From an optimization exercise on the open Yosys and OpenROAD flow, aimed at small area and a short achievable clock period; shortcuts taken in it are not production practice. In this exercise RTL edits were held to simulation tests only and were not proved equivalent to the original. The series may have gaps, and a smaller design here may also do less where the tests do not look.

$ cat flow/standard.sh
#!/bin/bash
# synth_recipe.tcl (not shown) runs the flow's synth.tcl, then flattens the netlist and writes it again
# the make line also repeats each setting of config.mk as NAME=value (left out here)
make -C /OpenROAD-flow-scripts/flow DESIGN_CONFIG=/design/flow/config.mk WORK_HOME=/design/flow/orfs CLKGATE_MAP_FILE= SYNTH_SCRIPT=/design/flow/synth_recipe.tcl "${@:-finish}"
$ cat flow/flow/run.sh
#!/bin/bash
# Standard layout flow, with the timing repair steps asked to leave a setup
# margin below the clock period (the constraints themselves are unchanged).
set -euo pipefail
bash standard.sh SETUP_SLACK_MARGIN=${FLOW_MARGIN:-6.9} finish > standard.log 2>&1
$ cat flow/config.mk
export PLATFORM = sky130hd
export DESIGN_NAME = fir_pipe_1
export DESIGN_NICKNAME = fir_pipe_1
export VERILOG_FILES = /design/flow/design.v
export SDC_FILE = /design/flow/constraint.sdc
export NUM_CORES = 4
export LEC_CHECK = 0
export CAP_MARGIN = 20
export CORE_MARGIN = 2
export CORE_UTILIZATION = 40
export CTS_BUF_LIST = sky130_fd_sc_hd__clkbuf_4 sky130_fd_sc_hd__clkbuf_8
export CTS_CLUSTER_SIZE = 20
export SLEW_MARGIN = 20
export SYNTH_HIERARCHICAL = 1
$ cat flow/design.v
`timescale 1ns / 1ps
module fir_pipe_1(
    input clk,
    input reset_p,
    input [15:0]x,
    output [15:0]y
    );
    reg [15:0] d [1:19];
    integer i;
    always @(posedge clk or posedge reset_p) begin
        if (reset_p) begin
            for (i = 1; i <= 19; i = i + 1) d[i] <= 16'd0;
        end else begin
            d[1] <= x;
            for (i = 2; i <= 19; i = i + 1) d[i] <= d[i-1];
        end
    end
    reg [16:0] p0;
    reg [16:0] p1;
    reg [16:0] p2;
    reg [16:0] p3;
    reg [16:0] p4;
    always @(posedge clk or posedge reset_p) begin
        if (reset_p) begin
            p0 <= 17'd0;
            p1 <= 17'd0;
            p2 <= 17'd0;
            p3 <= 17'd0;
            p4 <= 17'd0;
        end else begin
            p0 <= {d[9][15], d[9]} + {d[19][15], d[19]};
            p1 <= {d[10][15], d[10]} + {d[18][15], d[18]};
            p2 <= {d[11][15], d[11]} + {d[17][15], d[17]};
            p3 <= {d[12][15], d[12]} + {d[16][15], d[16]};
            p4 <= {d[13][15], d[13]} + {d[15][15], d[15]};
        end
    end
    wire fs1, fc2;
    assign fs1 = p0[6] ^ p1[7];
    assign fc2 = p0[6] & p1[7];
    wire fs3, fc4;
    fa3 ufs3 (.a(p1[8]), .b(p1[3]), .c(p2[10]), .s(fs3), .co(fc4));
    wire fs5, fc6;
    fa3 ufs5 (.a(p2[7]), .b(p2[5]), .c(p4[9]), .s(fs5), .co(fc6));
    wire fs7, fc8;
    fa3 ufs7 (.a(p0[8]), .b(p1[9]), .c(p1[4]), .s(fs7), .co(fc8));
    wire fs9, fc10;
    fa3 ufs9 (.a(p2[11]), .b(p2[8]), .c(p2[6]), .s(fs9), .co(fc10));
    wire fs11, fc12;
    fa3 ufs11 (.a(p0[9]), .b(p1[10]), .c(p1[5]), .s(fs11), .co(fc12));
    wire fs13, fc14;
    fa3 ufs13 (.a(p2[12]), .b(p2[9]), .c(p2[7]), .s(fs13), .co(fc14));
    wire fs15, fc16;
    fa3 ufs15 (.a(p3[0]), .b(p4[11]), .c(p4[8]), .s(fs15), .co(fc16));
    wire fs17, fc18;
    assign fs17 = p4[5] ^ d[15][9];
    assign fc18 = p4[5] & d[15][9];
    wire fs19, fc20;
    fa3 ufs19 (.a(p1[11]), .b(p1[6]), .c(p2[13]), .s(fs19), .co(fc20));
    wire fs21, fc22;
    fa3 ufs21 (.a(p2[10]), .b(p2[8]), .c(p3[1]), .s(fs21), .co(fc22));
    wire fs23, fc24;
    fa3 ufs23 (.a(p4[12]), .b(p4[9]), .c(p4[6]), .s(fs23), .co(fc24));
    wire fs25, fc26;
    fa3 ufs25 (.a(p0[10]), .b(p0[6]), .c(p1[13]), .s(fs25), .co(fc26));
    wire fs27, fc28;
    fa3 ufs27 (.a(p1[9]), .b(p1[4]), .c(p2[6]), .s(fs27), .co(fc28));
    wire fs29, fc30;
    fa3 ufs29 (.a(p1[12]), .b(p1[7]), .c(p2[14]), .s(fs29), .co(fc30));
    wire fs31, fc32;
    fa3 ufs31 (.a(p2[11]), .b(p2[9]), .c(p3[2]), .s(fs31), .co(fc32));
    wire fs33, fc34;
    fa3 ufs33 (.a(p4[13]), .b(p4[10]), .c(p4[7]), .s(fs33), .co(fc34));
    wire fs35, fc36;
    fa3 ufs35 (.a(p4[1]), .b(d[15][11]), .c(d[15][0]), .s(fs35), .co(fc36));
    wire fs37, fc38;
    fa3 ufs37 (.a(p0[11]), .b(p0[7]), .c(p1[14]), .s(fs37), .co(fc38));
    wire fs39, fc40;
    assign fs39 = p1[10] ^ p1[5];
    assign fc40 = ~p1[10] & ~p1[5];
    wire fs41, fc42;
    fa3 ufs41 (.a(p1[13]), .b(p1[8]), .c(p2[15]), .s(fs41), .co(fc42));
    wire fs43, fc44;
    fa3 ufs43 (.a(p2[12]), .b(p2[10]), .c(p3[3]), .s(fs43), .co(fc44));
    wire fs45, fc46;
    fa3 ufs45 (.a(p4[14]), .b(p4[11]), .c(p4[8]), .s(fs45), .co(fc46));
    wire fs47, fc48;
    fa3 ufs47 (.a(p4[2]), .b(d[15][12]), .c(d[15][1]), .s(fs47), .co(fc48));
    wire fs49, fc50;
    fa3 ufs49 (.a(p0[12]), .b(p0[8]), .c(p1[15]), .s(fs49), .co(fc50));
    wire fs51, fc52;
    fa3 ufs51 (.a(p1[11]), .b(p1[6]), .c(p2[8]), .s(fs51), .co(fc52));
    wire fs53, fc54;
    fa3 ufs53 (.a(p0[13]), .b(p1[16]), .c(p1[14]), .s(fs53), .co(fc54));
    wire fs55, fc56;
    fa3 ufs55 (.a(p1[9]), .b(p2[13]), .c(p2[11]), .s(fs55), .co(fc56));
    wire fs57, fc58;
    fa3 ufs57 (.a(p3[4]), .b(p4[15]), .c(p4[12]), .s(fs57), .co(fc58));
    wire fs59, fc60;
    fa3 ufs59 (.a(p4[9]), .b(p4[3]), .c(d[15][15]), .s(fs59), .co(fc60));
    wire fs61, fc62;
    fa3 ufs61 (.a(p0[9]), .b(p1[12]), .c(p1[7]), .s(fs61), .co(fc62));
    wire fs63, fc64;
    fa3 ufs63 (.a(p2[16]), .b(p2[9]), .c(p3[14]), .s(fs63), .co(fc64));
    wire fs65, fc66;
    fa3 ufs65 (.a(p0[14]), .b(p1[15]), .c(p1[10]), .s(fs65), .co(fc66));
    wire fs67, fc68;
    fa3 ufs67 (.a(p2[14]), .b(p2[12]), .c(p3[5]), .s(fs67), .co(fc68));
    wire fs69, fc70;
    fa3 ufs69 (.a(p4[13]), .b(p4[10]), .c(p4[4]), .s(fs69), .co(fc70));
    wire fs71, fc72;
    fa3 ufs71 (.a(p0[10]), .b(p1[13]), .c(p1[8]), .s(fs71), .co(fc72));
    wire fs73, fc74;
    fa3 ufs73 (.a(p2[10]), .b(p3[15]), .c(p3[11]), .s(fs73), .co(fc74));
    wire fs75, fc76;
    fa3 ufs75 (.a(p0[15]), .b(p1[11]), .c(p2[15]), .s(fs75), .co(fc76));
    wire fs77, fc78;
    fa3 ufs77 (.a(p2[13]), .b(p3[16]), .c(p3[6]), .s(fs77), .co(fc78));
    wire fs79, fc80;
    fa3 ufs79 (.a(p4[14]), .b(p4[11]), .c(p4[5]), .s(fs79), .co(fc80));
    wire fs81, fc82;
    fa3 ufs81 (.a(p0[11]), .b(p1[16]), .c(p1[14]), .s(fs81), .co(fc82));
    wire fs83, fc84;
    fa3 ufs83 (.a(p1[12]), .b(p2[14]), .c(p3[7]), .s(fs83), .co(fc84));
    wire fs85, fc86;
    fa3 ufs85 (.a(p4[15]), .b(p4[12]), .c(p4[6]), .s(fs85), .co(fc86));
    wire fs87, fc88;
    fa3 ufs87 (.a(p0[4]), .b(p1[5]), .c(p1[0]), .s(fs87), .co(fc88));
    wire fs89, fc90;
    fa3 ufs89 (.a(p2[7]), .b(p2[4]), .c(p2[2]), .s(fs89), .co(fc90));
    wire fs91, fc92;
    fa3 ufs91 (.a(p4[6]), .b(p4[3]), .c(p4[0]), .s(fs91), .co(fc92));
    wire fs93, fc94;
    fa3 ufs93 (.a(p0[5]), .b(p1[6]), .c(p1[1]), .s(fs93), .co(fc94));
    wire fs95, fc96;
    fa3 ufs95 (.a(p2[8]), .b(p2[5]), .c(p2[3]), .s(fs95), .co(fc96));
    wire fs97, fc98;
    fa3 ufs97 (.a(p4[7]), .b(p4[4]), .c(p4[1]), .s(fs97), .co(fc98));
    wire fs99, fc100;
    fa3 ufs99 (.a(p0[1]), .b(p1[8]), .c(p1[4]), .s(fs99), .co(fc100));
    wire fs101, fc102;
    assign fs101 = d[15][5] ^ p2[1];
    assign fc102 = d[15][5] & ~p2[1];
    wire fs103, fc104;
    fa3 ufs103 (.a(p1[2]), .b(p2[9]), .c(p2[6]), .s(fs103), .co(fc104));
    wire fs105, fc106;
    fa3 ufs105 (.a(p2[4]), .b(p4[8]), .c(p4[5]), .s(fs105), .co(fc106));
    wire fs107, fc108;
    fa3 ufs107 (.a(p4[2]), .b(d[15][6]), .c(fs1), .s(fs107), .co(fc108));
    wire fs109, fc110;
    fa3 ufs109 (.a(p0[2]), .b(p1[9]), .c(p1[5]), .s(fs109), .co(fc110));
    wire fs111, fc112;
    fa3 ufs111 (.a(p1[0]), .b(p2[2]), .c(p3[7]), .s(fs111), .co(fc112));
    wire fs113, fc114;
    assign fs113 = p3[3] ^ d[15][8];
    assign fc114 = ~p3[3] & ~d[15][8];
    wire fs115, fc116;
    fa3 ufs115 (.a(p4[6]), .b(p4[3]), .c(d[15][7]), .s(fs115), .co(fc116));
    wire fs117, fc118;
    fa3 ufs117 (.a(p0[7]), .b(p0[3]), .c(p1[10]), .s(fs117), .co(fc118));
    wire fs119, fc120;
    fa3 ufs119 (.a(p1[6]), .b(p1[1]), .c(p2[3]), .s(fs119), .co(fc120));
    wire fs121, fc122;
    fa3 ufs121 (.a(p3[8]), .b(p3[4]), .c(p3[0]), .s(fs121), .co(fc122));
    wire fs123, fc124;
    fa3 ufs123 (.a(d[15][9]), .b(d[15][3]), .c(d[15][0]), .s(fs123), .co(fc124));
    wire fs125, fc126;
    fa3 ufs125 (.a(fc2), .b(fs3), .c(fs5), .s(fs125), .co(fc126));
    wire fs127, fc128;
    fa3 ufs127 (.a(p4[10]), .b(p4[7]), .c(p4[4]), .s(fs127), .co(fc128));
    wire fs129, fc130;
    fa3 ufs129 (.a(d[15][8]), .b(fc4), .c(fc6), .s(fs129), .co(fc130));
    wire fs131, fc132;
    fa3 ufs131 (.a(p0[4]), .b(p1[11]), .c(p1[7]), .s(fs131), .co(fc132));
    wire fs133, fc134;
    fa3 ufs133 (.a(p1[2]), .b(p2[4]), .c(p3[9]), .s(fs133), .co(fc134));
    wire fs135, fc136;
    fa3 ufs135 (.a(p3[5]), .b(p3[1]), .c(d[15][10]), .s(fs135), .co(fc136));
    wire fs137, fc138;
    fa3 ufs137 (.a(d[15][4]), .b(d[15][1]), .c(~fs7), .s(fs137), .co(fc138));
    wire fs139, fc140;
    fa3 ufs139 (.a(p0[5]), .b(p1[12]), .c(p1[8]), .s(fs139), .co(fc140));
    wire fs141, fc142;
    fa3 ufs141 (.a(p1[3]), .b(p2[5]), .c(p3[10]), .s(fs141), .co(fc142));
    wire fs143, fc144;
    fa3 ufs143 (.a(p3[6]), .b(p3[2]), .c(d[15][11]), .s(fs143), .co(fc144));
    wire fs145, fc146;
    fa3 ufs145 (.a(d[15][5]), .b(d[15][2]), .c(d[15][0]), .s(fs145), .co(fc146));
    wire fs147, fc148;
    fa3 ufs147 (.a(fs17), .b(fc8), .c(fc10), .s(fs147), .co(fc148));
    wire fs149, fc150;
    fa3 ufs149 (.a(fs11), .b(fs13), .c(fs15), .s(fs149), .co(fc150));
    wire fs151, fc152;
    fa3 ufs151 (.a(p4[0]), .b(d[15][10]), .c(fc18), .s(fs151), .co(fc152));
    wire fs153, fc154;
    fa3 ufs153 (.a(p3[11]), .b(p3[7]), .c(p3[3]), .s(fs153), .co(fc154));
    wire fs155, fc156;
    fa3 ufs155 (.a(d[15][12]), .b(d[15][6]), .c(d[15][3]), .s(fs155), .co(fc156));
    wire fs157, fc158;
    fa3 ufs157 (.a(d[15][1]), .b(p0[9]), .c(fs25), .s(fs157), .co(fc158));
    wire fs159, fc160;
    fa3 ufs159 (.a(fc12), .b(fc14), .c(fc16), .s(fs159), .co(fc160));
    wire fs161, fc162;
    fa3 ufs161 (.a(fs19), .b(fs21), .c(fs23), .s(fs161), .co(fc162));
    wire fs163, fc164;
    fa3 ufs163 (.a(p2[7]), .b(p3[12]), .c(p3[8]), .s(fs163), .co(fc164));
    wire fs165, fc166;
    fa3 ufs165 (.a(p3[4]), .b(d[15][13]), .c(d[15][7]), .s(fs165), .co(fc166));
    wire fs167, fc168;
    fa3 ufs167 (.a(d[15][4]), .b(d[15][2]), .c(fc26), .s(fs167), .co(fc168));
    wire fs169, fc170;
    fa3 ufs169 (.a(fs39), .b(fc20), .c(fc22), .s(fs169), .co(fc170));
    wire fs171, fc172;
    fa3 ufs171 (.a(fc24), .b(fs29), .c(fs31), .s(fs171), .co(fc172));
    wire fs173, fc174;
    fa3 ufs173 (.a(~fc28), .b(fs33), .c(fs35), .s(fs173), .co(fc174));
    wire fs175, fc176;
    fa3 ufs175 (.a(p3[13]), .b(p3[9]), .c(p3[5]), .s(fs175), .co(fc176));
    wire fs177, fc178;
    fa3 ufs177 (.a(d[15][14]), .b(d[15][8]), .c(d[15][5]), .s(fs177), .co(fc178));
    wire fs179, fc180;
    fa3 ufs179 (.a(d[15][3]), .b(fc38), .c(fs49), .s(fs179), .co(fc180));
    wire fs181, fc182;
    fa3 ufs181 (.a(fc40), .b(fc30), .c(fc32), .s(fs181), .co(fc182));
    wire fs183, fc184;
    fa3 ufs183 (.a(fc34), .b(fc36), .c(fs41), .s(fs183), .co(fc184));
    wire fs185, fc186;
    fa3 ufs185 (.a(fs43), .b(fs45), .c(fs47), .s(fs185), .co(fc186));
    wire fs187, fc188;
    fa3 ufs187 (.a(d[15][13]), .b(d[15][2]), .c(fc42), .s(fs187), .co(fc188));
    wire fs189, fc190;
    fa3 ufs189 (.a(p3[10]), .b(p3[6]), .c(d[15][9]), .s(fs189), .co(fc190));
    wire fs191, fc192;
    fa3 ufs191 (.a(d[15][6]), .b(d[15][4]), .c(fc50), .s(fs191), .co(fc192));
    wire fs193, fc194;
    fa3 ufs193 (.a(fc44), .b(fc46), .c(fc48), .s(fs193), .co(fc194));
    wire fs195, fc196;
    fa3 ufs195 (.a(fc52), .b(fs61), .c(fs63), .s(fs195), .co(fc196));
    wire fs197, fc198;
    fa3 ufs197 (.a(fs53), .b(fs55), .c(fs57), .s(fs197), .co(fc198));
    wire fs199, fc200;
    fa3 ufs199 (.a(d[15][14]), .b(d[15][3]), .c(fc54), .s(fs199), .co(fc200));
    wire fs201, fc202;
    fa3 ufs201 (.a(p3[7]), .b(p4[16]), .c(d[15][10]), .s(fs201), .co(fc202));
    wire fs203, fc204;
    fa3 ufs203 (.a(d[15][7]), .b(d[15][5]), .c(p0[13]), .s(fs203), .co(fc204));
    wire fs205, fc206;
    fa3 ufs205 (.a(fc56), .b(fc58), .c(fc60), .s(fs205), .co(fc206));
    wire fs207, fc208;
    fa3 ufs207 (.a(fc62), .b(fc64), .c(fs71), .s(fs207), .co(fc208));
    wire fs209, fc210;
    fa3 ufs209 (.a(fs65), .b(fs67), .c(fs69), .s(fs209), .co(fc210));
    wire fs211, fc212;
    fa3 ufs211 (.a(d[15][4]), .b(fc66), .c(fc68), .s(fs211), .co(fc212));
    wire fs213, fc214;
    fa3 ufs213 (.a(p1[9]), .b(p2[11]), .c(p3[12]), .s(fs213), .co(fc214));
    wire fs215, fc216;
    fa3 ufs215 (.a(p3[8]), .b(d[15][15]), .c(d[15][11]), .s(fs215), .co(fc216));
    wire fs217, fc218;
    fa3 ufs217 (.a(d[15][8]), .b(d[15][6]), .c(p0[14]), .s(fs217), .co(fc218));
    wire fs219, fc220;
    fa3 ufs219 (.a(fc70), .b(fs75), .c(fs77), .s(fs219), .co(fc220));
    wire fs221, fc222;
    fa3 ufs221 (.a(fc72), .b(fc74), .c(fs81), .s(fs221), .co(fc222));
    wire fs223, fc224;
    fa3 ufs223 (.a(d[15][5]), .b(fc76), .c(fc78), .s(fs223), .co(fc224));
    wire fs225, fc226;
    fa3 ufs225 (.a(p0[16]), .b(p0[12]), .c(p1[15]), .s(fs225), .co(fc226));
    wire fs227, fc228;
    fa3 ufs227 (.a(p1[10]), .b(p2[16]), .c(p2[12]), .s(fs227), .co(fc228));
    wire fs229, fc230;
    fa3 ufs229 (.a(p3[13]), .b(p3[9]), .c(d[15][12]), .s(fs229), .co(fc230));
    wire fs231, fc232;
    fa3 ufs231 (.a(d[15][9]), .b(d[15][7]), .c(p0[15]), .s(fs231), .co(fc232));
    wire fs233, fc234;
    fa3 ufs233 (.a(fc80), .b(fs83), .c(fs85), .s(fs233), .co(fc234));
    wire fs235, fc236;
    fa3 ufs235 (.a(p0[13]), .b(p1[16]), .c(p1[13]), .s(fs235), .co(fc236));
    wire fs237, fc238;
    fa3 ufs237 (.a(p2[15]), .b(p3[8]), .c(p4[13]), .s(fs237), .co(fc238));
    wire fs239, fc240;
    fa3 ufs239 (.a(p4[7]), .b(d[15][6]), .c(p0[16]), .s(fs239), .co(fc240));
    wire fs241, fc242;
    fa3 ufs241 (.a(p1[11]), .b(p2[13]), .c(p3[14]), .s(fs241), .co(fc242));
    wire fs243, fc244;
    fa3 ufs243 (.a(p3[10]), .b(p4[16]), .c(d[15][13]), .s(fs243), .co(fc244));
    wire fs245, fc246;
    fa3 ufs245 (.a(d[15][10]), .b(d[15][8]), .c(~fc84), .s(fs245), .co(fc246));
    wire fs247, fc248;
    fa3 ufs247 (.a(p1[14]), .b(p3[9]), .c(p4[14]), .s(fs247), .co(fc248));
    wire fs249, fc250;
    fa3 ufs249 (.a(p0[14]), .b(p1[12]), .c(p2[16]), .s(fs249), .co(fc250));
    wire fs251, fc252;
    fa3 ufs251 (.a(p2[14]), .b(p3[15]), .c(p3[11]), .s(fs251), .co(fc252));
    wire fs253, fc254;
    fa3 ufs253 (.a(d[15][14]), .b(d[15][11]), .c(d[15][9]), .s(fs253), .co(fc254));
    wire fs255, fc256;
    fa3 ufs255 (.a(p1[15]), .b(p3[16]), .c(p3[10]), .s(fs255), .co(fc256));
    wire fs257, fc258;
    fa3 ufs257 (.a(p4[15]), .b(p4[9]), .c(d[15][15]), .s(fs257), .co(fc258));
    wire fs259, fc260;
    assign fs259 = p0[0] ^ p1[1];
    assign fc260 = p0[0] & p1[1];
    wire fs261, fc262;
    fa3 ufs261 (.a(p0[1]), .b(p1[2]), .c(p2[4]), .s(fs261), .co(fc262));
    wire fs263, fc264;
    fa3 ufs263 (.a(p2[1]), .b(p4[3]), .c(p4[0]), .s(fs263), .co(fc264));
    wire fs265, fc266;
    fa3 ufs265 (.a(p1[3]), .b(p2[5]), .c(p2[2]), .s(fs265), .co(fc266));
    wire fs267, fc268;
    fa3 ufs267 (.a(p2[0]), .b(p4[4]), .c(p4[1]), .s(fs267), .co(fc268));
    wire fs269, fc270;
    fa3 ufs269 (.a(p0[2]), .b(p1[5]), .c(p1[1]), .s(fs269), .co(fc270));
    wire fs271, fc272;
    fa3 ufs271 (.a(p0[3]), .b(p1[4]), .c(p2[6]), .s(fs271), .co(fc272));
    wire fs273, fc274;
    fa3 ufs273 (.a(p2[3]), .b(p2[1]), .c(p4[5]), .s(fs273), .co(fc274));
    wire fs275, fc276;
    fa3 ufs275 (.a(p1[6]), .b(p1[2]), .c(p3[4]), .s(fs275), .co(fc276));
    wire fs277, fc278;
    assign fs277 = p4[2] ^ d[15][3];
    assign fc278 = p4[2] & d[15][3];
    wire fs279, fc280;
    fa3 ufs279 (.a(d[15][4]), .b(fs87), .c(fs89), .s(fs279), .co(fc280));
    wire fs281, fc282;
    fa3 ufs281 (.a(p0[0]), .b(p1[7]), .c(p1[3]), .s(fs281), .co(fc282));
    wire fs283, fc284;
    fa3 ufs283 (.a(p2[0]), .b(p3[5]), .c(p3[1]), .s(fs283), .co(fc284));
    wire fs285, fc286;
    fa3 ufs285 (.a(d[15][6]), .b(d[15][0]), .c(p0[3]), .s(fs285), .co(fc286));
    wire fs287, fc288;
    fa3 ufs287 (.a(p3[6]), .b(p3[2]), .c(d[15][7]), .s(fs287), .co(fc288));
    wire fs289, fc290;
    fa3 ufs289 (.a(d[15][1]), .b(p0[4]), .c(fs101), .s(fs289), .co(fc290));
    wire fs291, fc292;
    fa3 ufs291 (.a(fc88), .b(fc90), .c(fc92), .s(fs291), .co(fc292));
    wire fs293, fc294;
    fa3 ufs293 (.a(fs93), .b(fs95), .c(fs97), .s(fs293), .co(fc294));
    wire fs295, fc296;
    fa3 ufs295 (.a(d[15][2]), .b(p0[5]), .c(fc100), .s(fs295), .co(fc296));
    wire fs297, fc298;
    fa3 ufs297 (.a(fc102), .b(fs113), .c(fc94), .s(fs297), .co(fc298));
    wire fs299, fc300;
    fa3 ufs299 (.a(fc96), .b(fc98), .c(fs103), .s(fs299), .co(fc300));
    wire fs301, fc302;
    fa3 ufs301 (.a(~fs105), .b(fs109), .c(fs111), .s(fs301), .co(fc302));
    wire fs303, fc304;
    fa3 ufs303 (.a(p0[6]), .b(fc110), .c(fc112), .s(fs303), .co(fc304));
    wire fs305, fc306;
    fa3 ufs305 (.a(fc114), .b(fc104), .c(fc106), .s(fs305), .co(fc306));
    wire fs307, fc308;
    fa3 ufs307 (.a(fs115), .b(fc108), .c(fs125), .s(fs307), .co(fc308));
    wire fs309, fc310;
    fa3 ufs309 (.a(fs117), .b(fs119), .c(fs121), .s(fs309), .co(fc310));
    wire fs311, fc312;
    fa3 ufs311 (.a(fc116), .b(fs127), .c(fs9), .s(fs311), .co(fc312));
    wire fs313, fc314;
    fa3 ufs313 (.a(fc118), .b(fc120), .c(fc122), .s(fs313), .co(fc314));
    wire fs315, fc316;
    fa3 ufs315 (.a(fc124), .b(fs131), .c(fs133), .s(fs315), .co(fc316));
    wire fs317, fc318;
    fa3 ufs317 (.a(~fs135), .b(fc126), .c(fs129), .s(fs317), .co(fc318));
    wire fs319, fc320;
    fa3 ufs319 (.a(p0[8]), .b(fc132), .c(fc134), .s(fs319), .co(fc320));
    wire fs321, fc322;
    fa3 ufs321 (.a(fc128), .b(fc130), .c(fs147), .s(fs321), .co(fc322));
    wire fs323, fc324;
    fa3 ufs323 (.a(fc136), .b(fs139), .c(fs141), .s(fs323), .co(fc324));
    wire fs325, fc326;
    fa3 ufs325 (.a(fs143), .b(fs145), .c(fc138), .s(fs325), .co(fc326));
    wire fs327, fc328;
    fa3 ufs327 (.a(fc140), .b(fc142), .c(fc144), .s(fs327), .co(fc328));
    wire fs329, fc330;
    fa3 ufs329 (.a(fc146), .b(fs153), .c(fs155), .s(fs329), .co(fc330));
    wire fs331, fc332;
    fa3 ufs331 (.a(fs151), .b(fc148), .c(fc150), .s(fs331), .co(fc332));
    wire fs333, fc334;
    fa3 ufs333 (.a(~fs27), .b(fs159), .c(fs161), .s(fs333), .co(fc334));
    wire fs335, fc336;
    fa3 ufs335 (.a(fc154), .b(fc156), .c(fs163), .s(fs335), .co(fc336));
    wire fs337, fc338;
    fa3 ufs337 (.a(fs165), .b(fs37), .c(fc158), .s(fs337), .co(fc338));
    wire fs339, fc340;
    fa3 ufs339 (.a(fc152), .b(fc160), .c(fc162), .s(fs339), .co(fc340));
    wire fs341, fc342;
    fa3 ufs341 (.a(fs169), .b(fs171), .c(fs173), .s(fs341), .co(fc342));
    wire fs343, fc344;
    fa3 ufs343 (.a(fc164), .b(fc166), .c(fs175), .s(fs343), .co(fc344));
    wire fs345, fc346;
    fa3 ufs345 (.a(fs177), .b(fs51), .c(fc168), .s(fs345), .co(fc346));
    wire fs347, fc348;
    fa3 ufs347 (.a(fc170), .b(fc172), .c(fs181), .s(fs347), .co(fc348));
    wire fs349, fc350;
    fa3 ufs349 (.a(fs183), .b(fs185), .c(fc174), .s(fs349), .co(fc350));
    wire fs351, fc352;
    fa3 ufs351 (.a(fc176), .b(fc178), .c(fs189), .s(fs351), .co(fc352));
    wire fs353, fc354;
    fa3 ufs353 (.a(fs59), .b(fc182), .c(fc184), .s(fs353), .co(fc354));
    wire fs355, fc356;
    fa3 ufs355 (.a(fc186), .b(fs187), .c(fs193), .s(fs355), .co(fc356));
    wire fs357, fc358;
    fa3 ufs357 (.a(fc180), .b(fs191), .c(fs195), .s(fs357), .co(fc358));
    wire fs359, fc360;
    fa3 ufs359 (.a(fc190), .b(fs201), .c(fs203), .s(fs359), .co(fc360));
    wire fs361, fc362;
    fa3 ufs361 (.a(fs73), .b(fc192), .c(fc196), .s(fs361), .co(fc362));
    wire fs363, fc364;
    fa3 ufs363 (.a(fc188), .b(fc194), .c(fc198), .s(fs363), .co(fc364));
    wire fs365, fc366;
    fa3 ufs365 (.a(fs199), .b(fs205), .c(fs209), .s(fs365), .co(fc366));
    wire fs367, fc368;
    fa3 ufs367 (.a(fc202), .b(fc204), .c(fs213), .s(fs367), .co(fc368));
    wire fs369, fc370;
    fa3 ufs369 (.a(fs79), .b(fc200), .c(fc206), .s(fs369), .co(fc370));
    wire fs371, fc372;
    fa3 ufs371 (.a(fs215), .b(fs217), .c(fc208), .s(fs371), .co(fc372));
    wire fs373, fc374;
    fa3 ufs373 (.a(fc210), .b(fs211), .c(fs219), .s(fs373), .co(fc374));
    wire fs375, fc376;
    fa3 ufs375 (.a(fc214), .b(fc216), .c(fc218), .s(fs375), .co(fc376));
    wire fs377, fc378;
    fa3 ufs377 (.a(fc82), .b(fs225), .c(fs227), .s(fs377), .co(fc378));
    wire fs379, fc380;
    fa3 ufs379 (.a(fs229), .b(fs231), .c(fc222), .s(fs379), .co(fc380));
    wire fs381, fc382;
    fa3 ufs381 (.a(fc212), .b(fc220), .c(fs223), .s(fs381), .co(fc382));
    wire fs383, fc384;
    fa3 ufs383 (.a(fc86), .b(fs235), .c(fs237), .s(fs383), .co(fc384));
    wire fs385, fc386;
    fa3 ufs385 (.a(fc226), .b(fc228), .c(fc230), .s(fs385), .co(fc386));
    wire fs387, fc388;
    fa3 ufs387 (.a(fc232), .b(fs241), .c(fs243), .s(fs387), .co(fc388));
    wire fs389, fc390;
    fa3 ufs389 (.a(fs239), .b(fc224), .c(fc234), .s(fs389), .co(fc390));
    wire fs391, fc392;
    fa3 ufs391 (.a(p4[8]), .b(d[15][7]), .c(fc236), .s(fs391), .co(fc392));
    wire fs393, fc394;
    fa3 ufs393 (.a(p0[13]), .b(fc242), .c(fc244), .s(fs393), .co(fc394));
    wire fs395, fc396;
    fa3 ufs395 (.a(fc238), .b(fc240), .c(fs247), .s(fs395), .co(fc396));
    wire fs397, fc398;
    fa3 ufs397 (.a(fs249), .b(fs251), .c(fs253), .s(fs397), .co(fc398));
    wire fs399, fc400;
    fa3 ufs399 (.a(d[15][8]), .b(fc248), .c(fs255), .s(fs399), .co(fc400));
    wire fs401, fc402;
    fa3 ufs401 (.a(p0[15]), .b(p1[13]), .c(p2[15]), .s(fs401), .co(fc402));
    wire fs403, fc404;
    fa3 ufs403 (.a(p3[12]), .b(d[15][12]), .c(d[15][10]), .s(fs403), .co(fc404));
    wire fs405, fc406;
    fa3 ufs405 (.a(fc250), .b(fc252), .c(fc254), .s(fs405), .co(fc406));
    wire fs407, fc408;
    fa3 ufs407 (.a(p0[16]), .b(p2[16]), .c(p3[11]), .s(fs407), .co(fc408));
    wire fs409, fc410;
    fa3 ufs409 (.a(p4[10]), .b(d[15][9]), .c(fc256), .s(fs409), .co(fc410));
    wire fs411, fc412;
    fa3 ufs411 (.a(p1[16]), .b(p1[14]), .c(p3[13]), .s(fs411), .co(fc412));
    wire fs413, fc414;
    fa3 ufs413 (.a(p4[16]), .b(d[15][13]), .c(d[15][11]), .s(fs413), .co(fc414));
    wire fs415, fc416;
    fa3 ufs415 (.a(p1[15]), .b(p3[12]), .c(p4[11]), .s(fs415), .co(fc416));
    wire fs417, fc418;
    assign fs417 = p1[2] ^ p1[0];
    assign fc418 = p1[2] & p1[0];
    wire fs419, fc420;
    fa3 ufs419 (.a(p2[3]), .b(p2[0]), .c(p4[2]), .s(fs419), .co(fc420));
    wire fs421, fc422;
    fa3 ufs421 (.a(p1[3]), .b(p3[1]), .c(d[15][2]), .s(fs421), .co(fc422));
    wire fs423, fc424;
    fa3 ufs423 (.a(d[15][1]), .b(fc260), .c(fs261), .s(fs423), .co(fc424));
    wire fs425, fc426;
    fa3 ufs425 (.a(p1[4]), .b(p1[0]), .c(p3[2]), .s(fs425), .co(fc426));
    wire fs427, fc428;
    assign fs427 = d[15][3] ^ p0[0];
    assign fc428 = ~d[15][3] & ~p0[0];
    wire fs429, fc430;
    fa3 ufs429 (.a(d[15][2]), .b(fc262), .c(fc264), .s(fs429), .co(fc430));
    wire fs431, fc432;
    fa3 ufs431 (.a(p3[3]), .b(d[15][4]), .c(p0[1]), .s(fs431), .co(fc432));
    wire fs433, fc434;
    fa3 ufs433 (.a(fs265), .b(fs267), .c(~fs269), .s(fs433), .co(fc434));
    wire fs435, fc436;
    fa3 ufs435 (.a(p3[0]), .b(d[15][5]), .c(fc270), .s(fs435), .co(fc436));
    wire fs437, fc438;
    fa3 ufs437 (.a(fs277), .b(fc266), .c(fc268), .s(fs437), .co(fc438));
    wire fs439, fc440;
    fa3 ufs439 (.a(fs271), .b(fs273), .c(~fs275), .s(fs439), .co(fc440));
    wire fs441, fc442;
    fa3 ufs441 (.a(fc278), .b(fc272), .c(fc274), .s(fs441), .co(fc442));
    wire fs443, fc444;
    fa3 ufs443 (.a(fc276), .b(fs281), .c(fs283), .s(fs443), .co(fc444));
    wire fs445, fc446;
    fa3 ufs445 (.a(fs91), .b(~fs285), .c(fs279), .s(fs445), .co(fc446));
    wire fs447, fc448;
    fa3 ufs447 (.a(fc282), .b(fc284), .c(fc286), .s(fs447), .co(fc448));
    wire fs449, fc450;
    fa3 ufs449 (.a(fs287), .b(fs99), .c(fs289), .s(fs449), .co(fc450));
    wire fs451, fc452;
    fa3 ufs451 (.a(fc280), .b(fs291), .c(fs293), .s(fs451), .co(fc452));
    wire fs453, fc454;
    fa3 ufs453 (.a(fc288), .b(fc290), .c(fs295), .s(fs453), .co(fc454));
    wire fs455, fc456;
    fa3 ufs455 (.a(fs107), .b(fc292), .c(fc294), .s(fs455), .co(fc456));
    wire fs457, fc458;
    fa3 ufs457 (.a(fs297), .b(fs299), .c(~fs301), .s(fs457), .co(fc458));
    wire fs459, fc460;
    fa3 ufs459 (.a(fs123), .b(fc296), .c(fs303), .s(fs459), .co(fc460));
    wire fs461, fc462;
    fa3 ufs461 (.a(fc298), .b(fc300), .c(fs305), .s(fs461), .co(fc462));
    wire fs463, fc464;
    fa3 ufs463 (.a(fs309), .b(fc302), .c(~fs307), .s(fs463), .co(fc464));
    wire fs465, fc466;
    fa3 ufs465 (.a(fc306), .b(fs311), .c(fc308), .s(fs465), .co(fc466));
    wire fs467, fc468;
    fa3 ufs467 (.a(fc304), .b(fc310), .c(fs313), .s(fs467), .co(fc468));
    wire fs469, fc470;
    fa3 ufs469 (.a(fs315), .b(fs137), .c(~fs317), .s(fs469), .co(fc470));
    wire fs471, fc472;
    fa3 ufs471 (.a(fc312), .b(fs149), .c(fc318), .s(fs471), .co(fc472));
    wire fs473, fc474;
    fa3 ufs473 (.a(fc314), .b(fc316), .c(fs319), .s(fs473), .co(fc474));
    wire fs475, fc476;
    fa3 ufs475 (.a(fs323), .b(~fs321), .c(fs325), .s(fs475), .co(fc476));
    wire fs477, fc478;
    fa3 ufs477 (.a(fc320), .b(fc324), .c(fs327), .s(fs477), .co(fc478));
    wire fs479, fc480;
    fa3 ufs479 (.a(fs329), .b(fs157), .c(fc326), .s(fs479), .co(fc480));
    wire fs481, fc482;
    fa3 ufs481 (.a(fc322), .b(fs331), .c(fs333), .s(fs481), .co(fc482));
    wire fs483, fc484;
    fa3 ufs483 (.a(fc328), .b(fc330), .c(fs335), .s(fs483), .co(fc484));
    wire fs485, fc486;
    fa3 ufs485 (.a(fc332), .b(fc334), .c(fs339), .s(fs485), .co(fc486));
    wire fs487, fc488;
    fa3 ufs487 (.a(fs167), .b(fs337), .c(~fs341), .s(fs487), .co(fc488));
    wire fs489, fc490;
    fa3 ufs489 (.a(fc336), .b(fs343), .c(fs179), .s(fs489), .co(fc490));
    wire fs491, fc492;
    fa3 ufs491 (.a(fc340), .b(fc342), .c(fs347), .s(fs491), .co(fc492));
    wire fs493, fc494;
    fa3 ufs493 (.a(fc338), .b(fs345), .c(~fs349), .s(fs493), .co(fc494));
    wire fs495, fc496;
    fa3 ufs495 (.a(fs197), .b(fc348), .c(fc350), .s(fs495), .co(fc496));
    wire fs497, fc498;
    fa3 ufs497 (.a(fc344), .b(fs351), .c(fc346), .s(fs497), .co(fc498));
    wire fs499, fc500;
    fa3 ufs499 (.a(fs353), .b(fs355), .c(~fs357), .s(fs499), .co(fc500));
    wire fs501, fc502;
    fa3 ufs501 (.a(fc352), .b(fs359), .c(fs207), .s(fs501), .co(fc502));
    wire fs503, fc504;
    fa3 ufs503 (.a(fc354), .b(fc356), .c(fs363), .s(fs503), .co(fc504));
    wire fs505, fc506;
    fa3 ufs505 (.a(~fs365), .b(fc358), .c(fs361), .s(fs505), .co(fc506));
    wire fs507, fc508;
    fa3 ufs507 (.a(fc360), .b(fs367), .c(fs221), .s(fs507), .co(fc508));
    wire fs509, fc510;
    fa3 ufs509 (.a(fc364), .b(fs369), .c(fc366), .s(fs509), .co(fc510));
    wire fs511, fc512;
    fa3 ufs511 (.a(fc362), .b(~fs373), .c(fs371), .s(fs511), .co(fc512));
    wire fs513, fc514;
    fa3 ufs513 (.a(fs233), .b(fc370), .c(fc374), .s(fs513), .co(fc514));
    wire fs515, fc516;
    fa3 ufs515 (.a(fc368), .b(fs375), .c(fs377), .s(fs515), .co(fc516));
    wire fs517, fc518;
    fa3 ufs517 (.a(fc372), .b(~fs381), .c(fs379), .s(fs517), .co(fc518));
    wire fs519, fc520;
    fa3 ufs519 (.a(fs383), .b(fc382), .c(fs389), .s(fs519), .co(fc520));
    wire fs521, fc522;
    fa3 ufs521 (.a(fc376), .b(fc378), .c(fs385), .s(fs521), .co(fc522));
    wire fs523, fc524;
    fa3 ufs523 (.a(fs387), .b(fs245), .c(fc380), .s(fs523), .co(fc524));
    wire fs525, fc526;
    fa3 ufs525 (.a(fc384), .b(fs391), .c(fs395), .s(fs525), .co(fc526));
    wire fs527, fc528;
    fa3 ufs527 (.a(fc386), .b(fc388), .c(fs393), .s(fs527), .co(fc528));
    wire fs529, fc530;
    fa3 ufs529 (.a(fs397), .b(fc246), .c(~fc390), .s(fs529), .co(fc530));
    wire fs531, fc532;
    fa3 ufs531 (.a(fs257), .b(fc392), .c(fc396), .s(fs531), .co(fc532));
    wire fs533, fc534;
    fa3 ufs533 (.a(fs401), .b(fs403), .c(fc394), .s(fs533), .co(fc534));
    wire fs535, fc536;
    fa3 ufs535 (.a(~fs399), .b(fc398), .c(fs405), .s(fs535), .co(fc536));
    wire fs537, fc538;
    fa3 ufs537 (.a(fc258), .b(fs407), .c(fc400), .s(fs537), .co(fc538));
    wire fs539, fc540;
    fa3 ufs539 (.a(fc402), .b(fc404), .c(fs411), .s(fs539), .co(fc540));
    wire fs541, fc542;
    fa3 ufs541 (.a(fs413), .b(~fs409), .c(fc406), .s(fs541), .co(fc542));
    wire fs543, fc544;
    fa3 ufs543 (.a(d[15][10]), .b(fc408), .c(fs415), .s(fs543), .co(fc544));
    wire fs545, fc546;
    fa3 ufs545 (.a(p3[14]), .b(d[15][14]), .c(d[15][12]), .s(fs545), .co(fc546));
    wire fs547, fc548;
    fa3 ufs547 (.a(fc412), .b(fc414), .c(~fc410), .s(fs547), .co(fc548));
    wire fs549, fc550;
    fa3 ufs549 (.a(p1[16]), .b(p3[13]), .c(p4[12]), .s(fs549), .co(fc550));
    wire fs551, fc552;
    fa3 ufs551 (.a(d[15][15]), .b(d[15][11]), .c(fc416), .s(fs551), .co(fc552));
    wire fs553, fc554;
    fa3 ufs553 (.a(p3[15]), .b(d[15][13]), .c(p1[15]), .s(fs553), .co(fc554));
    wire fs555, fc556;
    fa3 ufs555 (.a(p3[14]), .b(p4[13]), .c(d[15][12]), .s(fs555), .co(fc556));
    wire fs557, fc558;
    assign fs557 = p1[1] ^ p2[1];
    assign fc558 = p1[1] & p2[1];
    wire fs559, fc560;
    fa3 ufs559 (.a(p2[2]), .b(p4[1]), .c(fs417), .s(fs559), .co(fc560));
    wire fs561, fc562;
    assign fs561 = p3[0] ^ d[15][1];
    assign fc562 = ~p3[0] & ~d[15][1];
    wire fs563, fc564;
    fa3 ufs563 (.a(d[15][0]), .b(fc418), .c(fs259), .s(fs563), .co(fc564));
    wire fs565, fc566;
    fa3 ufs565 (.a(p1[2]), .b(~fs419), .c(fs421), .s(fs565), .co(fc566));
    wire fs567, fc568;
    fa3 ufs567 (.a(fs427), .b(fc420), .c(fs263), .s(fs567), .co(fc568));
    wire fs569, fc570;
    fa3 ufs569 (.a(fc422), .b(fs425), .c(~fs423), .s(fs569), .co(fc570));
    wire fs571, fc572;
    fa3 ufs571 (.a(~fc428), .b(fc426), .c(fs431), .s(fs571), .co(fc572));
    wire fs573, fc574;
    fa3 ufs573 (.a(fc424), .b(fs429), .c(fs433), .s(fs573), .co(fc574));
    wire fs575, fc576;
    fa3 ufs575 (.a(fc430), .b(fs437), .c(fc434), .s(fs575), .co(fc576));
    wire fs577, fc578;
    fa3 ufs577 (.a(fc432), .b(fs435), .c(~fs439), .s(fs577), .co(fc578));
    wire fs579, fc580;
    fa3 ufs579 (.a(fc438), .b(fs441), .c(fc440), .s(fs579), .co(fc580));
    wire fs581, fc582;
    fa3 ufs581 (.a(fc436), .b(fs443), .c(~fs445), .s(fs581), .co(fc582));
    wire fs583, fc584;
    fa3 ufs583 (.a(fc442), .b(fc446), .c(fs451), .s(fs583), .co(fc584));
    wire fs585, fc586;
    fa3 ufs585 (.a(fc444), .b(fs447), .c(fs449), .s(fs585), .co(fc586));
    wire fs587, fc588;
    fa3 ufs587 (.a(fc448), .b(fc450), .c(fs453), .s(fs587), .co(fc588));
    wire fs589, fc590;
    fa3 ufs589 (.a(fc452), .b(fs455), .c(fs457), .s(fs589), .co(fc590));
    wire fs591, fc592;
    fa3 ufs591 (.a(fc456), .b(fs461), .c(fc458), .s(fs591), .co(fc592));
    wire fs593, fc594;
    fa3 ufs593 (.a(fc454), .b(fs459), .c(fs463), .s(fs593), .co(fc594));
    wire fs595, fc596;
    fa3 ufs595 (.a(fc460), .b(fs467), .c(fc464), .s(fs595), .co(fc596));
    wire fs597, fc598;
    fa3 ufs597 (.a(fc462), .b(fs465), .c(~fs469), .s(fs597), .co(fc598));
    wire fs599, fc600;
    fa3 ufs599 (.a(fc468), .b(fs473), .c(fc470), .s(fs599), .co(fc600));
    wire fs601, fc602;
    fa3 ufs601 (.a(fc466), .b(fs471), .c(~fs475), .s(fs601), .co(fc602));
    wire fs603, fc604;
    fa3 ufs603 (.a(fc474), .b(fs477), .c(fc476), .s(fs603), .co(fc604));
    wire fs605, fc606;
    fa3 ufs605 (.a(fc472), .b(fs481), .c(~fs479), .s(fs605), .co(fc606));
    wire fs607, fc608;
    fa3 ufs607 (.a(fc478), .b(fs483), .c(fc480), .s(fs607), .co(fc608));
    wire fs609, fc610;
    fa3 ufs609 (.a(fc482), .b(fs485), .c(~fs487), .s(fs609), .co(fc610));
    wire fs611, fc612;
    fa3 ufs611 (.a(fc484), .b(fs489), .c(fc488), .s(fs611), .co(fc612));
    wire fs613, fc614;
    fa3 ufs613 (.a(fc486), .b(fs491), .c(~fs493), .s(fs613), .co(fc614));
    wire fs615, fc616;
    fa3 ufs615 (.a(fc490), .b(fs497), .c(fc494), .s(fs615), .co(fc616));
    wire fs617, fc618;
    fa3 ufs617 (.a(fc492), .b(fs495), .c(fs499), .s(fs617), .co(fc618));
    wire fs619, fc620;
    fa3 ufs619 (.a(fs501), .b(fc498), .c(fs505), .s(fs619), .co(fc620));
    wire fs621, fc622;
    fa3 ufs621 (.a(fc496), .b(fs503), .c(fc500), .s(fs621), .co(fc622));
    wire fs623, fc624;
    fa3 ufs623 (.a(fc502), .b(fs507), .c(fc506), .s(fs623), .co(fc624));
    wire fs625, fc626;
    fa3 ufs625 (.a(fc504), .b(fs509), .c(~fs511), .s(fs625), .co(fc626));
    wire fs627, fc628;
    fa3 ufs627 (.a(fc508), .b(fs515), .c(fc512), .s(fs627), .co(fc628));
    wire fs629, fc630;
    fa3 ufs629 (.a(fc510), .b(fs513), .c(~fs517), .s(fs629), .co(fc630));
    wire fs631, fc632;
    fa3 ufs631 (.a(fc516), .b(fs521), .c(fs523), .s(fs631), .co(fc632));
    wire fs633, fc634;
    fa3 ufs633 (.a(fc514), .b(fs519), .c(~fc518), .s(fs633), .co(fc634));
    wire fs635, fc636;
    fa3 ufs635 (.a(fc522), .b(fs527), .c(fc524), .s(fs635), .co(fc636));
    wire fs637, fc638;
    fa3 ufs637 (.a(fs525), .b(fc520), .c(~fs529), .s(fs637), .co(fc638));
    wire fs639, fc640;
    fa3 ufs639 (.a(fc528), .b(fs533), .c(fs535), .s(fs639), .co(fc640));
    wire fs641, fc642;
    fa3 ufs641 (.a(fc526), .b(fs531), .c(~fc530), .s(fs641), .co(fc642));
    wire fs643, fc644;
    fa3 ufs643 (.a(fs539), .b(fc534), .c(fc536), .s(fs643), .co(fc644));
    wire fs645, fc646;
    fa3 ufs645 (.a(fc532), .b(fs537), .c(~fs541), .s(fs645), .co(fc646));
    wire fs647, fc648;
    fa3 ufs647 (.a(fs545), .b(~fs543), .c(fc540), .s(fs647), .co(fc648));
    wire fs649, fc650;
    fa3 ufs649 (.a(~fc538), .b(fc542), .c(fs547), .s(fs649), .co(fc650));
    wire fs651, fc652;
    fa3 ufs651 (.a(fs549), .b(fc544), .c(fs551), .s(fs651), .co(fc652));
    wire fs653, fc654;
    fa3 ufs653 (.a(fc546), .b(fs553), .c(fc548), .s(fs653), .co(fc654));
    wire fs655, fc656;
    fa3 ufs655 (.a(p3[16]), .b(d[15][14]), .c(fc554), .s(fs655), .co(fc656));
    wire fs657, fc658;
    fa3 ufs657 (.a(fc550), .b(fs555), .c(fc552), .s(fs657), .co(fc658));
    wire fs659, fc660;
    fa3 ufs659 (.a(p4[14]), .b(d[15][15]), .c(d[15][13]), .s(fs659), .co(fc660));
    wire fs661, fc662;
    fa3 ufs661 (.a(p3[16]), .b(~p3[15]), .c(fc556), .s(fs661), .co(fc662));
    wire fs663, fc664;
    fa3 ufs663 (.a(p3[16]), .b(p4[15]), .c(d[15][14]), .s(fs663), .co(fc664));
    reg [117:0] rr;
    wire [117:0] rr_d = {p3[16], d[15][15], p4[16], fc664, p3[15], fs663, fc662, fc660, fs661, fs659, fc658, fc656, fs657, fs655, fc654, fc652, fs653, fs651, fc650, fc648, fs649, fs647, fc646, fc644, fs645, fs643, fc642, fc640, fs641, fs639, fc638, fc636, fs637, fs635, fc634, fc632, fs633, fs631, fc630, fc628, fs629, fs627, fc626, fc624, fs625, fs623, fc622, fc620, fs621, fs619, fc618, fc616, fs617, fs615, fc614, fc612, fs613, fs611, fc610, fc608, fs609, fs607, fc606, fc604, fs605, fs603, fc602, fc600, fs601, fs599, fc598, fc596, fs597, fs595, fc594, fc592, fs593, fs591, fc590, fc588, fs589, fs587, fc586, fc584, fs585, fs583, fc582, fc580, fs581, fs579, fc578, fc576, fs577, fs575, fc574, fc572, fs573, fs571, fc570, fc568, fs569, fs567, fc566, fc564, fs565, fs563, fc562, fc560, p1[1], fs561, fs559, fc558, p1[0], d[15][0], p4[0], fs557, p2[0], p1[0]};
    always @(posedge clk or posedge reset_p)
        if (reset_p) rr <= 118'h2009030300122280030000222800;
        else rr <= rr_d;
    wire fs665, fc666;
    assign fs665 = rr[2] ^ rr[3];
    assign fc666 = rr[2] & rr[3];
    wire fs667, fc668;
    fa3 ufs667 (.a(rr[6]), .b(rr[7]), .c(rr[8]), .s(fs667), .co(fc668));
    wire fs669, fc670;
    fa3 ufs669 (.a(rr[10]), .b(rr[11]), .c(rr[12]), .s(fs669), .co(fc670));
    wire fs671, fc672;
    fa3 ufs671 (.a(rr[14]), .b(rr[16]), .c(~rr[15]), .s(fs671), .co(fc672));
    wire fs673, fc674;
    fa3 ufs673 (.a(rr[18]), .b(rr[21]), .c(~rr[19]), .s(fs673), .co(fc674));
    wire fs675, fc676;
    fa3 ufs675 (.a(rr[23]), .b(rr[24]), .c(~rr[22]), .s(fs675), .co(fc676));
    wire fs677, fc678;
    fa3 ufs677 (.a(rr[26]), .b(rr[28]), .c(~rr[27]), .s(fs677), .co(fc678));
    wire fs679, fc680;
    fa3 ufs679 (.a(rr[30]), .b(rr[32]), .c(~rr[31]), .s(fs679), .co(fc680));
    wire fs681, fc682;
    fa3 ufs681 (.a(rr[34]), .b(rr[37]), .c(~rr[35]), .s(fs681), .co(fc682));
    wire fs683, fc684;
    fa3 ufs683 (.a(rr[39]), .b(rr[40]), .c(~rr[38]), .s(fs683), .co(fc684));
    wire fs685, fc686;
    fa3 ufs685 (.a(rr[42]), .b(rr[45]), .c(~rr[43]), .s(fs685), .co(fc686));
    wire fs687, fc688;
    fa3 ufs687 (.a(rr[47]), .b(rr[49]), .c(~rr[46]), .s(fs687), .co(fc688));
    wire fs689, fc690;
    fa3 ufs689 (.a(rr[51]), .b(rr[53]), .c(~rr[50]), .s(fs689), .co(fc690));
    wire fs691, fc692;
    fa3 ufs691 (.a(rr[55]), .b(rr[57]), .c(~rr[54]), .s(fs691), .co(fc692));
    wire fs693, fc694;
    fa3 ufs693 (.a(rr[59]), .b(rr[61]), .c(~rr[58]), .s(fs693), .co(fc694));
    wire fs695, fc696;
    fa3 ufs695 (.a(rr[63]), .b(rr[65]), .c(~rr[62]), .s(fs695), .co(fc696));
    wire fs697, fc698;
    fa3 ufs697 (.a(rr[67]), .b(rr[69]), .c(~rr[66]), .s(fs697), .co(fc698));
    wire fs699, fc700;
    fa3 ufs699 (.a(rr[71]), .b(rr[73]), .c(~rr[70]), .s(fs699), .co(fc700));
    wire fs701, fc702;
    fa3 ufs701 (.a(rr[75]), .b(rr[77]), .c(~rr[74]), .s(fs701), .co(fc702));
    wire fs703, fc704;
    fa3 ufs703 (.a(rr[79]), .b(rr[81]), .c(~rr[78]), .s(fs703), .co(fc704));
    wire fs705, fc706;
    fa3 ufs705 (.a(rr[83]), .b(rr[85]), .c(~rr[82]), .s(fs705), .co(fc706));
    wire fs707, fc708;
    fa3 ufs707 (.a(rr[87]), .b(rr[89]), .c(~rr[86]), .s(fs707), .co(fc708));
    wire fs709, fc710;
    fa3 ufs709 (.a(rr[91]), .b(rr[93]), .c(~rr[90]), .s(fs709), .co(fc710));
    wire fs711, fc712;
    fa3 ufs711 (.a(rr[94]), .b(rr[96]), .c(rr[97]), .s(fs711), .co(fc712));
    wire fs713, fc714;
    fa3 ufs713 (.a(rr[98]), .b(rr[99]), .c(rr[101]), .s(fs713), .co(fc714));
    wire fs715, fc716;
    fa3 ufs715 (.a(rr[102]), .b(rr[105]), .c(~rr[103]), .s(fs715), .co(fc716));
    wire fs717, fc718;
    fa3 ufs717 (.a(rr[107]), .b(rr[108]), .c(rr[109]), .s(fs717), .co(fc718));
    wire fs719, fc720;
    fa3 ufs719 (.a(rr[110]), .b(rr[111]), .c(rr[112]), .s(fs719), .co(fc720));
    wire fs721, fc722;
    fa3 ufs721 (.a(rr[115]), .b(rr[116]), .c(rr[117]), .s(fs721), .co(fc722));
    wire fs723, fc724;
    assign fs723 = rr[4] ^ rr[5];
    assign fc724 = ~rr[4] & ~rr[5];
    wire fs725, fc726;
    fa3 ufs725 (.a(~rr[9]), .b(fc666), .c(fs667), .s(fs725), .co(fc726));
    wire fs727, fc728;
    fa3 ufs727 (.a(~rr[13]), .b(fc668), .c(fs669), .s(fs727), .co(fc728));
    wire fs729, fc730;
    fa3 ufs729 (.a(~rr[17]), .b(fc670), .c(fs671), .s(fs729), .co(fc730));
    wire fs731, fc732;
    fa3 ufs731 (.a(~rr[20]), .b(fc672), .c(fs673), .s(fs731), .co(fc732));
    wire fs733, fc734;
    fa3 ufs733 (.a(~rr[25]), .b(fc674), .c(fs675), .s(fs733), .co(fc734));
    wire fs735, fc736;
    fa3 ufs735 (.a(~rr[29]), .b(fc676), .c(fs677), .s(fs735), .co(fc736));
    wire fs737, fc738;
    fa3 ufs737 (.a(~rr[33]), .b(fc678), .c(fs679), .s(fs737), .co(fc738));
    wire fs739, fc740;
    fa3 ufs739 (.a(~rr[36]), .b(fc680), .c(fs681), .s(fs739), .co(fc740));
    wire fs741, fc742;
    fa3 ufs741 (.a(~rr[41]), .b(fc682), .c(fs683), .s(fs741), .co(fc742));
    wire fs743, fc744;
    fa3 ufs743 (.a(~rr[44]), .b(fc684), .c(fs685), .s(fs743), .co(fc744));
    wire fs745, fc746;
    fa3 ufs745 (.a(~rr[48]), .b(fc686), .c(fs687), .s(fs745), .co(fc746));
    wire fs747, fc748;
    fa3 ufs747 (.a(~rr[52]), .b(fc688), .c(fs689), .s(fs747), .co(fc748));
    wire fs749, fc750;
    fa3 ufs749 (.a(~rr[56]), .b(fc690), .c(fs691), .s(fs749), .co(fc750));
    wire fs751, fc752;
    fa3 ufs751 (.a(~rr[60]), .b(fc692), .c(fs693), .s(fs751), .co(fc752));
    wire fs753, fc754;
    fa3 ufs753 (.a(~rr[64]), .b(fc694), .c(fs695), .s(fs753), .co(fc754));
    wire fs755, fc756;
    fa3 ufs755 (.a(~rr[68]), .b(fc696), .c(fs697), .s(fs755), .co(fc756));
    wire fs757, fc758;
    fa3 ufs757 (.a(~rr[72]), .b(fc698), .c(fs699), .s(fs757), .co(fc758));
    wire fs759, fc760;
    fa3 ufs759 (.a(~rr[76]), .b(fc700), .c(fs701), .s(fs759), .co(fc760));
    wire fs761, fc762;
    fa3 ufs761 (.a(~rr[80]), .b(fc702), .c(fs703), .s(fs761), .co(fc762));
    wire fs763, fc764;
    fa3 ufs763 (.a(~rr[84]), .b(fc704), .c(fs705), .s(fs763), .co(fc764));
    wire fs765, fc766;
    fa3 ufs765 (.a(~rr[88]), .b(fc706), .c(fs707), .s(fs765), .co(fc766));
    wire fs767, fc768;
    fa3 ufs767 (.a(~rr[92]), .b(fc708), .c(fs709), .s(fs767), .co(fc768));
    wire fs769, fc770;
    fa3 ufs769 (.a(rr[95]), .b(fc710), .c(~fs711), .s(fs769), .co(fc770));
    wire fs771, fc772;
    fa3 ufs771 (.a(~rr[100]), .b(fc712), .c(fs713), .s(fs771), .co(fc772));
    wire fs773, fc774;
    fa3 ufs773 (.a(rr[104]), .b(fc714), .c(~fs715), .s(fs773), .co(fc774));
    wire fs775, fc776;
    fa3 ufs775 (.a(~rr[106]), .b(fc716), .c(fs717), .s(fs775), .co(fc776));
    wire fs777, fc778;
    fa3 ufs777 (.a(rr[113]), .b(fc718), .c(fs719), .s(fs777), .co(fc778));
    wire fs779, fc780;
    fa3 ufs779 (.a(rr[114]), .b(fc720), .c(~fs721), .s(fs779), .co(fc780));
    wire [31:0] fa_ = {1'b0, fc780, fc778, fc776, ~fc774, ~fc772, fc770, fc768, fc766, fc764, fc762, fc760, fc758, fc756, fc754, fc752, fc750, fc748, fc746, fc744, fc742, fc740, fc738, fc736, fc734, fc732, fc730, fc728, fc726, fc724, fs723, rr[0]};
    wire [31:0] fb_ = {1'b0, ~fc722, fs779, fs777, fs775, ~fs773, ~fs771, fs769, fs767, fs765, fs763, fs761, fs759, fs757, fs755, fs753, fs751, fs749, fs747, fs745, fs743, fs741, fs739, fs737, fs735, fs733, fs731, fs729, fs727, fs725, fs665, rr[1]};
    wire [31:0] acc = fa_ + fb_ + 32'd2147483648;
    reg [15:0] y_r;
    always @(posedge clk) y_r <= acc[31:16];
    assign y = y_r;
endmodule
module fa3(input a, input b, input c, output s, output co);
    assign s = a ^ b ^ c;
    assign co = (a & b) | (a & c) | (b & c);
endmodule
$ cat flow/constraint.sdc
create_clock -name core_clock -period 10.0 [get_ports {clk}]
set_input_delay 2.0000 -clock core_clock [delete_from_list [all_inputs] [get_ports {clk}]]
set_output_delay 2.0000 -clock core_clock [all_outputs]
set_load 0.01 [all_outputs]
==> run_1/metal_stack.png <==
Two of the layers only.
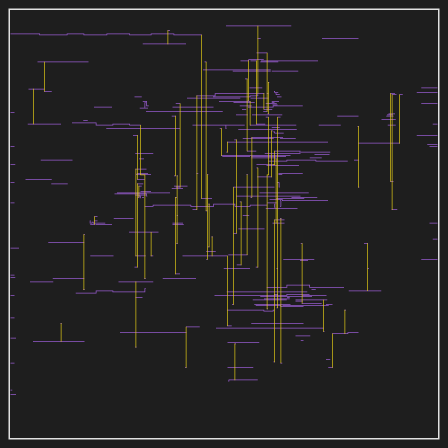
- met3: purple (wire length 3,060 µm)
- met4: yellow (wire length 2,330 µm)
WL final: 59,800 µm
Global Route Usage Sum: 18.7%
routed vias: 13,700
average routed wire per standard cell: 21.6 µm

==> run_1/zoom.png <==
The bar under the picture is 10 µm long. Region (114, 166) to (144, 196) µm. Cells in grey, sequential cells in the stronger grey; small squares are vias.
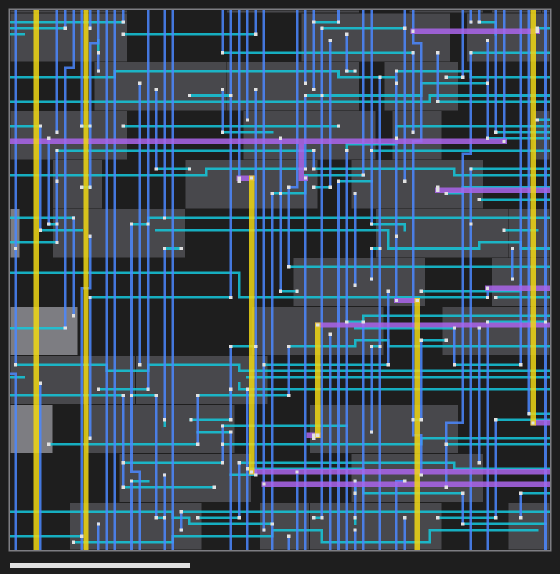
- met2: blue
- met1: cyan
- met3: purple
- met4: yellow
- most frequent: fa_1 (18), fa_2 (4), buf_4 (3)
- sequential cells in the window: 0
- cells with their middle in the window: 26

==> run_1/final_congestion.png <==
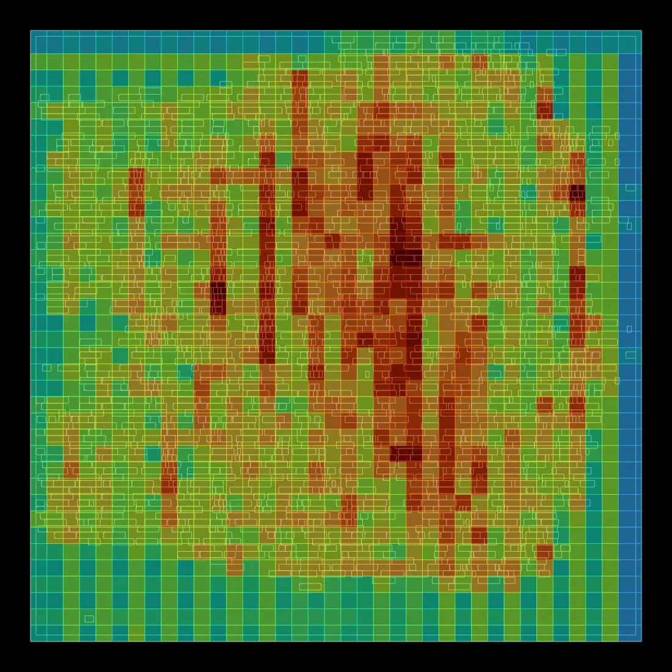
met3 usage in global routing: 3.84%
met2 GRT Util: 29.5%

==> run_1/met3.png <==
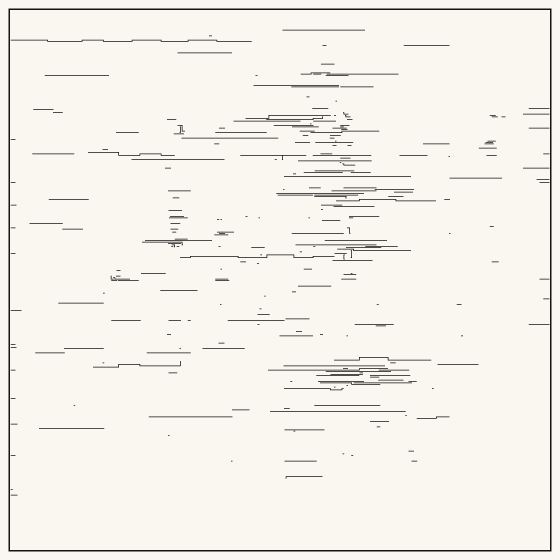
- nets with wire on the layer: 152
- share of all routed wire: 5.1%
- longest straight run: 64.6 µm

==> run summary, run 1 <==
The highest net fanout along the worst path came out at 4. The most critical setup path has its startpoint at rr[57]. Setup violations remaining at the end of the flow were counted as 0. The worst clock skew came out at 0.0344 ns.

The first detailed-routing pass ran for 5 iterations. Global routing finished with a remaining overflow of 0. The arrival time of the worst setup path is between 3 and 4 ns. The area share of the largest cell type after synthesis came out at roughly 47%. The horizontal die dimension came out at between 200 and 300 µm. At the end of routability-driven placement, the weighted congestion stood at around 0.9. The post-placement worst setup slack came out at roughly 5.1 ns. The count of final hold-check violations is 0. The number of cells on the worst reg-to-reg path came out at 10. After Yosys synthesis, full adders, half adders and majority gates account for 35.6% of the synthesized area. The number of synthesized flops with an enable pin is 0.

The count of instances resized after the clock tree is built is 199. The net count of the finished layout is 2,373. The largest net degree at the start of global routing is 176. Counting along the longest clock path gives a buffer depth of 3. The most utilized layer in the global route result is met2. In the routed layout, each cell is associated on average with a via count of 4.95. The count of nets left with antenna violations once routing finished came out at 0. The endpoint of the worst register-to-register path is y_r[14]. The core region area came out at 64,100 µm². The remaining design rule violation count came out at 0. Each instance of the synthesized netlist takes up on average 15.8 µm². Fill cells in the final layout number 5,438. The run finished with no timing, DRC or antenna violations. TritonCTS built the clock tree. Relative to the synthesized area, the layout overhead comes to 18.2%.

The net count of the mapped netlist is 2,160. The final worst-path setup slack came out at around 6.7 ns. The post-synthesis register bit count is 520. For this run, the leading register cell type out of synthesis is dfrtp_1. The number of primary I/O pins is 34.

Clock latency on the worst-skew pair, taken at its later pin, is ~0.69 ns. The worst endpoint required time is 10.60 ns. The sequential fraction of the synthesis area came out at 50.1%. The count of hold-fix buffers inserted at cts came out at 0. The number of DRC markers in iteration 0 came out at roughly 920. In this run the top signal layer used is met5. For the pin with the worst max-slew slack, the measured transition is approximately 0.85 ns. The startpoint-to-endpoint class of the critical path is reg2reg. The clock net in this run drives a total of 520 sinks. The commonest cells after synthesis are dfrtp_1, fa_1, inv_1. The reported max-cap violation count came out at 0.

The largest total area in the synthesized netlist belongs to dfrtp_1. The amount of wire on met3 after detailed routing is ~3100 µm. The proportion of synthesized flip-flops having asynchronous set or reset came out at between 90 and 100%. The count of pins over their slew limit was 0. In this run the critical register-to-register path is launched from rr[57]. The headroom to the max-slew limit came out at about 43%. The worst setup path is launched from a flip-flop. The mux contribution to synthesized area is less than 1%.

The min-delay analysis places its worst path in the category reg2reg. The number of global-route vias before repair came out at ~16,000. The die footprint came out at around 67,000 µm². The finished cells cover ~31,000 µm².

The achievable clock frequency came out at around 300 MHz. The post-synthesis instance total is around 1,600. The main combinational cell family by area after synthesis is adder cells. The clock period minus final worst setup slack came out at ~3.3 ns. The number of rows in the core area is between 90 and 100. The share of the synthesized area in compound gates (AO/OA/AOI/OAI) is approximately 6.4%. Setup repair after global routing could not meet its margin everywhere. The first global-routing pass estimated between 90,000 and 100,000 µm of wire.

For this run, the number of Yosys warnings is 9. The effective utilization at floorplan came out at between 40 and 50%. The HPWL after detailed placement came out at approximately 44,000 µm. The post-route clock period utilization came out at 33.1%. The wire length on met2 came out at about 28,000 µm. The post-synth design cell area came out at ~26,000 µm².

The depth of the CTS H-tree came out at 3. The most numerous cell in the Yosys netlist is dfrtp_1. The register-to-register setup slack is approximately 6.7 ns. The hold slack came out at 0.336 ns. In this run the worst setup path terminates at y_r[14]. In this run the clock root is driven by a clkbuf_8. The overall die height is about 260 µm. The post-synthesis simple-gate area fraction came out at under 10%.

The number of port buffers is 33. The number of antenna violations at the first check in global routing came to 3. In the global route stage, met1 resource usage came out at between 20% and 30%. The kind of end point of the critical path is a flip-flop.

The clock-pin transition on the worst setup and hold timing paths came out at approximately 0.070 ns. The number of distinct library cells after synthesis came out at 69. The routed length on met1 is 26,500 µm.

TritonCTS created 86 clock buffers. The fraction of final layout cells with drive strength greater than 1 came out at 25.3%. In the post-synthesis netlist, the biggest area contributors are dfrtp_1, fa_1, ha_1. The xor/xnor cell area share of the yosys netlist is 2.41%. 0 antenna diodes ended up in the layout.

The placed cell area came out at about 27,000 µm². The buffers inserted during post-CTS setup optimization is between 50 and 60. The setup TNS came out at 0 ns.
run 1: worst max-delay path, stage by stage (launching register included):
cell and delay, ns:
dfstp_2 0.52, fa_1 0.43, fa_1 0.53, ha_4 0.33
nand2_4 0.06, o21ai_4 0.18, a21oi_2 0.07, o31a_1 0.33
a311o_1 0.44, a211o_1 0.29, o2111ai_2 0.06
run 1: layout make-up:
type | instances | area, µm² | area share [%]
clock inverter | 17 | 161 | 0.528
multi-input combinational | 990 | 12900 | 42.3
clock buffer | 137 | 1710 | 5.60
sequential | 520 | 13100 | 42.7
timing repair inverter | 2 | 10.0 | 0.0328
timing repair buffer | 125 | 1140 | 3.75
tap | 855 | 1070 | 3.50
inverter | 125 | 473 | 1.55
run 1: metrics by stage:
step	std cells	util (%)
final	2771	47.6
after global routing	2771	47.6
after CTS	2737	46.7
after detailed placement	2529	42.6
after global placement	2529	42.6
after floorplan	1637	-
run 1: cell usage in the layout (no fill, tap or decap), types with 33 or more instances in the layout:
| cell | instances |
|---|---|
| dfrtp_1 | 422 |
| fa_1 | 333 |
| inv_1 | 114 |
| ha_1 | 113 |
| clkbuf_8 | 109 |
| buf_4 | 75 |
| dfrtp_2 | 61 |
| a21oi_1 | 58 |
| fa_2 | 49 |
| xnor2_1 | 43 |
| nor2_1 | 37 |
| a21o_1 | 35 |
| nand2_1 | 33 |
run 1: how the worst min path moves through the flow:
stage,start,end,slack [ns],depth (start not counted)
detailed placement,d[14][14],d[15][14],0.33,0
floorplan,d[14][0],d[15][0],0.33,0
global placement,d[14][10],d[15][10],0.33,0
CTS,d[14][10],d[15][10],0.34,0
finish,d[14][10],d[15][10],0.34,0
global route,d[14][10],d[15][10],0.35,0
run 1: flip-flops by register name, summed over array words and instances (netlist names):
name,cells
d,303
rr,116
p0,17
p1,17
p2,17
p3,17
p4,17
y_r,16
run 1: Yosys stat by module (local to each module, per instance):
module      flip-flops and latches  copies in the design  cell area, µm²  cells inside
fir_pipe_1                     520                     1           18300          1260
fa3                              0                   377            20.0             1
==> run 1 -> run 2 <==
==> flow/flow/run.sh (replaced) <==
#!/bin/bash
# Standard layout flow, with the timing repair steps asked to leave a setup
# margin below the clock period (the constraints themselves are unchanged).
set -euo pipefail
bash standard.sh SETUP_SLACK_MARGIN=${FLOW_MARGIN:-7.2} finish > standard.log 2>&1
--- a/flow/config.mk
+++ b/flow/config.mk
@@ -9,6 +9,4 @@
 export CORE_MARGIN = 2
 export CORE_UTILIZATION = 40
-export CTS_BUF_LIST = sky130_fd_sc_hd__clkbuf_4 sky130_fd_sc_hd__clkbuf_8
-export CTS_CLUSTER_SIZE = 20
 export SLEW_MARGIN = 20
 export SYNTH_HIERARCHICAL = 1
==> run_2/met3.png <==
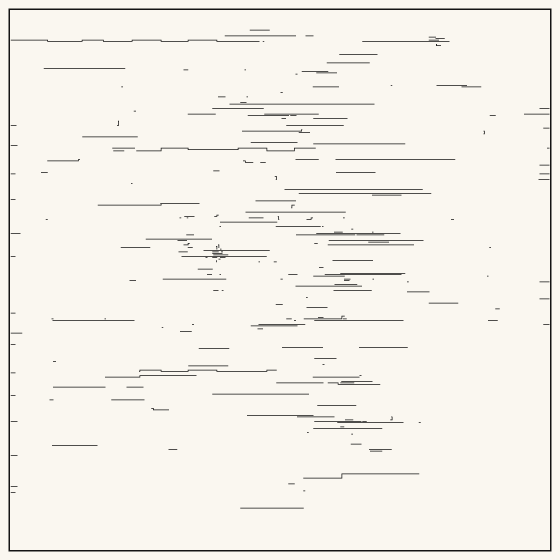
- main direction: horizontal
- share of all routed wire: 4.6%
- wire length on this layer: 2,810 µm
- nets with wire on the layer: 147
- longest straight run: 69.0 µm

==> run_2/port_nets.png <==
The bar under the picture is 100 µm long.
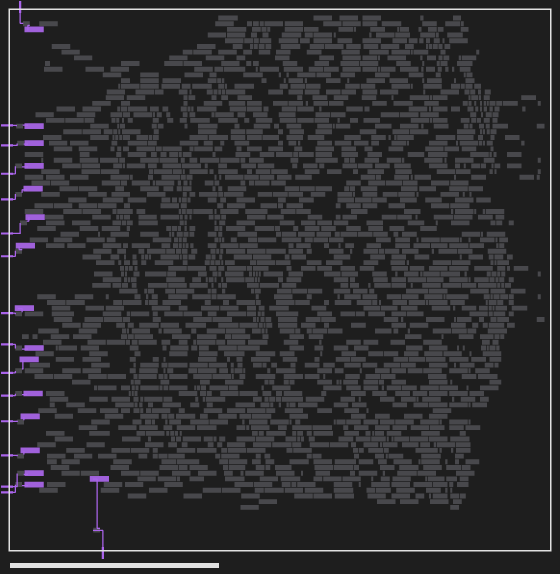
- x: purple (bits 16; direction input; edge 14 left, 1 bottom, 1 top; end cells 16; buffers 16; wire 152 µm)
total I/O pin count: 34
PortBufs: 33

==> run 2 against run 1 <==
Still clean on timing, DRC and antenna. Global-route usage increased by 0.27 points. Core utilization increased by 0.80 points. Fmax decreased by 2.1%. Via count about the same. Cell count decreased by 1.4%. Sequential share of layout area decreased by 0.66 points. Cell area increased by 1.7%. Sequential cell count unchanged. Clock skew decreased by 0.0073 ns. Worst hold slack improved by 0.0062 ns. Critical endpoint unchanged. Highest routed layer is now met4.
==> run summary, run 2 <==
The final count of negative-setup-slack endpoints came out at 0 (unchanged). The HPWL after detailed placement is 43,800 µm (-1.0%). The mean number of vias per cell is 5.02 (+1.4%). The startpoint identified for the worst hold timing path is d[7][3]. Setup repair after global routing could not meet its margin everywhere. The depth of the CTS H-tree came out at 2 (-1).

The number of buffers inserted during clock tree synthesis is 53 (-38%). The horizontal die dimension came out at 258 µm (unchanged). The tree is rooted in a clkbuf_16. The end-of-flow core utilization is 48.4% (+0.80 points). In this run the critical register-to-register path is launched from rr[57]. The number of synthesized flops with an enable pin came out at 0 (unchanged). The net count of the finished layout is 2,355 (-0.76%). The last weighted congestion value of the routability-driven placer is 0.919 (+0.34%).

The detailed-router iteration count before antenna repair is 5 (unchanged). TritonCTS built the clock tree. The proportion of synthesized flip-flops having asynchronous set or reset came to 96.9% (unchanged). The number of nets still failing antenna checks after routing came out at 0 (unchanged). The post-placement worst setup slack is 5.72 ns (+0.602 ns). The sequential fraction of the synthesis area came out at 50.1% (unchanged). The worst clock skew came out at 0.0270 ns (-0.00732 ns). The average footprint of a synthesized cell is 15.8 µm² (unchanged). In the final layout, the registers with the most flip-flops are d (303), rr (116). The number of DRC markers in iteration 0 came to 909 (-0.87%).

The net count of the mapped netlist is 2,160 (unchanged). The headroom to the max-slew limit is 59.4% (+17 points). The slew at the pin closest to its max-slew limit came out at 0.608 ns (-0.246 ns). The effective utilization at floorplan is 40.3% (unchanged).

The clock-pin transition on the worst setup and hold timing paths is 0.06 ns (about the same). The maximum number of buffers from clock root to sink is 3 (unchanged). The critical path starts at rr[57].

The highest net fanout along the worst path came out at 4 (unchanged).

The number of diodes added for antenna fixing is 0 (unchanged). The total via count in the routed design came out at 13,700 (+0.0073%). The post-synth design cell area came out at 25,800 µm² (unchanged).

After synthesis, the largest family of logic cells by area is adder cells. The count of hold-fix buffers inserted at cts came out at 0 (unchanged). The number of cells in the finished layout apart from fillers is 2,732 (-1.4%). The routed length per placed instance is 22.5 µm (+4.1%).

The area of the multi-input gates came to 13,200 µm² (+2.0%). The post-synthesis register bit count is 520 (unchanged). The reported max-cap violation count is 0 (unchanged). The placed cell count came out at 2,527 (-0.079%).

The remaining design rule violation count is 0 (unchanged). The mux contribution to synthesized area came out at 0.155% (unchanged). By area the synthesized netlist is led by dfrtp_1, fa_1, ha_1. The adder-cell share of the synthesized area came out at 35.6% (unchanged).

In the synthesized netlist the dominant register cell turns out to be dfrtp_1. STA classifies the critical path endpoint as a flip-flop.

The sum of routed wire length over all layers is 61,400 µm (+2.6%). The library cell used most frequently in the layout, excluding fill and tap cells, is dfrtp_1. The post-route clock period utilization came out at 33.8% (+0.70 points). The achievable clock frequency came out at 296 MHz (-2.1%). The number of antenna violations at the first check in global routing came to 1 (-2). The wire length of the first global-routing pass is 94,200 µm (+2.6%). The area share of the largest cell type after synthesis came out at 47.1% (unchanged). The clock sink total came out at 520 (unchanged).

More flip-flops sit in one register than any other, and that register is d. The number of distinct library cells after synthesis was 69 (unchanged). The fraction of final layout cells with drive strength greater than 1 came to 27.1% (+1.8 points).

The number of global-route vias before repair came to 15,300 (-1.5%). The number of fill cells in the layout is 5,394 (-0.81%). The most common cell in the synthesized netlist is dfrtp_1.

The worst min-delay path class is reg2reg. The xor/xnor cell area share of the yosys netlist is 2.41% (unchanged). The number of flip-flops in the largest register came out at 303 (unchanged). The number of rows in the core area came out at 93 (unchanged). In the layout the commonest cells are dfrtp_1, fa_1, ha_1.

The count of pins over their slew limit came out at 0 (unchanged). The core region area is 64,100 µm² (unchanged). The largest net degree at the start of global routing is 93 (-47%). The worst endpoint required time is 10.52 ns (-0.08 ns). The total number of yosys warnings is 9 (unchanged). The overall die height came out at 258 µm (unchanged). The sort of element at the start of the critical path is a flip-flop.

The share of the synthesized area in compound gates (AO/OA/AOI/OAI) is 6.39% (unchanged). The final worst-path setup slack came to 6.62 ns (-0.0695 ns). The die footprint is 66,600 µm² (unchanged). From synthesis to final layout, the design area changed by 20.2%. The placed cell area came out at 27,400 µm² (+0.43%).

The area taken by flip-flops and latches is 13,100 µm² (+0.11%). The post-synthesis simple-gate area fraction is 3.47% (unchanged). The total congestion overflow is 0 (unchanged). The arrival time of the worst setup path is 3.90 ns (about the same). The final cell area excluding filler cells came to 31,100 µm² (+1.7%).

The post-synthesis instance total came out at 1,637 (unchanged). The biggest area contributor in the post-synthesis netlist is dfrtp_1. The setup TNS was 0 ns (unchanged).

The source-to-sink clock delay at the later pin of the worst-skew pair came out at 0.62 ns (-0.07 ns). By count the netlist is led by dfrtp_1, fa_1, inv_1. The run finished with no timing, DRC or antenna violations. The worst setup path is of the reg2reg kind. The global-route usage over all layers came out at 19.0% (+0.27 points). The count of final hold-check violations came out at 0 (unchanged).
-- run 2: final timing paths --
kind	endpoint	slack, ns	depth (start not counted)
hold reg to reg	d[8][3]	0.34	0
min in group asynchronous	d[2][5]	1.88	3
hold / removal	d[8][3]	0.34	0
max in group asynchronous	rr[40]	7.28	4
setup reg to reg	y_r[14]	6.62	10
setup / recovery	y_r[14]	6.62	10
-- run 2: final cells by class --
cell class,instances,area share (%)
sequential,520,42.1
tap,855,3.44
clock inverter,25,1.25
clock buffer,75,4.92
multi-input combinational,990,42.4
inverter,125,1.52
timing repair buffer,142,4.37
-- run 2: per-module statistics from Yosys (local to each module, per instance) --
module / times used / cells inside / flip-flops and latches / cell area, µm²
fa3: 377 / 1 / 0 / 20.0
fir_pipe_1: 1 / 1260 / 520 / 18300
-- run 2: what timing repair did --
action,CTS,global route
setup endpoints to repair,541,411
pin swaps,75,65
resized for setup,272,82
gates cloned,2,4
endpoints found under the hold margin,0,0
buffers inserted,63,36
-- run 2: stage by stage --
step / hold slack (ns)
6_report: 0.342
4_1_cts: 0.346
5_1_grt: 0.352
2_1_floorplan: 0.331
3_5_place_dp: 0.335
3_3_place_gp: 0.332
-- run 2: worst max-delay path, cell delays in order, from the launching register on --
cell       delay (ns)
dfstp_2          0.53
fa_1             0.43
fa_1             0.53
ha_4             0.33
nand2_4          0.06
o21ai_4          0.16
a21oi_2          0.07
o31a_1           0.36
a311o_1          0.45
a211o_1          0.29
o2111ai_1        0.08
-- run 2: routing by layer --
| metal | GRT usage, % | part of all wire (%) | vias up |
|---|---|---|---|
| met5 | 0 | 0 | - |
| met4 | 6.02 | 3.4 | 0 |
| met3 | 3.07 | 4.6 | 111 |
| met2 | 30.6 | 47 | 342 |
| met1 | 26.6 | 45 | 7421 |
| li1 | - | - | 5835 |
-- run 2: cells by family (layout without fill, tap and decap cells) --
kind of cell / after synthesis / in the layout
muxes: 4 / 4
adders and majority gates: 505 / 505
xor gates and xnor gates: 71 / 71
buffers and inverters: 127 / 367
AOI/OAI and AO/OA: 239 / 239
and+or+nand+nor: 171 / 171
DFF: 520 / 520
==> run_2/metal_stack.png <==
Two of the layers only.
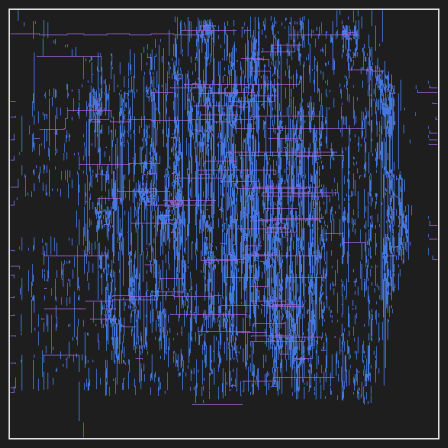

==> run 2 -> run 3 <==
==> flow/run.sh (new file) <==
#!/bin/bash
# synth_recipe.tcl (not shown) runs the flow's synth.tcl, then flattens the netlist and writes it again
# the make line also repeats each setting of config.mk as NAME=value (left out here)
make -C /OpenROAD-flow-scripts/flow DESIGN_CONFIG=/design/flow/config.mk WORK_HOME=/design/flow/orfs CLKGATE_MAP_FILE= SYNTH_SCRIPT=/design/flow/synth_recipe.tcl finish
removed: flow/flow/run.sh
removed: flow/standard.sh
==> run_3/metal_stack.png <==
Two of the layers only.
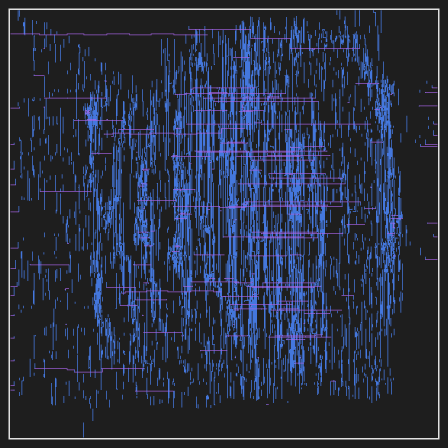
- met2: blue (wire length 26.5 mm)
- met3: purple (wire length 2,830 µm)
WL final: 56,800 µm
routed vias: 13,000
Global Route Usage Sum: 18.1%

==> run 3 against run 2 <==
Area after synthesis unchanged. Global-route usage down 0.91 points. Critical path depth unchanged. Critical path type unchanged.
==> run summary, run 3 <==
The depth of the CTS H-tree came out at 2 (unchanged). The total congestion overflow is 0 (unchanged). The reported max-cap violation count is 0 (unchanged). Leaving out fill and tap cells, the most frequent cell in the layout is dfrtp_1. The final count of negative-setup-slack endpoints is 0 (unchanged).

In the synthesized netlist, the cells that appear most often are dfrtp_1, fa_1, inv_1. The number of distinct library cells after synthesis is 69 (unchanged). The worst hold path belongs to the class reg2reg. The number of synthesized flops with an enable pin is 0 (unchanged). The sequential fraction of the synthesis area was 50.1% (unchanged). The highest net fanout along the worst path came out at 4 (unchanged). The last weighted congestion value of the routability-driven placer came out at 0.916 (-0.34%). The post-synthesis register bit count is 520 (unchanged). Of all cell types, the one taking the most synthesized area is dfrtp_1. The headroom to the max-slew limit is 25.2% (-34 points). The commonest register cell after synthesis is dfrtp_1. The worst clock skew was 0.0338 ns (+0.00673 ns). The core region area came to 64,100 µm² (unchanged).

The post-route clock period utilization is 39.1% (+5.3 points). The cell class contributing the biggest share of worst-path delay is compound AO/OA/AOI/OAI gates. The total number of yosys warnings came out at 9 (unchanged). The area taken by flip-flops and latches is 13,000 µm² (-0.83%). The library cells used most frequently in the layout, excluding fill and tap cells, are dfrtp_1, fa_1, inv_1. The overall die height came to 258 µm (unchanged). The wire length of the first global-routing pass is 89,100 µm (-5.4%). The number of diodes added for antenna fixing was 0 (unchanged). The clock-pin transition on the worst setup and hold timing paths is 0.06 ns (about the same).

The area of the multi-input gates came out at 12,400 µm² (-6.0%). The die footprint came out at 66,600 µm² (unchanged). The slowest cell on the critical path is a311oi_1. The sort of element at the start of the critical path is a flip-flop.

The count of pins over their slew limit came out at 0 (unchanged). The number of flip-flops in the largest register was 303 (unchanged). The kind of end point of the critical path is a flip-flop. The horizontal die dimension came out at 258 µm (unchanged). The HPWL after detailed placement was 43,600 µm (-0.43%).

From synthesis to final layout, the design area changed by 12.3%. The net count of the mapped netlist came out at 2,160 (unchanged). The worst path buffer plus inverter count came to 0 (unchanged).

The net count of the finished layout came out at 2,252 (-4.4%). d holds more flip-flops than any other register. The slew at the pin closest to its max-slew limit came to 1.12 ns (+0.507 ns). The number of DRC markers in iteration 0 came out at 858 (-5.6%). The setup TNS came out at 0 ns (unchanged).

The area share of the largest cell type after synthesis came to 47.1% (unchanged). Ranked by total cell area, the synthesized netlist is headed by dfrtp_1, fa_1, ha_1. The count of instances resized after the clock tree is built came out at 0 (-100%). The effective utilization at floorplan is 40.3% (unchanged). The count of hold-fix buffers inserted at cts is 0 (unchanged).

The flow ran to the end and the layout has no timing, DRC or antenna violations. The number of fill cells in the layout is 5,537 (+2.7%). The number of rows in the core area is 93 (unchanged). The number of buffers inserted during clock tree synthesis came out at 54 (+1.9%). The post-synth design cell area is 25,800 µm² (unchanged). The source-to-sink clock delay at the later pin of the worst-skew pair is 0.62 ns (about the same). The cell chosen for the clock root is clkbuf_16.

The proportion of synthesized flip-flops having asynchronous set or reset came out at 96.9% (unchanged). The average footprint of a synthesized cell was 15.8 µm² (unchanged). The detailed-router iteration count before antenna repair came out at 6 (+1). The clock sink total came to 520 (unchanged). Setup repair after global routing left no endpoint under its margin. By instance count, the leading cell after synthesis is dfrtp_1. The number of nets still failing antenna checks after routing came to 0 (unchanged). The largest registers in the layout are d (303), rr (116). The arrival time of the worst setup path is 4.42 ns (+0.52 ns). The number of port buffers came out at 33 (unchanged).

The mean number of vias per cell came out at 4.95 (-1.3%). The number of global-route vias before repair came out at 14,700 (-3.9%). The delay of the slowest cell on the worst path came out at 0.93 ns (+0.40 ns).

The fraction of final layout cells with drive strength greater than 1 is 7.24% (-20 points). The achievable clock frequency came out at 256 MHz (-14%). TritonCTS built the clock tree.

The placed cell area is 27,300 µm² (-0.56%). The post-synthesis instance total is 1,637 (unchanged). The worst endpoint required time came out at 10.51 ns (about the same).
==> run_3/final_congestion.png <==
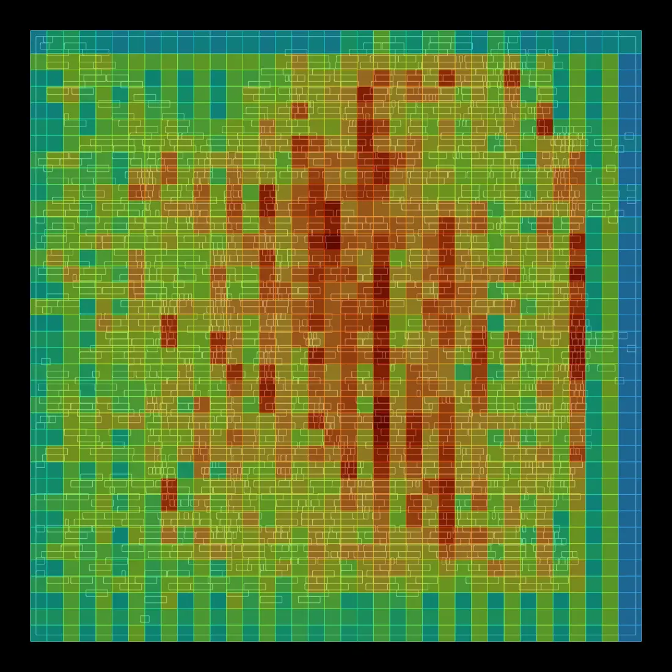
post-route core utilization: 45.2%
average routed wire per standard cell: 21.7 µm
met3 usage in global routing: 3.52%
global-route layer with the greatest usage: met2

## run 3: worst register-to-register path: stages (launching register included)
cell      delay [ns]
dfstp_2         0.54
fa_1            0.43
fa_1            0.45
ha_1            0.30
nand4_1         0.09
a21oi_1         0.26
nor2_1          0.13
a311oi_1        0.93
a21oi_1         0.19
o211a_1         0.27
a221oi_1        0.22
## run 3: cell type report
cell class	count	area share, %
inverters	125	1.63
multi-input cells	990	42.7
clock inverters	17	0.699
clock buffers	78	5.24
flip-flops and latches	520	44.7
repair buffers	38	1.35
well taps	855	3.69
## run 3: cell families after synthesis
family,count (synthesis),share of synthesized area [%]
XOR/XNOR,71,2.41
multiplexers,4,0.155
adder cells (fa/ha/maj),505,35.6
AO/OA/AOI/OAI,239,6.39
buffers and inverters,127,1.87
flip-flops,520,50.1
AND/OR/NAND/NOR,171,3.47
## run 3: per-layer routing
metal	up-vias	share of wire (%)	GRT usage (%)
met2	304	47	29.0
met1	6962	45	25.1
li1	5624	-	-
met4	0	3.1	5.44
met5	-	0	0
met3	105	5.0	3.52
## run 3: through the flow
stage | worst slack (ns) | std cells | utilization (%) | hold WS (ns)
2_1_floorplan | 1.17 | 1637 | - | 0.331
3_3_place_gp | 5.87 | 2528 | 42.6 | 0.331
3_5_place_dp | 5.83 | 2528 | 42.6 | 0.335
4_1_cts | 6.17 | 2623 | 45.2 | 0.346
5_1_grt | 5.97 | 2623 | 45.2 | 0.348
6_report | 6.09 | 2623 | 45.2 | 0.345
## run 3: worst paths after layout
path | startpoint | end | slack, ns | cells after the start
max in group asynchronous | reset_p | rr[106] | 6.52 | 4
setup reg to reg | rr[21] | y_r[12] | 6.09 | 10
min in group asynchronous | reset_p | d[5][6] | 1.73 | 2
setup / recovery | rr[21] | y_r[12] | 6.09 | 10
hold reg to reg | d[8][14] | d[9][14] | 0.34 | 0
hold / removal | d[8][14] | d[9][14] | 0.34 | 0
## run 3: modules after synthesis, one instance, submodules excluded
module / flip-flops and latches / cells / copies in the design / cell area, µm²
fa3: 0 / 1 / 377 / 20.0
fir_pipe_1: 520 / 1260 / 1 / 18300
==> run 3 -> run 4 <==
--- a/flow/design.v
+++ b/flow/design.v
@@ -711,129 +711,129 @@
     wire fs663, fc664;
     fa3 ufs663 (.a(p3[16]), .b(p4[15]), .c(d[15][14]), .s(fs663), .co(fc664));
-    reg [117:0] rr;
-    wire [117:0] rr_d = {p3[16], d[15][15], p4[16], fc664, p3[15], fs663, fc662, fc660, fs661, fs659, fc658, fc656, fs657, fs655, fc654, fc652, fs653, fs651, fc650, fc648, fs649, fs647, fc646, fc644, fs645, fs643, fc642, fc640, fs641, fs639, fc638, fc636, fs637, fs635, fc634, fc632, fs633, fs631, fc630, fc628, fs629, fs627, fc626, fc624, fs625, fs623, fc622, fc620, fs621, fs619, fc618, fc616, fs617, fs615, fc614, fc612, fs613, fs611, fc610, fc608, fs609, fs607, fc606, fc604, fs605, fs603, fc602, fc600, fs601, fs599, fc598, fc596, fs597, fs595, fc594, fc592, fs593, fs591, fc590, fc588, fs589, fs587, fc586, fc584, fs585, fs583, fc582, fc580, fs581, fs579, fc578, fc576, fs577, fs575, fc574, fc572, fs573, fs571, fc570, fc568, fs569, fs567, fc566, fc564, fs565, fs563, fc562, fc560, p1[1], fs561, fs559, fc558, p1[0], d[15][0], p4[0], fs557, p2[0], p1[0]};
-    always @(posedge clk or posedge reset_p)
-        if (reset_p) rr <= 118'h2009030300122280030000222800;
-        else rr <= rr_d;
     wire fs665, fc666;
-    assign fs665 = rr[2] ^ rr[3];
-    assign fc666 = rr[2] & rr[3];
+    assign fs665 = p4[0] ^ d[15][0];
+    assign fc666 = p4[0] & ~d[15][0];
     wire fs667, fc668;
-    fa3 ufs667 (.a(rr[6]), .b(rr[7]), .c(rr[8]), .s(fs667), .co(fc668));
+    fa3 ufs667 (.a(~p1[1]), .b(fc558), .c(fs561), .s(fs667), .co(fc668));
     wire fs669, fc670;
-    fa3 ufs669 (.a(rr[10]), .b(rr[11]), .c(rr[12]), .s(fs669), .co(fc670));
+    fa3 ufs669 (.a(fc562), .b(fc560), .c(fs563), .s(fs669), .co(fc670));
     wire fs671, fc672;
-    fa3 ufs671 (.a(rr[14]), .b(rr[16]), .c(~rr[15]), .s(fs671), .co(fc672));
+    fa3 ufs671 (.a(fc564), .b(fs567), .c(~fc566), .s(fs671), .co(fc672));
     wire fs673, fc674;
-    fa3 ufs673 (.a(rr[18]), .b(rr[21]), .c(~rr[19]), .s(fs673), .co(fc674));
+    fa3 ufs673 (.a(~fc568), .b(fs571), .c(fc570), .s(fs673), .co(fc674));
     wire fs675, fc676;
-    fa3 ufs675 (.a(rr[23]), .b(rr[24]), .c(~rr[22]), .s(fs675), .co(fc676));
+    fa3 ufs675 (.a(~fc572), .b(fc574), .c(fs575), .s(fs675), .co(fc676));
     wire fs677, fc678;
-    fa3 ufs677 (.a(rr[26]), .b(rr[28]), .c(~rr[27]), .s(fs677), .co(fc678));
+    fa3 ufs677 (.a(fc576), .b(fs579), .c(~fc578), .s(fs677), .co(fc678));
     wire fs679, fc680;
-    fa3 ufs679 (.a(rr[30]), .b(rr[32]), .c(~rr[31]), .s(fs679), .co(fc680));
+    fa3 ufs679 (.a(fc580), .b(~fs585), .c(fs583), .s(fs679), .co(fc680));
     wire fs681, fc682;
-    fa3 ufs681 (.a(rr[34]), .b(rr[37]), .c(~rr[35]), .s(fs681), .co(fc682));
+    fa3 ufs681 (.a(fc586), .b(fs587), .c(~fc584), .s(fs681), .co(fc682));
     wire fs683, fc684;
-    fa3 ufs683 (.a(rr[39]), .b(rr[40]), .c(~rr[38]), .s(fs683), .co(fc684));
+    fa3 ufs683 (.a(~fc588), .b(fc590), .c(fs591), .s(fs683), .co(fc684));
     wire fs685, fc686;
-    fa3 ufs685 (.a(rr[42]), .b(rr[45]), .c(~rr[43]), .s(fs685), .co(fc686));
+    fa3 ufs685 (.a(~fc592), .b(fc594), .c(fs595), .s(fs685), .co(fc686));
     wire fs687, fc688;
-    fa3 ufs687 (.a(rr[47]), .b(rr[49]), .c(~rr[46]), .s(fs687), .co(fc688));
+    fa3 ufs687 (.a(fc596), .b(~fc598), .c(fs599), .s(fs687), .co(fc688));
     wire fs689, fc690;
-    fa3 ufs689 (.a(rr[51]), .b(rr[53]), .c(~rr[50]), .s(fs689), .co(fc690));
+    fa3 ufs689 (.a(fc602), .b(fs605), .c(~fc600), .s(fs689), .co(fc690));
     wire fs691, fc692;
-    fa3 ufs691 (.a(rr[55]), .b(rr[57]), .c(~rr[54]), .s(fs691), .co(fc692));
+    fa3 ufs691 (.a(fs607), .b(~fc606), .c(fc604), .s(fs691), .co(fc692));
     wire fs693, fc694;
-    fa3 ufs693 (.a(rr[59]), .b(rr[61]), .c(~rr[58]), .s(fs693), .co(fc694));
+    fa3 ufs693 (.a(fc608), .b(fs611), .c(~fc610), .s(fs693), .co(fc694));
     wire fs695, fc696;
-    fa3 ufs695 (.a(rr[63]), .b(rr[65]), .c(~rr[62]), .s(fs695), .co(fc696));
+    fa3 ufs695 (.a(fc614), .b(fs617), .c(~fc612), .s(fs695), .co(fc696));
     wire fs697, fc698;
-    fa3 ufs697 (.a(rr[67]), .b(rr[69]), .c(~rr[66]), .s(fs697), .co(fc698));
+    fa3 ufs697 (.a(fc618), .b(fs621), .c(~fc616), .s(fs697), .co(fc698));
     wire fs699, fc700;
-    fa3 ufs699 (.a(rr[71]), .b(rr[73]), .c(~rr[70]), .s(fs699), .co(fc700));
+    fa3 ufs699 (.a(fc622), .b(fs625), .c(~fc620), .s(fs699), .co(fc700));
     wire fs701, fc702;
-    fa3 ufs701 (.a(rr[75]), .b(rr[77]), .c(~rr[74]), .s(fs701), .co(fc702));
+    fa3 ufs701 (.a(~fc624), .b(fc626), .c(fs629), .s(fs701), .co(fc702));
     wire fs703, fc704;
-    fa3 ufs703 (.a(rr[79]), .b(rr[81]), .c(~rr[78]), .s(fs703), .co(fc704));
+    fa3 ufs703 (.a(fc628), .b(fs631), .c(~fc630), .s(fs703), .co(fc704));
     wire fs705, fc706;
-    fa3 ufs705 (.a(rr[83]), .b(rr[85]), .c(~rr[82]), .s(fs705), .co(fc706));
+    fa3 ufs705 (.a(fc632), .b(fs635), .c(~fc634), .s(fs705), .co(fc706));
     wire fs707, fc708;
-    fa3 ufs707 (.a(rr[87]), .b(rr[89]), .c(~rr[86]), .s(fs707), .co(fc708));
+    fa3 ufs707 (.a(fs639), .b(fc636), .c(~fc638), .s(fs707), .co(fc708));
     wire fs709, fc710;
-    fa3 ufs709 (.a(rr[91]), .b(rr[93]), .c(~rr[90]), .s(fs709), .co(fc710));
+    fa3 ufs709 (.a(~fs645), .b(fc640), .c(fs643), .s(fs709), .co(fc710));
     wire fs711, fc712;
-    fa3 ufs711 (.a(rr[94]), .b(rr[96]), .c(rr[97]), .s(fs711), .co(fc712));
+    fa3 ufs711 (.a(fs647), .b(fc644), .c(fs649), .s(fs711), .co(fc712));
     wire fs713, fc714;
-    fa3 ufs713 (.a(rr[98]), .b(rr[99]), .c(rr[101]), .s(fs713), .co(fc714));
+    fa3 ufs713 (.a(fc648), .b(fs653), .c(fc650), .s(fs713), .co(fc714));
     wire fs715, fc716;
-    fa3 ufs715 (.a(rr[102]), .b(rr[105]), .c(~rr[103]), .s(fs715), .co(fc716));
+    fa3 ufs715 (.a(~fs655), .b(fc652), .c(fs657), .s(fs715), .co(fc716));
     wire fs717, fc718;
-    fa3 ufs717 (.a(rr[107]), .b(rr[108]), .c(rr[109]), .s(fs717), .co(fc718));
+    fa3 ufs717 (.a(fs659), .b(~fc656), .c(fs661), .s(fs717), .co(fc718));
     wire fs719, fc720;
-    fa3 ufs719 (.a(rr[110]), .b(rr[111]), .c(rr[112]), .s(fs719), .co(fc720));
+    fa3 ufs719 (.a(p3[15]), .b(fc660), .c(fs663), .s(fs719), .co(fc720));
     wire fs721, fc722;
-    fa3 ufs721 (.a(rr[115]), .b(rr[116]), .c(rr[117]), .s(fs721), .co(fc722));
+    fa3 ufs721 (.a(p4[16]), .b(d[15][15]), .c(p3[16]), .s(fs721), .co(fc722));
+    reg [89:0] rr;
+    wire [89:0] rr_d = {fc722, fc664, fs721, fc720, fc662, fs719, fc718, fc658, fs717, fc716, fc654, fs715, fc714, fs651, fs713, fc712, fc646, fs711, fc710, fc642, fs709, fc708, fs641, fs707, fc706, fs637, fs705, fc704, fs633, fs703, fc702, fs627, fs701, fc700, fs623, fs699, fc698, fs619, fs697, fc696, fs615, fs695, fc694, fs613, fs693, fc692, fs609, fs691, fc690, fs603, fs689, fc688, fs601, fs687, fc686, fs597, fs685, fc684, fs593, fs683, fc682, fs589, fs681, fc680, fc582, fs679, fc678, fs581, fs677, fc676, fs577, fs675, fc674, fs573, fs673, fc672, fs569, fs671, fc670, fs565, fs669, fc668, fs559, fs667, fc666, fs557, p1[0], fs665, p2[0], p1[0]};
+    always @(posedge clk or posedge reset_p)
+        if (reset_p) rr <= 90'h84938e25c68938925b640;
+        else rr <= rr_d;
     wire fs723, fc724;
-    assign fs723 = rr[4] ^ rr[5];
-    assign fc724 = ~rr[4] & ~rr[5];
+    assign fs723 = rr[4] ^ rr[2];
+    assign fc724 = rr[4] & ~rr[2];
     wire fs725, fc726;
-    fa3 ufs725 (.a(~rr[9]), .b(fc666), .c(fs667), .s(fs725), .co(fc726));
+    fa3 ufs725 (.a(rr[5]), .b(rr[6]), .c(rr[7]), .s(fs725), .co(fc726));
     wire fs727, fc728;
-    fa3 ufs727 (.a(~rr[13]), .b(fc668), .c(fs669), .s(fs727), .co(fc728));
+    fa3 ufs727 (.a(rr[8]), .b(rr[9]), .c(~rr[10]), .s(fs727), .co(fc728));
     wire fs729, fc730;
-    fa3 ufs729 (.a(~rr[17]), .b(fc670), .c(fs671), .s(fs729), .co(fc730));
+    fa3 ufs729 (.a(rr[11]), .b(rr[12]), .c(~rr[13]), .s(fs729), .co(fc730));
     wire fs731, fc732;
-    fa3 ufs731 (.a(~rr[20]), .b(fc672), .c(fs673), .s(fs731), .co(fc732));
+    fa3 ufs731 (.a(rr[14]), .b(rr[16]), .c(~rr[15]), .s(fs731), .co(fc732));
     wire fs733, fc734;
-    fa3 ufs733 (.a(~rr[25]), .b(fc674), .c(fs675), .s(fs733), .co(fc734));
+    fa3 ufs733 (.a(~rr[18]), .b(rr[17]), .c(rr[19]), .s(fs733), .co(fc734));
     wire fs735, fc736;
-    fa3 ufs735 (.a(~rr[29]), .b(fc676), .c(fs677), .s(fs735), .co(fc736));
+    fa3 ufs735 (.a(rr[20]), .b(rr[21]), .c(~rr[22]), .s(fs735), .co(fc736));
     wire fs737, fc738;
-    fa3 ufs737 (.a(~rr[33]), .b(fc678), .c(fs679), .s(fs737), .co(fc738));
+    fa3 ufs737 (.a(rr[23]), .b(rr[24]), .c(~rr[25]), .s(fs737), .co(fc738));
     wire fs739, fc740;
-    fa3 ufs739 (.a(~rr[36]), .b(fc680), .c(fs681), .s(fs739), .co(fc740));
+    fa3 ufs739 (.a(rr[26]), .b(rr[28]), .c(~rr[27]), .s(fs739), .co(fc740));
     wire fs741, fc742;
-    fa3 ufs741 (.a(~rr[41]), .b(fc682), .c(fs683), .s(fs741), .co(fc742));
+    fa3 ufs741 (.a(~rr[30]), .b(rr[29]), .c(rr[31]), .s(fs741), .co(fc742));
     wire fs743, fc744;
-    fa3 ufs743 (.a(~rr[44]), .b(fc684), .c(fs685), .s(fs743), .co(fc744));
+    fa3 ufs743 (.a(rr[32]), .b(rr[34]), .c(~rr[33]), .s(fs743), .co(fc744));
     wire fs745, fc746;
-    fa3 ufs745 (.a(~rr[48]), .b(fc686), .c(fs687), .s(fs745), .co(fc746));
+    fa3 ufs745 (.a(~rr[37]), .b(rr[35]), .c(rr[36]), .s(fs745), .co(fc746));
     wire fs747, fc748;
-    fa3 ufs747 (.a(~rr[52]), .b(fc688), .c(fs689), .s(fs747), .co(fc748));
+    fa3 ufs747 (.a(~rr[39]), .b(rr[38]), .c(rr[40]), .s(fs747), .co(fc748));
     wire fs749, fc750;
-    fa3 ufs749 (.a(~rr[56]), .b(fc690), .c(fs691), .s(fs749), .co(fc750));
+    fa3 ufs749 (.a(rr[41]), .b(rr[43]), .c(~rr[42]), .s(fs749), .co(fc750));
     wire fs751, fc752;
-    fa3 ufs751 (.a(~rr[60]), .b(fc692), .c(fs693), .s(fs751), .co(fc752));
+    fa3 ufs751 (.a(~rr[46]), .b(rr[44]), .c(rr[45]), .s(fs751), .co(fc752));
     wire fs753, fc754;
-    fa3 ufs753 (.a(~rr[64]), .b(fc694), .c(fs695), .s(fs753), .co(fc754));
+    fa3 ufs753 (.a(~rr[48]), .b(rr[47]), .c(rr[49]), .s(fs753), .co(fc754));
     wire fs755, fc756;
-    fa3 ufs755 (.a(~rr[68]), .b(fc696), .c(fs697), .s(fs755), .co(fc756));
+    fa3 ufs755 (.a(rr[50]), .b(rr[51]), .c(~rr[52]), .s(fs755), .co(fc756));
     wire fs757, fc758;
-    fa3 ufs757 (.a(~rr[72]), .b(fc698), .c(fs699), .s(fs757), .co(fc758));
+    fa3 ufs757 (.a(rr[53]), .b(rr[54]), .c(~rr[55]), .s(fs757), .co(fc758));
     wire fs759, fc760;
-    fa3 ufs759 (.a(~rr[76]), .b(fc700), .c(fs701), .s(fs759), .co(fc760));
+    fa3 ufs759 (.a(rr[56]), .b(rr[57]), .c(~rr[58]), .s(fs759), .co(fc760));
     wire fs761, fc762;
-    fa3 ufs761 (.a(~rr[80]), .b(fc702), .c(fs703), .s(fs761), .co(fc762));
+    fa3 ufs761 (.a(rr[59]), .b(rr[61]), .c(~rr[60]), .s(fs761), .co(fc762));
     wire fs763, fc764;
-    fa3 ufs763 (.a(~rr[84]), .b(fc704), .c(fs705), .s(fs763), .co(fc764));
+    fa3 ufs763 (.a(~rr[64]), .b(rr[62]), .c(rr[63]), .s(fs763), .co(fc764));
     wire fs765, fc766;
-    fa3 ufs765 (.a(~rr[88]), .b(fc706), .c(fs707), .s(fs765), .co(fc766));
+    fa3 ufs765 (.a(~rr[67]), .b(rr[65]), .c(rr[66]), .s(fs765), .co(fc766));
     wire fs767, fc768;
-    fa3 ufs767 (.a(~rr[92]), .b(fc708), .c(fs709), .s(fs767), .co(fc768));
+    fa3 ufs767 (.a(~rr[70]), .b(rr[68]), .c(rr[69]), .s(fs767), .co(fc768));
     wire fs769, fc770;
-    fa3 ufs769 (.a(rr[95]), .b(fc710), .c(~fs711), .s(fs769), .co(fc770));
+    fa3 ufs769 (.a(~rr[73]), .b(rr[71]), .c(rr[72]), .s(fs769), .co(fc770));
     wire fs771, fc772;
-    fa3 ufs771 (.a(~rr[100]), .b(fc712), .c(fs713), .s(fs771), .co(fc772));
+    fa3 ufs771 (.a(~rr[76]), .b(rr[74]), .c(rr[75]), .s(fs771), .co(fc772));
     wire fs773, fc774;
-    fa3 ufs773 (.a(rr[104]), .b(fc714), .c(~fs715), .s(fs773), .co(fc774));
+    fa3 ufs773 (.a(~rr[78]), .b(rr[77]), .c(rr[79]), .s(fs773), .co(fc774));
     wire fs775, fc776;
-    fa3 ufs775 (.a(~rr[106]), .b(fc716), .c(fs717), .s(fs775), .co(fc776));
+    fa3 ufs775 (.a(rr[80]), .b(rr[81]), .c(rr[82]), .s(fs775), .co(fc776));
     wire fs777, fc778;
-    fa3 ufs777 (.a(rr[113]), .b(fc718), .c(fs719), .s(fs777), .co(fc778));
+    fa3 ufs777 (.a(rr[83]), .b(rr[84]), .c(rr[85]), .s(fs777), .co(fc778));
     wire fs779, fc780;
-    fa3 ufs779 (.a(rr[114]), .b(fc720), .c(~fs721), .s(fs779), .co(fc780));
-    wire [31:0] fa_ = {1'b0, fc780, fc778, fc776, ~fc774, ~fc772, fc770, fc768, fc766, fc764, fc762, fc760, fc758, fc756, fc754, fc752, fc750, fc748, fc746, fc744, fc742, fc740, fc738, fc736, fc734, fc732, fc730, fc728, fc726, fc724, fs723, rr[0]};
-    wire [31:0] fb_ = {1'b0, ~fc722, fs779, fs777, fs775, ~fs773, ~fs771, fs769, fs767, fs765, fs763, fs761, fs759, fs757, fs755, fs753, fs751, fs749, fs747, fs745, fs743, fs741, fs739, fs737, fs735, fs733, fs731, fs729, fs727, fs725, fs665, rr[1]};
+    fa3 ufs779 (.a(rr[86]), .b(rr[88]), .c(~rr[87]), .s(fs779), .co(fc780));
+    wire [31:0] fa_ = {1'b0, fc780, fc778, fc776, ~fc774, ~fc772, ~fc770, ~fc768, ~fc766, ~fc764, fc762, fc760, fc758, fc756, ~fc754, ~fc752, fc750, ~fc748, ~fc746, fc744, ~fc742, fc740, fc738, fc736, ~fc734, fc732, fc730, fc728, fc726, fc724, ~fs723, rr[0]};
+    wire [31:0] fb_ = {1'b0, ~rr[89], fs779, fs777, fs775, ~fs773, ~fs771, ~fs769, ~fs767, ~fs765, ~fs763, fs761, fs759, fs757, fs755, ~fs753, ~fs751, fs749, ~fs747, ~fs745, fs743, ~fs741, fs739, fs737, fs735, ~fs733, fs731, fs729, fs727, fs725, ~rr[3], rr[1]};
     wire [31:0] acc = fa_ + fb_ + 32'd2147483648;
     reg [15:0] y_r;
==> run_4/port_nets.png <==
The bar under the picture is 100 µm long.
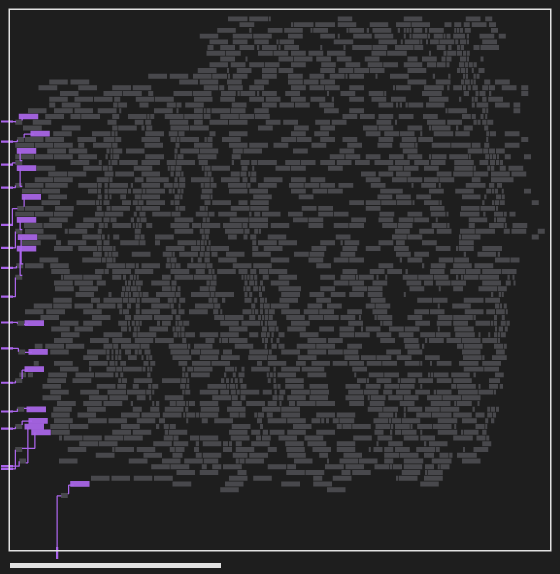
- x: purple (bits 16; direction input; edge 15 left, 1 bottom; end cells 16; buffers 16; wire 227 µm)

==> run_4/met3.png <==
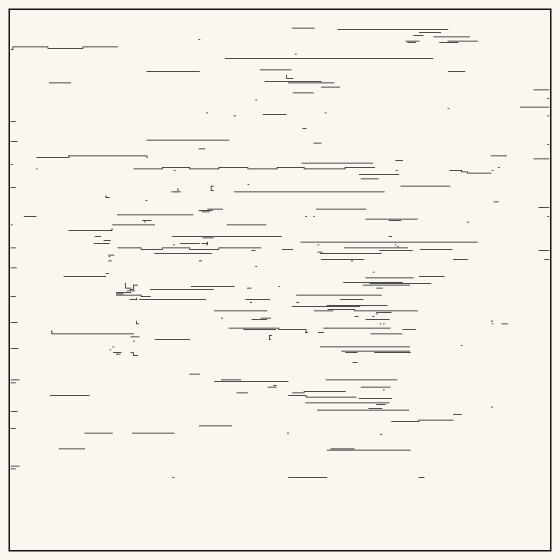
- share of all routed wire: 4.7%
- main direction: horizontal
- wire length on this layer: 2,750 µm

==> run 4 against run 3 <==
Still clean. Cell area down 1.4%. Critical path depth down 2. Via count up 2.2%. Die area down 1.8%. First-iteration DRC count down 4.3%. Routed wire length up 2.6%. Synthesized cell count up 2.5%.
==> run summary, run 4 <==
The highest net fanout along the worst path came out at 9 (+5). The worst setup path is captured at a flip-flop. The sequential fraction of the synthesis area came out at 48.6% (-1.6 points). The total via count in the routed design is 13,300 (+2.2%).

The number of port buffers is 33 (unchanged). Setup repair after global routing left no endpoint under its margin. The count of pins over their slew limit is 0 (unchanged).

Counting instances in the post-synthesis netlist gives the leading cell types as dfrtp_1, fa_1, inv_1. The count of instances resized after the clock tree is built came out at 0 (unchanged). The effective utilization at floorplan is 40.4% (+0.060 points). The die footprint came out at 65,400 µm² (-1.8%).

The depth of the CTS H-tree came to 2 (unchanged). The number of DRC markers in iteration 0 is 821 (-4.3%). The top cell types in the final layout, fill and taps aside, are dfrtp_1, fa_1, inv_1. The number of global-route vias before repair is 15,200 (+3.4%). The overall die height came out at 256 µm (-0.90%). The proportion of synthesized flip-flops having asynchronous set or reset was 96.8% (-0.16 points). The area of the multi-input gates is 12,400 µm² (+0.17%). The hold slack came out at 0.341 ns (-0.00384 ns).

The global-route usage over all layers is 18.8% (+0.76 points). The area share of the largest cell type after synthesis came to 43.8% (-3.3 points).

The number of cells on the worst reg-to-reg path came to 8 (-2). The worst register-to-register path ends at rr[48]. The total congestion overflow came to 0 (unchanged).

The reported max-cap violation count is 0 (unchanged). The run finished with no timing, DRC or antenna violations. The slew at the pin closest to its max-slew limit came out at 0.978 ns (-0.137 ns). The cell depth of the worst min-delay path came out at 0 (unchanged). The clock-pin transition on the worst setup and hold timing paths came out at 0.06 ns (about the same).

The number of nets still failing antenna checks after routing came out at 0 (unchanged). The number of synthesized flops with an enable pin is 0 (unchanged). The source-to-sink clock delay at the later pin of the worst-skew pair came out at 0.62 ns (about the same).

The most critical setup path has its startpoint at d[15][1]. The net count of the finished layout came out at 2,292 (+1.8%). The most common cell in the synthesized netlist is dfrtp_1.

The detailed-router iteration count before antenna repair is 5 (-1). The worst endpoint required time was 10.48 ns (-0.03 ns). The count of hold-fix buffers inserted at cts came to 0 (unchanged).

The number of fill cells in the layout is 5,568 (+0.56%). The register-to-register setup slack is 6.14 ns (+0.05 ns). The mean number of vias per cell came out at 5.00 (+0.92%).

For this run, the leading register cell type out of synthesis is dfrtp_1. Leaving out fill and tap cells, the most frequent cell in the layout is dfrtp_1.
[run 4: metrics by stage]
stage | setup WS [ns] | instances | util [%]
after detailed placement | 5.81 | 2562 | 42.7
after CTS | 6.11 | 2656 | 45.5
after global routing | 6.01 | 2656 | 45.5
after global placement | 5.83 | 2562 | 42.7
after floorplan | 1.55 | 1678 | -
final | 6.14 | 2657 | 45.5
[run 4: Yosys stat by module (local to each module, per instance)]
module	times used	flops+latches	cells inside
fir_pipe_1	1	494	1301
fa3	377	0	1
[run 4: area by class of cell]
| class | instances | area share [%] |
|---|---|---|
| multi-input cells | 1019 | 43.4 |
| flip-flops and latches | 494 | 43.1 |
| clock buffers | 69 | 5.09 |
| well taps | 846 | 3.70 |
| inverters | 164 | 2.17 |
| repair buffers | 39 | 1.37 |
| clock inverters | 25 | 1.15 |
| diodes | 1 | 0.00875 |
[run 4: worst max-delay path: stages (launching register included)]
cell and delay, ns:
dfrtp_1 0.73, fa_1 0.54, fa_1 0.47, fa_1 0.51, inv_1 0.05, fa_1 0.48, inv_1 0.05, fa_1 0.41
fa_1 0.50
[run 4: per-layer routing]
layer | track usage [%] | up-vias | wire, µm
met4 | 6.81 | 0 | 2120
met5 | 0 | - | 0
li1 | - | 5687 | -
met1 | 26.3 | 7131 | 26200
met3 | 2.91 | 116 | 2750
met2 | 30.1 | 351 | 27300
[run 4: cells by family (layout without fill, tap and decap cells)]
kind of cell,after synthesis,in the layout,synth area share [%]
buffers and inverters,165,297,2.45
AND/OR/NAND/NOR,166,166,3.15
AO/OA/AOI/OAI,272,272,6.96
XOR/XNOR,76,76,2.62
adder cells (fa/ha/maj),505,505,36.2
flip-flops,494,494,48.6
other,0,1,0
==> run 4 -> run 5 <==
--- a/flow/design.v
+++ b/flow/design.v
@@ -23,15 +23,15 @@
     always @(posedge clk or posedge reset_p) begin
         if (reset_p) begin
-            p0 <= 17'd0;
-            p1 <= 17'd0;
-            p2 <= 17'd0;
-            p3 <= 17'd0;
-            p4 <= 17'd0;
+            p0 <= 17'h0;
+            p1 <= 17'h0;
+            p2 <= 17'h0;
+            p3 <= 17'h0;
+            p4 <= 17'h0;
         end else begin
-            p0 <= {d[9][15], d[9]} + {d[19][15], d[19]};
-            p1 <= {d[10][15], d[10]} + {d[18][15], d[18]};
-            p2 <= {d[11][15], d[11]} + {d[17][15], d[17]};
-            p3 <= {d[12][15], d[12]} + {d[16][15], d[16]};
-            p4 <= {d[13][15], d[13]} + {d[15][15], d[15]};
+            p0 <= ({d[9][15], d[9]} + {d[19][15], d[19]});
+            p1 <= ({d[10][15], d[10]} + {d[18][15], d[18]});
+            p2 <= ({d[11][15], d[11]} + {d[17][15], d[17]});
+            p3 <= ({d[12][15], d[12]} + {d[16][15], d[16]});
+            p4 <= ({d[13][15], d[13]} + {d[15][15], d[15]});
         end
     end
@@ -712,128 +712,128 @@
     fa3 ufs663 (.a(p3[16]), .b(p4[15]), .c(d[15][14]), .s(fs663), .co(fc664));
     wire fs665, fc666;
-    assign fs665 = p4[0] ^ d[15][0];
-    assign fc666 = p4[0] & ~d[15][0];
+    fa3 ufs665 (.a(fc640), .b(fs643), .c(~fs645), .s(fs665), .co(fc666));
     wire fs667, fc668;
-    fa3 ufs667 (.a(~p1[1]), .b(fc558), .c(fs561), .s(fs667), .co(fc668));
+    fa3 ufs667 (.a(fs647), .b(fc644), .c(~fc646), .s(fs667), .co(fc668));
     wire fs669, fc670;
-    fa3 ufs669 (.a(fc562), .b(fc560), .c(fs563), .s(fs669), .co(fc670));
+    fa3 ufs669 (.a(~fs651), .b(fc648), .c(fs653), .s(fs669), .co(fc670));
     wire fs671, fc672;
-    fa3 ufs671 (.a(fc564), .b(fs567), .c(~fc566), .s(fs671), .co(fc672));
+    fa3 ufs671 (.a(~fs655), .b(fc652), .c(fs657), .s(fs671), .co(fc672));
     wire fs673, fc674;
-    fa3 ufs673 (.a(~fc568), .b(fs571), .c(fc570), .s(fs673), .co(fc674));
+    fa3 ufs673 (.a(fs659), .b(~fc656), .c(fs661), .s(fs673), .co(fc674));
     wire fs675, fc676;
-    fa3 ufs675 (.a(~fc572), .b(fc574), .c(fs575), .s(fs675), .co(fc676));
+    fa3 ufs675 (.a(fc658), .b(fs673), .c(fc672), .s(fs675), .co(fc676));
     wire fs677, fc678;
-    fa3 ufs677 (.a(fc576), .b(fs579), .c(~fc578), .s(fs677), .co(fc678));
+    fa3 ufs677 (.a(p3[15]), .b(fc660), .c(fs663), .s(fs677), .co(fc678));
     wire fs679, fc680;
-    fa3 ufs679 (.a(fc580), .b(~fs585), .c(fs583), .s(fs679), .co(fc680));
+    fa3 ufs679 (.a(fc662), .b(fs677), .c(fc674), .s(fs679), .co(fc680));
     wire fs681, fc682;
-    fa3 ufs681 (.a(fc586), .b(fs587), .c(~fc584), .s(fs681), .co(fc682));
+    fa3 ufs681 (.a(p4[16]), .b(d[15][15]), .c(p3[16]), .s(fs681), .co(fc682));
     wire fs683, fc684;
-    fa3 ufs683 (.a(~fc588), .b(fc590), .c(fs591), .s(fs683), .co(fc684));
+    fa3 ufs683 (.a(fc664), .b(~fs681), .c(fc678), .s(fs683), .co(fc684));
+    reg [107:0] rr;
+    wire [107:0] rr_d = {fc684, fc682, fc680, fs683, fc676, fs679, fs675, fc670, fs671, fc654, fc668, fs669, fc650, fs667, fc666, fs649, fs665, fc642, fs641, fc638, fc636, fs639, fs637, fc634, fs635, fc632, fc630, fs633, fc628, fs631, fs629, fc626, fs627, fc624, fs625, fs623, fc620, fc622, fs619, fs621, fc618, fc616, fc614, fs617, fs615, fc612, fs613, fc610, fs611, fc608, fs609, fc606, fc604, fs607, fs605, fc602, fs603, fc600, fs601, fc598, fs599, fc596, fs597, fs595, fc594, fc592, fs593, fs591, fc590, fc588, fs589, fc584, fs587, fc586, fc582, fs583, fs585, fc580, fs581, fc578, fs579, fc576, fs577, fc574, fs575, fc572, fs573, fc570, fs571, fc568, fs569, fc566, fs567, fc564, fs565, fs563, fc560, fc562, fs559, fs561, fc558, p1[1], fs557, p1[0], d[15][0], p4[0], p2[0], p1[0]};
+    always @(posedge clk or posedge reset_p)
+        if (reset_p) rr <= 108'h14b8a4140212300030000222400;
+        else rr <= rr_d;
     wire fs685, fc686;
-    fa3 ufs685 (.a(~fc592), .b(fc594), .c(fs595), .s(fs685), .co(fc686));
+    assign fs685 = rr[2] ^ rr[5];
+    assign fc686 = rr[2] & rr[5];
     wire fs687, fc688;
-    fa3 ufs687 (.a(fc596), .b(~fc598), .c(fs599), .s(fs687), .co(fc688));
+    fa3 ufs687 (.a(rr[7]), .b(rr[8]), .c(rr[9]), .s(fs687), .co(fc688));
     wire fs689, fc690;
-    fa3 ufs689 (.a(fc602), .b(fs605), .c(~fc600), .s(fs689), .co(fc690));
+    fa3 ufs689 (.a(rr[10]), .b(rr[11]), .c(rr[12]), .s(fs689), .co(fc690));
     wire fs691, fc692;
-    fa3 ufs691 (.a(fs607), .b(~fc606), .c(fc604), .s(fs691), .co(fc692));
+    fa3 ufs691 (.a(rr[14]), .b(rr[15]), .c(~rr[16]), .s(fs691), .co(fc692));
     wire fs693, fc694;
-    fa3 ufs693 (.a(fc608), .b(fs611), .c(~fc610), .s(fs693), .co(fc694));
+    fa3 ufs693 (.a(rr[18]), .b(rr[21]), .c(~rr[19]), .s(fs693), .co(fc694));
     wire fs695, fc696;
-    fa3 ufs695 (.a(fc614), .b(fs617), .c(~fc612), .s(fs695), .co(fc696));
+    fa3 ufs695 (.a(rr[23]), .b(rr[24]), .c(~rr[22]), .s(fs695), .co(fc696));
     wire fs697, fc698;
-    fa3 ufs697 (.a(fc618), .b(fs621), .c(~fc616), .s(fs697), .co(fc698));
+    fa3 ufs697 (.a(rr[26]), .b(rr[27]), .c(~rr[28]), .s(fs697), .co(fc698));
     wire fs699, fc700;
-    fa3 ufs699 (.a(fc622), .b(fs625), .c(~fc620), .s(fs699), .co(fc700));
+    fa3 ufs699 (.a(rr[30]), .b(rr[32]), .c(~rr[31]), .s(fs699), .co(fc700));
     wire fs701, fc702;
-    fa3 ufs701 (.a(~fc624), .b(fc626), .c(fs629), .s(fs701), .co(fc702));
+    fa3 ufs701 (.a(rr[36]), .b(rr[37]), .c(~rr[34]), .s(fs701), .co(fc702));
     wire fs703, fc704;
-    fa3 ufs703 (.a(fc628), .b(fs631), .c(~fc630), .s(fs703), .co(fc704));
+    fa3 ufs703 (.a(rr[39]), .b(rr[40]), .c(~rr[38]), .s(fs703), .co(fc704));
     wire fs705, fc706;
-    fa3 ufs705 (.a(fc632), .b(fs635), .c(~fc634), .s(fs705), .co(fc706));
+    fa3 ufs705 (.a(rr[42]), .b(rr[45]), .c(~rr[43]), .s(fs705), .co(fc706));
     wire fs707, fc708;
-    fa3 ufs707 (.a(fs639), .b(fc636), .c(~fc638), .s(fs707), .co(fc708));
+    fa3 ufs707 (.a(rr[48]), .b(rr[49]), .c(~rr[46]), .s(fs707), .co(fc708));
     wire fs709, fc710;
-    fa3 ufs709 (.a(~fs645), .b(fc640), .c(fs643), .s(fs709), .co(fc710));
+    fa3 ufs709 (.a(rr[52]), .b(rr[53]), .c(~rr[50]), .s(fs709), .co(fc710));
     wire fs711, fc712;
-    fa3 ufs711 (.a(fs647), .b(fc644), .c(fs649), .s(fs711), .co(fc712));
+    fa3 ufs711 (.a(rr[56]), .b(rr[57]), .c(~rr[54]), .s(fs711), .co(fc712));
     wire fs713, fc714;
-    fa3 ufs713 (.a(fc648), .b(fs653), .c(fc650), .s(fs713), .co(fc714));
+    fa3 ufs713 (.a(rr[60]), .b(rr[61]), .c(~rr[58]), .s(fs713), .co(fc714));
     wire fs715, fc716;
-    fa3 ufs715 (.a(~fs655), .b(fc652), .c(fs657), .s(fs715), .co(fc716));
+    fa3 ufs715 (.a(rr[64]), .b(rr[65]), .c(~rr[62]), .s(fs715), .co(fc716));
     wire fs717, fc718;
-    fa3 ufs717 (.a(fs659), .b(~fc656), .c(fs661), .s(fs717), .co(fc718));
+    fa3 ufs717 (.a(rr[67]), .b(rr[68]), .c(~rr[66]), .s(fs717), .co(fc718));
     wire fs719, fc720;
-    fa3 ufs719 (.a(p3[15]), .b(fc660), .c(fs663), .s(fs719), .co(fc720));
+    fa3 ufs719 (.a(rr[70]), .b(rr[73]), .c(~rr[71]), .s(fs719), .co(fc720));
     wire fs721, fc722;
-    fa3 ufs721 (.a(p4[16]), .b(d[15][15]), .c(p3[16]), .s(fs721), .co(fc722));
-    reg [89:0] rr;
-    wire [89:0] rr_d = {fc722, fc664, fs721, fc720, fc662, fs719, fc718, fc658, fs717, fc716, fc654, fs715, fc714, fs651, fs713, fc712, fc646, fs711, fc710, fc642, fs709, fc708, fs641, fs707, fc706, fs637, fs705, fc704, fs633, fs703, fc702, fs627, fs701, fc700, fs623, fs699, fc698, fs619, fs697, fc696, fs615, fs695, fc694, fs613, fs693, fc692, fs609, fs691, fc690, fs603, fs689, fc688, fs601, fs687, fc686, fs597, fs685, fc684, fs593, fs683, fc682, fs589, fs681, fc680, fc582, fs679, fc678, fs581, fs677, fc676, fs577, fs675, fc674, fs573, fs673, fc672, fs569, fs671, fc670, fs565, fs669, fc668, fs559, fs667, fc666, fs557, p1[0], fs665, p2[0], p1[0]};
-    always @(posedge clk or posedge reset_p)
-        if (reset_p) rr <= 90'h84938e25c68938925b640;
-        else rr <= rr_d;
+    fa3 ufs721 (.a(rr[76]), .b(rr[77]), .c(~rr[74]), .s(fs721), .co(fc722));
     wire fs723, fc724;
-    assign fs723 = rr[4] ^ rr[2];
-    assign fc724 = rr[4] & ~rr[2];
+    fa3 ufs723 (.a(rr[80]), .b(rr[81]), .c(~rr[78]), .s(fs723), .co(fc724));
     wire fs725, fc726;
-    fa3 ufs725 (.a(rr[5]), .b(rr[6]), .c(rr[7]), .s(fs725), .co(fc726));
+    fa3 ufs725 (.a(rr[84]), .b(rr[85]), .c(~rr[82]), .s(fs725), .co(fc726));
     wire fs727, fc728;
-    fa3 ufs727 (.a(rr[8]), .b(rr[9]), .c(~rr[10]), .s(fs727), .co(fc728));
+    fa3 ufs727 (.a(rr[88]), .b(rr[89]), .c(~rr[86]), .s(fs727), .co(fc728));
     wire fs729, fc730;
-    fa3 ufs729 (.a(rr[11]), .b(rr[12]), .c(~rr[13]), .s(fs729), .co(fc730));
+    assign fs729 = rr[3] ^ rr[4];
+    assign fc730 = ~rr[3] & ~rr[4];
     wire fs731, fc732;
-    fa3 ufs731 (.a(rr[14]), .b(rr[16]), .c(~rr[15]), .s(fs731), .co(fc732));
+    fa3 ufs731 (.a(~rr[6]), .b(fc686), .c(fs687), .s(fs731), .co(fc732));
     wire fs733, fc734;
-    fa3 ufs733 (.a(~rr[18]), .b(rr[17]), .c(rr[19]), .s(fs733), .co(fc734));
+    fa3 ufs733 (.a(~rr[13]), .b(fc688), .c(fs689), .s(fs733), .co(fc734));
     wire fs735, fc736;
-    fa3 ufs735 (.a(rr[20]), .b(rr[21]), .c(~rr[22]), .s(fs735), .co(fc736));
+    fa3 ufs735 (.a(~rr[17]), .b(fc690), .c(fs691), .s(fs735), .co(fc736));
     wire fs737, fc738;
-    fa3 ufs737 (.a(rr[23]), .b(rr[24]), .c(~rr[25]), .s(fs737), .co(fc738));
+    fa3 ufs737 (.a(~rr[20]), .b(fc692), .c(fs693), .s(fs737), .co(fc738));
     wire fs739, fc740;
-    fa3 ufs739 (.a(rr[26]), .b(rr[28]), .c(~rr[27]), .s(fs739), .co(fc740));
+    fa3 ufs739 (.a(~rr[25]), .b(fc694), .c(fs695), .s(fs739), .co(fc740));
     wire fs741, fc742;
-    fa3 ufs741 (.a(~rr[30]), .b(rr[29]), .c(rr[31]), .s(fs741), .co(fc742));
+    fa3 ufs741 (.a(~rr[29]), .b(fc696), .c(fs697), .s(fs741), .co(fc742));
     wire fs743, fc744;
-    fa3 ufs743 (.a(rr[32]), .b(rr[34]), .c(~rr[33]), .s(fs743), .co(fc744));
+    fa3 ufs743 (.a(~rr[33]), .b(fc698), .c(fs699), .s(fs743), .co(fc744));
     wire fs745, fc746;
-    fa3 ufs745 (.a(~rr[37]), .b(rr[35]), .c(rr[36]), .s(fs745), .co(fc746));
+    fa3 ufs745 (.a(~rr[35]), .b(fc700), .c(fs701), .s(fs745), .co(fc746));
     wire fs747, fc748;
-    fa3 ufs747 (.a(~rr[39]), .b(rr[38]), .c(rr[40]), .s(fs747), .co(fc748));
+    fa3 ufs747 (.a(~rr[41]), .b(fc702), .c(fs703), .s(fs747), .co(fc748));
     wire fs749, fc750;
-    fa3 ufs749 (.a(rr[41]), .b(rr[43]), .c(~rr[42]), .s(fs749), .co(fc750));
+    fa3 ufs749 (.a(~rr[44]), .b(fc704), .c(fs705), .s(fs749), .co(fc750));
     wire fs751, fc752;
-    fa3 ufs751 (.a(~rr[46]), .b(rr[44]), .c(rr[45]), .s(fs751), .co(fc752));
+    fa3 ufs751 (.a(~rr[47]), .b(fc706), .c(fs707), .s(fs751), .co(fc752));
     wire fs753, fc754;
-    fa3 ufs753 (.a(~rr[48]), .b(rr[47]), .c(rr[49]), .s(fs753), .co(fc754));
+    fa3 ufs753 (.a(~rr[51]), .b(fc708), .c(fs709), .s(fs753), .co(fc754));
     wire fs755, fc756;
-    fa3 ufs755 (.a(rr[50]), .b(rr[51]), .c(~rr[52]), .s(fs755), .co(fc756));
+    fa3 ufs755 (.a(~rr[55]), .b(fc710), .c(fs711), .s(fs755), .co(fc756));
     wire fs757, fc758;
-    fa3 ufs757 (.a(rr[53]), .b(rr[54]), .c(~rr[55]), .s(fs757), .co(fc758));
+    fa3 ufs757 (.a(~rr[59]), .b(fc712), .c(fs713), .s(fs757), .co(fc758));
     wire fs759, fc760;
-    fa3 ufs759 (.a(rr[56]), .b(rr[57]), .c(~rr[58]), .s(fs759), .co(fc760));
+    fa3 ufs759 (.a(~rr[63]), .b(fc714), .c(fs715), .s(fs759), .co(fc760));
     wire fs761, fc762;
-    fa3 ufs761 (.a(rr[59]), .b(rr[61]), .c(~rr[60]), .s(fs761), .co(fc762));
+    fa3 ufs761 (.a(~rr[69]), .b(fc716), .c(fs717), .s(fs761), .co(fc762));
     wire fs763, fc764;
-    fa3 ufs763 (.a(~rr[64]), .b(rr[62]), .c(rr[63]), .s(fs763), .co(fc764));
+    fa3 ufs763 (.a(~rr[72]), .b(fc718), .c(fs719), .s(fs763), .co(fc764));
     wire fs765, fc766;
-    fa3 ufs765 (.a(~rr[67]), .b(rr[65]), .c(rr[66]), .s(fs765), .co(fc766));
+    fa3 ufs765 (.a(~rr[75]), .b(fc720), .c(fs721), .s(fs765), .co(fc766));
     wire fs767, fc768;
-    fa3 ufs767 (.a(~rr[70]), .b(rr[68]), .c(rr[69]), .s(fs767), .co(fc768));
+    fa3 ufs767 (.a(~rr[79]), .b(fc722), .c(fs723), .s(fs767), .co(fc768));
     wire fs769, fc770;
-    fa3 ufs769 (.a(~rr[73]), .b(rr[71]), .c(rr[72]), .s(fs769), .co(fc770));
+    fa3 ufs769 (.a(~rr[83]), .b(fc724), .c(fs725), .s(fs769), .co(fc770));
     wire fs771, fc772;
-    fa3 ufs771 (.a(~rr[76]), .b(rr[74]), .c(rr[75]), .s(fs771), .co(fc772));
+    fa3 ufs771 (.a(~rr[87]), .b(fc726), .c(fs727), .s(fs771), .co(fc772));
     wire fs773, fc774;
-    fa3 ufs773 (.a(~rr[78]), .b(rr[77]), .c(rr[79]), .s(fs773), .co(fc774));
+    fa3 ufs773 (.a(rr[90]), .b(~rr[91]), .c(fc728), .s(fs773), .co(fc774));
     wire fs775, fc776;
-    fa3 ufs775 (.a(rr[80]), .b(rr[81]), .c(rr[82]), .s(fs775), .co(fc776));
+    fa3 ufs775 (.a(rr[92]), .b(rr[93]), .c(rr[94]), .s(fs775), .co(fc776));
     wire fs777, fc778;
-    fa3 ufs777 (.a(rr[83]), .b(rr[84]), .c(rr[85]), .s(fs777), .co(fc778));
+    fa3 ufs777 (.a(rr[95]), .b(rr[96]), .c(rr[97]), .s(fs777), .co(fc778));
     wire fs779, fc780;
-    fa3 ufs779 (.a(rr[86]), .b(rr[88]), .c(~rr[87]), .s(fs779), .co(fc780));
-    wire [31:0] fa_ = {1'b0, fc780, fc778, fc776, ~fc774, ~fc772, ~fc770, ~fc768, ~fc766, ~fc764, fc762, fc760, fc758, fc756, ~fc754, ~fc752, fc750, ~fc748, ~fc746, fc744, ~fc742, fc740, fc738, fc736, ~fc734, fc732, fc730, fc728, fc726, fc724, ~fs723, rr[0]};
-    wire [31:0] fb_ = {1'b0, ~rr[89], fs779, fs777, fs775, ~fs773, ~fs771, ~fs769, ~fs767, ~fs765, ~fs763, fs761, fs759, fs757, fs755, ~fs753, ~fs751, fs749, ~fs747, ~fs745, fs743, ~fs741, fs739, fs737, fs735, ~fs733, fs731, fs729, fs727, fs725, ~rr[3], rr[1]};
+    fa3 ufs779 (.a(~rr[99]), .b(rr[98]), .c(rr[100]), .s(fs779), .co(fc780));
+    wire [31:0] fa_ = {1'b0, rr[107], rr[104], rr[102], ~fc780, ~fc778, ~fc776, fc774, fc772, fc770, fc768, fc766, fc764, fc762, fc760, fc758, fc756, fc754, fc752, fc750, fc748, fc746, fc744, fc742, fc740, fc738, fc736, fc734, fc732, fc730, fs729, rr[0]};
+    wire [31:0] fb_ = {1'b0, ~rr[106], rr[105], rr[103], rr[101], ~fs779, ~fs777, ~fs775, fs773, fs771, fs769, fs767, fs765, fs763, fs761, fs759, fs757, fs755, fs753, fs751, fs749, fs747, fs745, fs743, fs741, fs739, fs737, fs735, fs733, fs731, fs685, rr[1]};
     wire [31:0] acc = fa_ + fb_ + 32'd2147483648;
     reg [15:0] y_r;
==> flow/flow/run.sh (new file) <==
#!/bin/bash
# Standard layout flow, with the timing repair steps asked to leave a setup
# margin below the clock period (the constraints themselves are unchanged).
set -euo pipefail
bash standard.sh SETUP_SLACK_MARGIN=${FLOW_MARGIN:-6.9} finish > standard.log 2>&1
==> flow/standard.sh (new file) <==
#!/bin/bash
# synth_recipe.tcl (not shown) runs the flow's synth.tcl, then flattens the netlist and writes it again
# the make line also repeats each setting of config.mk as NAME=value (left out here)
make -C /OpenROAD-flow-scripts/flow DESIGN_CONFIG=/design/flow/config.mk WORK_HOME=/design/flow/orfs CLKGATE_MAP_FILE= SYNTH_SCRIPT=/design/flow/synth_recipe.tcl "${@:-finish}"
--- a/flow/config.mk
+++ b/flow/config.mk
@@ -9,4 +9,5 @@
 export CORE_MARGIN = 2
 export CORE_UTILIZATION = 40
+export CTS_BUF_LIST = sky130_fd_sc_hd__clkbuf_8
 export SLEW_MARGIN = 20
 export SYNTH_HIERARCHICAL = 1
removed: flow/run.sh
==> run 5 against run 4 <==
Sequential cell count increased by 17. Synthesized cell count fell by 5.0%. Clock skew up 0.013 ns. Non-clock buffer count increased by 87. Fmax is 15% higher. Worst setup slack improved by 0.49 ns. Critical endpoint is now y_r[9]. Register-to-register slack improved by 0.49 ns. Critical path depth is 6 higher.
==> run summary, run 5 <==
The worst setup path is captured at a flip-flop. The number of global-route vias before repair is 15,200 (-0.26%). After layout, the worst path uses 33.6% of the clock period. The setup TNS is 0 ns. The net count of the finished layout came to 2,331 (+1.7%).

The number of synthesized flops with an enable pin is 0 (unchanged). In the post-synthesis netlist, the cell with the most instances is dfrtp_1. The end-of-flow core utilization was 47.8% (+2.3 points). Sorting the synthesized cells by how often they occur yields dfrtp_1, fa_1, inv_1. The number of nets still failing antenna checks after routing came out at 0 (unchanged). The number of port buffers is 33 (unchanged). In the layout the commonest cells are dfrtp_1, fa_1, inv_1. The endpoint of the worst register-to-register path is y_r[9].

The post-synthesis register bit count is between 500 and 600. Leaving out fill and tap cells, the most frequent cell in the layout is dfrtp_1. The post-placement worst setup slack is 5.66 ns (-0.150 ns). The proportion of synthesized flip-flops having asynchronous set or reset was 96.9% (+0.11 points). The hold slack was 0.323 ns (-0.0177 ns).

The final worst-path setup slack is 6.64 ns (+0.493 ns).

The net count of the mapped netlist came out at about 2,100. In the synthesized netlist the dominant register cell turns out to be dfrtp_1. The count of hold-fix buffers inserted at cts came out at 0 (unchanged). The highest net fanout along the worst path was 2 (-7).

The detailed-router iteration count before antenna repair is 5 (unchanged). The overall die height is 255 µm (-0.19%). Synthesis produced between 1,500 and 2,000 cells. The placed cell count came out at 2,479 (-3.2%). The area share of the largest cell type after synthesis is 46.8% (+3.0 points). The register-to-register setup slack is 6.64 ns (+0.49 ns). The count of pins over their slew limit came to 0 (unchanged).

The largest net degree at the start of global routing is between 90 and 100. The depth of the CTS H-tree came to 3 (+1). The buffers inserted during post-CTS setup optimization came out at 57. The worst endpoint required time is 10.58 ns (+0.10 ns). The reported max-cap violation count is 0 (unchanged). The die footprint is 65,200 µm² (-0.37%). The number of cells on the worst reg-to-reg path is 14 (+6). The flow ran to the end and the layout has no timing, DRC or antenna violations. The critical path starts at rr[7]. The total congestion overflow came out at 0 (unchanged). The number of DRC markers in iteration 0 came out at 829 (+0.97%). The mean number of vias per cell came out at 4.85 (-3.1%). The clock-pin transition on the worst setup and hold timing paths came out at 0.06 ns (about the same). The sequential fraction of the synthesis area came to 50.4% (+1.8 points). The number of cells in the finished layout apart from fillers was 2,727 (+2.6%).
## run 5: cell count changes after synthesis, sizes merged, moves of 7 or more
cell / before / now
dfstp: 34 / 22
nand2: 37 / 29
nand3: 14 / 21
a21oi: 83 / 62
o21ai: 61 / 26
nor2: 59 / 50
xnor2: 56 / 47
nor3: 10 / 28
a31o: 9 / 2
inv: 162 / 132
dfrtp: 444 / 473
a21o: 34 / 27
## run 5: routing by layer
layer	routed length, µm	share of wire, %	up-vias	global-route usage [%]
met1	25600	44	7072	25.6
met4	2000	3.5	0	7.14
met3	3000	5.2	126	3.80
met2	27000	47	344	29.3
met5	0	0	-	0
li1	-	-	5676	-
## run 5: cells by family after synthesis
family                   count (synthesis)  synth area share (%)
XOR/XNOR                                71                  2.46
buffers and inverters                  132                  1.96
adder cells (fa/ha/maj)                505                  36.4
flip-flops                             511                  50.4
AO/OA/AOI/OAI                          197                  5.40
AND/OR/NAND/NOR                        178                  3.43
## run 5: Yosys stat by module (local to each module, per instance)
module      cells  cell area [µm²]  copies in the design
fir_pipe_1   1217            17700                     1
fa3             1             20.0                   377
## run 5: layout make-up
| cell class | instances | area (µm²) |
|---|---|---|
| Clock inverter | 52 | 445 |
| Fill cell | 5368 | 32800 |
| Multi-Input combinational cell | 951 | 12500 |
| Sequential cell | 511 | 12800 |
| Tap cell | 846 | 1060 |
| Inverter | 132 | 499 |
| Timing Repair Buffer | 126 | 1150 |
| Antenna cell | 2 | 5.00 |
| Clock buffer | 107 | 1470 |
## run 5: how the worst min path moves through the flow
stage	from	end	slack (ns)	depth (start not counted)
finish	d[8][13]	d[9][13]	0.32	0
global route	d[14][2]	d[15][2]	0.34	0
CTS	d[8][13]	d[9][13]	0.34	0
detailed placement	d[1][2]	d[2][2]	0.33	0
floorplan	d[14][0]	d[15][0]	0.33	0
global placement	d[14][6]	d[15][6]	0.33	0
## run 5: critical path, cell delays in order (launching register included)
cell,delay [ns]
dfrtp_1,0.38
fa_1,0.55
fa_1,0.45
ha_4,0.30
nand4_1,0.10
a21oi_2,0.17
o211ai_1,0.10
buf_4,0.17
buf_6,0.12
a2111oi_4,0.27
buf_4,0.20
o2111ai_4,0.12
nand3b_1,0.17
a21oi_2,0.07
xnor2_1,0.12
==> run_5/met3.png <==
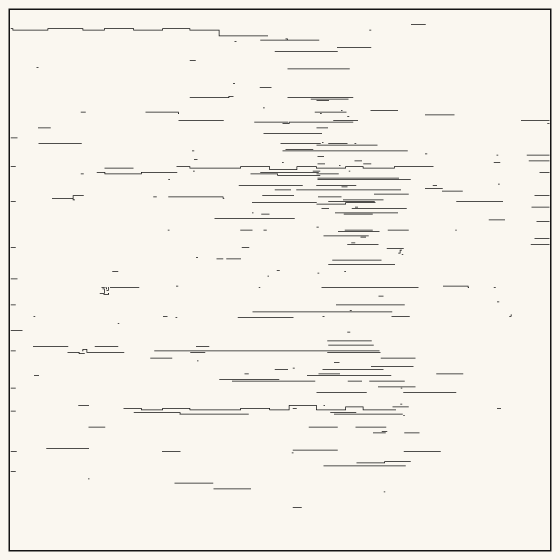
- main direction: horizontal
- nets with wire on the layer: 125
- longest straight run: 106 µm
- wire length on this layer: 3,000 µm
- share of all routed wire: 5.2%
WL final: 57,700 µm
met3 usage in global routing: 3.80%
routed vias: 13,200

==> run_5/metal_stack.png <==
Two of the layers only.
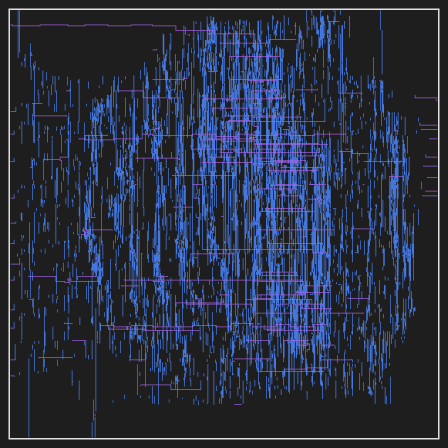
- met2: blue (wire length 27.0 mm)
- met3: purple (wire length 3,000 µm)

==> run 5 -> run 6 <==
--- a/flow/design.v
+++ b/flow/design.v
@@ -7,11 +7,18 @@
     );
     reg [15:0] d [1:19];
+    reg [3:0] fill;
     integer i;
+    always @(posedge clk) begin
+        d[1] <= x;
+        for (i = 2; i <= 8; i = i + 1) d[i] <= d[i-1];
+    end
     always @(posedge clk or posedge reset_p) begin
         if (reset_p) begin
-            for (i = 1; i <= 19; i = i + 1) d[i] <= 16'd0;
+            fill <= 4'd0;
+            for (i = 9; i <= 19; i = i + 1) d[i] <= 16'd0;
         end else begin
-            d[1] <= x;
-            for (i = 2; i <= 19; i = i + 1) d[i] <= d[i-1];
+            if (fill != 4'd8) fill <= fill + 4'd1;
+            d[9] <= (fill == 4'd8) ? d[8] : 16'd0;
+            for (i = 10; i <= 19; i = i + 1) d[i] <= d[i-1];
         end
     end
@@ -21,4 +28,299 @@
     reg [16:0] p3;
     reg [16:0] p4;
+    wire [16:0] pa0_a = {d[9][15], d[9][15], d[9][14], d[9][13], d[9][12], d[9][11], d[9][10], d[9][9], d[9][8], d[9][7], d[9][6], d[9][5], d[9][4], d[9][3], d[9][2], d[9][1], d[9][0]};
+    wire [16:0] pa0_b = {d[19][15], d[19][15], d[19][14], d[19][13], d[19][12], d[19][11], d[19][10], d[19][9], d[19][8], d[19][7], d[19][6], d[19][5], d[19][4], d[19][3], d[19][2], d[19][1], d[19][0]};
+    wire [16:0] pa0_g = pa0_a & pa0_b;
+    wire [16:0] pa0_p = pa0_a ^ pa0_b;
+    wire pa0_G1 = pa0_g[1] | (pa0_p[1] & pa0_g[0]);
+    wire pa0_P1 = pa0_p[1] & pa0_p[0];
+    wire pa0_G2 = pa0_g[3] | (pa0_p[3] & pa0_g[2]);
+    wire pa0_P2 = pa0_p[3] & pa0_p[2];
+    wire pa0_G3 = pa0_g[5] | (pa0_p[5] & pa0_g[4]);
+    wire pa0_P3 = pa0_p[5] & pa0_p[4];
+    wire pa0_G4 = pa0_g[7] | (pa0_p[7] & pa0_g[6]);
+    wire pa0_P4 = pa0_p[7] & pa0_p[6];
+    wire pa0_G5 = pa0_g[9] | (pa0_p[9] & pa0_g[8]);
+    wire pa0_P5 = pa0_p[9] & pa0_p[8];
+    wire pa0_G6 = pa0_g[11] | (pa0_p[11] & pa0_g[10]);
+    wire pa0_P6 = pa0_p[11] & pa0_p[10];
+    wire pa0_G7 = pa0_g[13] | (pa0_p[13] & pa0_g[12]);
+    wire pa0_P7 = pa0_p[13] & pa0_p[12];
+    wire pa0_G8 = pa0_g[15] | (pa0_p[15] & pa0_g[14]);
+    wire pa0_P8 = pa0_p[15] & pa0_p[14];
+    wire pa0_G9 = pa0_G2 | (pa0_P2 & pa0_G1);
+    wire pa0_P9 = pa0_P2 & pa0_P1;
+    wire pa0_G10 = pa0_G4 | (pa0_P4 & pa0_G3);
+    wire pa0_P10 = pa0_P4 & pa0_P3;
+    wire pa0_G11 = pa0_G6 | (pa0_P6 & pa0_G5);
+    wire pa0_P11 = pa0_P6 & pa0_P5;
+    wire pa0_G12 = pa0_G8 | (pa0_P8 & pa0_G7);
+    wire pa0_P12 = pa0_P8 & pa0_P7;
+    wire pa0_G13 = pa0_G10 | (pa0_P10 & pa0_G9);
+    wire pa0_P13 = pa0_P10 & pa0_P9;
+    wire pa0_G14 = pa0_G12 | (pa0_P12 & pa0_G11);
+    wire pa0_P14 = pa0_P12 & pa0_P11;
+    wire pa0_G15 = pa0_G14 | (pa0_P14 & pa0_G13);
+    wire pa0_P15 = pa0_P14 & pa0_P13;
+    wire pa0_G16 = pa0_G11 | (pa0_P11 & pa0_G13);
+    wire pa0_P16 = pa0_P11 & pa0_P13;
+    wire pa0_G17 = pa0_G3 | (pa0_P3 & pa0_G9);
+    wire pa0_P17 = pa0_P3 & pa0_P9;
+    wire pa0_G18 = pa0_G5 | (pa0_P5 & pa0_G13);
+    wire pa0_P18 = pa0_P5 & pa0_P13;
+    wire pa0_G19 = pa0_G7 | (pa0_P7 & pa0_G16);
+    wire pa0_P19 = pa0_P7 & pa0_P16;
+    wire pa0_G20 = pa0_g[2] | (pa0_p[2] & pa0_G1);
+    wire pa0_P20 = pa0_p[2] & pa0_P1;
+    wire pa0_G21 = pa0_g[4] | (pa0_p[4] & pa0_G9);
+    wire pa0_P21 = pa0_p[4] & pa0_P9;
+    wire pa0_G22 = pa0_g[6] | (pa0_p[6] & pa0_G17);
+    wire pa0_P22 = pa0_p[6] & pa0_P17;
+    wire pa0_G23 = pa0_g[8] | (pa0_p[8] & pa0_G13);
+    wire pa0_P23 = pa0_p[8] & pa0_P13;
+    wire pa0_G24 = pa0_g[10] | (pa0_p[10] & pa0_G18);
+    wire pa0_P24 = pa0_p[10] & pa0_P18;
+    wire pa0_G25 = pa0_g[12] | (pa0_p[12] & pa0_G16);
+    wire pa0_P25 = pa0_p[12] & pa0_P16;
+    wire pa0_G26 = pa0_g[14] | (pa0_p[14] & pa0_G19);
+    wire pa0_P26 = pa0_p[14] & pa0_P19;
+    wire pa0_G27 = pa0_g[16] | (pa0_p[16] & pa0_G15);
+    wire pa0_P27 = pa0_p[16] & pa0_P15;
+    wire [16:0] pn0 = {pa0_p[16] ^ pa0_G15, pa0_p[15] ^ pa0_G26, pa0_p[14] ^ pa0_G19, pa0_p[13] ^ pa0_G25, pa0_p[12] ^ pa0_G16, pa0_p[11] ^ pa0_G24, pa0_p[10] ^ pa0_G18, pa0_p[9] ^ pa0_G23, pa0_p[8] ^ pa0_G13, pa0_p[7] ^ pa0_G22, pa0_p[6] ^ pa0_G17, pa0_p[5] ^ pa0_G21, pa0_p[4] ^ pa0_G9, pa0_p[3] ^ pa0_G20, pa0_p[2] ^ pa0_G1, pa0_p[1] ^ pa0_g[0], pa0_p[0]};
+    wire [16:0] pa1_a = {d[10][15], d[10][15], d[10][14], d[10][13], d[10][12], d[10][11], d[10][10], d[10][9], d[10][8], d[10][7], d[10][6], d[10][5], d[10][4], d[10][3], d[10][2], d[10][1], d[10][0]};
+    wire [16:0] pa1_b = {d[18][15], d[18][15], d[18][14], d[18][13], d[18][12], d[18][11], d[18][10], d[18][9], d[18][8], d[18][7], d[18][6], d[18][5], d[18][4], d[18][3], d[18][2], d[18][1], d[18][0]};
+    wire [16:0] pa1_g = pa1_a & pa1_b;
+    wire [16:0] pa1_p = pa1_a ^ pa1_b;
+    wire pa1_G1 = pa1_g[1] | (pa1_p[1] & pa1_g[0]);
+    wire pa1_P1 = pa1_p[1] & pa1_p[0];
+    wire pa1_G2 = pa1_g[3] | (pa1_p[3] & pa1_g[2]);
+    wire pa1_P2 = pa1_p[3] & pa1_p[2];
+    wire pa1_G3 = pa1_g[5] | (pa1_p[5] & pa1_g[4]);
+    wire pa1_P3 = pa1_p[5] & pa1_p[4];
+    wire pa1_G4 = pa1_g[7] | (pa1_p[7] & pa1_g[6]);
+    wire pa1_P4 = pa1_p[7] & pa1_p[6];
+    wire pa1_G5 = pa1_g[9] | (pa1_p[9] & pa1_g[8]);
+    wire pa1_P5 = pa1_p[9] & pa1_p[8];
+    wire pa1_G6 = pa1_g[11] | (pa1_p[11] & pa1_g[10]);
+    wire pa1_P6 = pa1_p[11] & pa1_p[10];
+    wire pa1_G7 = pa1_g[13] | (pa1_p[13] & pa1_g[12]);
+    wire pa1_P7 = pa1_p[13] & pa1_p[12];
+    wire pa1_G8 = pa1_g[15] | (pa1_p[15] & pa1_g[14]);
+    wire pa1_P8 = pa1_p[15] & pa1_p[14];
+    wire pa1_G9 = pa1_G2 | (pa1_P2 & pa1_G1);
+    wire pa1_P9 = pa1_P2 & pa1_P1;
+    wire pa1_G10 = pa1_G4 | (pa1_P4 & pa1_G3);
+    wire pa1_P10 = pa1_P4 & pa1_P3;
+    wire pa1_G11 = pa1_G6 | (pa1_P6 & pa1_G5);
+    wire pa1_P11 = pa1_P6 & pa1_P5;
+    wire pa1_G12 = pa1_G8 | (pa1_P8 & pa1_G7);
+    wire pa1_P12 = pa1_P8 & pa1_P7;
+    wire pa1_G13 = pa1_G10 | (pa1_P10 & pa1_G9);
+    wire pa1_P13 = pa1_P10 & pa1_P9;
+    wire pa1_G14 = pa1_G12 | (pa1_P12 & pa1_G11);
+    wire pa1_P14 = pa1_P12 & pa1_P11;
+    wire pa1_G15 = pa1_G14 | (pa1_P14 & pa1_G13);
+    wire pa1_P15 = pa1_P14 & pa1_P13;
+    wire pa1_G16 = pa1_G11 | (pa1_P11 & pa1_G13);
+    wire pa1_P16 = pa1_P11 & pa1_P13;
+    wire pa1_G17 = pa1_G3 | (pa1_P3 & pa1_G9);
+    wire pa1_P17 = pa1_P3 & pa1_P9;
+    wire pa1_G18 = pa1_G5 | (pa1_P5 & pa1_G13);
+    wire pa1_P18 = pa1_P5 & pa1_P13;
+    wire pa1_G19 = pa1_G7 | (pa1_P7 & pa1_G16);
+    wire pa1_P19 = pa1_P7 & pa1_P16;
+    wire pa1_G20 = pa1_g[2] | (pa1_p[2] & pa1_G1);
+    wire pa1_P20 = pa1_p[2] & pa1_P1;
+    wire pa1_G21 = pa1_g[4] | (pa1_p[4] & pa1_G9);
+    wire pa1_P21 = pa1_p[4] & pa1_P9;
+    wire pa1_G22 = pa1_g[6] | (pa1_p[6] & pa1_G17);
+    wire pa1_P22 = pa1_p[6] & pa1_P17;
+    wire pa1_G23 = pa1_g[8] | (pa1_p[8] & pa1_G13);
+    wire pa1_P23 = pa1_p[8] & pa1_P13;
+    wire pa1_G24 = pa1_g[10] | (pa1_p[10] & pa1_G18);
+    wire pa1_P24 = pa1_p[10] & pa1_P18;
+    wire pa1_G25 = pa1_g[12] | (pa1_p[12] & pa1_G16);
+    wire pa1_P25 = pa1_p[12] & pa1_P16;
+    wire pa1_G26 = pa1_g[14] | (pa1_p[14] & pa1_G19);
+    wire pa1_P26 = pa1_p[14] & pa1_P19;
+    wire pa1_G27 = pa1_g[16] | (pa1_p[16] & pa1_G15);
+    wire pa1_P27 = pa1_p[16] & pa1_P15;
+    wire [16:0] pn1 = {pa1_p[16] ^ pa1_G15, pa1_p[15] ^ pa1_G26, pa1_p[14] ^ pa1_G19, pa1_p[13] ^ pa1_G25, pa1_p[12] ^ pa1_G16, pa1_p[11] ^ pa1_G24, pa1_p[10] ^ pa1_G18, pa1_p[9] ^ pa1_G23, pa1_p[8] ^ pa1_G13, pa1_p[7] ^ pa1_G22, pa1_p[6] ^ pa1_G17, pa1_p[5] ^ pa1_G21, pa1_p[4] ^ pa1_G9, pa1_p[3] ^ pa1_G20, pa1_p[2] ^ pa1_G1, pa1_p[1] ^ pa1_g[0], pa1_p[0]};
+    wire [16:0] pa2_a = {d[11][15], d[11][15], d[11][14], d[11][13], d[11][12], d[11][11], d[11][10], d[11][9], d[11][8], d[11][7], d[11][6], d[11][5], d[11][4], d[11][3], d[11][2], d[11][1], d[11][0]};
+    wire [16:0] pa2_b = {d[17][15], d[17][15], d[17][14], d[17][13], d[17][12], d[17][11], d[17][10], d[17][9], d[17][8], d[17][7], d[17][6], d[17][5], d[17][4], d[17][3], d[17][2], d[17][1], d[17][0]};
+    wire [16:0] pa2_g = pa2_a & pa2_b;
+    wire [16:0] pa2_p = pa2_a ^ pa2_b;
+    wire pa2_G1 = pa2_g[1] | (pa2_p[1] & pa2_g[0]);
+    wire pa2_P1 = pa2_p[1] & pa2_p[0];
+    wire pa2_G2 = pa2_g[3] | (pa2_p[3] & pa2_g[2]);
+    wire pa2_P2 = pa2_p[3] & pa2_p[2];
+    wire pa2_G3 = pa2_g[5] | (pa2_p[5] & pa2_g[4]);
+    wire pa2_P3 = pa2_p[5] & pa2_p[4];
+    wire pa2_G4 = pa2_g[7] | (pa2_p[7] & pa2_g[6]);
+    wire pa2_P4 = pa2_p[7] & pa2_p[6];
+    wire pa2_G5 = pa2_g[9] | (pa2_p[9] & pa2_g[8]);
+    wire pa2_P5 = pa2_p[9] & pa2_p[8];
+    wire pa2_G6 = pa2_g[11] | (pa2_p[11] & pa2_g[10]);
+    wire pa2_P6 = pa2_p[11] & pa2_p[10];
+    wire pa2_G7 = pa2_g[13] | (pa2_p[13] & pa2_g[12]);
+    wire pa2_P7 = pa2_p[13] & pa2_p[12];
+    wire pa2_G8 = pa2_g[15] | (pa2_p[15] & pa2_g[14]);
+    wire pa2_P8 = pa2_p[15] & pa2_p[14];
+    wire pa2_G9 = pa2_G2 | (pa2_P2 & pa2_G1);
+    wire pa2_P9 = pa2_P2 & pa2_P1;
+    wire pa2_G10 = pa2_G4 | (pa2_P4 & pa2_G3);
+    wire pa2_P10 = pa2_P4 & pa2_P3;
+    wire pa2_G11 = pa2_G6 | (pa2_P6 & pa2_G5);
+    wire pa2_P11 = pa2_P6 & pa2_P5;
+    wire pa2_G12 = pa2_G8 | (pa2_P8 & pa2_G7);
+    wire pa2_P12 = pa2_P8 & pa2_P7;
+    wire pa2_G13 = pa2_G10 | (pa2_P10 & pa2_G9);
+    wire pa2_P13 = pa2_P10 & pa2_P9;
+    wire pa2_G14 = pa2_G12 | (pa2_P12 & pa2_G11);
+    wire pa2_P14 = pa2_P12 & pa2_P11;
+    wire pa2_G15 = pa2_G14 | (pa2_P14 & pa2_G13);
+    wire pa2_P15 = pa2_P14 & pa2_P13;
+    wire pa2_G16 = pa2_G11 | (pa2_P11 & pa2_G13);
+    wire pa2_P16 = pa2_P11 & pa2_P13;
+    wire pa2_G17 = pa2_G3 | (pa2_P3 & pa2_G9);
+    wire pa2_P17 = pa2_P3 & pa2_P9;
+    wire pa2_G18 = pa2_G5 | (pa2_P5 & pa2_G13);
+    wire pa2_P18 = pa2_P5 & pa2_P13;
+    wire pa2_G19 = pa2_G7 | (pa2_P7 & pa2_G16);
+    wire pa2_P19 = pa2_P7 & pa2_P16;
+    wire pa2_G20 = pa2_g[2] | (pa2_p[2] & pa2_G1);
+    wire pa2_P20 = pa2_p[2] & pa2_P1;
+    wire pa2_G21 = pa2_g[4] | (pa2_p[4] & pa2_G9);
+    wire pa2_P21 = pa2_p[4] & pa2_P9;
+    wire pa2_G22 = pa2_g[6] | (pa2_p[6] & pa2_G17);
+    wire pa2_P22 = pa2_p[6] & pa2_P17;
+    wire pa2_G23 = pa2_g[8] | (pa2_p[8] & pa2_G13);
+    wire pa2_P23 = pa2_p[8] & pa2_P13;
+    wire pa2_G24 = pa2_g[10] | (pa2_p[10] & pa2_G18);
+    wire pa2_P24 = pa2_p[10] & pa2_P18;
+    wire pa2_G25 = pa2_g[12] | (pa2_p[12] & pa2_G16);
+    wire pa2_P25 = pa2_p[12] & pa2_P16;
+    wire pa2_G26 = pa2_g[14] | (pa2_p[14] & pa2_G19);
+    wire pa2_P26 = pa2_p[14] & pa2_P19;
+    wire pa2_G27 = pa2_g[16] | (pa2_p[16] & pa2_G15);
+    wire pa2_P27 = pa2_p[16] & pa2_P15;
+    wire [16:0] pn2 = {pa2_p[16] ^ pa2_G15, pa2_p[15] ^ pa2_G26, pa2_p[14] ^ pa2_G19, pa2_p[13] ^ pa2_G25, pa2_p[12] ^ pa2_G16, pa2_p[11] ^ pa2_G24, pa2_p[10] ^ pa2_G18, pa2_p[9] ^ pa2_G23, pa2_p[8] ^ pa2_G13, pa2_p[7] ^ pa2_G22, pa2_p[6] ^ pa2_G17, pa2_p[5] ^ pa2_G21, pa2_p[4] ^ pa2_G9, pa2_p[3] ^ pa2_G20, pa2_p[2] ^ pa2_G1, pa2_p[1] ^ pa2_g[0], pa2_p[0]};
+    wire [16:0] pa3_a = {d[12][15], d[12][15], d[12][14], d[12][13], d[12][12], d[12][11], d[12][10], d[12][9], d[12][8], d[12][7], d[12][6], d[12][5], d[12][4], d[12][3], d[12][2], d[12][1], d[12][0]};
+    wire [16:0] pa3_b = {d[16][15], d[16][15], d[16][14], d[16][13], d[16][12], d[16][11], d[16][10], d[16][9], d[16][8], d[16][7], d[16][6], d[16][5], d[16][4], d[16][3], d[16][2], d[16][1], d[16][0]};
+    wire [16:0] pa3_g = pa3_a & pa3_b;
+    wire [16:0] pa3_p = pa3_a ^ pa3_b;
+    wire pa3_G1 = pa3_g[1] | (pa3_p[1] & pa3_g[0]);
+    wire pa3_P1 = pa3_p[1] & pa3_p[0];
+    wire pa3_G2 = pa3_g[3] | (pa3_p[3] & pa3_g[2]);
+    wire pa3_P2 = pa3_p[3] & pa3_p[2];
+    wire pa3_G3 = pa3_g[5] | (pa3_p[5] & pa3_g[4]);
+    wire pa3_P3 = pa3_p[5] & pa3_p[4];
+    wire pa3_G4 = pa3_g[7] | (pa3_p[7] & pa3_g[6]);
+    wire pa3_P4 = pa3_p[7] & pa3_p[6];
+    wire pa3_G5 = pa3_g[9] | (pa3_p[9] & pa3_g[8]);
+    wire pa3_P5 = pa3_p[9] & pa3_p[8];
+    wire pa3_G6 = pa3_g[11] | (pa3_p[11] & pa3_g[10]);
+    wire pa3_P6 = pa3_p[11] & pa3_p[10];
+    wire pa3_G7 = pa3_g[13] | (pa3_p[13] & pa3_g[12]);
+    wire pa3_P7 = pa3_p[13] & pa3_p[12];
+    wire pa3_G8 = pa3_g[15] | (pa3_p[15] & pa3_g[14]);
+    wire pa3_P8 = pa3_p[15] & pa3_p[14];
+    wire pa3_G9 = pa3_G2 | (pa3_P2 & pa3_G1);
+    wire pa3_P9 = pa3_P2 & pa3_P1;
+    wire pa3_G10 = pa3_G4 | (pa3_P4 & pa3_G3);
+    wire pa3_P10 = pa3_P4 & pa3_P3;
+    wire pa3_G11 = pa3_G6 | (pa3_P6 & pa3_G5);
+    wire pa3_P11 = pa3_P6 & pa3_P5;
+    wire pa3_G12 = pa3_G8 | (pa3_P8 & pa3_G7);
+    wire pa3_P12 = pa3_P8 & pa3_P7;
+    wire pa3_G13 = pa3_G10 | (pa3_P10 & pa3_G9);
+    wire pa3_P13 = pa3_P10 & pa3_P9;
+    wire pa3_G14 = pa3_G12 | (pa3_P12 & pa3_G11);
+    wire pa3_P14 = pa3_P12 & pa3_P11;
+    wire pa3_G15 = pa3_G14 | (pa3_P14 & pa3_G13);
+    wire pa3_P15 = pa3_P14 & pa3_P13;
+    wire pa3_G16 = pa3_G11 | (pa3_P11 & pa3_G13);
+    wire pa3_P16 = pa3_P11 & pa3_P13;
+    wire pa3_G17 = pa3_G3 | (pa3_P3 & pa3_G9);
+    wire pa3_P17 = pa3_P3 & pa3_P9;
+    wire pa3_G18 = pa3_G5 | (pa3_P5 & pa3_G13);
+    wire pa3_P18 = pa3_P5 & pa3_P13;
+    wire pa3_G19 = pa3_G7 | (pa3_P7 & pa3_G16);
+    wire pa3_P19 = pa3_P7 & pa3_P16;
+    wire pa3_G20 = pa3_g[2] | (pa3_p[2] & pa3_G1);
+    wire pa3_P20 = pa3_p[2] & pa3_P1;
+    wire pa3_G21 = pa3_g[4] | (pa3_p[4] & pa3_G9);
+    wire pa3_P21 = pa3_p[4] & pa3_P9;
+    wire pa3_G22 = pa3_g[6] | (pa3_p[6] & pa3_G17);
+    wire pa3_P22 = pa3_p[6] & pa3_P17;
+    wire pa3_G23 = pa3_g[8] | (pa3_p[8] & pa3_G13);
+    wire pa3_P23 = pa3_p[8] & pa3_P13;
+    wire pa3_G24 = pa3_g[10] | (pa3_p[10] & pa3_G18);
+    wire pa3_P24 = pa3_p[10] & pa3_P18;
+    wire pa3_G25 = pa3_g[12] | (pa3_p[12] & pa3_G16);
+    wire pa3_P25 = pa3_p[12] & pa3_P16;
+    wire pa3_G26 = pa3_g[14] | (pa3_p[14] & pa3_G19);
+    wire pa3_P26 = pa3_p[14] & pa3_P19;
+    wire pa3_G27 = pa3_g[16] | (pa3_p[16] & pa3_G15);
+    wire pa3_P27 = pa3_p[16] & pa3_P15;
+    wire [16:0] pn3 = {pa3_p[16] ^ pa3_G15, pa3_p[15] ^ pa3_G26, pa3_p[14] ^ pa3_G19, pa3_p[13] ^ pa3_G25, pa3_p[12] ^ pa3_G16, pa3_p[11] ^ pa3_G24, pa3_p[10] ^ pa3_G18, pa3_p[9] ^ pa3_G23, pa3_p[8] ^ pa3_G13, pa3_p[7] ^ pa3_G22, pa3_p[6] ^ pa3_G17, pa3_p[5] ^ pa3_G21, pa3_p[4] ^ pa3_G9, pa3_p[3] ^ pa3_G20, pa3_p[2] ^ pa3_G1, pa3_p[1] ^ pa3_g[0], pa3_p[0]};
+    wire [16:0] pa4_a = {d[13][15], d[13][15], d[13][14], d[13][13], d[13][12], d[13][11], d[13][10], d[13][9], d[13][8], d[13][7], d[13][6], d[13][5], d[13][4], d[13][3], d[13][2], d[13][1], d[13][0]};
+    wire [16:0] pa4_b = {d[15][15], d[15][15], d[15][14], d[15][13], d[15][12], d[15][11], d[15][10], d[15][9], d[15][8], d[15][7], d[15][6], d[15][5], d[15][4], d[15][3], d[15][2], d[15][1], d[15][0]};
+    wire [16:0] pa4_g = pa4_a & pa4_b;
+    wire [16:0] pa4_p = pa4_a ^ pa4_b;
+    wire pa4_G1 = pa4_g[1] | (pa4_p[1] & pa4_g[0]);
+    wire pa4_P1 = pa4_p[1] & pa4_p[0];
+    wire pa4_G2 = pa4_g[3] | (pa4_p[3] & pa4_g[2]);
+    wire pa4_P2 = pa4_p[3] & pa4_p[2];
+    wire pa4_G3 = pa4_g[5] | (pa4_p[5] & pa4_g[4]);
+    wire pa4_P3 = pa4_p[5] & pa4_p[4];
+    wire pa4_G4 = pa4_g[7] | (pa4_p[7] & pa4_g[6]);
+    wire pa4_P4 = pa4_p[7] & pa4_p[6];
+    wire pa4_G5 = pa4_g[9] | (pa4_p[9] & pa4_g[8]);
+    wire pa4_P5 = pa4_p[9] & pa4_p[8];
+    wire pa4_G6 = pa4_g[11] | (pa4_p[11] & pa4_g[10]);
+    wire pa4_P6 = pa4_p[11] & pa4_p[10];
+    wire pa4_G7 = pa4_g[13] | (pa4_p[13] & pa4_g[12]);
+    wire pa4_P7 = pa4_p[13] & pa4_p[12];
+    wire pa4_G8 = pa4_g[15] | (pa4_p[15] & pa4_g[14]);
+    wire pa4_P8 = pa4_p[15] & pa4_p[14];
+    wire pa4_G9 = pa4_G2 | (pa4_P2 & pa4_G1);
+    wire pa4_P9 = pa4_P2 & pa4_P1;
+    wire pa4_G10 = pa4_G4 | (pa4_P4 & pa4_G3);
+    wire pa4_P10 = pa4_P4 & pa4_P3;
+    wire pa4_G11 = pa4_G6 | (pa4_P6 & pa4_G5);
+    wire pa4_P11 = pa4_P6 & pa4_P5;
+    wire pa4_G12 = pa4_G8 | (pa4_P8 & pa4_G7);
+    wire pa4_P12 = pa4_P8 & pa4_P7;
+    wire pa4_G13 = pa4_G10 | (pa4_P10 & pa4_G9);
+    wire pa4_P13 = pa4_P10 & pa4_P9;
+    wire pa4_G14 = pa4_G12 | (pa4_P12 & pa4_G11);
+    wire pa4_P14 = pa4_P12 & pa4_P11;
+    wire pa4_G15 = pa4_G14 | (pa4_P14 & pa4_G13);
+    wire pa4_P15 = pa4_P14 & pa4_P13;
+    wire pa4_G16 = pa4_G11 | (pa4_P11 & pa4_G13);
+    wire pa4_P16 = pa4_P11 & pa4_P13;
+    wire pa4_G17 = pa4_G3 | (pa4_P3 & pa4_G9);
+    wire pa4_P17 = pa4_P3 & pa4_P9;
+    wire pa4_G18 = pa4_G5 | (pa4_P5 & pa4_G13);
+    wire pa4_P18 = pa4_P5 & pa4_P13;
+    wire pa4_G19 = pa4_G7 | (pa4_P7 & pa4_G16);
+    wire pa4_P19 = pa4_P7 & pa4_P16;
+    wire pa4_G20 = pa4_g[2] | (pa4_p[2] & pa4_G1);
+    wire pa4_P20 = pa4_p[2] & pa4_P1;
+    wire pa4_G21 = pa4_g[4] | (pa4_p[4] & pa4_G9);
+    wire pa4_P21 = pa4_p[4] & pa4_P9;
+    wire pa4_G22 = pa4_g[6] | (pa4_p[6] & pa4_G17);
+    wire pa4_P22 = pa4_p[6] & pa4_P17;
+    wire pa4_G23 = pa4_g[8] | (pa4_p[8] & pa4_G13);
+    wire pa4_P23 = pa4_p[8] & pa4_P13;
+    wire pa4_G24 = pa4_g[10] | (pa4_p[10] & pa4_G18);
+    wire pa4_P24 = pa4_p[10] & pa4_P18;
+    wire pa4_G25 = pa4_g[12] | (pa4_p[12] & pa4_G16);
+    wire pa4_P25 = pa4_p[12] & pa4_P16;
+    wire pa4_G26 = pa4_g[14] | (pa4_p[14] & pa4_G19);
+    wire pa4_P26 = pa4_p[14] & pa4_P19;
+    wire pa4_G27 = pa4_g[16] | (pa4_p[16] & pa4_G15);
+    wire pa4_P27 = pa4_p[16] & pa4_P15;
+    wire [16:0] pn4 = {pa4_p[16] ^ pa4_G15, pa4_p[15] ^ pa4_G26, pa4_p[14] ^ pa4_G19, pa4_p[13] ^ pa4_G25, pa4_p[12] ^ pa4_G16, pa4_p[11] ^ pa4_G24, pa4_p[10] ^ pa4_G18, pa4_p[9] ^ pa4_G23, pa4_p[8] ^ pa4_G13, pa4_p[7] ^ pa4_G22, pa4_p[6] ^ pa4_G17, pa4_p[5] ^ pa4_G21, pa4_p[4] ^ pa4_G9, pa4_p[3] ^ pa4_G20, pa4_p[2] ^ pa4_G1, pa4_p[1] ^ pa4_g[0], pa4_p[0]};
     always @(posedge clk or posedge reset_p) begin
         if (reset_p) begin
@@ -29,9 +331,9 @@
             p4 <= 17'h0;
         end else begin
-            p0 <= ({d[9][15], d[9]} + {d[19][15], d[19]});
-            p1 <= ({d[10][15], d[10]} + {d[18][15], d[18]});
-            p2 <= ({d[11][15], d[11]} + {d[17][15], d[17]});
-            p3 <= ({d[12][15], d[12]} + {d[16][15], d[16]});
-            p4 <= ({d[13][15], d[13]} + {d[15][15], d[15]});
+            p0 <= pn0;
+            p1 <= pn1;
+            p2 <= pn2;
+            p3 <= pn3;
+            p4 <= pn4;
         end
     end
--- a/flow/config.mk
+++ b/flow/config.mk
@@ -8,6 +8,7 @@
 export CAP_MARGIN = 20
 export CORE_MARGIN = 2
-export CORE_UTILIZATION = 40
+export CORE_UTILIZATION = 60
 export CTS_BUF_LIST = sky130_fd_sc_hd__clkbuf_8
+export PLACE_DENSITY = 0.8
 export SLEW_MARGIN = 20
 export SYNTH_HIERARCHICAL = 1
==> run_6/port_nets.png <==
The bar under the picture is 50 µm long.
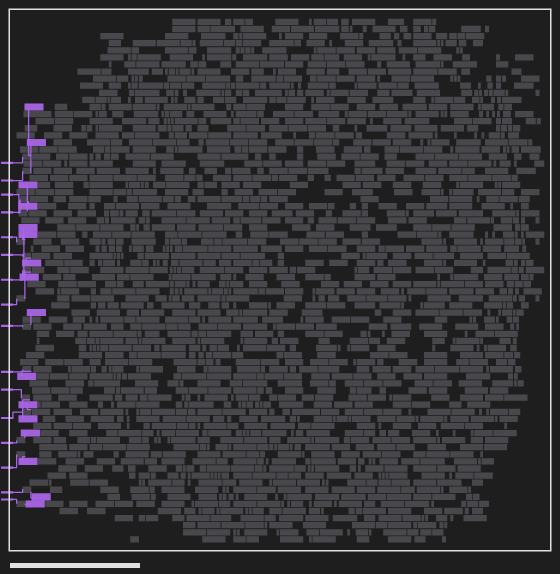
- x: purple (bits 16; direction input; edge left; end cells 16; buffers 16; wire 218 µm)

==> run_6/met3.png <==
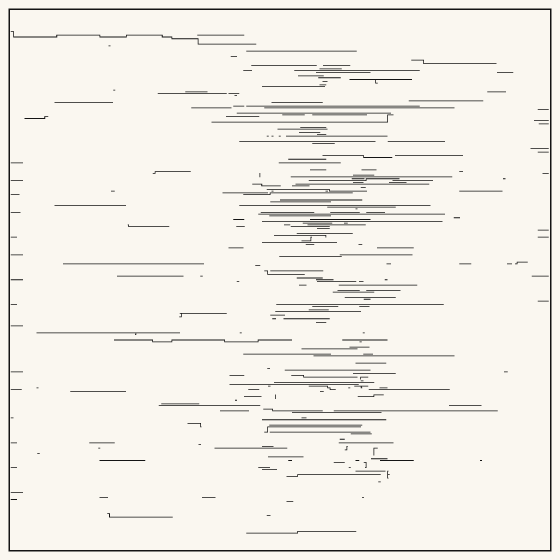
- share of all routed wire: 7.4%
- main direction: horizontal

==> run 6 against run 5 <==
Via count is 5.5% lower. Cell area is 4.3% lower. Sequential cell count is 4 higher. Global-route usage is 6.8 points higher. Fmax is 4.4% lower. Still clean on timing, DRC and antenna. Die area is 34% lower.
==> run summary, run 6 <==
The run finished with no timing, DRC or antenna violations. The area of the multi-input gates came out at 12,200 µm² (-2.5%). Sorting the synthesized cells by how often they occur yields fa_1, dfrtp_1, inv_1. The post-synthesis instance total came out at 1,551 (-2.7%). Clock tree synthesis found a total of roughly 520 sinks. The most numerous cell in the Yosys netlist is fa_1. The end-of-flow core utilization is 70.2% (+22 points).

The post-route clock period utilization is 35.2% (+1.6 points). The mean number of vias per cell is 5.30 (+9.4%). The sum of routed wire length over all layers is 51,100 µm (-11%).

STA classifies the critical path endpoint as a flip-flop. The worst endpoint required time was 10.55 ns (-0.03 ns). The count of hold-fix buffers inserted at cts is 0 (unchanged).

The met3 routing resource usage after global routing came out at 5.98% (+2.2 points). The setup TNS was 0 ns (unchanged). The count of pins over their slew limit came out at 0 (unchanged). The number of diodes added for antenna fixing came out at 0 (-2).

The area taken by flip-flops and latches is 12,300 µm² (-4.2%). The depth of the CTS H-tree came out at 3 (unchanged). The number of nets still failing antenna checks after routing came out at 0 (unchanged). The commonest register cell after synthesis is dfrtp_1. The global routing usage on met2 came out at 39.5% (+10 points). The highest net fanout along the worst path came out at 3 (+1).

Leaving out fill and tap cells, the most frequent cell in the layout is fa_1. The detailed-router iteration count before antenna repair is 5 (unchanged). The sequential fraction of the synthesis area is 49.2% (-1.2 points). The number of synthesized flops with an enable pin came to 0 (unchanged). In this run the worst hold path is classified as reg2reg.

The number of DRC markers in iteration 0 is 768 (-7.4%). The buffers inserted during post-CTS setup optimization is 57 (unchanged). The largest net degree at the start of global routing came to 143 (+54%). The reported max-cap violation count came to 0 (unchanged). The net count of the mapped netlist came out at 2,106 (-0.52%).

The overall die height is 207 µm (-19%). Summed over all instances, the cell type with the most area after synthesis is dfrtp_1. The first global-routing pass estimated ~81,000 µm of wire.

The number of global-route vias before repair is 14,400 (-5.1%). The total congestion overflow came out at 0 (unchanged). The die footprint is 42,900 µm² (-34%). The global-route usage over all layers is about 25%. The met1 capacity usage during global routing is 35.1% (+9.5 points). The number of port buffers came out at 33 (unchanged).

The number of fill cells in the layout came out at 2,604 (-51%).
==> run 6: cell families (layout without fill, tap and decap cells) <==
family | Yosys count | after routing | synth area share [%]
compound gates | 127 | 127 | 3.57
simple gates | 122 | 122 | 2.60
fa+ha+maj | 537 | 537 | 39.8
xor+xnor | 52 | 52 | 1.84
mux | 1 | 1 | 0.0454
buf+inv | 197 | 469 | 2.98
flops | 515 | 515 | 49.2
==> run 6: critical path: stages (launching register included) <==
cell      delay (ns)
dfrtp_1         0.39
fa_1            0.50
fa_1            0.55
ha_4            0.22
a21o_1          0.16
a31o_1          0.23
or4_4           0.54
a21oi_4         0.24
o311ai_4        0.13
o31a_4          0.31
xor2_1          0.14
==> run 6: per-module statistics from Yosys (local to each module, per instance) <==
module,flops+latches,times used
fir_pipe_1,515,1
fa3,0,377
==> run 6: path summary, 6_finish.rpt <==
kind	start	end	slack, ns	depth (start not counted)
worst min register to register	d[2][12]	d[3][12]	0.31	0
min in group asynchronous	reset_p	d[11][0]	1.88	3
worst min-delay path	d[2][12]	d[3][12]	0.31	0
worst max-delay path	rr[42]	y_r[14]	6.48	10
worst max register to register	rr[42]	y_r[14]	6.48	10
max in group asynchronous	reset_p	rr[86]	7.10	4
==> run 6: through the flow <==
stage	area, µm²	setup WS [ns]	instances	hold WS [ns]
after detailed placement	25900	5.70	2120	0.312
after global placement	25900	5.77	2120	0.310
after global routing	28700	6.40	2355	0.311
final	28700	6.48	2355	0.306
after CTS	28200	6.49	2325	0.305
after floorplan	24900	3.04	1551	0.310
==> run 6: per-layer routing <==
metal	vias up	part of all wire, %
met3	108	7.4
met5	-	0
met1	6646	41
li1	5321	-
met4	0	3.7
met2	416	47
==> run 6: final cells by class <==
class / count / area share [%]
inverters: 196 / 2.58
clock inverters: 48 / 1.13
well taps: 532 / 2.32
multi-input cells: 839 / 42.5
flip-flops and latches: 515 / 42.9
repair buffers: 125 / 3.79
clock buffers: 100 / 4.80
==> run 6 -> run 7 <==
--- a/flow/config.mk
+++ b/flow/config.mk
@@ -8,7 +8,6 @@
 export CAP_MARGIN = 20
 export CORE_MARGIN = 2
-export CORE_UTILIZATION = 60
+export CORE_UTILIZATION = 40
 export CTS_BUF_LIST = sky130_fd_sc_hd__clkbuf_8
-export PLACE_DENSITY = 0.8
 export SLEW_MARGIN = 20
 export SYNTH_HIERARCHICAL = 1
==> run 7 against run 6 <==
First-iteration DRC count is 14% lower. Core utilization shrank 23 points. Worst setup slack gained 0.0092 ns. Critical path depth up 1. Largest cell class unchanged. Highest routed layer unchanged.
==> run summary, run 7 <==
The final cell area excluding filler cells was 29,300 µm² (+2.3%). The mean number of vias per cell is 4.67 (-12%). The die footprint is 64,000 µm² (+49%). The depth of the CTS H-tree is 3 (unchanged). The post-synthesis instance total was 1,551 (unchanged). The total congestion overflow came out at 0 (unchanged).

The clock sink total came to 515 (unchanged). The placed cell area came to 26,200 µm² (+1.3%). The flow ran to the end and the layout has no timing, DRC or antenna violations.

The most common cell in the synthesized netlist is fa_1. The post-route clock period utilization is 35.1% (-0.092 points). The number of nets still failing antenna checks after routing came out at 0 (unchanged). In the synthesized netlist, the cells that appear most often are fa_1, dfrtp_1, inv_1. The clock period minus final worst setup slack is between 3 and 4 ns. The count of hold-fix buffers inserted at cts was 0 (unchanged). The end-of-flow core utilization came out at 47.7% (-23 points).

The overall die height is 253 µm (+22%). The number of global-route vias before repair came to 14,000 (-3.2%). The count of pins over their slew limit is 0 (unchanged). The number of cells in the finished layout apart from fillers came out at 2,639 (+12%). The number of antenna violations at the first check in global routing came out at 1. The sequential fraction of the synthesis area is 49.2% (unchanged). The setup TNS is 0 ns (unchanged). The reported max-cap violation count came to 0 (unchanged). Leaving out fill and tap cells, the most frequent cell in the layout is fa_1. The wire length of the first global-routing pass came out at 82,200 µm (+1.7%). The worst endpoint required time came out at 10.57 ns (+0.02 ns). The highest net fanout along the worst path is 2 (-1). The synthesized design spends more area on one cell type than any other, namely dfrtp_1.

The number of port buffers is 33 (unchanged). The buffers inserted during post-CTS setup optimization came out at 52 (-8.8%).

The number of synthesized flops with an enable pin came out at 0 (unchanged). The net count of the mapped netlist is 2,106 (unchanged). The number of DRC markers in iteration 0 came out at 660 (-14%).

The tightest min-delay check is of the reg2reg type.
## run 7: changes by cell type in the layout (fill, tap and decap cells not counted), sizes merged
cell	change
buf	+10
bufbuf	+1
bufinv	+2
clkbuf	+11
clkinv	+6
diode	+1
inv	-5
## run 7: layout make-up
type | count | area (µm²)
Antenna cell | 1 | 2.50
Clock inverter | 51 | 377
Sequential cell | 515 | 12300
Inverter | 196 | 739
Timing Repair Buffer | 134 | 1170
Fill cell | 5304 | 32200
Clock buffer | 113 | 1560
Multi-Input combinational cell | 839 | 12200
Tap cell | 790 | 988
## run 7: worst paths after layout
| check | startpoint | endpoint | slack, ns | cells past startpoint |
|---|---|---|---|---|
| min | d[2][12] | d[3][12] | 0.32 | 0 |
| min in group asynchronous | reset_p | d[9][6] | 1.88 | 3 |
| max | rr[34] | y_r[14] | 6.49 | 11 |
| max reg2reg | rr[34] | y_r[14] | 6.49 | 11 |
| min reg2reg | d[2][12] | d[3][12] | 0.32 | 0 |
| max in group asynchronous | reset_p | rr[69] | 7.09 | 4 |
## run 7: cells by family after synthesis
kind of cell,Yosys count,synth area share (%)
AOI/OAI and AO/OA,127,3.57
xor gates and xnor gates,52,1.84
adders and majority gates,537,39.8
buffers and inverters,197,2.98
DFF,515,49.2
muxes,1,0.0454
and+or+nand+nor,122,2.60
## run 7: critical path, cell delays in order (launching register included)
cell and delay (ns):
dfrtp_1 0.34, inv_2 0.04, fa_1 0.55, fa_1 0.46
ha_4 0.24, a21o_1 0.18, a31o_1 0.21, or4_4 0.54
a21oi_4 0.25, o311ai_4 0.14, o31a_4 0.31, xor2_1 0.14
## run 7: routing by layer
metal	global-route usage, %	share of wire [%]	vias to the layer above
li1	-	-	5361
met2	27.8	47	318
met1	23.4	44	6526
met3	3.81	5.2	110
met4	8.35	4.0	0
met5	0	0	-
## run 7: per-stage QoR
step / hold WS (ns) / worst slack [ns]
after global routing: 0.323 / 6.39
after floorplan: 0.310 / 3.04
after CTS: 0.321 / 6.46
after global placement: 0.310 / 5.80
after detailed placement: 0.312 / 5.77
final: 0.319 / 6.49
## run 7: modules after synthesis (local to each module, per instance)
module / flip-flops and latches / area [µm²] / cells inside / copies in the design
fir_pipe_1: 515 / 17200 / 1174 / 1
fa3: 0 / 20.0 / 1 / 377
==> run_7/met3.png <==
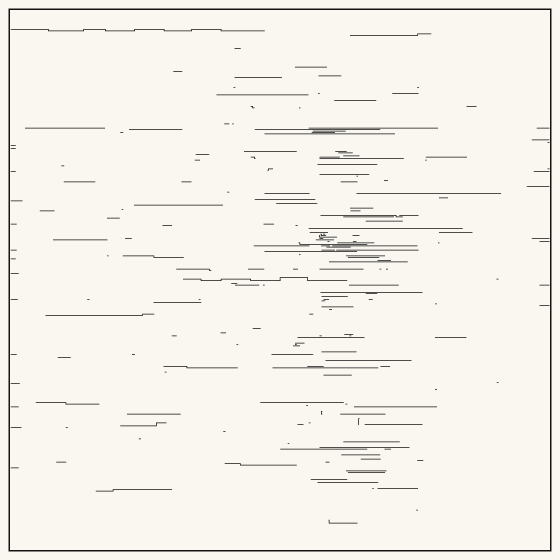
- main direction: horizontal
- longest straight run: 71.8 µm
- share of all routed wire: 5.2%
- nets with wire on the layer: 117

==> run_7/metal_stack.png <==
Two of the layers only.
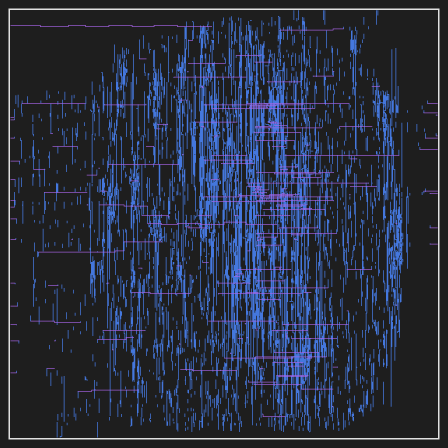
- met3: purple (wire length 2,780 µm)
- met2: blue (wire length 25.1 mm)
routed vias: 12,300
average routed wire per standard cell: 20.1 µm
Global Route Usage Sum: 17.7%
WL final: 53,100 µm

==> run 7 -> run 8 <==
--- a/flow/design.v
+++ b/flow/design.v
@@ -7,20 +7,23 @@
     );
     reg [15:0] d [1:19];
-    reg [3:0] fill;
+    reg [3:0] fill;        
+    reg y_ok;              
     integer i;
-    always @(posedge clk) begin
-        d[1] <= x;
-        for (i = 2; i <= 8; i = i + 1) d[i] <= d[i-1];
-    end
     always @(posedge clk or posedge reset_p) begin
         if (reset_p) begin
             fill <= 4'd0;
-            for (i = 9; i <= 19; i = i + 1) d[i] <= 16'd0;
+            y_ok <= 1'b0;
+            d[1] <= 16'd0;
         end else begin
-            if (fill != 4'd8) fill <= fill + 4'd1;
-            d[9] <= (fill == 4'd8) ? d[8] : 16'd0;
-            for (i = 10; i <= 19; i = i + 1) d[i] <= d[i-1];
+            if (fill != 4'd11) fill <= fill + 4'd1;
+            y_ok <= (fill == 4'd11);
+            d[1] <= x;
         end
     end
+    always @(posedge clk) begin
+        for (i = 2; i <= 10; i = i + 1) d[i] <= d[i-1];
+        d[11] <= (fill >= 4'd10) ? d[10] : 16'd0;
+        for (i = 12; i <= 19; i = i + 1) d[i] <= d[i-1];
+    end
     reg [16:0] p0;
     reg [16:0] p1;
@@ -323,12 +326,6 @@
     wire pa4_P27 = pa4_p[16] & pa4_P15;
     wire [16:0] pn4 = {pa4_p[16] ^ pa4_G15, pa4_p[15] ^ pa4_G26, pa4_p[14] ^ pa4_G19, pa4_p[13] ^ pa4_G25, pa4_p[12] ^ pa4_G16, pa4_p[11] ^ pa4_G24, pa4_p[10] ^ pa4_G18, pa4_p[9] ^ pa4_G23, pa4_p[8] ^ pa4_G13, pa4_p[7] ^ pa4_G22, pa4_p[6] ^ pa4_G17, pa4_p[5] ^ pa4_G21, pa4_p[4] ^ pa4_G9, pa4_p[3] ^ pa4_G20, pa4_p[2] ^ pa4_G1, pa4_p[1] ^ pa4_g[0], pa4_p[0]};
-    always @(posedge clk or posedge reset_p) begin
-        if (reset_p) begin
-            p0 <= 17'h0;
-            p1 <= 17'h0;
-            p2 <= 17'h0;
-            p3 <= 17'h0;
-            p4 <= 17'h0;
-        end else begin
+    always @(posedge clk) begin
+        begin
             p0 <= pn0;
             p1 <= pn1;
@@ -1035,7 +1032,5 @@
     reg [107:0] rr;
     wire [107:0] rr_d = {fc684, fc682, fc680, fs683, fc676, fs679, fs675, fc670, fs671, fc654, fc668, fs669, fc650, fs667, fc666, fs649, fs665, fc642, fs641, fc638, fc636, fs639, fs637, fc634, fs635, fc632, fc630, fs633, fc628, fs631, fs629, fc626, fs627, fc624, fs625, fs623, fc620, fc622, fs619, fs621, fc618, fc616, fc614, fs617, fs615, fc612, fs613, fc610, fs611, fc608, fs609, fc606, fc604, fs607, fs605, fc602, fs603, fc600, fs601, fc598, fs599, fc596, fs597, fs595, fc594, fc592, fs593, fs591, fc590, fc588, fs589, fc584, fs587, fc586, fc582, fs583, fs585, fc580, fs581, fc578, fs579, fc576, fs577, fc574, fs575, fc572, fs573, fc570, fs571, fc568, fs569, fc566, fs567, fc564, fs565, fs563, fc560, fc562, fs559, fs561, fc558, p1[1], fs557, p1[0], d[15][0], p4[0], p2[0], p1[0]};
-    always @(posedge clk or posedge reset_p)
-        if (reset_p) rr <= 108'h14b8a4140212300030000222400;
-        else rr <= rr_d;
+    always @(posedge clk) rr <= rr_d;
     wire fs685, fc686;
     assign fs685 = rr[2] ^ rr[5];
@@ -1141,5 +1136,5 @@
     reg [15:0] y_r;
     always @(posedge clk) y_r <= acc[31:16];
-    assign y = y_r;
+    assign y = y_r & {16{y_ok}};
 endmodule
 module fa3(input a, input b, input c, output s, output co);
==> run_8/metal_stack.png <==
Two of the layers only.
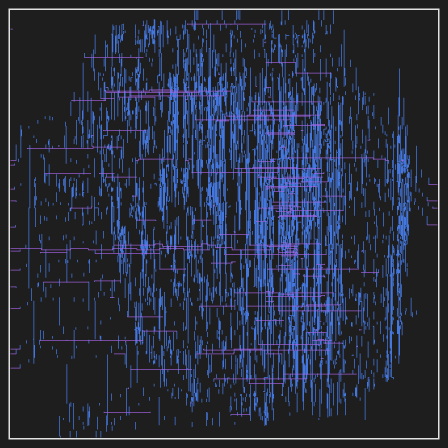
- met3: purple (wire length 2,740 µm)
- met2: blue (wire length 23.1 mm)

==> run 8 against run 7 <==
Die area decreased by 7.1%. Synthesized cell count shrank 0.32%. First-iteration DRC count down 28%. Sequential share of layout area decreased by 2.6 points.
==> run summary, run 8 <==
The number of synthesized flops with an enable pin is 0 (unchanged). The reported max-cap violation count is 0 (unchanged). The slowest cell on the critical path is dfrtp_4. The depth of the CTS H-tree is 3 (unchanged).

The number of rows in the core area is 87. The most frequent standard cell in the layout excluding fill and tap cells is dfxtp_1. The number of fill cells in the layout was 4,973 (-6.2%).

The post-route clock period utilization came out at 35.7% (+0.66 points). The post-placement worst setup slack was 6.41 ns (+0.645 ns). The placed cell count is between 2,000 and 2,500.

TritonCTS built the clock tree. dfxtp_1 is the most common cell in the netlist. The horizontal die dimension is 244 µm. The cell class contributing the biggest share of worst-path delay is flip-flops. The average footprint of a synthesized cell is ~15 µm². Sorting the synthesized cells by how often they occur yields dfxtp_1, fa_1, inv_1. The count of pins over their slew limit came out at 0 (unchanged). The number of cells in the finished layout apart from fillers came out at 2,539 (-3.8%). In the synthesized netlist the dominant register cell turns out to be dfxtp_1.

The clock period minus final worst setup slack is 3.57 ns (+0.0656 ns). The cell depth of the worst min-delay path came out at 0 (unchanged). The number of buffers inserted during clock tree synthesis is 85. The die footprint came out at 59,400 µm² (-7.1%).

The flow ran to the end and the layout has no timing, DRC or antenna violations. Traced cell by cell, the critical path runs through buf_12 > and2_4 > buf_6. The worst endpoint required time came out at 8.00 ns (-2.57 ns).

The mean number of vias per cell is 4.54 (-2.7%). The number of flip-flops in the largest register is approximately 300.

The count of instances resized after the clock tree is built is between 200 and 250. The wire length of the first global-routing pass is 77,000 µm (-6.3%). The buffers inserted during post-CTS setup optimization came out at 18 (-65%). The net count of the finished layout came out at between 2,000 and 2,500. The source-to-sink clock delay at the later pin of the worst-skew pair is ~0.67 ns. The number of DRC markers in iteration 0 is 478 (-28%). The clock sink total is 516 (+0.19%). The post-synthesis instance total was 1,546 (-0.32%). The register-to-register setup slack came out at 6.65 ns (+0.16 ns). The number of cells on the worst reg-to-reg path is 12 (+1). The post-synth design cell area came out at approximately 23,000 µm². The sequential fraction of the synthesis area came out at 45.4% (-3.8 points). The global-route usage over all layers is 17.5% (-0.14 points).

Clock-pin slew was measured on the worst setup and hold paths at 0.06 ns. The net count of the mapped netlist was 2,101 (-0.24%). The setup TNS was 0 ns (unchanged). The routed length per placed instance is 19.2 µm (-4.5%). The count of hold-fix buffers inserted at cts came out at 0 (unchanged). The sum of routed wire length over all layers is 48,800 µm (-8.1%). The delay of the slowest cell on the worst path is 0.50 ns (-0.05 ns). The number of global-route vias before repair came out at 13,400 (-4.3%).

The worst path buffer plus inverter count is 2 (+1). The total via count in the routed design was 11,500 (-6.4%). The worst hold path terminates at d[8][0]. The number of port buffers came to 33 (unchanged).

The total congestion overflow came to 0 (unchanged). The highest net fanout along the worst path is 8 (+6). The largest total area in the synthesized netlist belongs to dfxtp_1. The fraction of final layout cells with drive strength greater than 1 came out at 20.0%. The number of antenna violations at the first check in global routing is 1 (unchanged).

The final worst-path setup slack is 6.43 ns (-0.0656 ns). In this run the most critical hold path is launched from d[7][0]. Measured against its own limit, the worst slew margin works out to about 46%. In this run the critical register-to-register path is launched from rr[66].

In this run the worst hold path is classified as reg2reg. The overall die height is 244 µm (-3.6%). The achievable clock frequency is roughly 280 MHz.

In this run the critical register-to-register path is captured at y_r[15]. The hold slack came to 0.314 ns (-0.00419 ns). The HPWL after detailed placement came out at between 30,000 and 40,000 µm. The number of nets still failing antenna checks after routing came out at 0 (unchanged).

==> run_8/port_nets.png <==
The bar under the picture is 50 µm long.
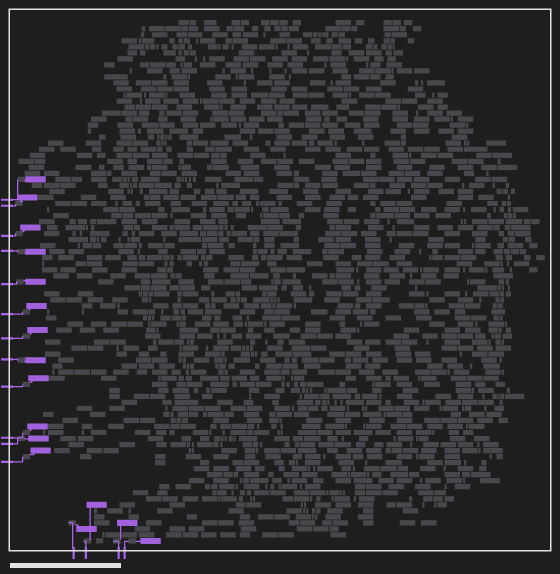
- x: purple (bits 16; direction input; edge 12 left, 4 bottom; end cells 16; buffers 16; wire 155 µm)

run 8: cell count changes after synthesis, moves of 3 or more:
cell,delta
inv_1,-18
dfstp_2,-22
o21ai_0,-8
dfrtp_1,-328
nor3_1,+7
nor4_1,-3
o21bai_1,-4
and2_1,+13
a211oi_1,+5
dfxtp_1,+351
or3_1,+4
a31oi_1,+3
nand2b_1,+7
nor2_1,-3
run 8: layout make-up:
| cell class | instances | area (µm²) | share of cell area, % |
|---|---|---|---|
| clock inverters | 44 | 300 | 1.11 |
| inverters | 178 | 668 | 2.46 |
| clock buffers | 110 | 1510 | 5.58 |
| multi-input cells | 848 | 12200 | 45.1 |
| diodes | 1 | 2.50 | 0.00923 |
| repair buffers | 86 | 812 | 2.99 |
| flip-flops and latches | 516 | 10700 | 39.3 |
| well taps | 756 | 946 | 3.49 |
run 8: through the flow:
stage / util (%) / area, µm²
floorplan: - / 23000
global placement: 42.8 / 24200
detailed placement: 42.8 / 24200
CTS: 46.9 / 26600
global route: 47.9 / 27100
finish: 47.9 / 27100
run 8: layer usage:
metal / global-route usage, % / part of all wire, %
met4: 7.17 / 3.3
met5: 0 / 0
met3: 4.04 / 5.6
met2: 28.4 / 47
met1: 22.7 / 44
run 8: cell families after synthesis:
kind of cell | share of synthesized area, %
xor+xnor | 1.87
compound gates | 3.29
mux | 0.147
fa+ha+maj | 42.8
buf+inv | 3.00
flops | 45.4
simple gates | 3.46
run 8: worst max-delay path by stage:
stage | startpoint | to | slack, ns | depth (start not counted)
6_report | y_ok | y[4] | 6.43 | 3
4_1_cts | y_ok | y[9] | 6.35 | 3
2_1_floorplan | rr[67] | y_r[14] | 6.91 | 12
5_1_grt | y_ok | y[15] | 6.36 | 3
3_5_place_dp | rr[70] | y_r[13] | 6.41 | 11
3_3_place_gp | rr[70] | y_r[14] | 6.46 | 11
==> run 8 -> run 9 <==
--- a/flow/design.v
+++ b/flow/design.v
@@ -8,14 +8,11 @@
     reg [15:0] d [1:19];
     reg [3:0] fill;        
-    reg y_ok;              
     integer i;
     always @(posedge clk or posedge reset_p) begin
         if (reset_p) begin
             fill <= 4'd0;
-            y_ok <= 1'b0;
             d[1] <= 16'd0;
         end else begin
             if (fill != 4'd11) fill <= fill + 4'd1;
-            y_ok <= (fill == 4'd11);
             d[1] <= x;
         end
@@ -1135,6 +1132,6 @@
     wire [31:0] acc = fa_ + fb_ + 32'd2147483648;
     reg [15:0] y_r;
-    always @(posedge clk) y_r <= acc[31:16];
-    assign y = y_r & {16{y_ok}};
+    always @(posedge clk) y_r <= (fill == 4'd11) ? acc[31:16] : 16'd0;
+    assign y = y_r;
 endmodule
 module fa3(input a, input b, input c, output s, output co);
==> run_9/metal_stack.png <==
Two of the layers only.
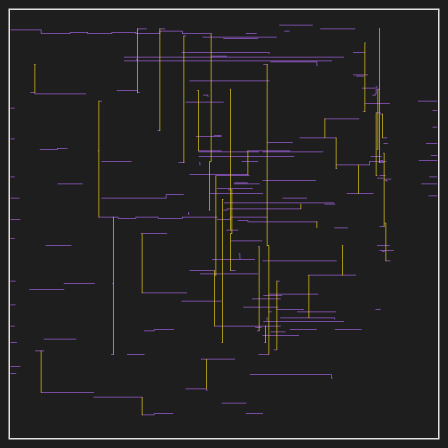
- met4: yellow (wire length 1,490 µm)
- met3: purple (wire length 2,560 µm)

==> run_9/final_congestion.png <==
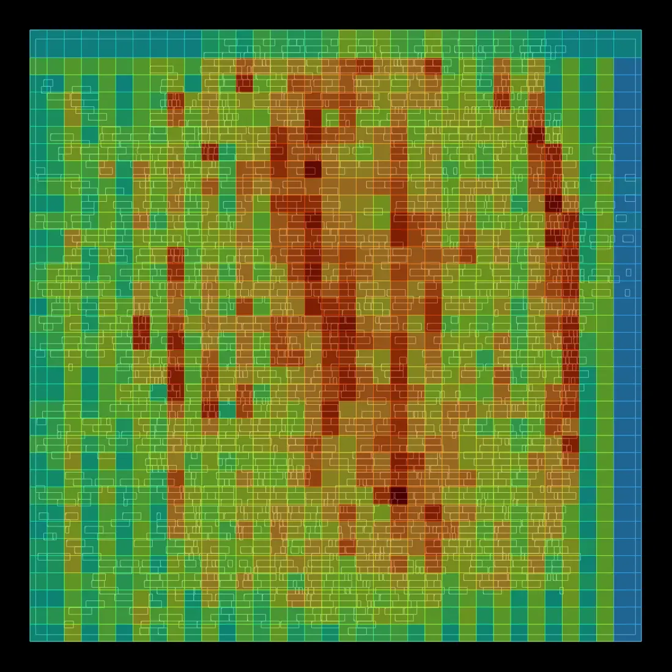
Global Route Usage Sum: 18.7%
met3 usage in global routing: 3.75%

==> run 9 against run 8 <==
Fmax increased by 13%. Still clean on timing, DRC and antenna. Critical path depth decreased by 2. Worst setup slack improved by 0.42 ns. Critical endpoint is now y[10].
==> run summary, run 9 <==
The mux contribution to synthesized area is 0.134% (-0.013 points). The number of DRC markers in iteration 0 came out at 582 (+22%). For this design, the slowest cell found on the critical path is dfxtp_4.

The reported max-cap violation count came out at 0 (unchanged). The total congestion overflow came out at 0 (unchanged). The worst path buffer plus inverter count is 1 (-1). The overall die height came to 246 µm (+0.82%). The number of cells in the finished layout apart from fillers is 2,628 (+3.5%).

In this run the top signal layer used is met5. The adder-cell share of the synthesized area is 42.1% (-0.70 points). The clock tree from TritonCTS is yes. The post-synth design cell area came out at 23,400 µm² (+1.7%). The highest net fanout along the worst path came to 1 (-7). The number of port buffers is 33 (unchanged).

The number of buffers inserted during clock tree synthesis was 88 (+3.5%). The share of the synthesized area in compound gates (AO/OA/AOI/OAI) came out at 4.70% (+1.4 points). The wire length on met2 was 25,000 µm (+8.2%). The worst endpoint required time came to 8.00 ns (about the same).

The sequential fraction of the synthesis area came out at 44.5% (-0.85 points). The post-route clock period utilization came out at 31.6% (-4.2 points). The placed cell count is 2,423 (+3.9%). The number of nets still failing antenna checks after routing is 0 (unchanged).

The number of rows in the core area came out at 88 (+1.1%). Leaving out fill and tap cells, the most frequent cell in the layout is fa_1. The mean number of vias per cell is 4.64 (+2.3%). The source-to-sink clock delay at the later pin of the worst-skew pair came out at 0.69 ns (+0.02 ns). The number of flip-flops in the largest register came out at 304 (unchanged).

The post-synthesis simple-gate area fraction came to 3.44% (-0.019 points). The number of synthesized flops with an enable pin was 0 (unchanged). The delay of the slowest cell on the worst path came to 0.36 ns (-0.14 ns). The horizontal die dimension came out at 246 µm (+0.82%). The total via count in the routed design came to 12,200 (+5.8%).

The routed length on met1 is 24,400 µm (+14%).

The tightest min-delay check is of the reg2reg type. The setup TNS came out at 0 ns (unchanged). The clock sink total came out at 515 (-0.19%). The post-synthesis instance total came out at 1,630 (+5.4%). The main combinational cell family by area after synthesis is adder cells. The count of pins over their slew limit came out at 0 (unchanged). The cell class contributing the biggest share of worst-path delay is flip-flops. The xor/xnor cell area share of the yosys netlist is 1.76% (-0.11 points). The count of hold-fix buffers inserted at cts is 0 (unchanged). The number of diodes added for antenna fixing was 0 (-1).

The sum of routed wire length over all layers is 53,400 µm (+9.6%). Yosys instantiated no cell more often than dfxtp_1. The clock period minus final worst setup slack was 3.16 ns (-0.420 ns). The achievable clock frequency is 317 MHz (+13%).

The area of the multi-input gates came out at 12,500 µm² (+2.7%). In the post-synthesis netlist, the biggest area contributors are dfxtp_1, fa_1, ha_1. The net count of the mapped netlist is 2,185 (+4.0%). After synthesis, the most frequently instantiated cells are dfxtp_1, fa_1, inv_1. dfxtp_1 takes more of the synthesized area than any other cell. The die footprint came out at 60,400 µm² (+1.6%).

The area taken by flip-flops and latches is 10,600 µm² (-0.20%). The number of global-route vias before repair is 14,100 (+5.7%). The average footprint of a synthesized cell was 14.3 µm² (-3.6%).

The clock-pin transition on the worst setup and hold timing paths came out at 0.06 ns (about the same). The flow ran to the end and the layout has no timing, DRC or antenna violations. The headroom to the max-slew limit is 40.9% (-4.6 points).
-- run 9: logic make-up after synthesis --
group	after synthesis
compound gates	171
xor+xnor	47
simple gates	156
buf+inv	201
fa+ha+maj	537
mux	3
flops	515
-- run 9: final timing paths --
check                         start  endpoint  slack [ns]  cells past startpoint
min in group asynchronous   reset_p   d[1][6]        1.82                      2
hold / removal             d[3][13]  d[4][13]        0.31                      0
hold reg to reg            d[3][13]  d[4][13]        0.31                      0
setup reg to reg             rr[36]   y_r[15]        6.86                      9
setup / recovery            y_r[10]     y[10]        6.84                      1
max in group asynchronous   reset_p  d[1][15]        7.61                      2
-- run 9: cell type report --
cell class / instances / area share, %
Clock buffer: 109 / 5.46
Multi-Input combinational cell: 914 / 45.7
Clock inverter: 48 / 1.49
Sequential cell: 515 / 38.7
Timing Repair Buffer: 82 / 2.50
Tap cell: 765 / 3.49
Inverter: 195 / 2.67
-- run 9: Yosys stat by module (local to each module, per instance) --
| module | cells inside | flops+latches |
|---|---|---|
| fir_pipe_1 | 1253 | 515 |
| fa3 | 1 | 0 |
-- run 9: timing repair --
item	4_1_cts	5_1_grt
setup buffers	2	46
endpoints found under the setup margin	75	49
pin swaps	10	35
gates resized for setup	186	93
-- run 9: stage by stage --
step           util, %  worst slack, ns
6_report          47.6             6.84
3_5_place_dp      42.7             6.58
3_3_place_gp      42.7             6.60
5_1_grt           47.6             6.75
2_1_floorplan        -             6.91
4_1_cts           46.4             6.78
-- run 9: worst reg2reg max path, cell delays in order, from the launching register on --
cell	delay [ns]
dfxtp_1	0.31
fa_1	0.56
fa_1	0.46
ha_4	0.30
nand4_1	0.23
a211o_4	0.43
o211ai_4	0.29
a21oi_2	0.13
o21ai_1	0.17
a211oi_2	0.08
-- run 9: layer usage --
| layer | vias to the layer above | GRT usage, % |
|---|---|---|
| met2 | 282 | 30.0 |
| li1 | 5525 | - |
| met3 | 82 | 3.75 |
| met4 | 4 | 7.43 |
| met5 | - | 0 |
| met1 | 6305 | 24.9 |
==> run 9 -> run 10 <==
--- a/flow/config.mk
+++ b/flow/config.mk
@@ -9,5 +9,7 @@
 export CORE_MARGIN = 2
 export CORE_UTILIZATION = 40
-export CTS_BUF_LIST = sky130_fd_sc_hd__clkbuf_8
+export CTS_BUF_LIST = sky130_fd_sc_hd__clkbuf_8 sky130_fd_sc_hd__clkbuf_16
+export CTS_CLUSTER_DIAMETER = 100
+export CTS_CLUSTER_SIZE = 30
 export SLEW_MARGIN = 20
 export SYNTH_HIERARCHICAL = 1
==> run 10 against run 9 <==
Routed wire length shrank 2.7%. Non-clock buffer count shrank 2. Register-to-register slack is essentially flat. Die area is the same.
==> run summary, run 10 <==
The flow ran to the end and the layout has no timing, DRC or antenna violations. TritonCTS built the clock tree. The startpoint-to-endpoint class of the critical path is reg2reg. The fraction of final layout cells with drive strength greater than 1 came out at 13.4%.

The die footprint is 60,400 µm² (unchanged). The mean number of vias per cell came out at 4.67 (+0.70%). After synthesis, the cell types taking the most area are dfxtp_1, fa_1, ha_1. The source-to-sink clock delay at the later pin of the worst-skew pair came out at 0.59 ns (-0.10 ns).

The post-synthesis instance total came out at 1,630 (unchanged). The global-route usage over all layers is 18.1% (-0.63 points). The highest net fanout along the worst path came to 5 (+4). The net count of the finished layout is approximately 2,300.

The HPWL after detailed placement is around 42,000 µm. Between clock sinks in the finished design, the worst skew comes to roughly 0.027 ns.

The proportion of synthesized flip-flops having asynchronous set or reset came out at under 10%. The overall die height came out at 246 µm (unchanged). The critical path goes through fa_1 > fa_1 > ha_4 > nand4_1 > a21o_1 > a211o_4 > o211ai_4 > a21oi_2 > o21ai_1 > a211oi_2.

The post-placement worst setup slack is 6.58 ns (unchanged). The count of final hold-check violations was 0. The sort of element at the start of the critical path is a flip-flop.

Counting flops per register, the top entry is d. The setup TNS is 0 ns (unchanged). Broken down by cell family, the worst path's largest delay share belongs to adder cells. The number of global-route vias before repair came out at 13,300 (-5.7%). The worst endpoint required time is 10.43 ns (+2.43 ns). The relative area change from synthesis to final layout is 11.9%. The sequential fraction of the synthesis area is 44.5% (unchanged). The post-synth design cell area came out at 23,400 µm² (unchanged). The largest registers in the layout are d (304), rr (106). The commonest cells after synthesis are dfxtp_1, fa_1, inv_1. The met1 capacity usage during global routing came out at 25.3% (+0.34 points). In the synthesized netlist the dominant register cell turns out to be dfxtp_1. The last weighted congestion value of the routability-driven placer came out at between 0.8 and 0.9. The cell type contributing the most total cell area after synthesis is dfxtp_1. The headroom to the max-slew limit is 40.5% (-0.46 points).

By instance count, the leading cell after synthesis is dfxtp_1. Data arrives at the worst endpoint at 3.57 ns. The depth of the CTS H-tree came out at 1. The number of buffers inserted during clock tree synthesis came out at 23 (-74%). The final cell area excluding filler cells came out at 26,100 µm². The total via count in the routed design is 11,700 (-3.9%). The path class of the tightest hold or removal check is reg2reg. The number of port buffers is 33 (unchanged). The cell chosen for the clock root is clkbuf_16.

Once the floorplan was initialized, standard cells occupied around 41% of the core. Setup violations remaining at the end of the flow were counted as 0. The final worst-path setup slack came out at 6.86 ns (+0.0164 ns). The number of fill cells in the layout came out at roughly 5,200. The horizontal die dimension came out at 246 µm (unchanged). The number of rows in the core area came to 88 (unchanged). The placed cell area is approximately 25,000 µm². The net count of the mapped netlist came out at 2,185 (unchanged). The delay of the slowest cell on the worst path is 0.53 ns (+0.17 ns). The number of DRC markers in iteration 0 was 675 (+16%). The slew at the pin closest to its max-slew limit came out at between 0.8 and 0.9 ns. The clock period minus final worst setup slack is 3.14 ns (-0.0164 ns). The cell that appears most often on the critical path is fa_1.

The reported max-cap violation count is 0 (unchanged). The number of primary I/O pins is 34.

The global routing usage on met2 is 30.3% (+0.24 points). The total congestion overflow is 0 (unchanged). The detailed-router iteration count before antenna repair is 4. The slowest cell on the critical path is fa_1. Leaving out fill and tap cells, the most frequent cells in the layout are fa_1, dfxtp_1, inv_1. The number of nets still failing antenna checks after routing is 0 (unchanged). The wire length of the first global-routing pass is 80,900 µm. The post-synthesis register bit count is between 500 and 600. The worst path buffer plus inverter count is 0 (-1). The clock sink total is 515 (unchanged). The clock-pin transition on the worst setup and hold timing paths is 0.11 ns (+0.05 ns).

The achievable clock frequency came out at 319 MHz (+0.52%). The largest net degree at the start of global routing came out at 32. The most utilized layer in the global route result is met2.

The number of flip-flops in the largest register is 304 (unchanged).

Setup repair after global routing could not meet its margin everywhere. The sum of routed wire length over all layers is 52,000 µm (-2.7%). The average footprint of a synthesized cell is 14.3 µm² (unchanged). The remaining design rule violation count is 0. The area share of the largest cell type after synthesis came out at 42.4%. The kind of end point of the critical path is a flip-flop. The met3 routing resource usage after global routing is 1.96% (-1.8 points). The end-of-flow core utilization is 45.3% (-2.3 points). The count of hold-fix buffers inserted at cts came out at 0 (unchanged). The total number of yosys warnings is 9.

The most frequent standard cell in the layout excluding fill and tap cells is fa_1. The number of antenna violations at the first check in global routing came to 0. The count of pins over their slew limit came to 0 (unchanged).

The number of synthesized flops with an enable pin is 0 (unchanged). The maximum number of buffers from clock root to sink is 3. Synthesis instantiated 53 different standard cells from the library. The post-route clock period utilization came out at 31.4% (-0.16 points).
## run 10: cell types whose count changed in the layout (fill, tap and decap cells not counted), moves of 8 or more
| cell | change |
|---|---|
| clkinv_2 | -11 |
| buf_6 | -8 |
| clkbuf_16 | +23 |
| buf_2 | +8 |
| inv_1 | -17 |
| dfxtp_2 | -10 |
| clkbuf_8 | -108 |
## run 10: final timing paths
check | from | end | slack [ns] | depth (start not counted)
setup reg to reg | rr[9] | y_r[15] | 6.86 | 10
max in group asynchronous | reset_p | fill[3] | 7.55 | 2
hold / removal | d[14][10] | d[15][10] | 0.32 | 0
min in group asynchronous | reset_p | d[1][4] | 1.89 | 2
hold reg to reg | d[14][10] | d[15][10] | 0.32 | 0
setup / recovery | rr[9] | y_r[15] | 6.86 | 10
## run 10: modules after synthesis, one instance, submodules excluded
module / cells / cell area [µm²] / flip-flops and latches / copies in the design
fir_pipe_1: 1253 / 15800 / 515 / 1
fa3: 1 / 20.0 / 0 / 377
## run 10: layer usage
layer / vias to the layer above / share of wire, %
met1: 6087 / 47
met4: 0 / 2.5
met3: 61 / 3.6
met5: - / 0
met2: 235 / 47
li1: 5339 / -
## run 10: timing repair
| item | 4_1_cts | 5_1_grt |
|---|---|---|
| endpoints found under the setup margin | 76 | 35 |
| resized for setup | 187 | 62 |
| buffers inserted | 11 | 35 |
| pin swaps | 9 | 26 |
## run 10: area by class of cell
| cell class | instances | area, µm² | share of cell area (%) |
|---|---|---|---|
| Multi-Input combinational cell | 914 | 12400 | 47.6 |
| Sequential cell | 515 | 10600 | 40.7 |
| Tap cell | 765 | 957 | 3.66 |
| Inverter | 195 | 732 | 2.80 |
| Timing Repair Buffer | 80 | 647 | 2.47 |
| Clock buffer | 24 | 589 | 2.25 |
| Clock inverter | 14 | 148 | 0.565 |
| Antenna cell | 1 | 2.50 | 0.00957 |
## run 10: cell families after synthesis
| kind of cell | share of synthesized area, % |
|---|---|
| compound gates | 4.70 |
| simple gates | 3.44 |
| mux | 0.134 |
| fa+ha+maj | 42.1 |
| flops | 44.5 |
| buf+inv | 3.29 |
| xor+xnor | 1.76 |
## run 10: per-stage QoR
stage,hold slack [ns],instances
3_3_place_gp,0.310,2423
5_1_grt,0.324,2507
2_1_floorplan,0.310,1630
4_1_cts,0.320,2472
6_report,0.317,2508
3_5_place_dp,0.312,2423
==> run_10/metal_stack.png <==
Two of the layers only.
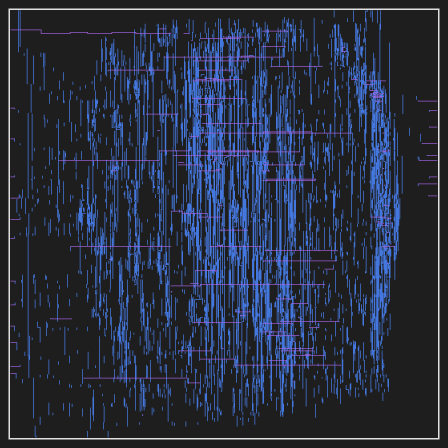
- met3: purple (wire length 1,900 µm)
- met2: blue (wire length 24.5 mm)

==> run_10/zoom.png <==
The bar under the picture is 10 µm long. Region (108, 157) to (138, 187) µm. Cells in grey, sequential cells in the stronger grey; small squares are vias.
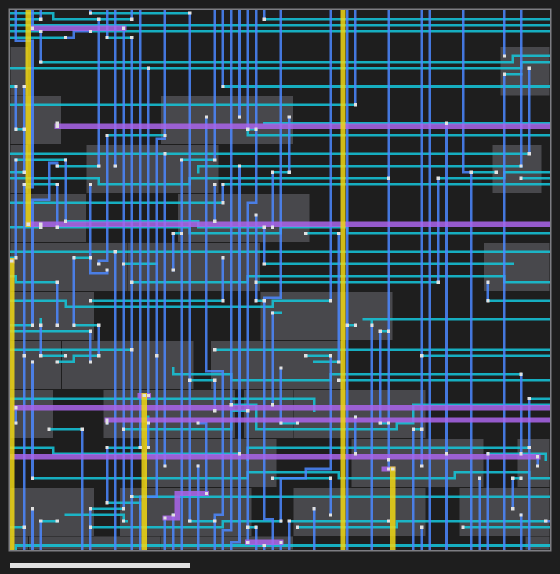
- met3: purple
- met1: cyan
- met2: blue
- met4: yellow
- cells with their middle in the window: 19
- most frequent: fa_1 (17), buf_4 (2)
- sequential cells in the window: 0

==> run 10 -> run 11 <==
==> flow/flow/run.sh (replaced) <==
#!/bin/bash
# Standard layout flow, with the timing repair steps asked to leave a setup
# margin below the clock period (the constraints themselves are unchanged).
set -euo pipefail
bash standard.sh SETUP_SLACK_MARGIN=${FLOW_MARGIN:-7.1} finish > standard.log 2>&1
==> run_11/metal_stack.png <==
Two of the layers only.
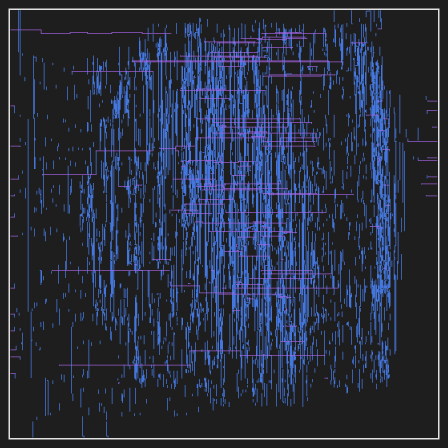
- met3: purple (wire length 2,600 µm)
- met2: blue (wire length 24.2 mm)
routed vias: 11,800
Global Route Usage Sum: 17.8%
WL final: 51,800 µm

==> run 11 against run 10 <==
Routed wire length shrank 0.37%. Sequential cell count is the same. Cell area grew 1.6%. Sequential share of layout area shrank 0.60 points. Largest cell class unchanged.
==> run summary, run 11 <==
The area share of the largest cell type after synthesis came out at 42.4% (unchanged). The last weighted congestion value of the routability-driven placer was 0.887 (+1.3%). The routed length per placed instance came out at about 20 µm. The HPWL after detailed placement came out at 40,700 µm (-2.6%). The worst setup path is captured at a flip-flop. The count of final hold-check violations came out at 0 (unchanged).

The source-to-sink clock delay at the later pin of the worst-skew pair was 0.58 ns (about the same). The number of nets still failing antenna checks after routing is 0 (unchanged). The wire length of the first global-routing pass is 79,500 µm (-1.7%). The cell type contributing the most total cell area after synthesis is dfxtp_1.

The achievable clock frequency is 317 MHz (-0.42%). The net count of the finished layout is 2,305 (+0.92%). The area growth from synthesis to layout is 13.6%. The worst hold path terminates at d[15][0].

The mean number of vias per cell came out at 4.69 (+0.29%). The average footprint of a synthesized cell is 14.3 µm² (unchanged). Ranked by instance count, the synthesized netlist is headed by dfxtp_1, fa_1, inv_1.

The final worst-path setup slack is 6.85 ns (-0.0132 ns). The worst endpoint required time is 10.46 ns (+0.03 ns). The maximum number of buffers from clock root to sink is 3 (unchanged). The overall die height is 246 µm (unchanged). The final count of negative-setup-slack endpoints is 0 (unchanged). The placed cell count was 2,423 (unchanged). The setup TNS is 0 ns (unchanged). The reported max-cap violation count came out at 0 (unchanged). The detailed-router iteration count before antenna repair came to 4 (unchanged). The start point of the worst hold path is d[14][0].

Setup repair after global routing could not meet its margin everywhere. In the final layout, the registers with the most flip-flops are d (304), rr (106). The number of flip-flops in the largest register came out at 304 (unchanged). The number of DRC markers in iteration 0 came out at 549 (-19%).

The total congestion overflow came out at 0 (unchanged). The headroom to the max-slew limit is 41.2% (+0.73 points). The number of primary I/O pins came out at 34 (unchanged).

The run finished with no timing, DRC or antenna violations. Counting flops per register, the top entry is d. The delay of the slowest cell on the worst path came out at 0.59 ns (+0.06 ns). The clock-pin transition on the worst setup and hold timing paths is 0.11 ns (about the same). The register-to-register setup slack came out at 6.85 ns (about the same).

The total number of yosys warnings is 9 (unchanged). The sequential fraction of the synthesis area came out at 44.5% (unchanged). By instance count, the cell type seen most on the critical path is fa_1. The depth of the CTS H-tree came out at 1 (unchanged). The post-synthesis register bit count is 515 (unchanged). The hold slack is 0.328 ns (+0.0104 ns). The number of rows in the core area came to 88 (unchanged). The most numerous cell in the Yosys netlist is dfxtp_1. STA classifies the critical path startpoint as a flip-flop.

The number of cells in the finished layout apart from fillers is 2,526 (+0.72%). Yosys attributes the largest share of cell area to dfxtp_1, fa_1, ha_1. The remaining design rule violation count came out at 0 (unchanged). The count of hold-fix buffers inserted at cts was 0 (unchanged).

The worst hold path belongs to the class reg2reg. The clock sink total is 515 (unchanged). The number of port buffers is 33 (unchanged). The proportion of synthesized flip-flops having asynchronous set or reset is 3.88% (unchanged). The number of diodes added for antenna fixing came out at 0 (-1).

The startpoint-to-endpoint class of the critical path is reg2reg. The effective utilization at floorplan is 40.5% (unchanged). The post-synthesis instance total came to 1,630 (unchanged). The clock period minus final worst setup slack came to 3.15 ns (+0.0132 ns). The number of antenna violations at the first check in global routing came out at 0 (unchanged).

The highest net fanout along the worst path is 2 (-3). The post-placement worst setup slack is 6.61 ns (+0.0279 ns).

The net count of the mapped netlist came out at 2,185 (unchanged). CTS placed an instance of clkbuf_16 at the clock tree root. The endpoint identified for the worst register-to-register timing path is rr[64].

The number of distinct library cells after synthesis came out at 53 (unchanged). The fraction of final layout cells with drive strength greater than 1 is 18.6% (+5.1 points). The top cell types in the final layout, fill and taps aside, are dfxtp_1, fa_1, inv_1. On the critical path, the stage with the largest delay is an instance of fa_1. The number of fill cells in the layout was 5,158 (-0.46%). The number of buffers inserted during clock tree synthesis is 22 (-4.3%).

The horizontal die dimension came to 246 µm (unchanged). The number of global-route vias before repair came to 13,300 (+0.053%). The post-synth design cell area came out at 23,400 µm² (unchanged). The number of synthesized flops with an enable pin came to 0 (unchanged).

TritonCTS built the clock tree. The post-route clock period utilization came to 31.5% (+0.13 points). The arrival time of the worst setup path was 3.61 ns (+0.04 ns). The die footprint came to 60,400 µm² (unchanged). The largest net degree at the start of global routing was 32 (unchanged). The count of pins over their slew limit was 0 (unchanged). The worst clock skew came to 0.0239 ns (-0.00309 ns). The signal on the critical path passes through fa_1 > fa_1 > fa_1 > inv_1 > fa_2 > fa_2. The slew at the pin closest to its max-slew limit is 0.881 ns (-0.0109 ns). The cell depth of the worst min-delay path came out at 0 (unchanged). The most frequent standard cell in the layout excluding fill and tap cells is dfxtp_1.

The worst reg2reg path startpoint is p0[9].
==> run_11/port_nets.png <==
The bar under the picture is 50 µm long.
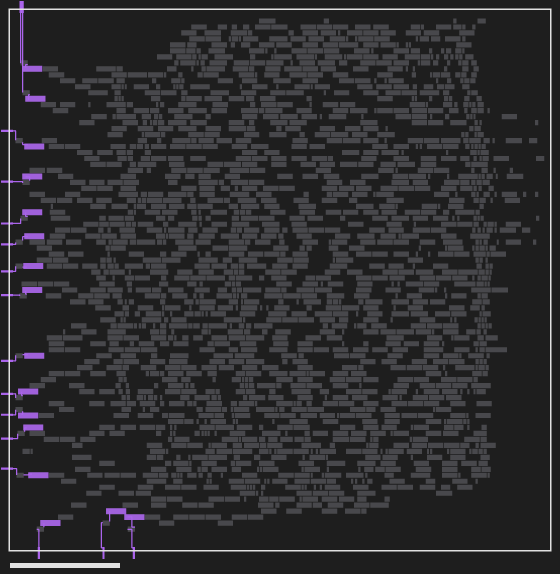
- x: purple (bits 16; direction input; edge 11 left, 3 bottom, 2 top; end cells 16; buffers 16; wire 199 µm)

[run 11: layout make-up]
type / count / area, µm² / area share [%]
Inverter: 195 / 732 / 2.76
Tap cell: 765 / 957 / 3.60
Timing Repair Buffer: 102 / 852 / 3.21
Clock inverter: 11 / 83.8 / 0.316
Multi-Input combinational cell: 914 / 12700 / 47.8
Clock buffer: 24 / 589 / 2.22
Sequential cell: 515 / 10600 / 40.1
[run 11: critical path: cells and delay by family (launching register included)]
family	cells	cell delay, ns
DFF	1	0.39
buffers and inverters	1	0.08
adders and majority gates	5	2.57
[run 11: cell families (layout without fill, tap and decap cells)]
kind of cell             after synthesis  after routing  share of synthesized area [%]
AO/OA/AOI/OAI                        171            171                           4.70
XOR/XNOR                              47             47                           1.76
adder cells (fa/ha/maj)              537            537                           42.1
buffers and inverters                201            332                           3.29
flip-flops                           515            515                           44.5
multiplexers                           3              3                          0.134
AND/OR/NAND/NOR                      156            156                           3.44
[run 11: Yosys stat by module (local to each module, per instance)]
module	cell area (µm²)	flip-flops and latches	cells inside
fa3	20.0	0	1
fir_pipe_1	15800	515	1253
[run 11: worst max-delay path by stage]
stage,startpoint,to
finish,p0[9],rr[64]
global route,rr[7],y_r[15]
CTS,y_r[10],y[10]
detailed placement,rr[30],y_r[4]
global placement,p3[3],rr[61]
floorplan,p4[11],rr[61]
[run 11: repair_timing]
| item | 4_1_cts | 5_1_grt |
|---|---|---|
| endpoints found under the setup margin | 92 | 84 |
| gates resized for setup | 250 | 51 |
| pin swaps | 43 | 37 |
| setup buffers | 56 | 12 |
| gates cloned | 0 | 0 |
[run 11: stage by stage]
step	cell area (µm²)	util (%)
finish	26600	46.0
global route	26600	46.0
CTS	26300	45.6
detailed placement	24700	42.8
global placement	24700	42.8
floorplan	23400	-
[run 11: per-layer routing]
metal  vias to the layer above  GRT usage, %  wire (µm)
met5                         -             0          0
li1                       5371             -          -
met3                        71          3.28       2600
met4                         0          4.94       1480
met2                       259          29.6      24200
met1                      6139          24.0      23500
==> run 11 -> run 12 <==
==> flow/run.sh (new file) <==
#!/bin/bash
# synth_recipe.tcl (not shown) runs the flow's synth.tcl, then flattens the netlist and writes it again
# the make line also repeats each setting of config.mk as NAME=value (left out here)
make -C /OpenROAD-flow-scripts/flow DESIGN_CONFIG=/design/flow/config.mk WORK_HOME=/design/flow/orfs CLKGATE_MAP_FILE= SYNTH_SCRIPT=/design/flow/synth_recipe.tcl finish
--- a/flow/config.mk
+++ b/flow/config.mk
@@ -12,4 +12,5 @@
 export CTS_CLUSTER_DIAMETER = 100
 export CTS_CLUSTER_SIZE = 30
+export SETUP_SLACK_MARGIN = 5
 export SLEW_MARGIN = 20
 export SYNTH_HIERARCHICAL = 1
removed: flow/flow/run.sh
removed: flow/standard.sh
==> run 12 against run 11 <==
Synthesized cell count did not move. Clock skew fell by 0.0079 ns.
==> run summary, run 12 <==
The run finished with no timing, DRC or antenna violations. The arrival time of the worst setup path came out at 1.51 ns (-2.10 ns). The post-synth design cell area was 23,400 µm² (unchanged). The number of buffers inserted during clock tree synthesis came out at 22 (unchanged). The number of synthesized flops with an enable pin came out at 0 (unchanged). The effective utilization at floorplan came out at 40.5% (unchanged).

After synthesis, the cell types taking the most area are dfxtp_1, fa_1, ha_1. The proportion of synthesized flip-flops having asynchronous set or reset was 3.88% (unchanged). The routed length per placed instance was 20.6 µm (+0.38%). The most common cell in the synthesized netlist is dfxtp_1. The delay of the slowest cell on the worst path was 0.56 ns (-0.03 ns). Setup repair after global routing left no endpoint under its margin. The reported max-cap violation count is 0 (unchanged). Tracing the worst setup path back leads to its startpoint at y_r[10]. The number of DRC markers in iteration 0 came out at 646 (+18%). The register-to-register setup slack came to 6.55 ns (-0.30 ns). Ranked by instance count, the synthesized netlist is headed by dfxtp_1, fa_1, inv_1. The fraction of final layout cells with drive strength greater than 1 came to 2.60% (-16 points). The number of rows in the core area is 88 (unchanged). The library cells used most frequently in the layout, excluding fill and tap cells, are dfxtp_1, fa_1, inv_1.

The number of distinct library cells after synthesis is 53 (unchanged). The sequential fraction of the synthesis area was 44.5% (unchanged). The clock-pin transition on the worst setup and hold timing paths is 0.11 ns (about the same).

The min-delay analysis places its worst path in the category reg2reg. The number of nets still failing antenna checks after routing came out at 0 (unchanged). The count of final hold-check violations was 0 (unchanged).

The tree is rooted in a clkbuf_16. The setup TNS is 0 ns (unchanged). The die footprint came to 60,400 µm² (unchanged).

The critical path is of the reg2out type. The final cell area excluding filler cells came out at 25,300 µm² (-4.6%). The detailed-router iteration count before antenna repair was 4 (unchanged).

The global-route usage over all layers is 17.7% (-0.15 points). The horizontal die dimension is 246 µm (unchanged).

The worst clock skew is 0.0160 ns (-0.00791 ns). The largest net degree at the start of global routing came out at 32 (unchanged). In the final layout, the registers with the most flip-flops are d (304), rr (106). Traced cell by cell, the critical path runs through clkdlybuf4s50_1. The headroom to the max-slew limit came out at 42.1% (+0.93 points). The average footprint of a synthesized cell is 14.3 µm² (unchanged). The placed cell area is 24,600 µm² (-0.30%).

The number of primary I/O pins is 34 (unchanged). The depth of the CTS H-tree came out at 1 (unchanged). TritonCTS built the clock tree. The maximum number of buffers from clock root to sink came out at 3 (unchanged).

The number of fill cells in the layout is 5,254 (+1.9%). The post-route clock period utilization was 35.1% (+3.6 points). The most frequent standard cell in the layout excluding fill and tap cells is dfxtp_1. The register with the most flip-flops in the final layout is d.

The count of instances resized after the clock tree is built came out at 0 (-100%). The mean number of vias per cell is 4.71 (+0.40%). The number of antenna violations at the first check in global routing is 0 (unchanged). The highest net fanout along the worst path is 1 (-1).

The worst hold path terminates at d[7][1]. The relative area change from synthesis to final layout came out at 8.37%. The clock sink total came out at 515 (unchanged). The buffers inserted during post-CTS setup optimization is 0 (-100%). The last weighted congestion value of the routability-driven placer is 0.902 (+1.7%). The area of the multi-input gates came out at 12,200 µm² (-4.0%). The count of pins over their slew limit came out at 0 (unchanged). The net count of the mapped netlist is 2,185 (unchanged).

The synthesized design spends more area on one cell type than any other, namely dfxtp_1. The total congestion overflow is 0 (unchanged). The cell depth of the worst min-delay path came out at 0 (unchanged).
run 12: how the worst max path moves through the flow:
stage,to,cells past startpoint
detailed placement,rr[61],7
floorplan,rr[61],7
global placement,rr[61],7
CTS,y[10],1
global route,y_r[4],10
finish,y[10],1
run 12: kinds of logic (layout without fill, tap and decap cells):
group	Yosys count	count (layout)	synth area share [%]
buf+inv	201	264	3.29
mux	3	3	0.134
simple gates	156	156	3.44
xor+xnor	47	47	1.76
compound gates	171	171	4.70
fa+ha+maj	537	537	42.1
flops	515	515	44.5
run 12: metal layers:
metal / up-vias / GRT usage [%] / wire length [µm]
met3: 71 / 2.94 / 2390
met5: - / 0 / 0
met2: 256 / 29.4 / 23800
met1: 5996 / 23.9 / 23000
met4: 0 / 4.90 / 1430
li1: 5244 / - / -
run 12: modules after synthesis (local to each module, per instance):
module	cell area, µm²	flops+latches	cells inside	times used
fa3	20.0	0	1	377
fir_pipe_1	15800	515	1253	1
run 12: area by class of cell:
type,instances,area share (%)
clock buffers,24,2.33
inverters,195,2.89
multi-input cells,914,48.1
repair buffers,34,1.33
flip-flops and latches,515,41.1
clock inverters,11,0.425
well taps,765,3.78
run 12: through the flow:
step | utilization (%) | std cells | worst slack, ns | hold slack (ns)
2_1_floorplan | - | 1630 | 6.89 | 0.310
3_3_place_gp | 42.7 | 2423 | 6.59 | 0.310
3_5_place_dp | 42.7 | 2423 | 6.56 | 0.312
4_1_cts | 43.9 | 2458 | 6.42 | 0.332
5_1_grt | 43.9 | 2458 | 6.39 | 0.337
6_report | 43.9 | 2458 | 6.49 | 0.330
==> run_12/port_nets.png <==
The bar under the picture is 50 µm long.
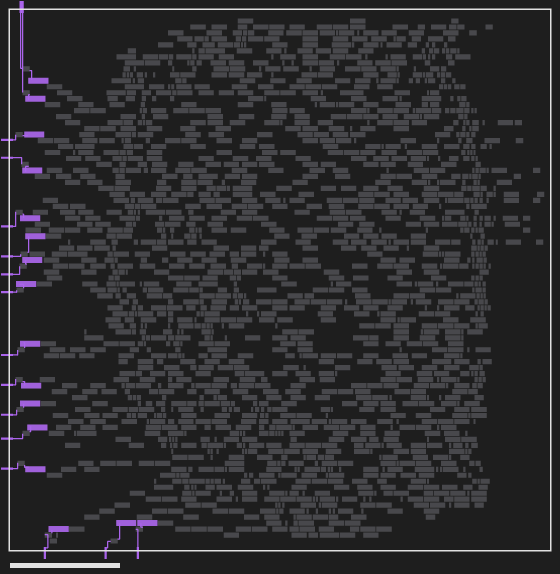
- x: purple (bits 16; direction input; edge 11 left, 3 bottom, 2 top; end cells 16; buffers 16; wire 208 µm)

==> run_12/metal_stack.png <==
Two of the layers only.
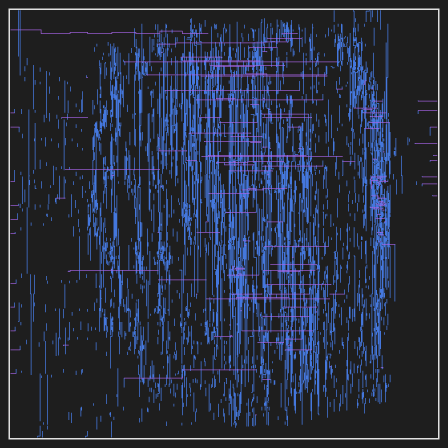
- met2: blue (wire length 23.8 mm)
- met3: purple (wire length 2,390 µm)
routed vias: 11,600
WL final: 50,600 µm

==> run 12 -> run 13 <==
==> flow/flow/run.sh (new file) <==
#!/bin/bash
# Standard layout flow, with the timing repair steps asked to leave a setup
# margin below the clock period (the constraints themselves are unchanged).
set -euo pipefail
bash standard.sh SETUP_SLACK_MARGIN=${FLOW_MARGIN:-6.9} finish > standard.log 2>&1
==> flow/standard.sh (new file) <==
#!/bin/bash
# synth_recipe.tcl (not shown) runs the flow's synth.tcl, then flattens the netlist and writes it again
# the make line also repeats each setting of config.mk as NAME=value (left out here)
make -C /OpenROAD-flow-scripts/flow DESIGN_CONFIG=/design/flow/config.mk WORK_HOME=/design/flow/orfs CLKGATE_MAP_FILE= SYNTH_SCRIPT=/design/flow/synth_recipe.tcl "${@:-finish}"
--- a/flow/config.mk
+++ b/flow/config.mk
@@ -9,8 +9,7 @@
 export CORE_MARGIN = 2
 export CORE_UTILIZATION = 40
-export CTS_BUF_LIST = sky130_fd_sc_hd__clkbuf_8 sky130_fd_sc_hd__clkbuf_16
-export CTS_CLUSTER_DIAMETER = 100
-export CTS_CLUSTER_SIZE = 30
-export SETUP_SLACK_MARGIN = 5
+export CTS_BUF_LIST = sky130_fd_sc_hd__clkbuf_16
+export CTS_CLUSTER_DIAMETER = 80
+export CTS_CLUSTER_SIZE = 25
 export SLEW_MARGIN = 20
 export SYNTH_HIERARCHICAL = 1
removed: flow/run.sh
==> run 13 against run 12 <==
Fmax grew 12%. Clock skew grew 0.010 ns. Critical path type is now reg2reg. Synthesized cell count is the same. Critical path depth grew 9. Non-clock buffer count grew 45. Via count grew 2.0%.
==> run summary, run 13 <==
The flow ran to the end and the layout has no timing, DRC or antenna violations. The headroom to the max-slew limit is 40.6% (-1.6 points). The overall die height is 246 µm. The number of antenna violations at the first check in global routing came out at 2 (+2).

The cell chosen for the clock root is clkbuf_16. The sort of element at the start of the critical path is a flip-flop. The clock sink total came out at 515 (unchanged). The average footprint of a synthesized cell is 14.3 µm² (unchanged). The count of pins over their slew limit is 0 (unchanged). The number of flip-flops in the largest register came out at between 300 and 400.

Sorting the synthesized cells by area gives the leading types as dfxtp_1, fa_1, ha_1. The net count of the mapped netlist came out at 2,185 (unchanged). dfxtp_1 is the most common cell in the netlist. By startpoint and endpoint, the worst setup path is classified as reg2reg. The hold slack was 0.324 ns (-0.00629 ns). The number of primary I/O pins came out at 34 (unchanged).

The HPWL after detailed placement came out at 41,800 µm. The proportion of synthesized flip-flops having asynchronous set or reset was 3.88% (unchanged). The die footprint came to 60,400 µm² (unchanged). The slowest cell on the critical path is fa_1. The number of diodes added for antenna fixing is 0.

The post-synthesis simple-gate area fraction is 3.44% (unchanged). The number of distinct library cells after synthesis is 53 (unchanged). The horizontal die dimension came out at 246 µm (unchanged).

The effective utilization at floorplan is 40.5% (unchanged). The clock-pin transition on the worst setup and hold timing paths came out at 0.09 ns (-0.02 ns). The xor/xnor cell area share of the yosys netlist came out at 1.76% (unchanged). By count the netlist is led by dfxtp_1, fa_1, inv_1. The last weighted congestion value of the routability-driven placer came to 0.876 (-2.9%). The mean number of vias per cell came to 4.69 (-0.41%). The maximum number of buffers from clock root to sink is 3 (unchanged).

The number of buffers inserted during clock tree synthesis came to 30 (+36%). After floorplanning, the core was sized to cover slightly below 60,000 µm². The relative area change from synthesis to final layout came out at 13.1%.

The post-synth design cell area came out at 23,400 µm² (unchanged). The number of synthesized flops with an enable pin came out at 0 (unchanged). Together, buffers and inverters on the worst path number 1. The number of fill cells in the layout came out at 5,147 (-2.0%). The critical path goes through fa_1 > fa_1 > ha_2 > nand4_1 > nor3_2 > inv_2 > o211ai_4 > a21oi_2 > o21ai_1 > a211oi_2. The worst endpoint required time is around 10 ns. The number of nets still failing antenna checks after routing was 0 (unchanged). The delay of the slowest cell on the worst path was 0.55 ns (about the same). The worst reg2reg path startpoint is rr[67]. The number of global-route vias before repair came out at 13,500. Registers take between 10,000 and 15,000 µm². In this run the most critical hold path is launched from d[5][15]. The final count of negative-setup-slack endpoints came out at 0.

The fraction of final layout cells with drive strength greater than 1 came out at 14.7% (+12 points). The highest net fanout along the worst path came out at 8 (+7). The total congestion overflow is 0 (unchanged). The clock tree from TritonCTS is yes. The setup TNS is 0 ns (unchanged).

The count of final hold-check violations was 0 (unchanged). The post-synthesis register bit count came out at 515. The mux contribution to synthesized area came out at 0.134% (unchanged). The adder-cell share of the synthesized area is 42.1% (unchanged). The post-route clock period utilization came out at 31.3% (-3.9 points). By area, the combinational part of the netlist is dominated by adder cells. The sequential fraction of the synthesis area was 44.5% (unchanged). The number of DRC markers in iteration 0 came to 553 (-14%). Of all cell types, the one taking the most synthesized area is dfxtp_1. The sum of routed wire length over all layers is 52,300 µm (+3.3%). The share of the synthesized area in compound gates (AO/OA/AOI/OAI) came out at 4.70% (unchanged). The total via count in the routed design came out at 11,800 (+2.0%). The worst clock skew came out at 0.0264 ns (+0.0104 ns).

The kind of end point of the critical path is a flip-flop. The detailed-router iteration count before antenna repair is 5 (+1). The cell class contributing the biggest share of worst-path delay is adder cells.

Setup repair after global routing could not meet its margin everywhere. The worst min-delay path class is reg2reg. The most used flip-flop cell after synthesis is dfxtp_1. The wire length of the first global-routing pass came out at roughly 81,000 µm.

The slew at the pin closest to its max-slew limit came out at 0.890 ns. The arrival time of the worst setup path is 3.58 ns (+2.07 ns). The depth of the CTS H-tree came to 1 (unchanged).

The area of the multi-input gates came out at 12,500 µm² (+2.2%). The register with the highest flop count is d. The largest net degree at the start of global routing is 27 (-16%). The largest registers in the layout are d (304), rr (106). The reported max-cap violation count came out at 0 (unchanged). The number of rows in the core area came out at 88 (unchanged). In the layout the commonest cells are fa_1, dfxtp_1, inv_1. For the worst-skew pair, the clock arrives at the later sink with an insertion delay of 0.61 ns.

Tracing the worst setup path back leads to its startpoint at rr[67].
## run 13: cell counts after synthesis
No cell type changed its count.
## run 13: through the flow
step	utilization (%)	worst slack [ns]	instance area, µm²	instances
after floorplan	-	6.91	23400	1630
final	45.8	6.87	26400	2517
after CTS	44.9	6.83	25900	2482
after global placement	42.7	6.60	24600	2423
after global routing	45.8	6.73	26400	2517
after detailed placement	42.7	6.58	24600	2423
## run 13: kinds of logic after synthesis
kind of cell,after synthesis
simple gates,156
buf+inv,201
fa+ha+maj,537
compound gates,171
flops,515
mux,3
xor+xnor,47
## run 13: layout make-up
type                       count  area share, %
multi-input combinational    914           47.2
sequential                   515           40.2
tap                          765           3.62
clock buffer                  31           2.93
inverter                     195           2.77
timing repair buffer          79           2.44
clock inverter                18          0.847
## run 13: layer usage
metal | share of wire (%) | vias to the layer above | GRT usage, % | wire length (µm)
met5 | 0.044 | - | 0 | 23
met4 | 3.1 | 4 | 5.15 | 1600
met3 | 4.0 | 79 | 2.39 | 2110
met2 | 47 | 241 | 30.3 | 24600
met1 | 46 | 6122 | 24.9 | 24000
li1 | - | 5350 | - | -
## run 13: path summary, 6_finish.rpt
| kind | to | slack, ns | cells after the start |
|---|---|---|---|
| min in group asynchronous | d[1][9] | 1.87 | 2 |
| hold reg to reg | d[6][15] | 0.32 | 0 |
| max in group asynchronous | d[1][15] | 7.57 | 2 |
| hold / removal | d[6][15] | 0.32 | 0 |
| setup / recovery | y_r[15] | 6.87 | 10 |
| setup reg to reg | y_r[15] | 6.87 | 10 |
## run 13: per-module statistics from Yosys, one instance, submodules excluded
module / cells inside / flops+latches / times used / area, µm²
fir_pipe_1: 1253 / 515 / 1 / 15800
fa3: 1 / 0 / 377 / 20.0
## run 13: timing repair
| item | in CTS | in global routing |
|---|---|---|
| pin swaps | 9 | 36 |
| setup buffers | 10 | 35 |
| hold endpoints to repair | 0 | 0 |
| endpoints found under the setup margin | 76 | 44 |
| hold buffers | 0 | 0 |
| resized for setup | 181 | 85 |
==> run_13/port_nets.png <==
The bar under the picture is 50 µm long.
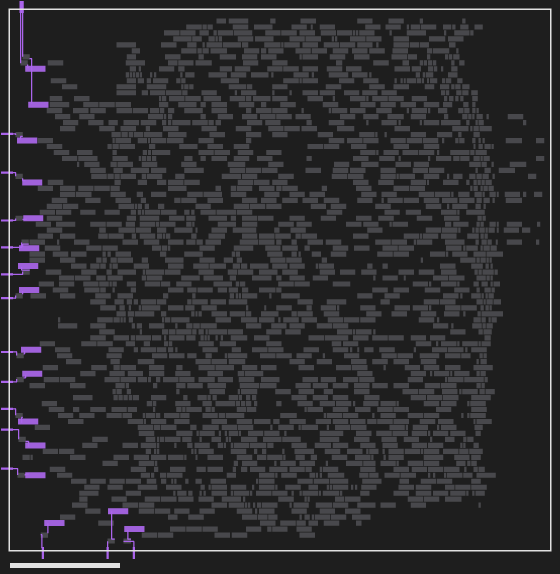
- x: purple (bits 16; direction input; edge 11 left, 3 bottom, 2 top; end cells 16; buffers 16; wire 193 µm)

==> run_13/final_congestion.png <==
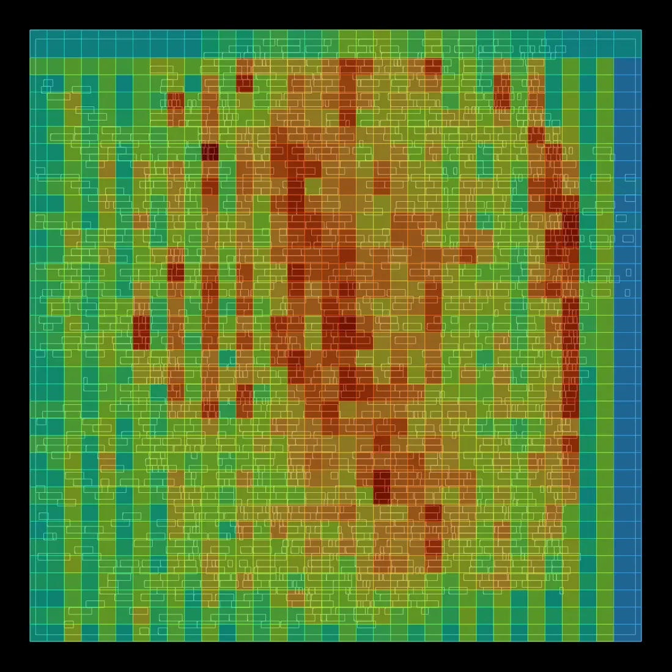
met3 usage in global routing: 2.39%
global-route met1 utilization: 24.9%
Global Route Usage Sum: 18.2%
average routed wire per standard cell: 20.8 µm
post-route core utilization: 45.8%

==> run 13 -> run 14 <==
--- a/flow/config.mk
+++ b/flow/config.mk
@@ -8,8 +8,9 @@
 export CAP_MARGIN = 20
 export CORE_MARGIN = 2
-export CORE_UTILIZATION = 40
+export CORE_UTILIZATION = 60
 export CTS_BUF_LIST = sky130_fd_sc_hd__clkbuf_16
-export CTS_CLUSTER_DIAMETER = 80
+export CTS_CLUSTER_DIAMETER = 70
 export CTS_CLUSTER_SIZE = 25
+export GPL_ROUTABILITY_DRIVEN = 0
 export SLEW_MARGIN = 20
 export SYNTH_HIERARCHICAL = 1
==> run_14/zoom.png <==
The bar under the picture is 10 µm long. Region (86, 126) to (116, 156) µm. Cells in grey, sequential cells in the stronger grey; small squares are vias.
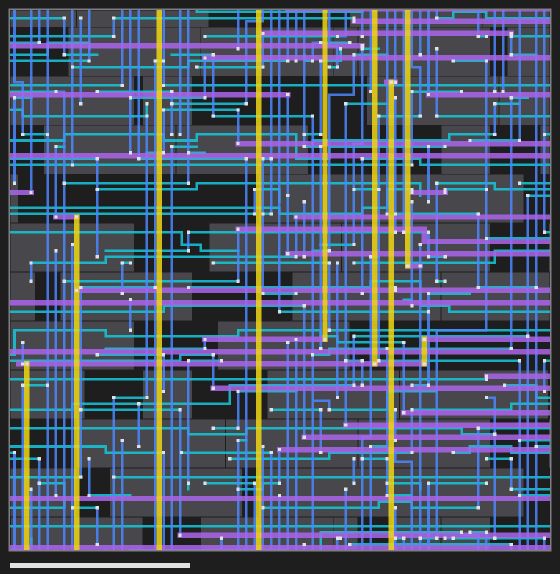
- met4: yellow
- met3: purple
- met2: blue
- met1: cyan
- cells with their middle in the window: 36
- most frequent: fa_1 (25), buf_4 (5), fa_2 (4)
- sequential cells in the window: 0

==> run 14 against run 13 <==
Worst setup slack worse by 0.036 ns. Area after synthesis unchanged. Fmax down 1.1%. Global-route usage up 6.7 points. Clock-buffer cell count up 4. Worst hold slack worse by 0.0055 ns. Via count up 0.13%. Routed wire length down 8.8%.
==> run summary, run 14 <==
The number of global-route vias before repair is 12,800 (-5.1%). The count of hold-fix buffers inserted at cts is 0 (unchanged). The mean number of vias per cell is 5.17 (+10%).

The net count of the mapped netlist is 2,185 (unchanged). The number of antenna violations at the first check in global routing was 1 (-1). The depth of the CTS H-tree came out at 2 (+1).

After synthesis, the most frequently instantiated cells are dfxtp_1, fa_1, inv_1. The routed length per placed instance is 20.9 µm (+0.51%). The remaining design rule violation count is 0. The cell class contributing the biggest share of worst-path delay is adder cells. Among all stages on the critical path, the largest delay is contributed by fa_1.

The slew at the pin closest to its max-slew limit is 0.864 ns (-0.0258 ns). The post-placement worst setup slack came out at 6.62 ns (+0.0388 ns). The proportion of synthesized flip-flops having asynchronous set or reset came to 3.88% (unchanged).

The die footprint came out at 40,500 µm² (-33%). The reported max-cap violation count was 0 (unchanged). The share of the synthesized area in compound gates (AO/OA/AOI/OAI) came out at 4.70% (unchanged).

The HPWL after detailed placement was 37,900 µm (-9.3%). The number of buffers inserted during clock tree synthesis is 34 (+13%). The cell type contributing the most total cell area after synthesis is dfxtp_1.

The count of pins over their slew limit is 0 (unchanged). The library cells used most frequently in the layout, excluding fill and tap cells, are dfxtp_1, fa_1, inv_1. The worst reg2reg path startpoint is rr[31]. The worst path in the final design needs a cycle of 3.16 ns, including I/O delays and setup. The post-route clock period utilization came out at 31.6% (+0.36 points). The wire length of the first global-routing pass is 74,600 µm (-8.3%). The number of distinct library cells after synthesis came out at 53 (unchanged).

The most common cell in the synthesized netlist is dfxtp_1. During placement, the flow inserted port buffers numbering 33. STA classifies the critical path endpoint as a flip-flop. The relative area change from synthesis to final layout is 12.4%. The register-to-register setup slack is 6.84 ns (-0.04 ns). The largest registers in the layout are d (304), rr (106). The number of primary I/O pins is 34 (unchanged). The largest net degree at the start of global routing is 27 (unchanged). The run finished with no timing, DRC or antenna violations. The register with the most flip-flops in the final layout is d.

The count of final hold-check violations is 0 (unchanged). The start point of the worst hold path is d[7][4]. The number of nets still failing antenna checks after routing is 0 (unchanged). The mux contribution to synthesized area was 0.134% (unchanged). Traced cell by cell, the critical path runs through inv_2 > fa_1 > fa_1 > ha_4 > nand4_1 > a211o_4 > o211ai_4 > a21oi_2 > o21ai_1 > a211oi_2. The library cell used most frequently in the layout, excluding fill and tap cells, is dfxtp_1.

The tree is rooted in a clkbuf_16. The global-route usage over all layers is 24.9% (+6.7 points). The post-synthesis instance total is around 1,600. The post-synthesis register bit count is 515 (unchanged).

The worst clock skew is 0.0412 ns (+0.0147 ns). The average footprint of a synthesized cell is 14.3 µm² (unchanged). The number of rows in the core area is 72 (-18%). The clock-pin transition on the worst setup and hold timing paths came out at 0.09 ns (about the same). The xor/xnor cell area share of the yosys netlist came out at 1.76% (unchanged). Setup repair after global routing could not meet its margin everywhere. The source-to-sink clock delay at the later pin of the worst-skew pair is 0.57 ns (-0.04 ns). The overall die height came out at 201 µm (-18%). The arrival time of the worst setup path came to 3.55 ns (-0.03 ns). The number of cells on the worst reg-to-reg path is 10 (unchanged). For this run, the post-layout net count is ~2,300.

The post-synthesis simple-gate area fraction came out at 3.44% (unchanged). The final count of negative-setup-slack endpoints came to 0 (unchanged).

The path with the worst hold slack has its endpoint at d[8][4]. The worst register-to-register path ends at y_r[15]. The clock sink total came out at 515 (unchanged). The sequential fraction of the synthesis area is 44.5% (unchanged). The commonest register cell after synthesis is dfxtp_1. The startpoint-to-endpoint class of the critical path is reg2reg. The horizontal die dimension came out at 201 µm (-18%).

In the post-synthesis netlist, the biggest area contributors are dfxtp_1, fa_1, ha_1. Among the stages of the critical path, the cell type that occurs most often is fa_1. The detailed-router iteration count before antenna repair came out at 5 (unchanged).

The fraction of final layout cells with drive strength greater than 1 is 14.8% (+0.12 points). The number of synthesized flops with an enable pin is 0 (unchanged). The number of flip-flops in the largest register is 304 (unchanged). The core region area came out at 38,600 µm² (-33%). STA classifies the critical path startpoint as a flip-flop. The headroom to the max-slew limit is 42.3% (+1.7 points). TritonCTS built the clock tree. The cell depth of the worst min-delay path is 0 (unchanged).

The highest net fanout along the worst path came to 4 (-4). The setup TNS is 0 ns (unchanged). The post-synth design cell area is 23,400 µm² (unchanged). The maximum number of buffers from clock root to sink came out at 3 (unchanged). Static timing analysis puts the maximum clock frequency at approximately 320 MHz.

The worst endpoint required time is 10.39 ns (-0.07 ns). The adder-cell share of the synthesized area came out at 42.1% (unchanged). The area share of the largest cell type after synthesis is between 40% and 50%. The number of DRC markers in iteration 0 came out at 619 (+12%). The effective utilization at floorplan came out at 60.6% (+20 points). The delay of the slowest cell on the worst path came out at 0.54 ns (about the same). The total number of yosys warnings is 9. The final worst-path setup slack came out at 6.84 ns (-0.0361 ns).

The total congestion overflow was 0 (unchanged). The worst path buffer plus inverter count is 1 (unchanged). The worst min-delay path class is reg2reg. By area, the combinational part of the netlist is dominated by adder cells.
==> run_14/metal_stack.png <==
Two of the layers only.
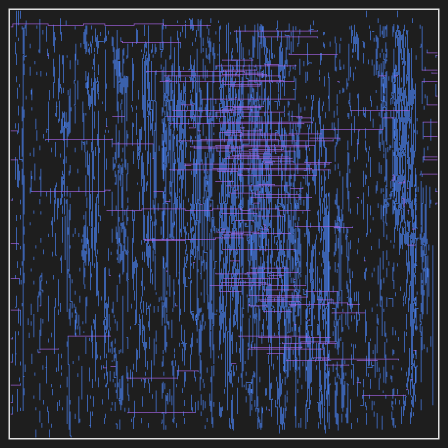
- met2: blue (wire length 21.1 mm)
- met3: purple (wire length 3,050 µm)
WL final: 47,700 µm
routed vias: 11,800

-- run 14: cell counts after synthesis --
No cell type changed its count.
-- run 14: final cells by class --
cell class	instances	area, µm²
antenna	1	2.50
clock buffer	35	876
clock inverter	20	241
fill	2835	12300
inverter	195	732
multi-input combinational	914	12500
sequential	515	10600
tap	518	648
timing repair buffer	86	686
-- run 14: Yosys stat by module, one instance, submodules excluded --
module | copies in the design | flops+latches
fir_pipe_1 | 1 | 515
fa3 | 377 | 0
-- run 14: kinds of logic after synthesis --
logic type	after synthesis
xor gates and xnor gates	47
muxes	3
DFF	515
buffers and inverters	201
adders and majority gates	537
AOI/OAI and AO/OA	171
and+or+nand+nor	156
-- run 14: what timing repair did --
action                                  4_1_cts  5_1_grt
endpoints found under the setup margin       71       52
pin swaps                                    10       37
buffers inserted                              3       50
resized for setup                           139      101
cloned                                        0        0
-- run 14: metrics by stage --
step	cells	instance area, µm²	hold slack [ns]	utilization (%)
5_1_grt	2283	26300	0.322	68.1
3_3_place_gp	2175	24300	0.310	63.1
2_1_floorplan	1630	23400	0.310	-
6_report	2284	26300	0.318	68.1
4_1_cts	2233	25600	0.323	66.5
3_5_place_dp	2175	24300	0.312	63.1
-- run 14: per-layer routing --
metal | wire (µm) | vias to the layer above | track usage (%)
li1 | - | 5387 | -
met1 | 22000 | 6007 | 36.5
met2 | 21100 | 330 | 37.6
met3 | 3050 | 87 | 4.94
met4 | 1540 | 0 | 8.32
met5 | 0 | - | 0
-- run 14: worst max-delay path by stage --
| stage | cells past startpoint | end | slack, ns | start |
|---|---|---|---|---|
| CTS | 1 | y[6] | 6.84 | y_r[6] |
| floorplan | 7 | rr[73] | 6.91 | p1[15] |
| global placement | 10 | y_r[10] | 6.68 | rr[7] |
| detailed placement | 10 | y_r[10] | 6.62 | rr[7] |
| global route | 10 | y_r[15] | 6.76 | rr[7] |
| finish | 10 | y_r[15] | 6.84 | rr[31] |
==> run_14/final_congestion.png <==
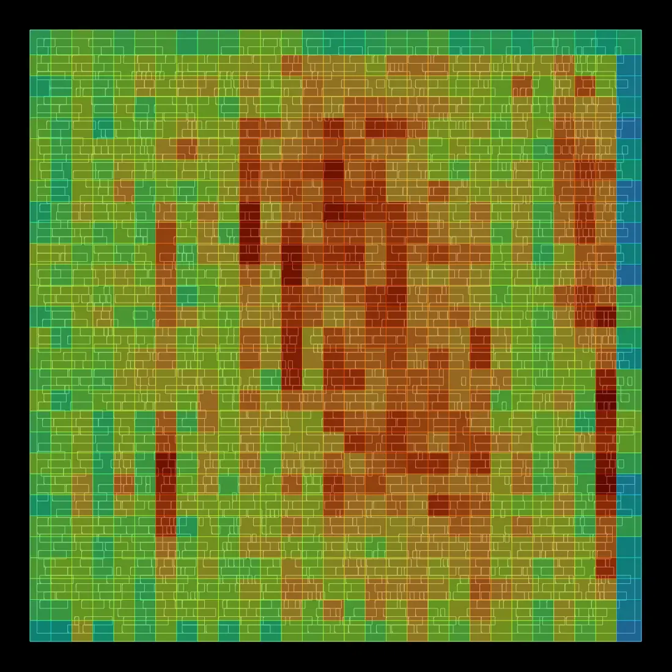

==> run 14 -> run 15 <==
--- a/flow/config.mk
+++ b/flow/config.mk
@@ -8,7 +8,7 @@
 export CAP_MARGIN = 20
 export CORE_MARGIN = 2
-export CORE_UTILIZATION = 60
+export CORE_UTILIZATION = 50
 export CTS_BUF_LIST = sky130_fd_sc_hd__clkbuf_16
-export CTS_CLUSTER_DIAMETER = 70
+export CTS_CLUSTER_DIAMETER = 60
 export CTS_CLUSTER_SIZE = 25
 export GPL_ROUTABILITY_DRIVEN = 0
==> run_15/final_congestion.png <==
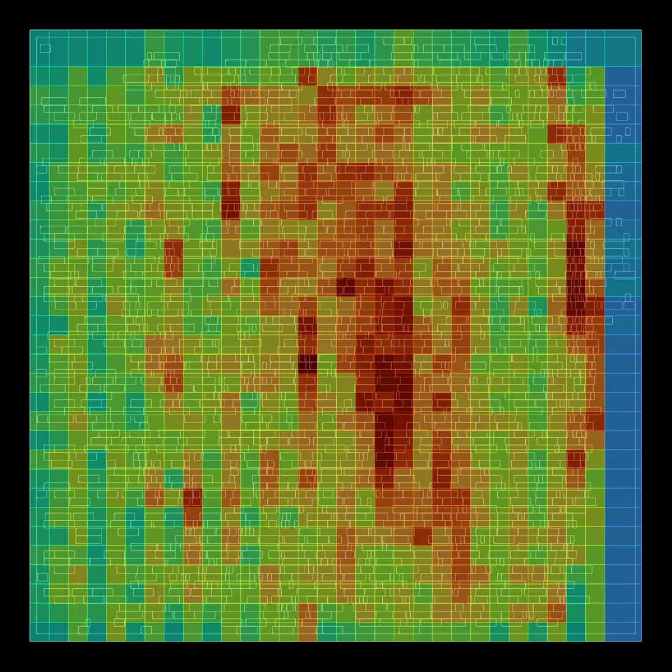
post-route core utilization: 56.8%
Global Route Usage Sum: 21.1%

==> run 15 against run 14 <==
Global-route usage fell by 3.7 points. First-iteration DRC count rose by 19%. Fmax rose by 0.58%. Cell count rose by 3.8%. Critical endpoint is now y_r[6]. Highest routed layer unchanged.
==> run summary, run 15 <==
The flow ran to the end and the layout has no timing, DRC or antenna violations. The most used flip-flop cell after synthesis is dfxtp_1. The number of diodes added for antenna fixing came out at 0 (-1). The total congestion overflow came to 0 (unchanged). The maximum number of buffers from clock root to sink is 3 (unchanged). The global routing usage on met2 came out at 32.7% (-4.9 points). The number of nets still failing antenna checks after routing is 0 (unchanged). Yosys attributes the largest share of cell area to dfxtp_1, fa_1, ha_1. The relative area change from synthesis to final layout is 12.6%. In the post-synthesis netlist, the cell with the most instances is dfxtp_1.

The setup TNS is 0 ns (unchanged). The worst clock skew came out at 0.0367 ns (-0.00448 ns). The wire length on met2 was 21,500 µm (+1.7%). The cell occurring most often along the worst timing path is fa_1. The fraction of final layout cells with drive strength greater than 1 was 14.5% (-0.28 points).

The number of antenna violations at the first check in global routing was 0 (-1). The routed length per placed instance came out at 20.2 µm (-3.2%). The number of rows in the core area is 79 (+9.7%). The amount of wire on met3 after detailed routing is 3010 µm (-1.4%). Traced cell by cell, the critical path runs through fa_1 > fa_1 > ha_4 > nand4_1 > a211oi_4 > o21ai_2 > a211oi_2 > buf_4 > nor2_2 > xor2_1 > nor2_1. The net count of the mapped netlist is 2,185 (unchanged). The met3 routing resource usage after global routing is 4.47% (-0.47 points). The path class of the tightest hold or removal check is reg2reg.

The highest net fanout along the worst path came to 2 (-2). The met1 capacity usage during global routing is 29.2% (-7.3 points). The area share of the largest cell type after synthesis came out at 42.4% (unchanged). The sequential fraction of the synthesis area is 44.5% (unchanged). In this run the clock root is driven by a clkbuf_16.

The number of global-route vias before repair is 12,900 (+1.1%). Setup repair after global routing could not meet its margin everywhere. The post-synthesis register bit count was 515 (unchanged). The post-placement worst setup slack came out at 6.62 ns (+0.00187 ns).

Summed over all instances, the cell type with the most area after synthesis is dfxtp_1. The average footprint of a synthesized cell came out at 14.3 µm² (unchanged). The number of primary I/O pins is 34 (unchanged). The die footprint is 48,500 µm² (+20%).

The number of buffers inserted during clock tree synthesis is 34 (unchanged). The total via count in the routed design is 11,900 (+0.64%). The worst endpoint required time is 10.41 ns (+0.02 ns). The final count of negative-setup-slack endpoints is 0 (unchanged).

The arrival time of the worst setup path was 3.56 ns (about the same). The HPWL after detailed placement is 38,400 µm (+1.4%). The number of port buffers came to 33 (unchanged). The number of synthesized flops with an enable pin came out at 0 (unchanged).

Leaving out fill and tap cells, the most frequent cell in the layout is dfxtp_1. The slowest stage of the critical path belongs to the cell fa_1. TritonCTS built the clock tree. The top cell types in the final layout, fill and taps aside, are dfxtp_1, fa_1, inv_1. The total number of yosys warnings is 9 (unchanged). In the final layout, the registers with the most flip-flops are d (304), rr (106).

The largest net degree at the start of global routing is 27 (unchanged). The highest layer used for signal routing is met4. The post-route clock period utilization was 31.4% (-0.18 points). The achievable clock frequency is 318 MHz (+0.58%). The sum of routed wire length over all layers came out at 47,900 µm (+0.49%).

The number of distinct library cells after synthesis came out at 53 (unchanged). The routed length on met1 came out at 21,500 µm (-1.9%). STA classifies the critical path startpoint as a flip-flop. The remaining design rule violation count was 0 (unchanged).

The post-synth design cell area is 23,400 µm² (unchanged). The worst setup path is captured at a flip-flop. The post-synthesis instance total is 1,630 (unchanged). The count of final hold-check violations is 0 (unchanged). The startpoint-to-endpoint class of the critical path is reg2reg. The detailed-router iteration count before antenna repair is 5 (unchanged). The clock sink total is 515 (unchanged). The headroom to the max-slew limit came to 43.0% (+0.72 points).

The count of pins over their slew limit came to 0 (unchanged). The reported max-cap violation count came out at 0 (unchanged). The overall die height came to 220 µm (+9.4%). The depth of the CTS H-tree is 2 (unchanged).

The source-to-sink clock delay at the later pin of the worst-skew pair came to 0.58 ns (about the same). The register-to-register setup slack came to 6.86 ns (+0.02 ns). Counting instances in the post-synthesis netlist gives the leading cell types as dfxtp_1, fa_1, inv_1.
==> run_15/zoom.png <==
The bar under the picture is 10 µm long. Region (95, 139) to (125, 169) µm. Cells in grey, sequential cells in the stronger grey; small squares are vias.
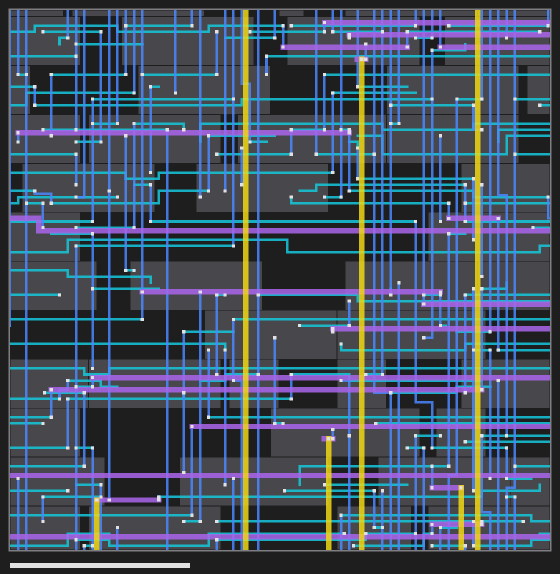
- met1: cyan
- met3: purple
- met4: yellow
- met2: blue
- sequential cells in the window: 0
- most frequent: fa_1 (25), fa_2 (6), buf_4 (4)
- cells with their middle in the window: 36

==> run 15: cell counts after synthesis <==
No cell type changed its count.
==> run 15: logic make-up after synthesis <==
group,count (synthesis),synth area share [%]
buffers and inverters,201,3.29
DFF,515,44.5
muxes,3,0.134
and+or+nand+nor,156,3.44
adders and majority gates,537,42.1
AOI/OAI and AO/OA,171,4.70
xor gates and xnor gates,47,1.76
==> run 15: through the flow <==
step	area, µm²	std cells	hold WS (ns)	util [%]
floorplan	23400	1630	0.310	-
global placement	24400	2265	0.310	52.7
detailed placement	24400	2265	0.312	52.7
CTS	25900	2339	0.323	55.9
global route	26300	2371	0.330	56.8
finish	26300	2371	0.320	56.8
==> run 15: area by class of cell <==
type,instances,area [µm²]
Fill cell,3689,20000
Multi-Input combinational cell,914,12400
Sequential cell,515,10600
Clock buffer,36,901
Tap cell,607,759
Inverter,195,732
Timing Repair Buffer,79,639
Clock inverter,25,278
==> run 15: timing repair <==
action / 4_1_cts / 5_1_grt
endpoints found under the setup margin: 72 / 46
pin swaps: 11 / 36
gates resized for setup: 151 / 79
hold endpoints to repair: 0 / 0
setup buffers: 13 / 32
==> run 15: final timing paths <==
| check | startpoint | endpoint | depth (start not counted) |
|---|---|---|---|
| hold reg to reg | d[8][15] | d[9][15] | 0 |
| hold / removal | d[8][15] | d[9][15] | 0 |
| setup / recovery | rr[7] | y_r[6] | 11 |
| min in group asynchronous | reset_p | d[1][1] | 2 |
| max in group asynchronous | reset_p | fill[3] | 2 |
| setup reg to reg | rr[7] | y_r[6] | 11 |
==> run 15: Yosys stat by module, one instance, submodules excluded <==
module | flip-flops and latches | cells
fa3 | 0 | 1
fir_pipe_1 | 515 | 1253
==> run 15: critical path, delay by kind of cell, from the launching register on <==
family,cells,cell delay [ns]
AND/OR/NAND/NOR,3,0.23
flip-flops,1,0.33
AO/OA/AOI/OAI,3,0.86
adder cells (fa/ha/maj),3,1.28
XOR/XNOR,1,0.12
buffers and inverters,1,0.17

==> notes/layouts.md <==
Pictures saved along the way, in no particular order.

Track usage over the die.
(a)
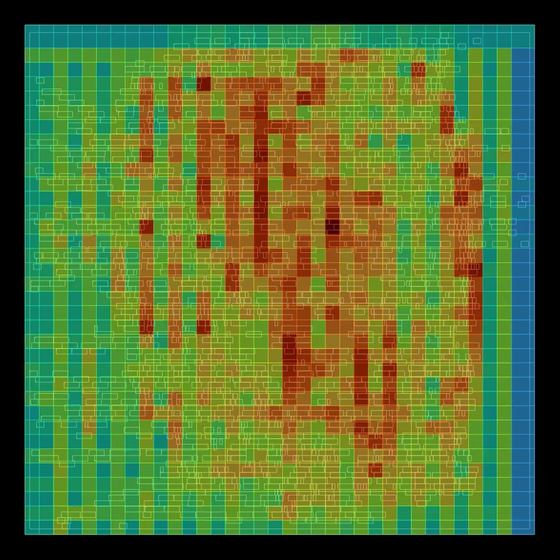
(b)
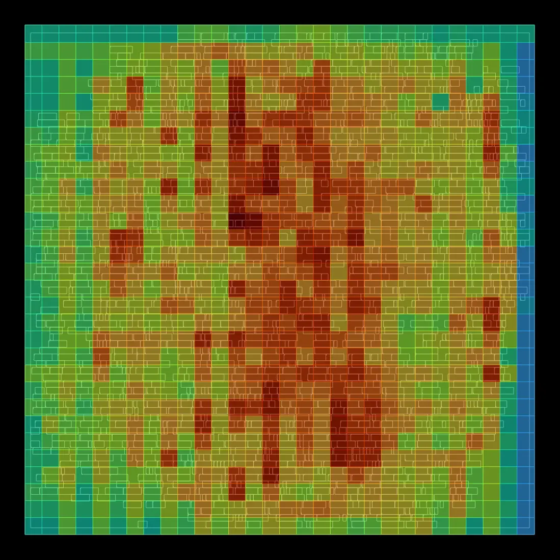
(c)
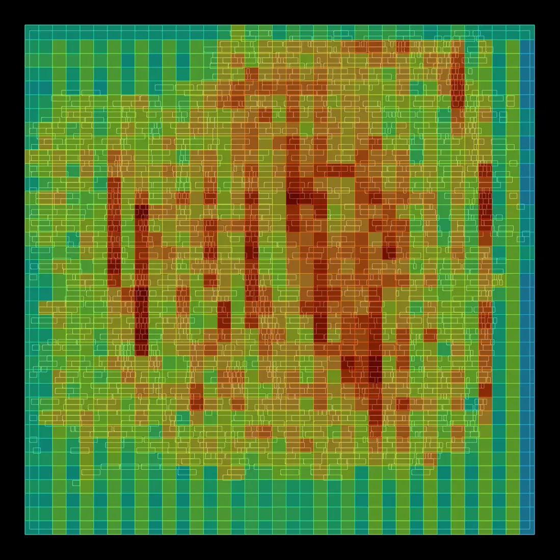
For run 6, see (b).
For run 4, see (c).
For run 12, see (a).
The one with the highest utilization is (b).
The one with the highest track usage is (b).


==> notes/layouts.md <==
Pictures saved along the way, in no particular order.

The metal 3 layer.
Plate I
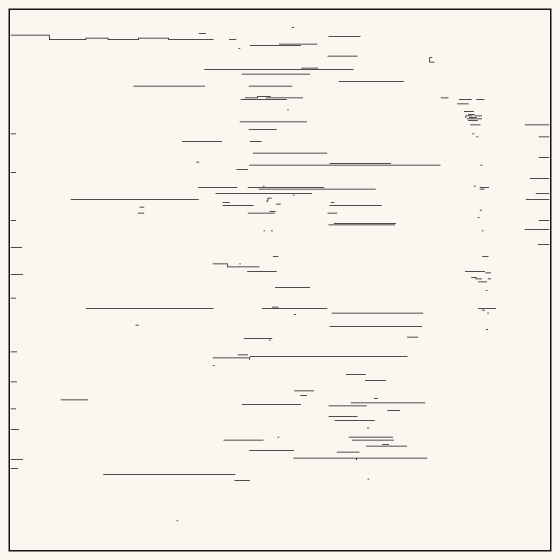
Plate II
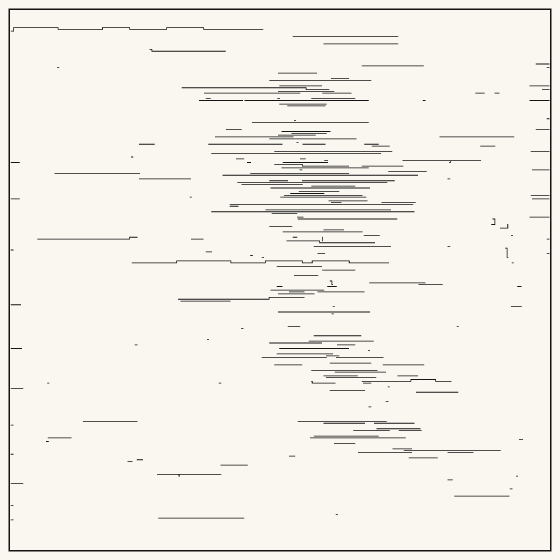
- run 14 = Plate II
- run 10 = Plate I

Key to Plate II:
- nets with wire on the layer: 130
- wire length on this layer: 3,050 µm

==> separate check: timing with driven ports <==
In the flow no input, the clock included, has a driving cell. The finished layouts below were timed again as built, in two steps. Step 1 (the two cells are an assumption about what drives the block):
set clk [get_ports {clk}]
set_driving_cell -lib_cell sky130_fd_sc_hd__clkbuf_16 $clk
set_driving_cell -lib_cell sky130_fd_sc_hd__buf_2 [delete_from_list [all_inputs] $clk]
Step 2 times the ports against the registers' clock, not the clock port: input delays grow and output delays shrink by t, the midpoint of the rising clock arrivals with the driver on. Three values: no drivers, after step 1, after step 2; two values: the first two.
run | shift t [ns] | setup WS [ns] | hold WS [ns] | worst setup path after step 2 | worst slew at a driven data input, ns
run 1 | 0.726 | 6.691 / 6.691 / 6.530 | 0.336 / 0.336 / 0.336 | input, reset recovery | 0.04
run 2 | 0.669 | 6.622 / 6.622 / 6.622 | 0.342 / 0.342 / 0.342 | register to register | 0.03
run 3 | 0.660 | 6.090 / 6.090 / 5.897 | 0.345 / 0.345 / 0.345 | input, reset recovery | 0.03
run 4 | 0.670 | 6.144 / 6.144 / 6.041 | 0.341 / 0.341 / 0.341 | input, reset recovery | 0.04
run 5 | 0.734 | 6.638 / 6.638 / 6.338 | 0.323 / 0.323 / 0.323 | input, reset recovery | 0.05
run 6 | 0.706 | 6.482 / 6.482 / 6.417 | 0.306 / 0.306 / 0.306 | input, reset recovery | 0.03
run 7 | 0.740 | 6.491 / 6.491 / 6.386 | 0.319 / 0.319 / 0.319 | input, reset recovery | 0.03
run 8 | 0.699 | 6.425 / 6.375 / 6.655 | 0.314 / 0.314 / 0.314 | register to register | 0.03
run 9 | 0.726 | 6.845 / 6.788 / 6.855 | 0.309 / 0.309 / 0.309 | register to register | 0.04
run 10 | 0.628 | 6.861 / 6.861 / 6.861 | 0.317 / 0.317 / 0.317 | register to register | 0.04
run 11 | 0.619 | 6.848 / 6.848 / 6.848 | 0.328 / 0.328 / 0.328 | register to register | 0.04
run 12 | 0.635 | 6.487 / 6.425 / 6.552 | 0.330 / 0.330 / 0.330 | register to register | 0.04
run 13 | 0.657 | 6.873 / 6.848 / 6.873 | 0.324 / 0.324 / 0.324 | register to register | 0.04
run 14 | 0.601 | 6.837 / 6.837 / 6.837 | 0.318 / 0.318 / 0.318 | register to register | 0.03
run 15 | 0.620 | 6.856 / 6.856 / 6.856 | 0.320 / 0.320 / 0.320 | register to register | 0.03
After both steps every run listed still meets setup and hold. The setup slack of run 5, which loses most, moves by 0.000 ns with the drivers and by -0.300 ns with both steps. The worst setup slack also covers recovery checks on asynchronous resets.
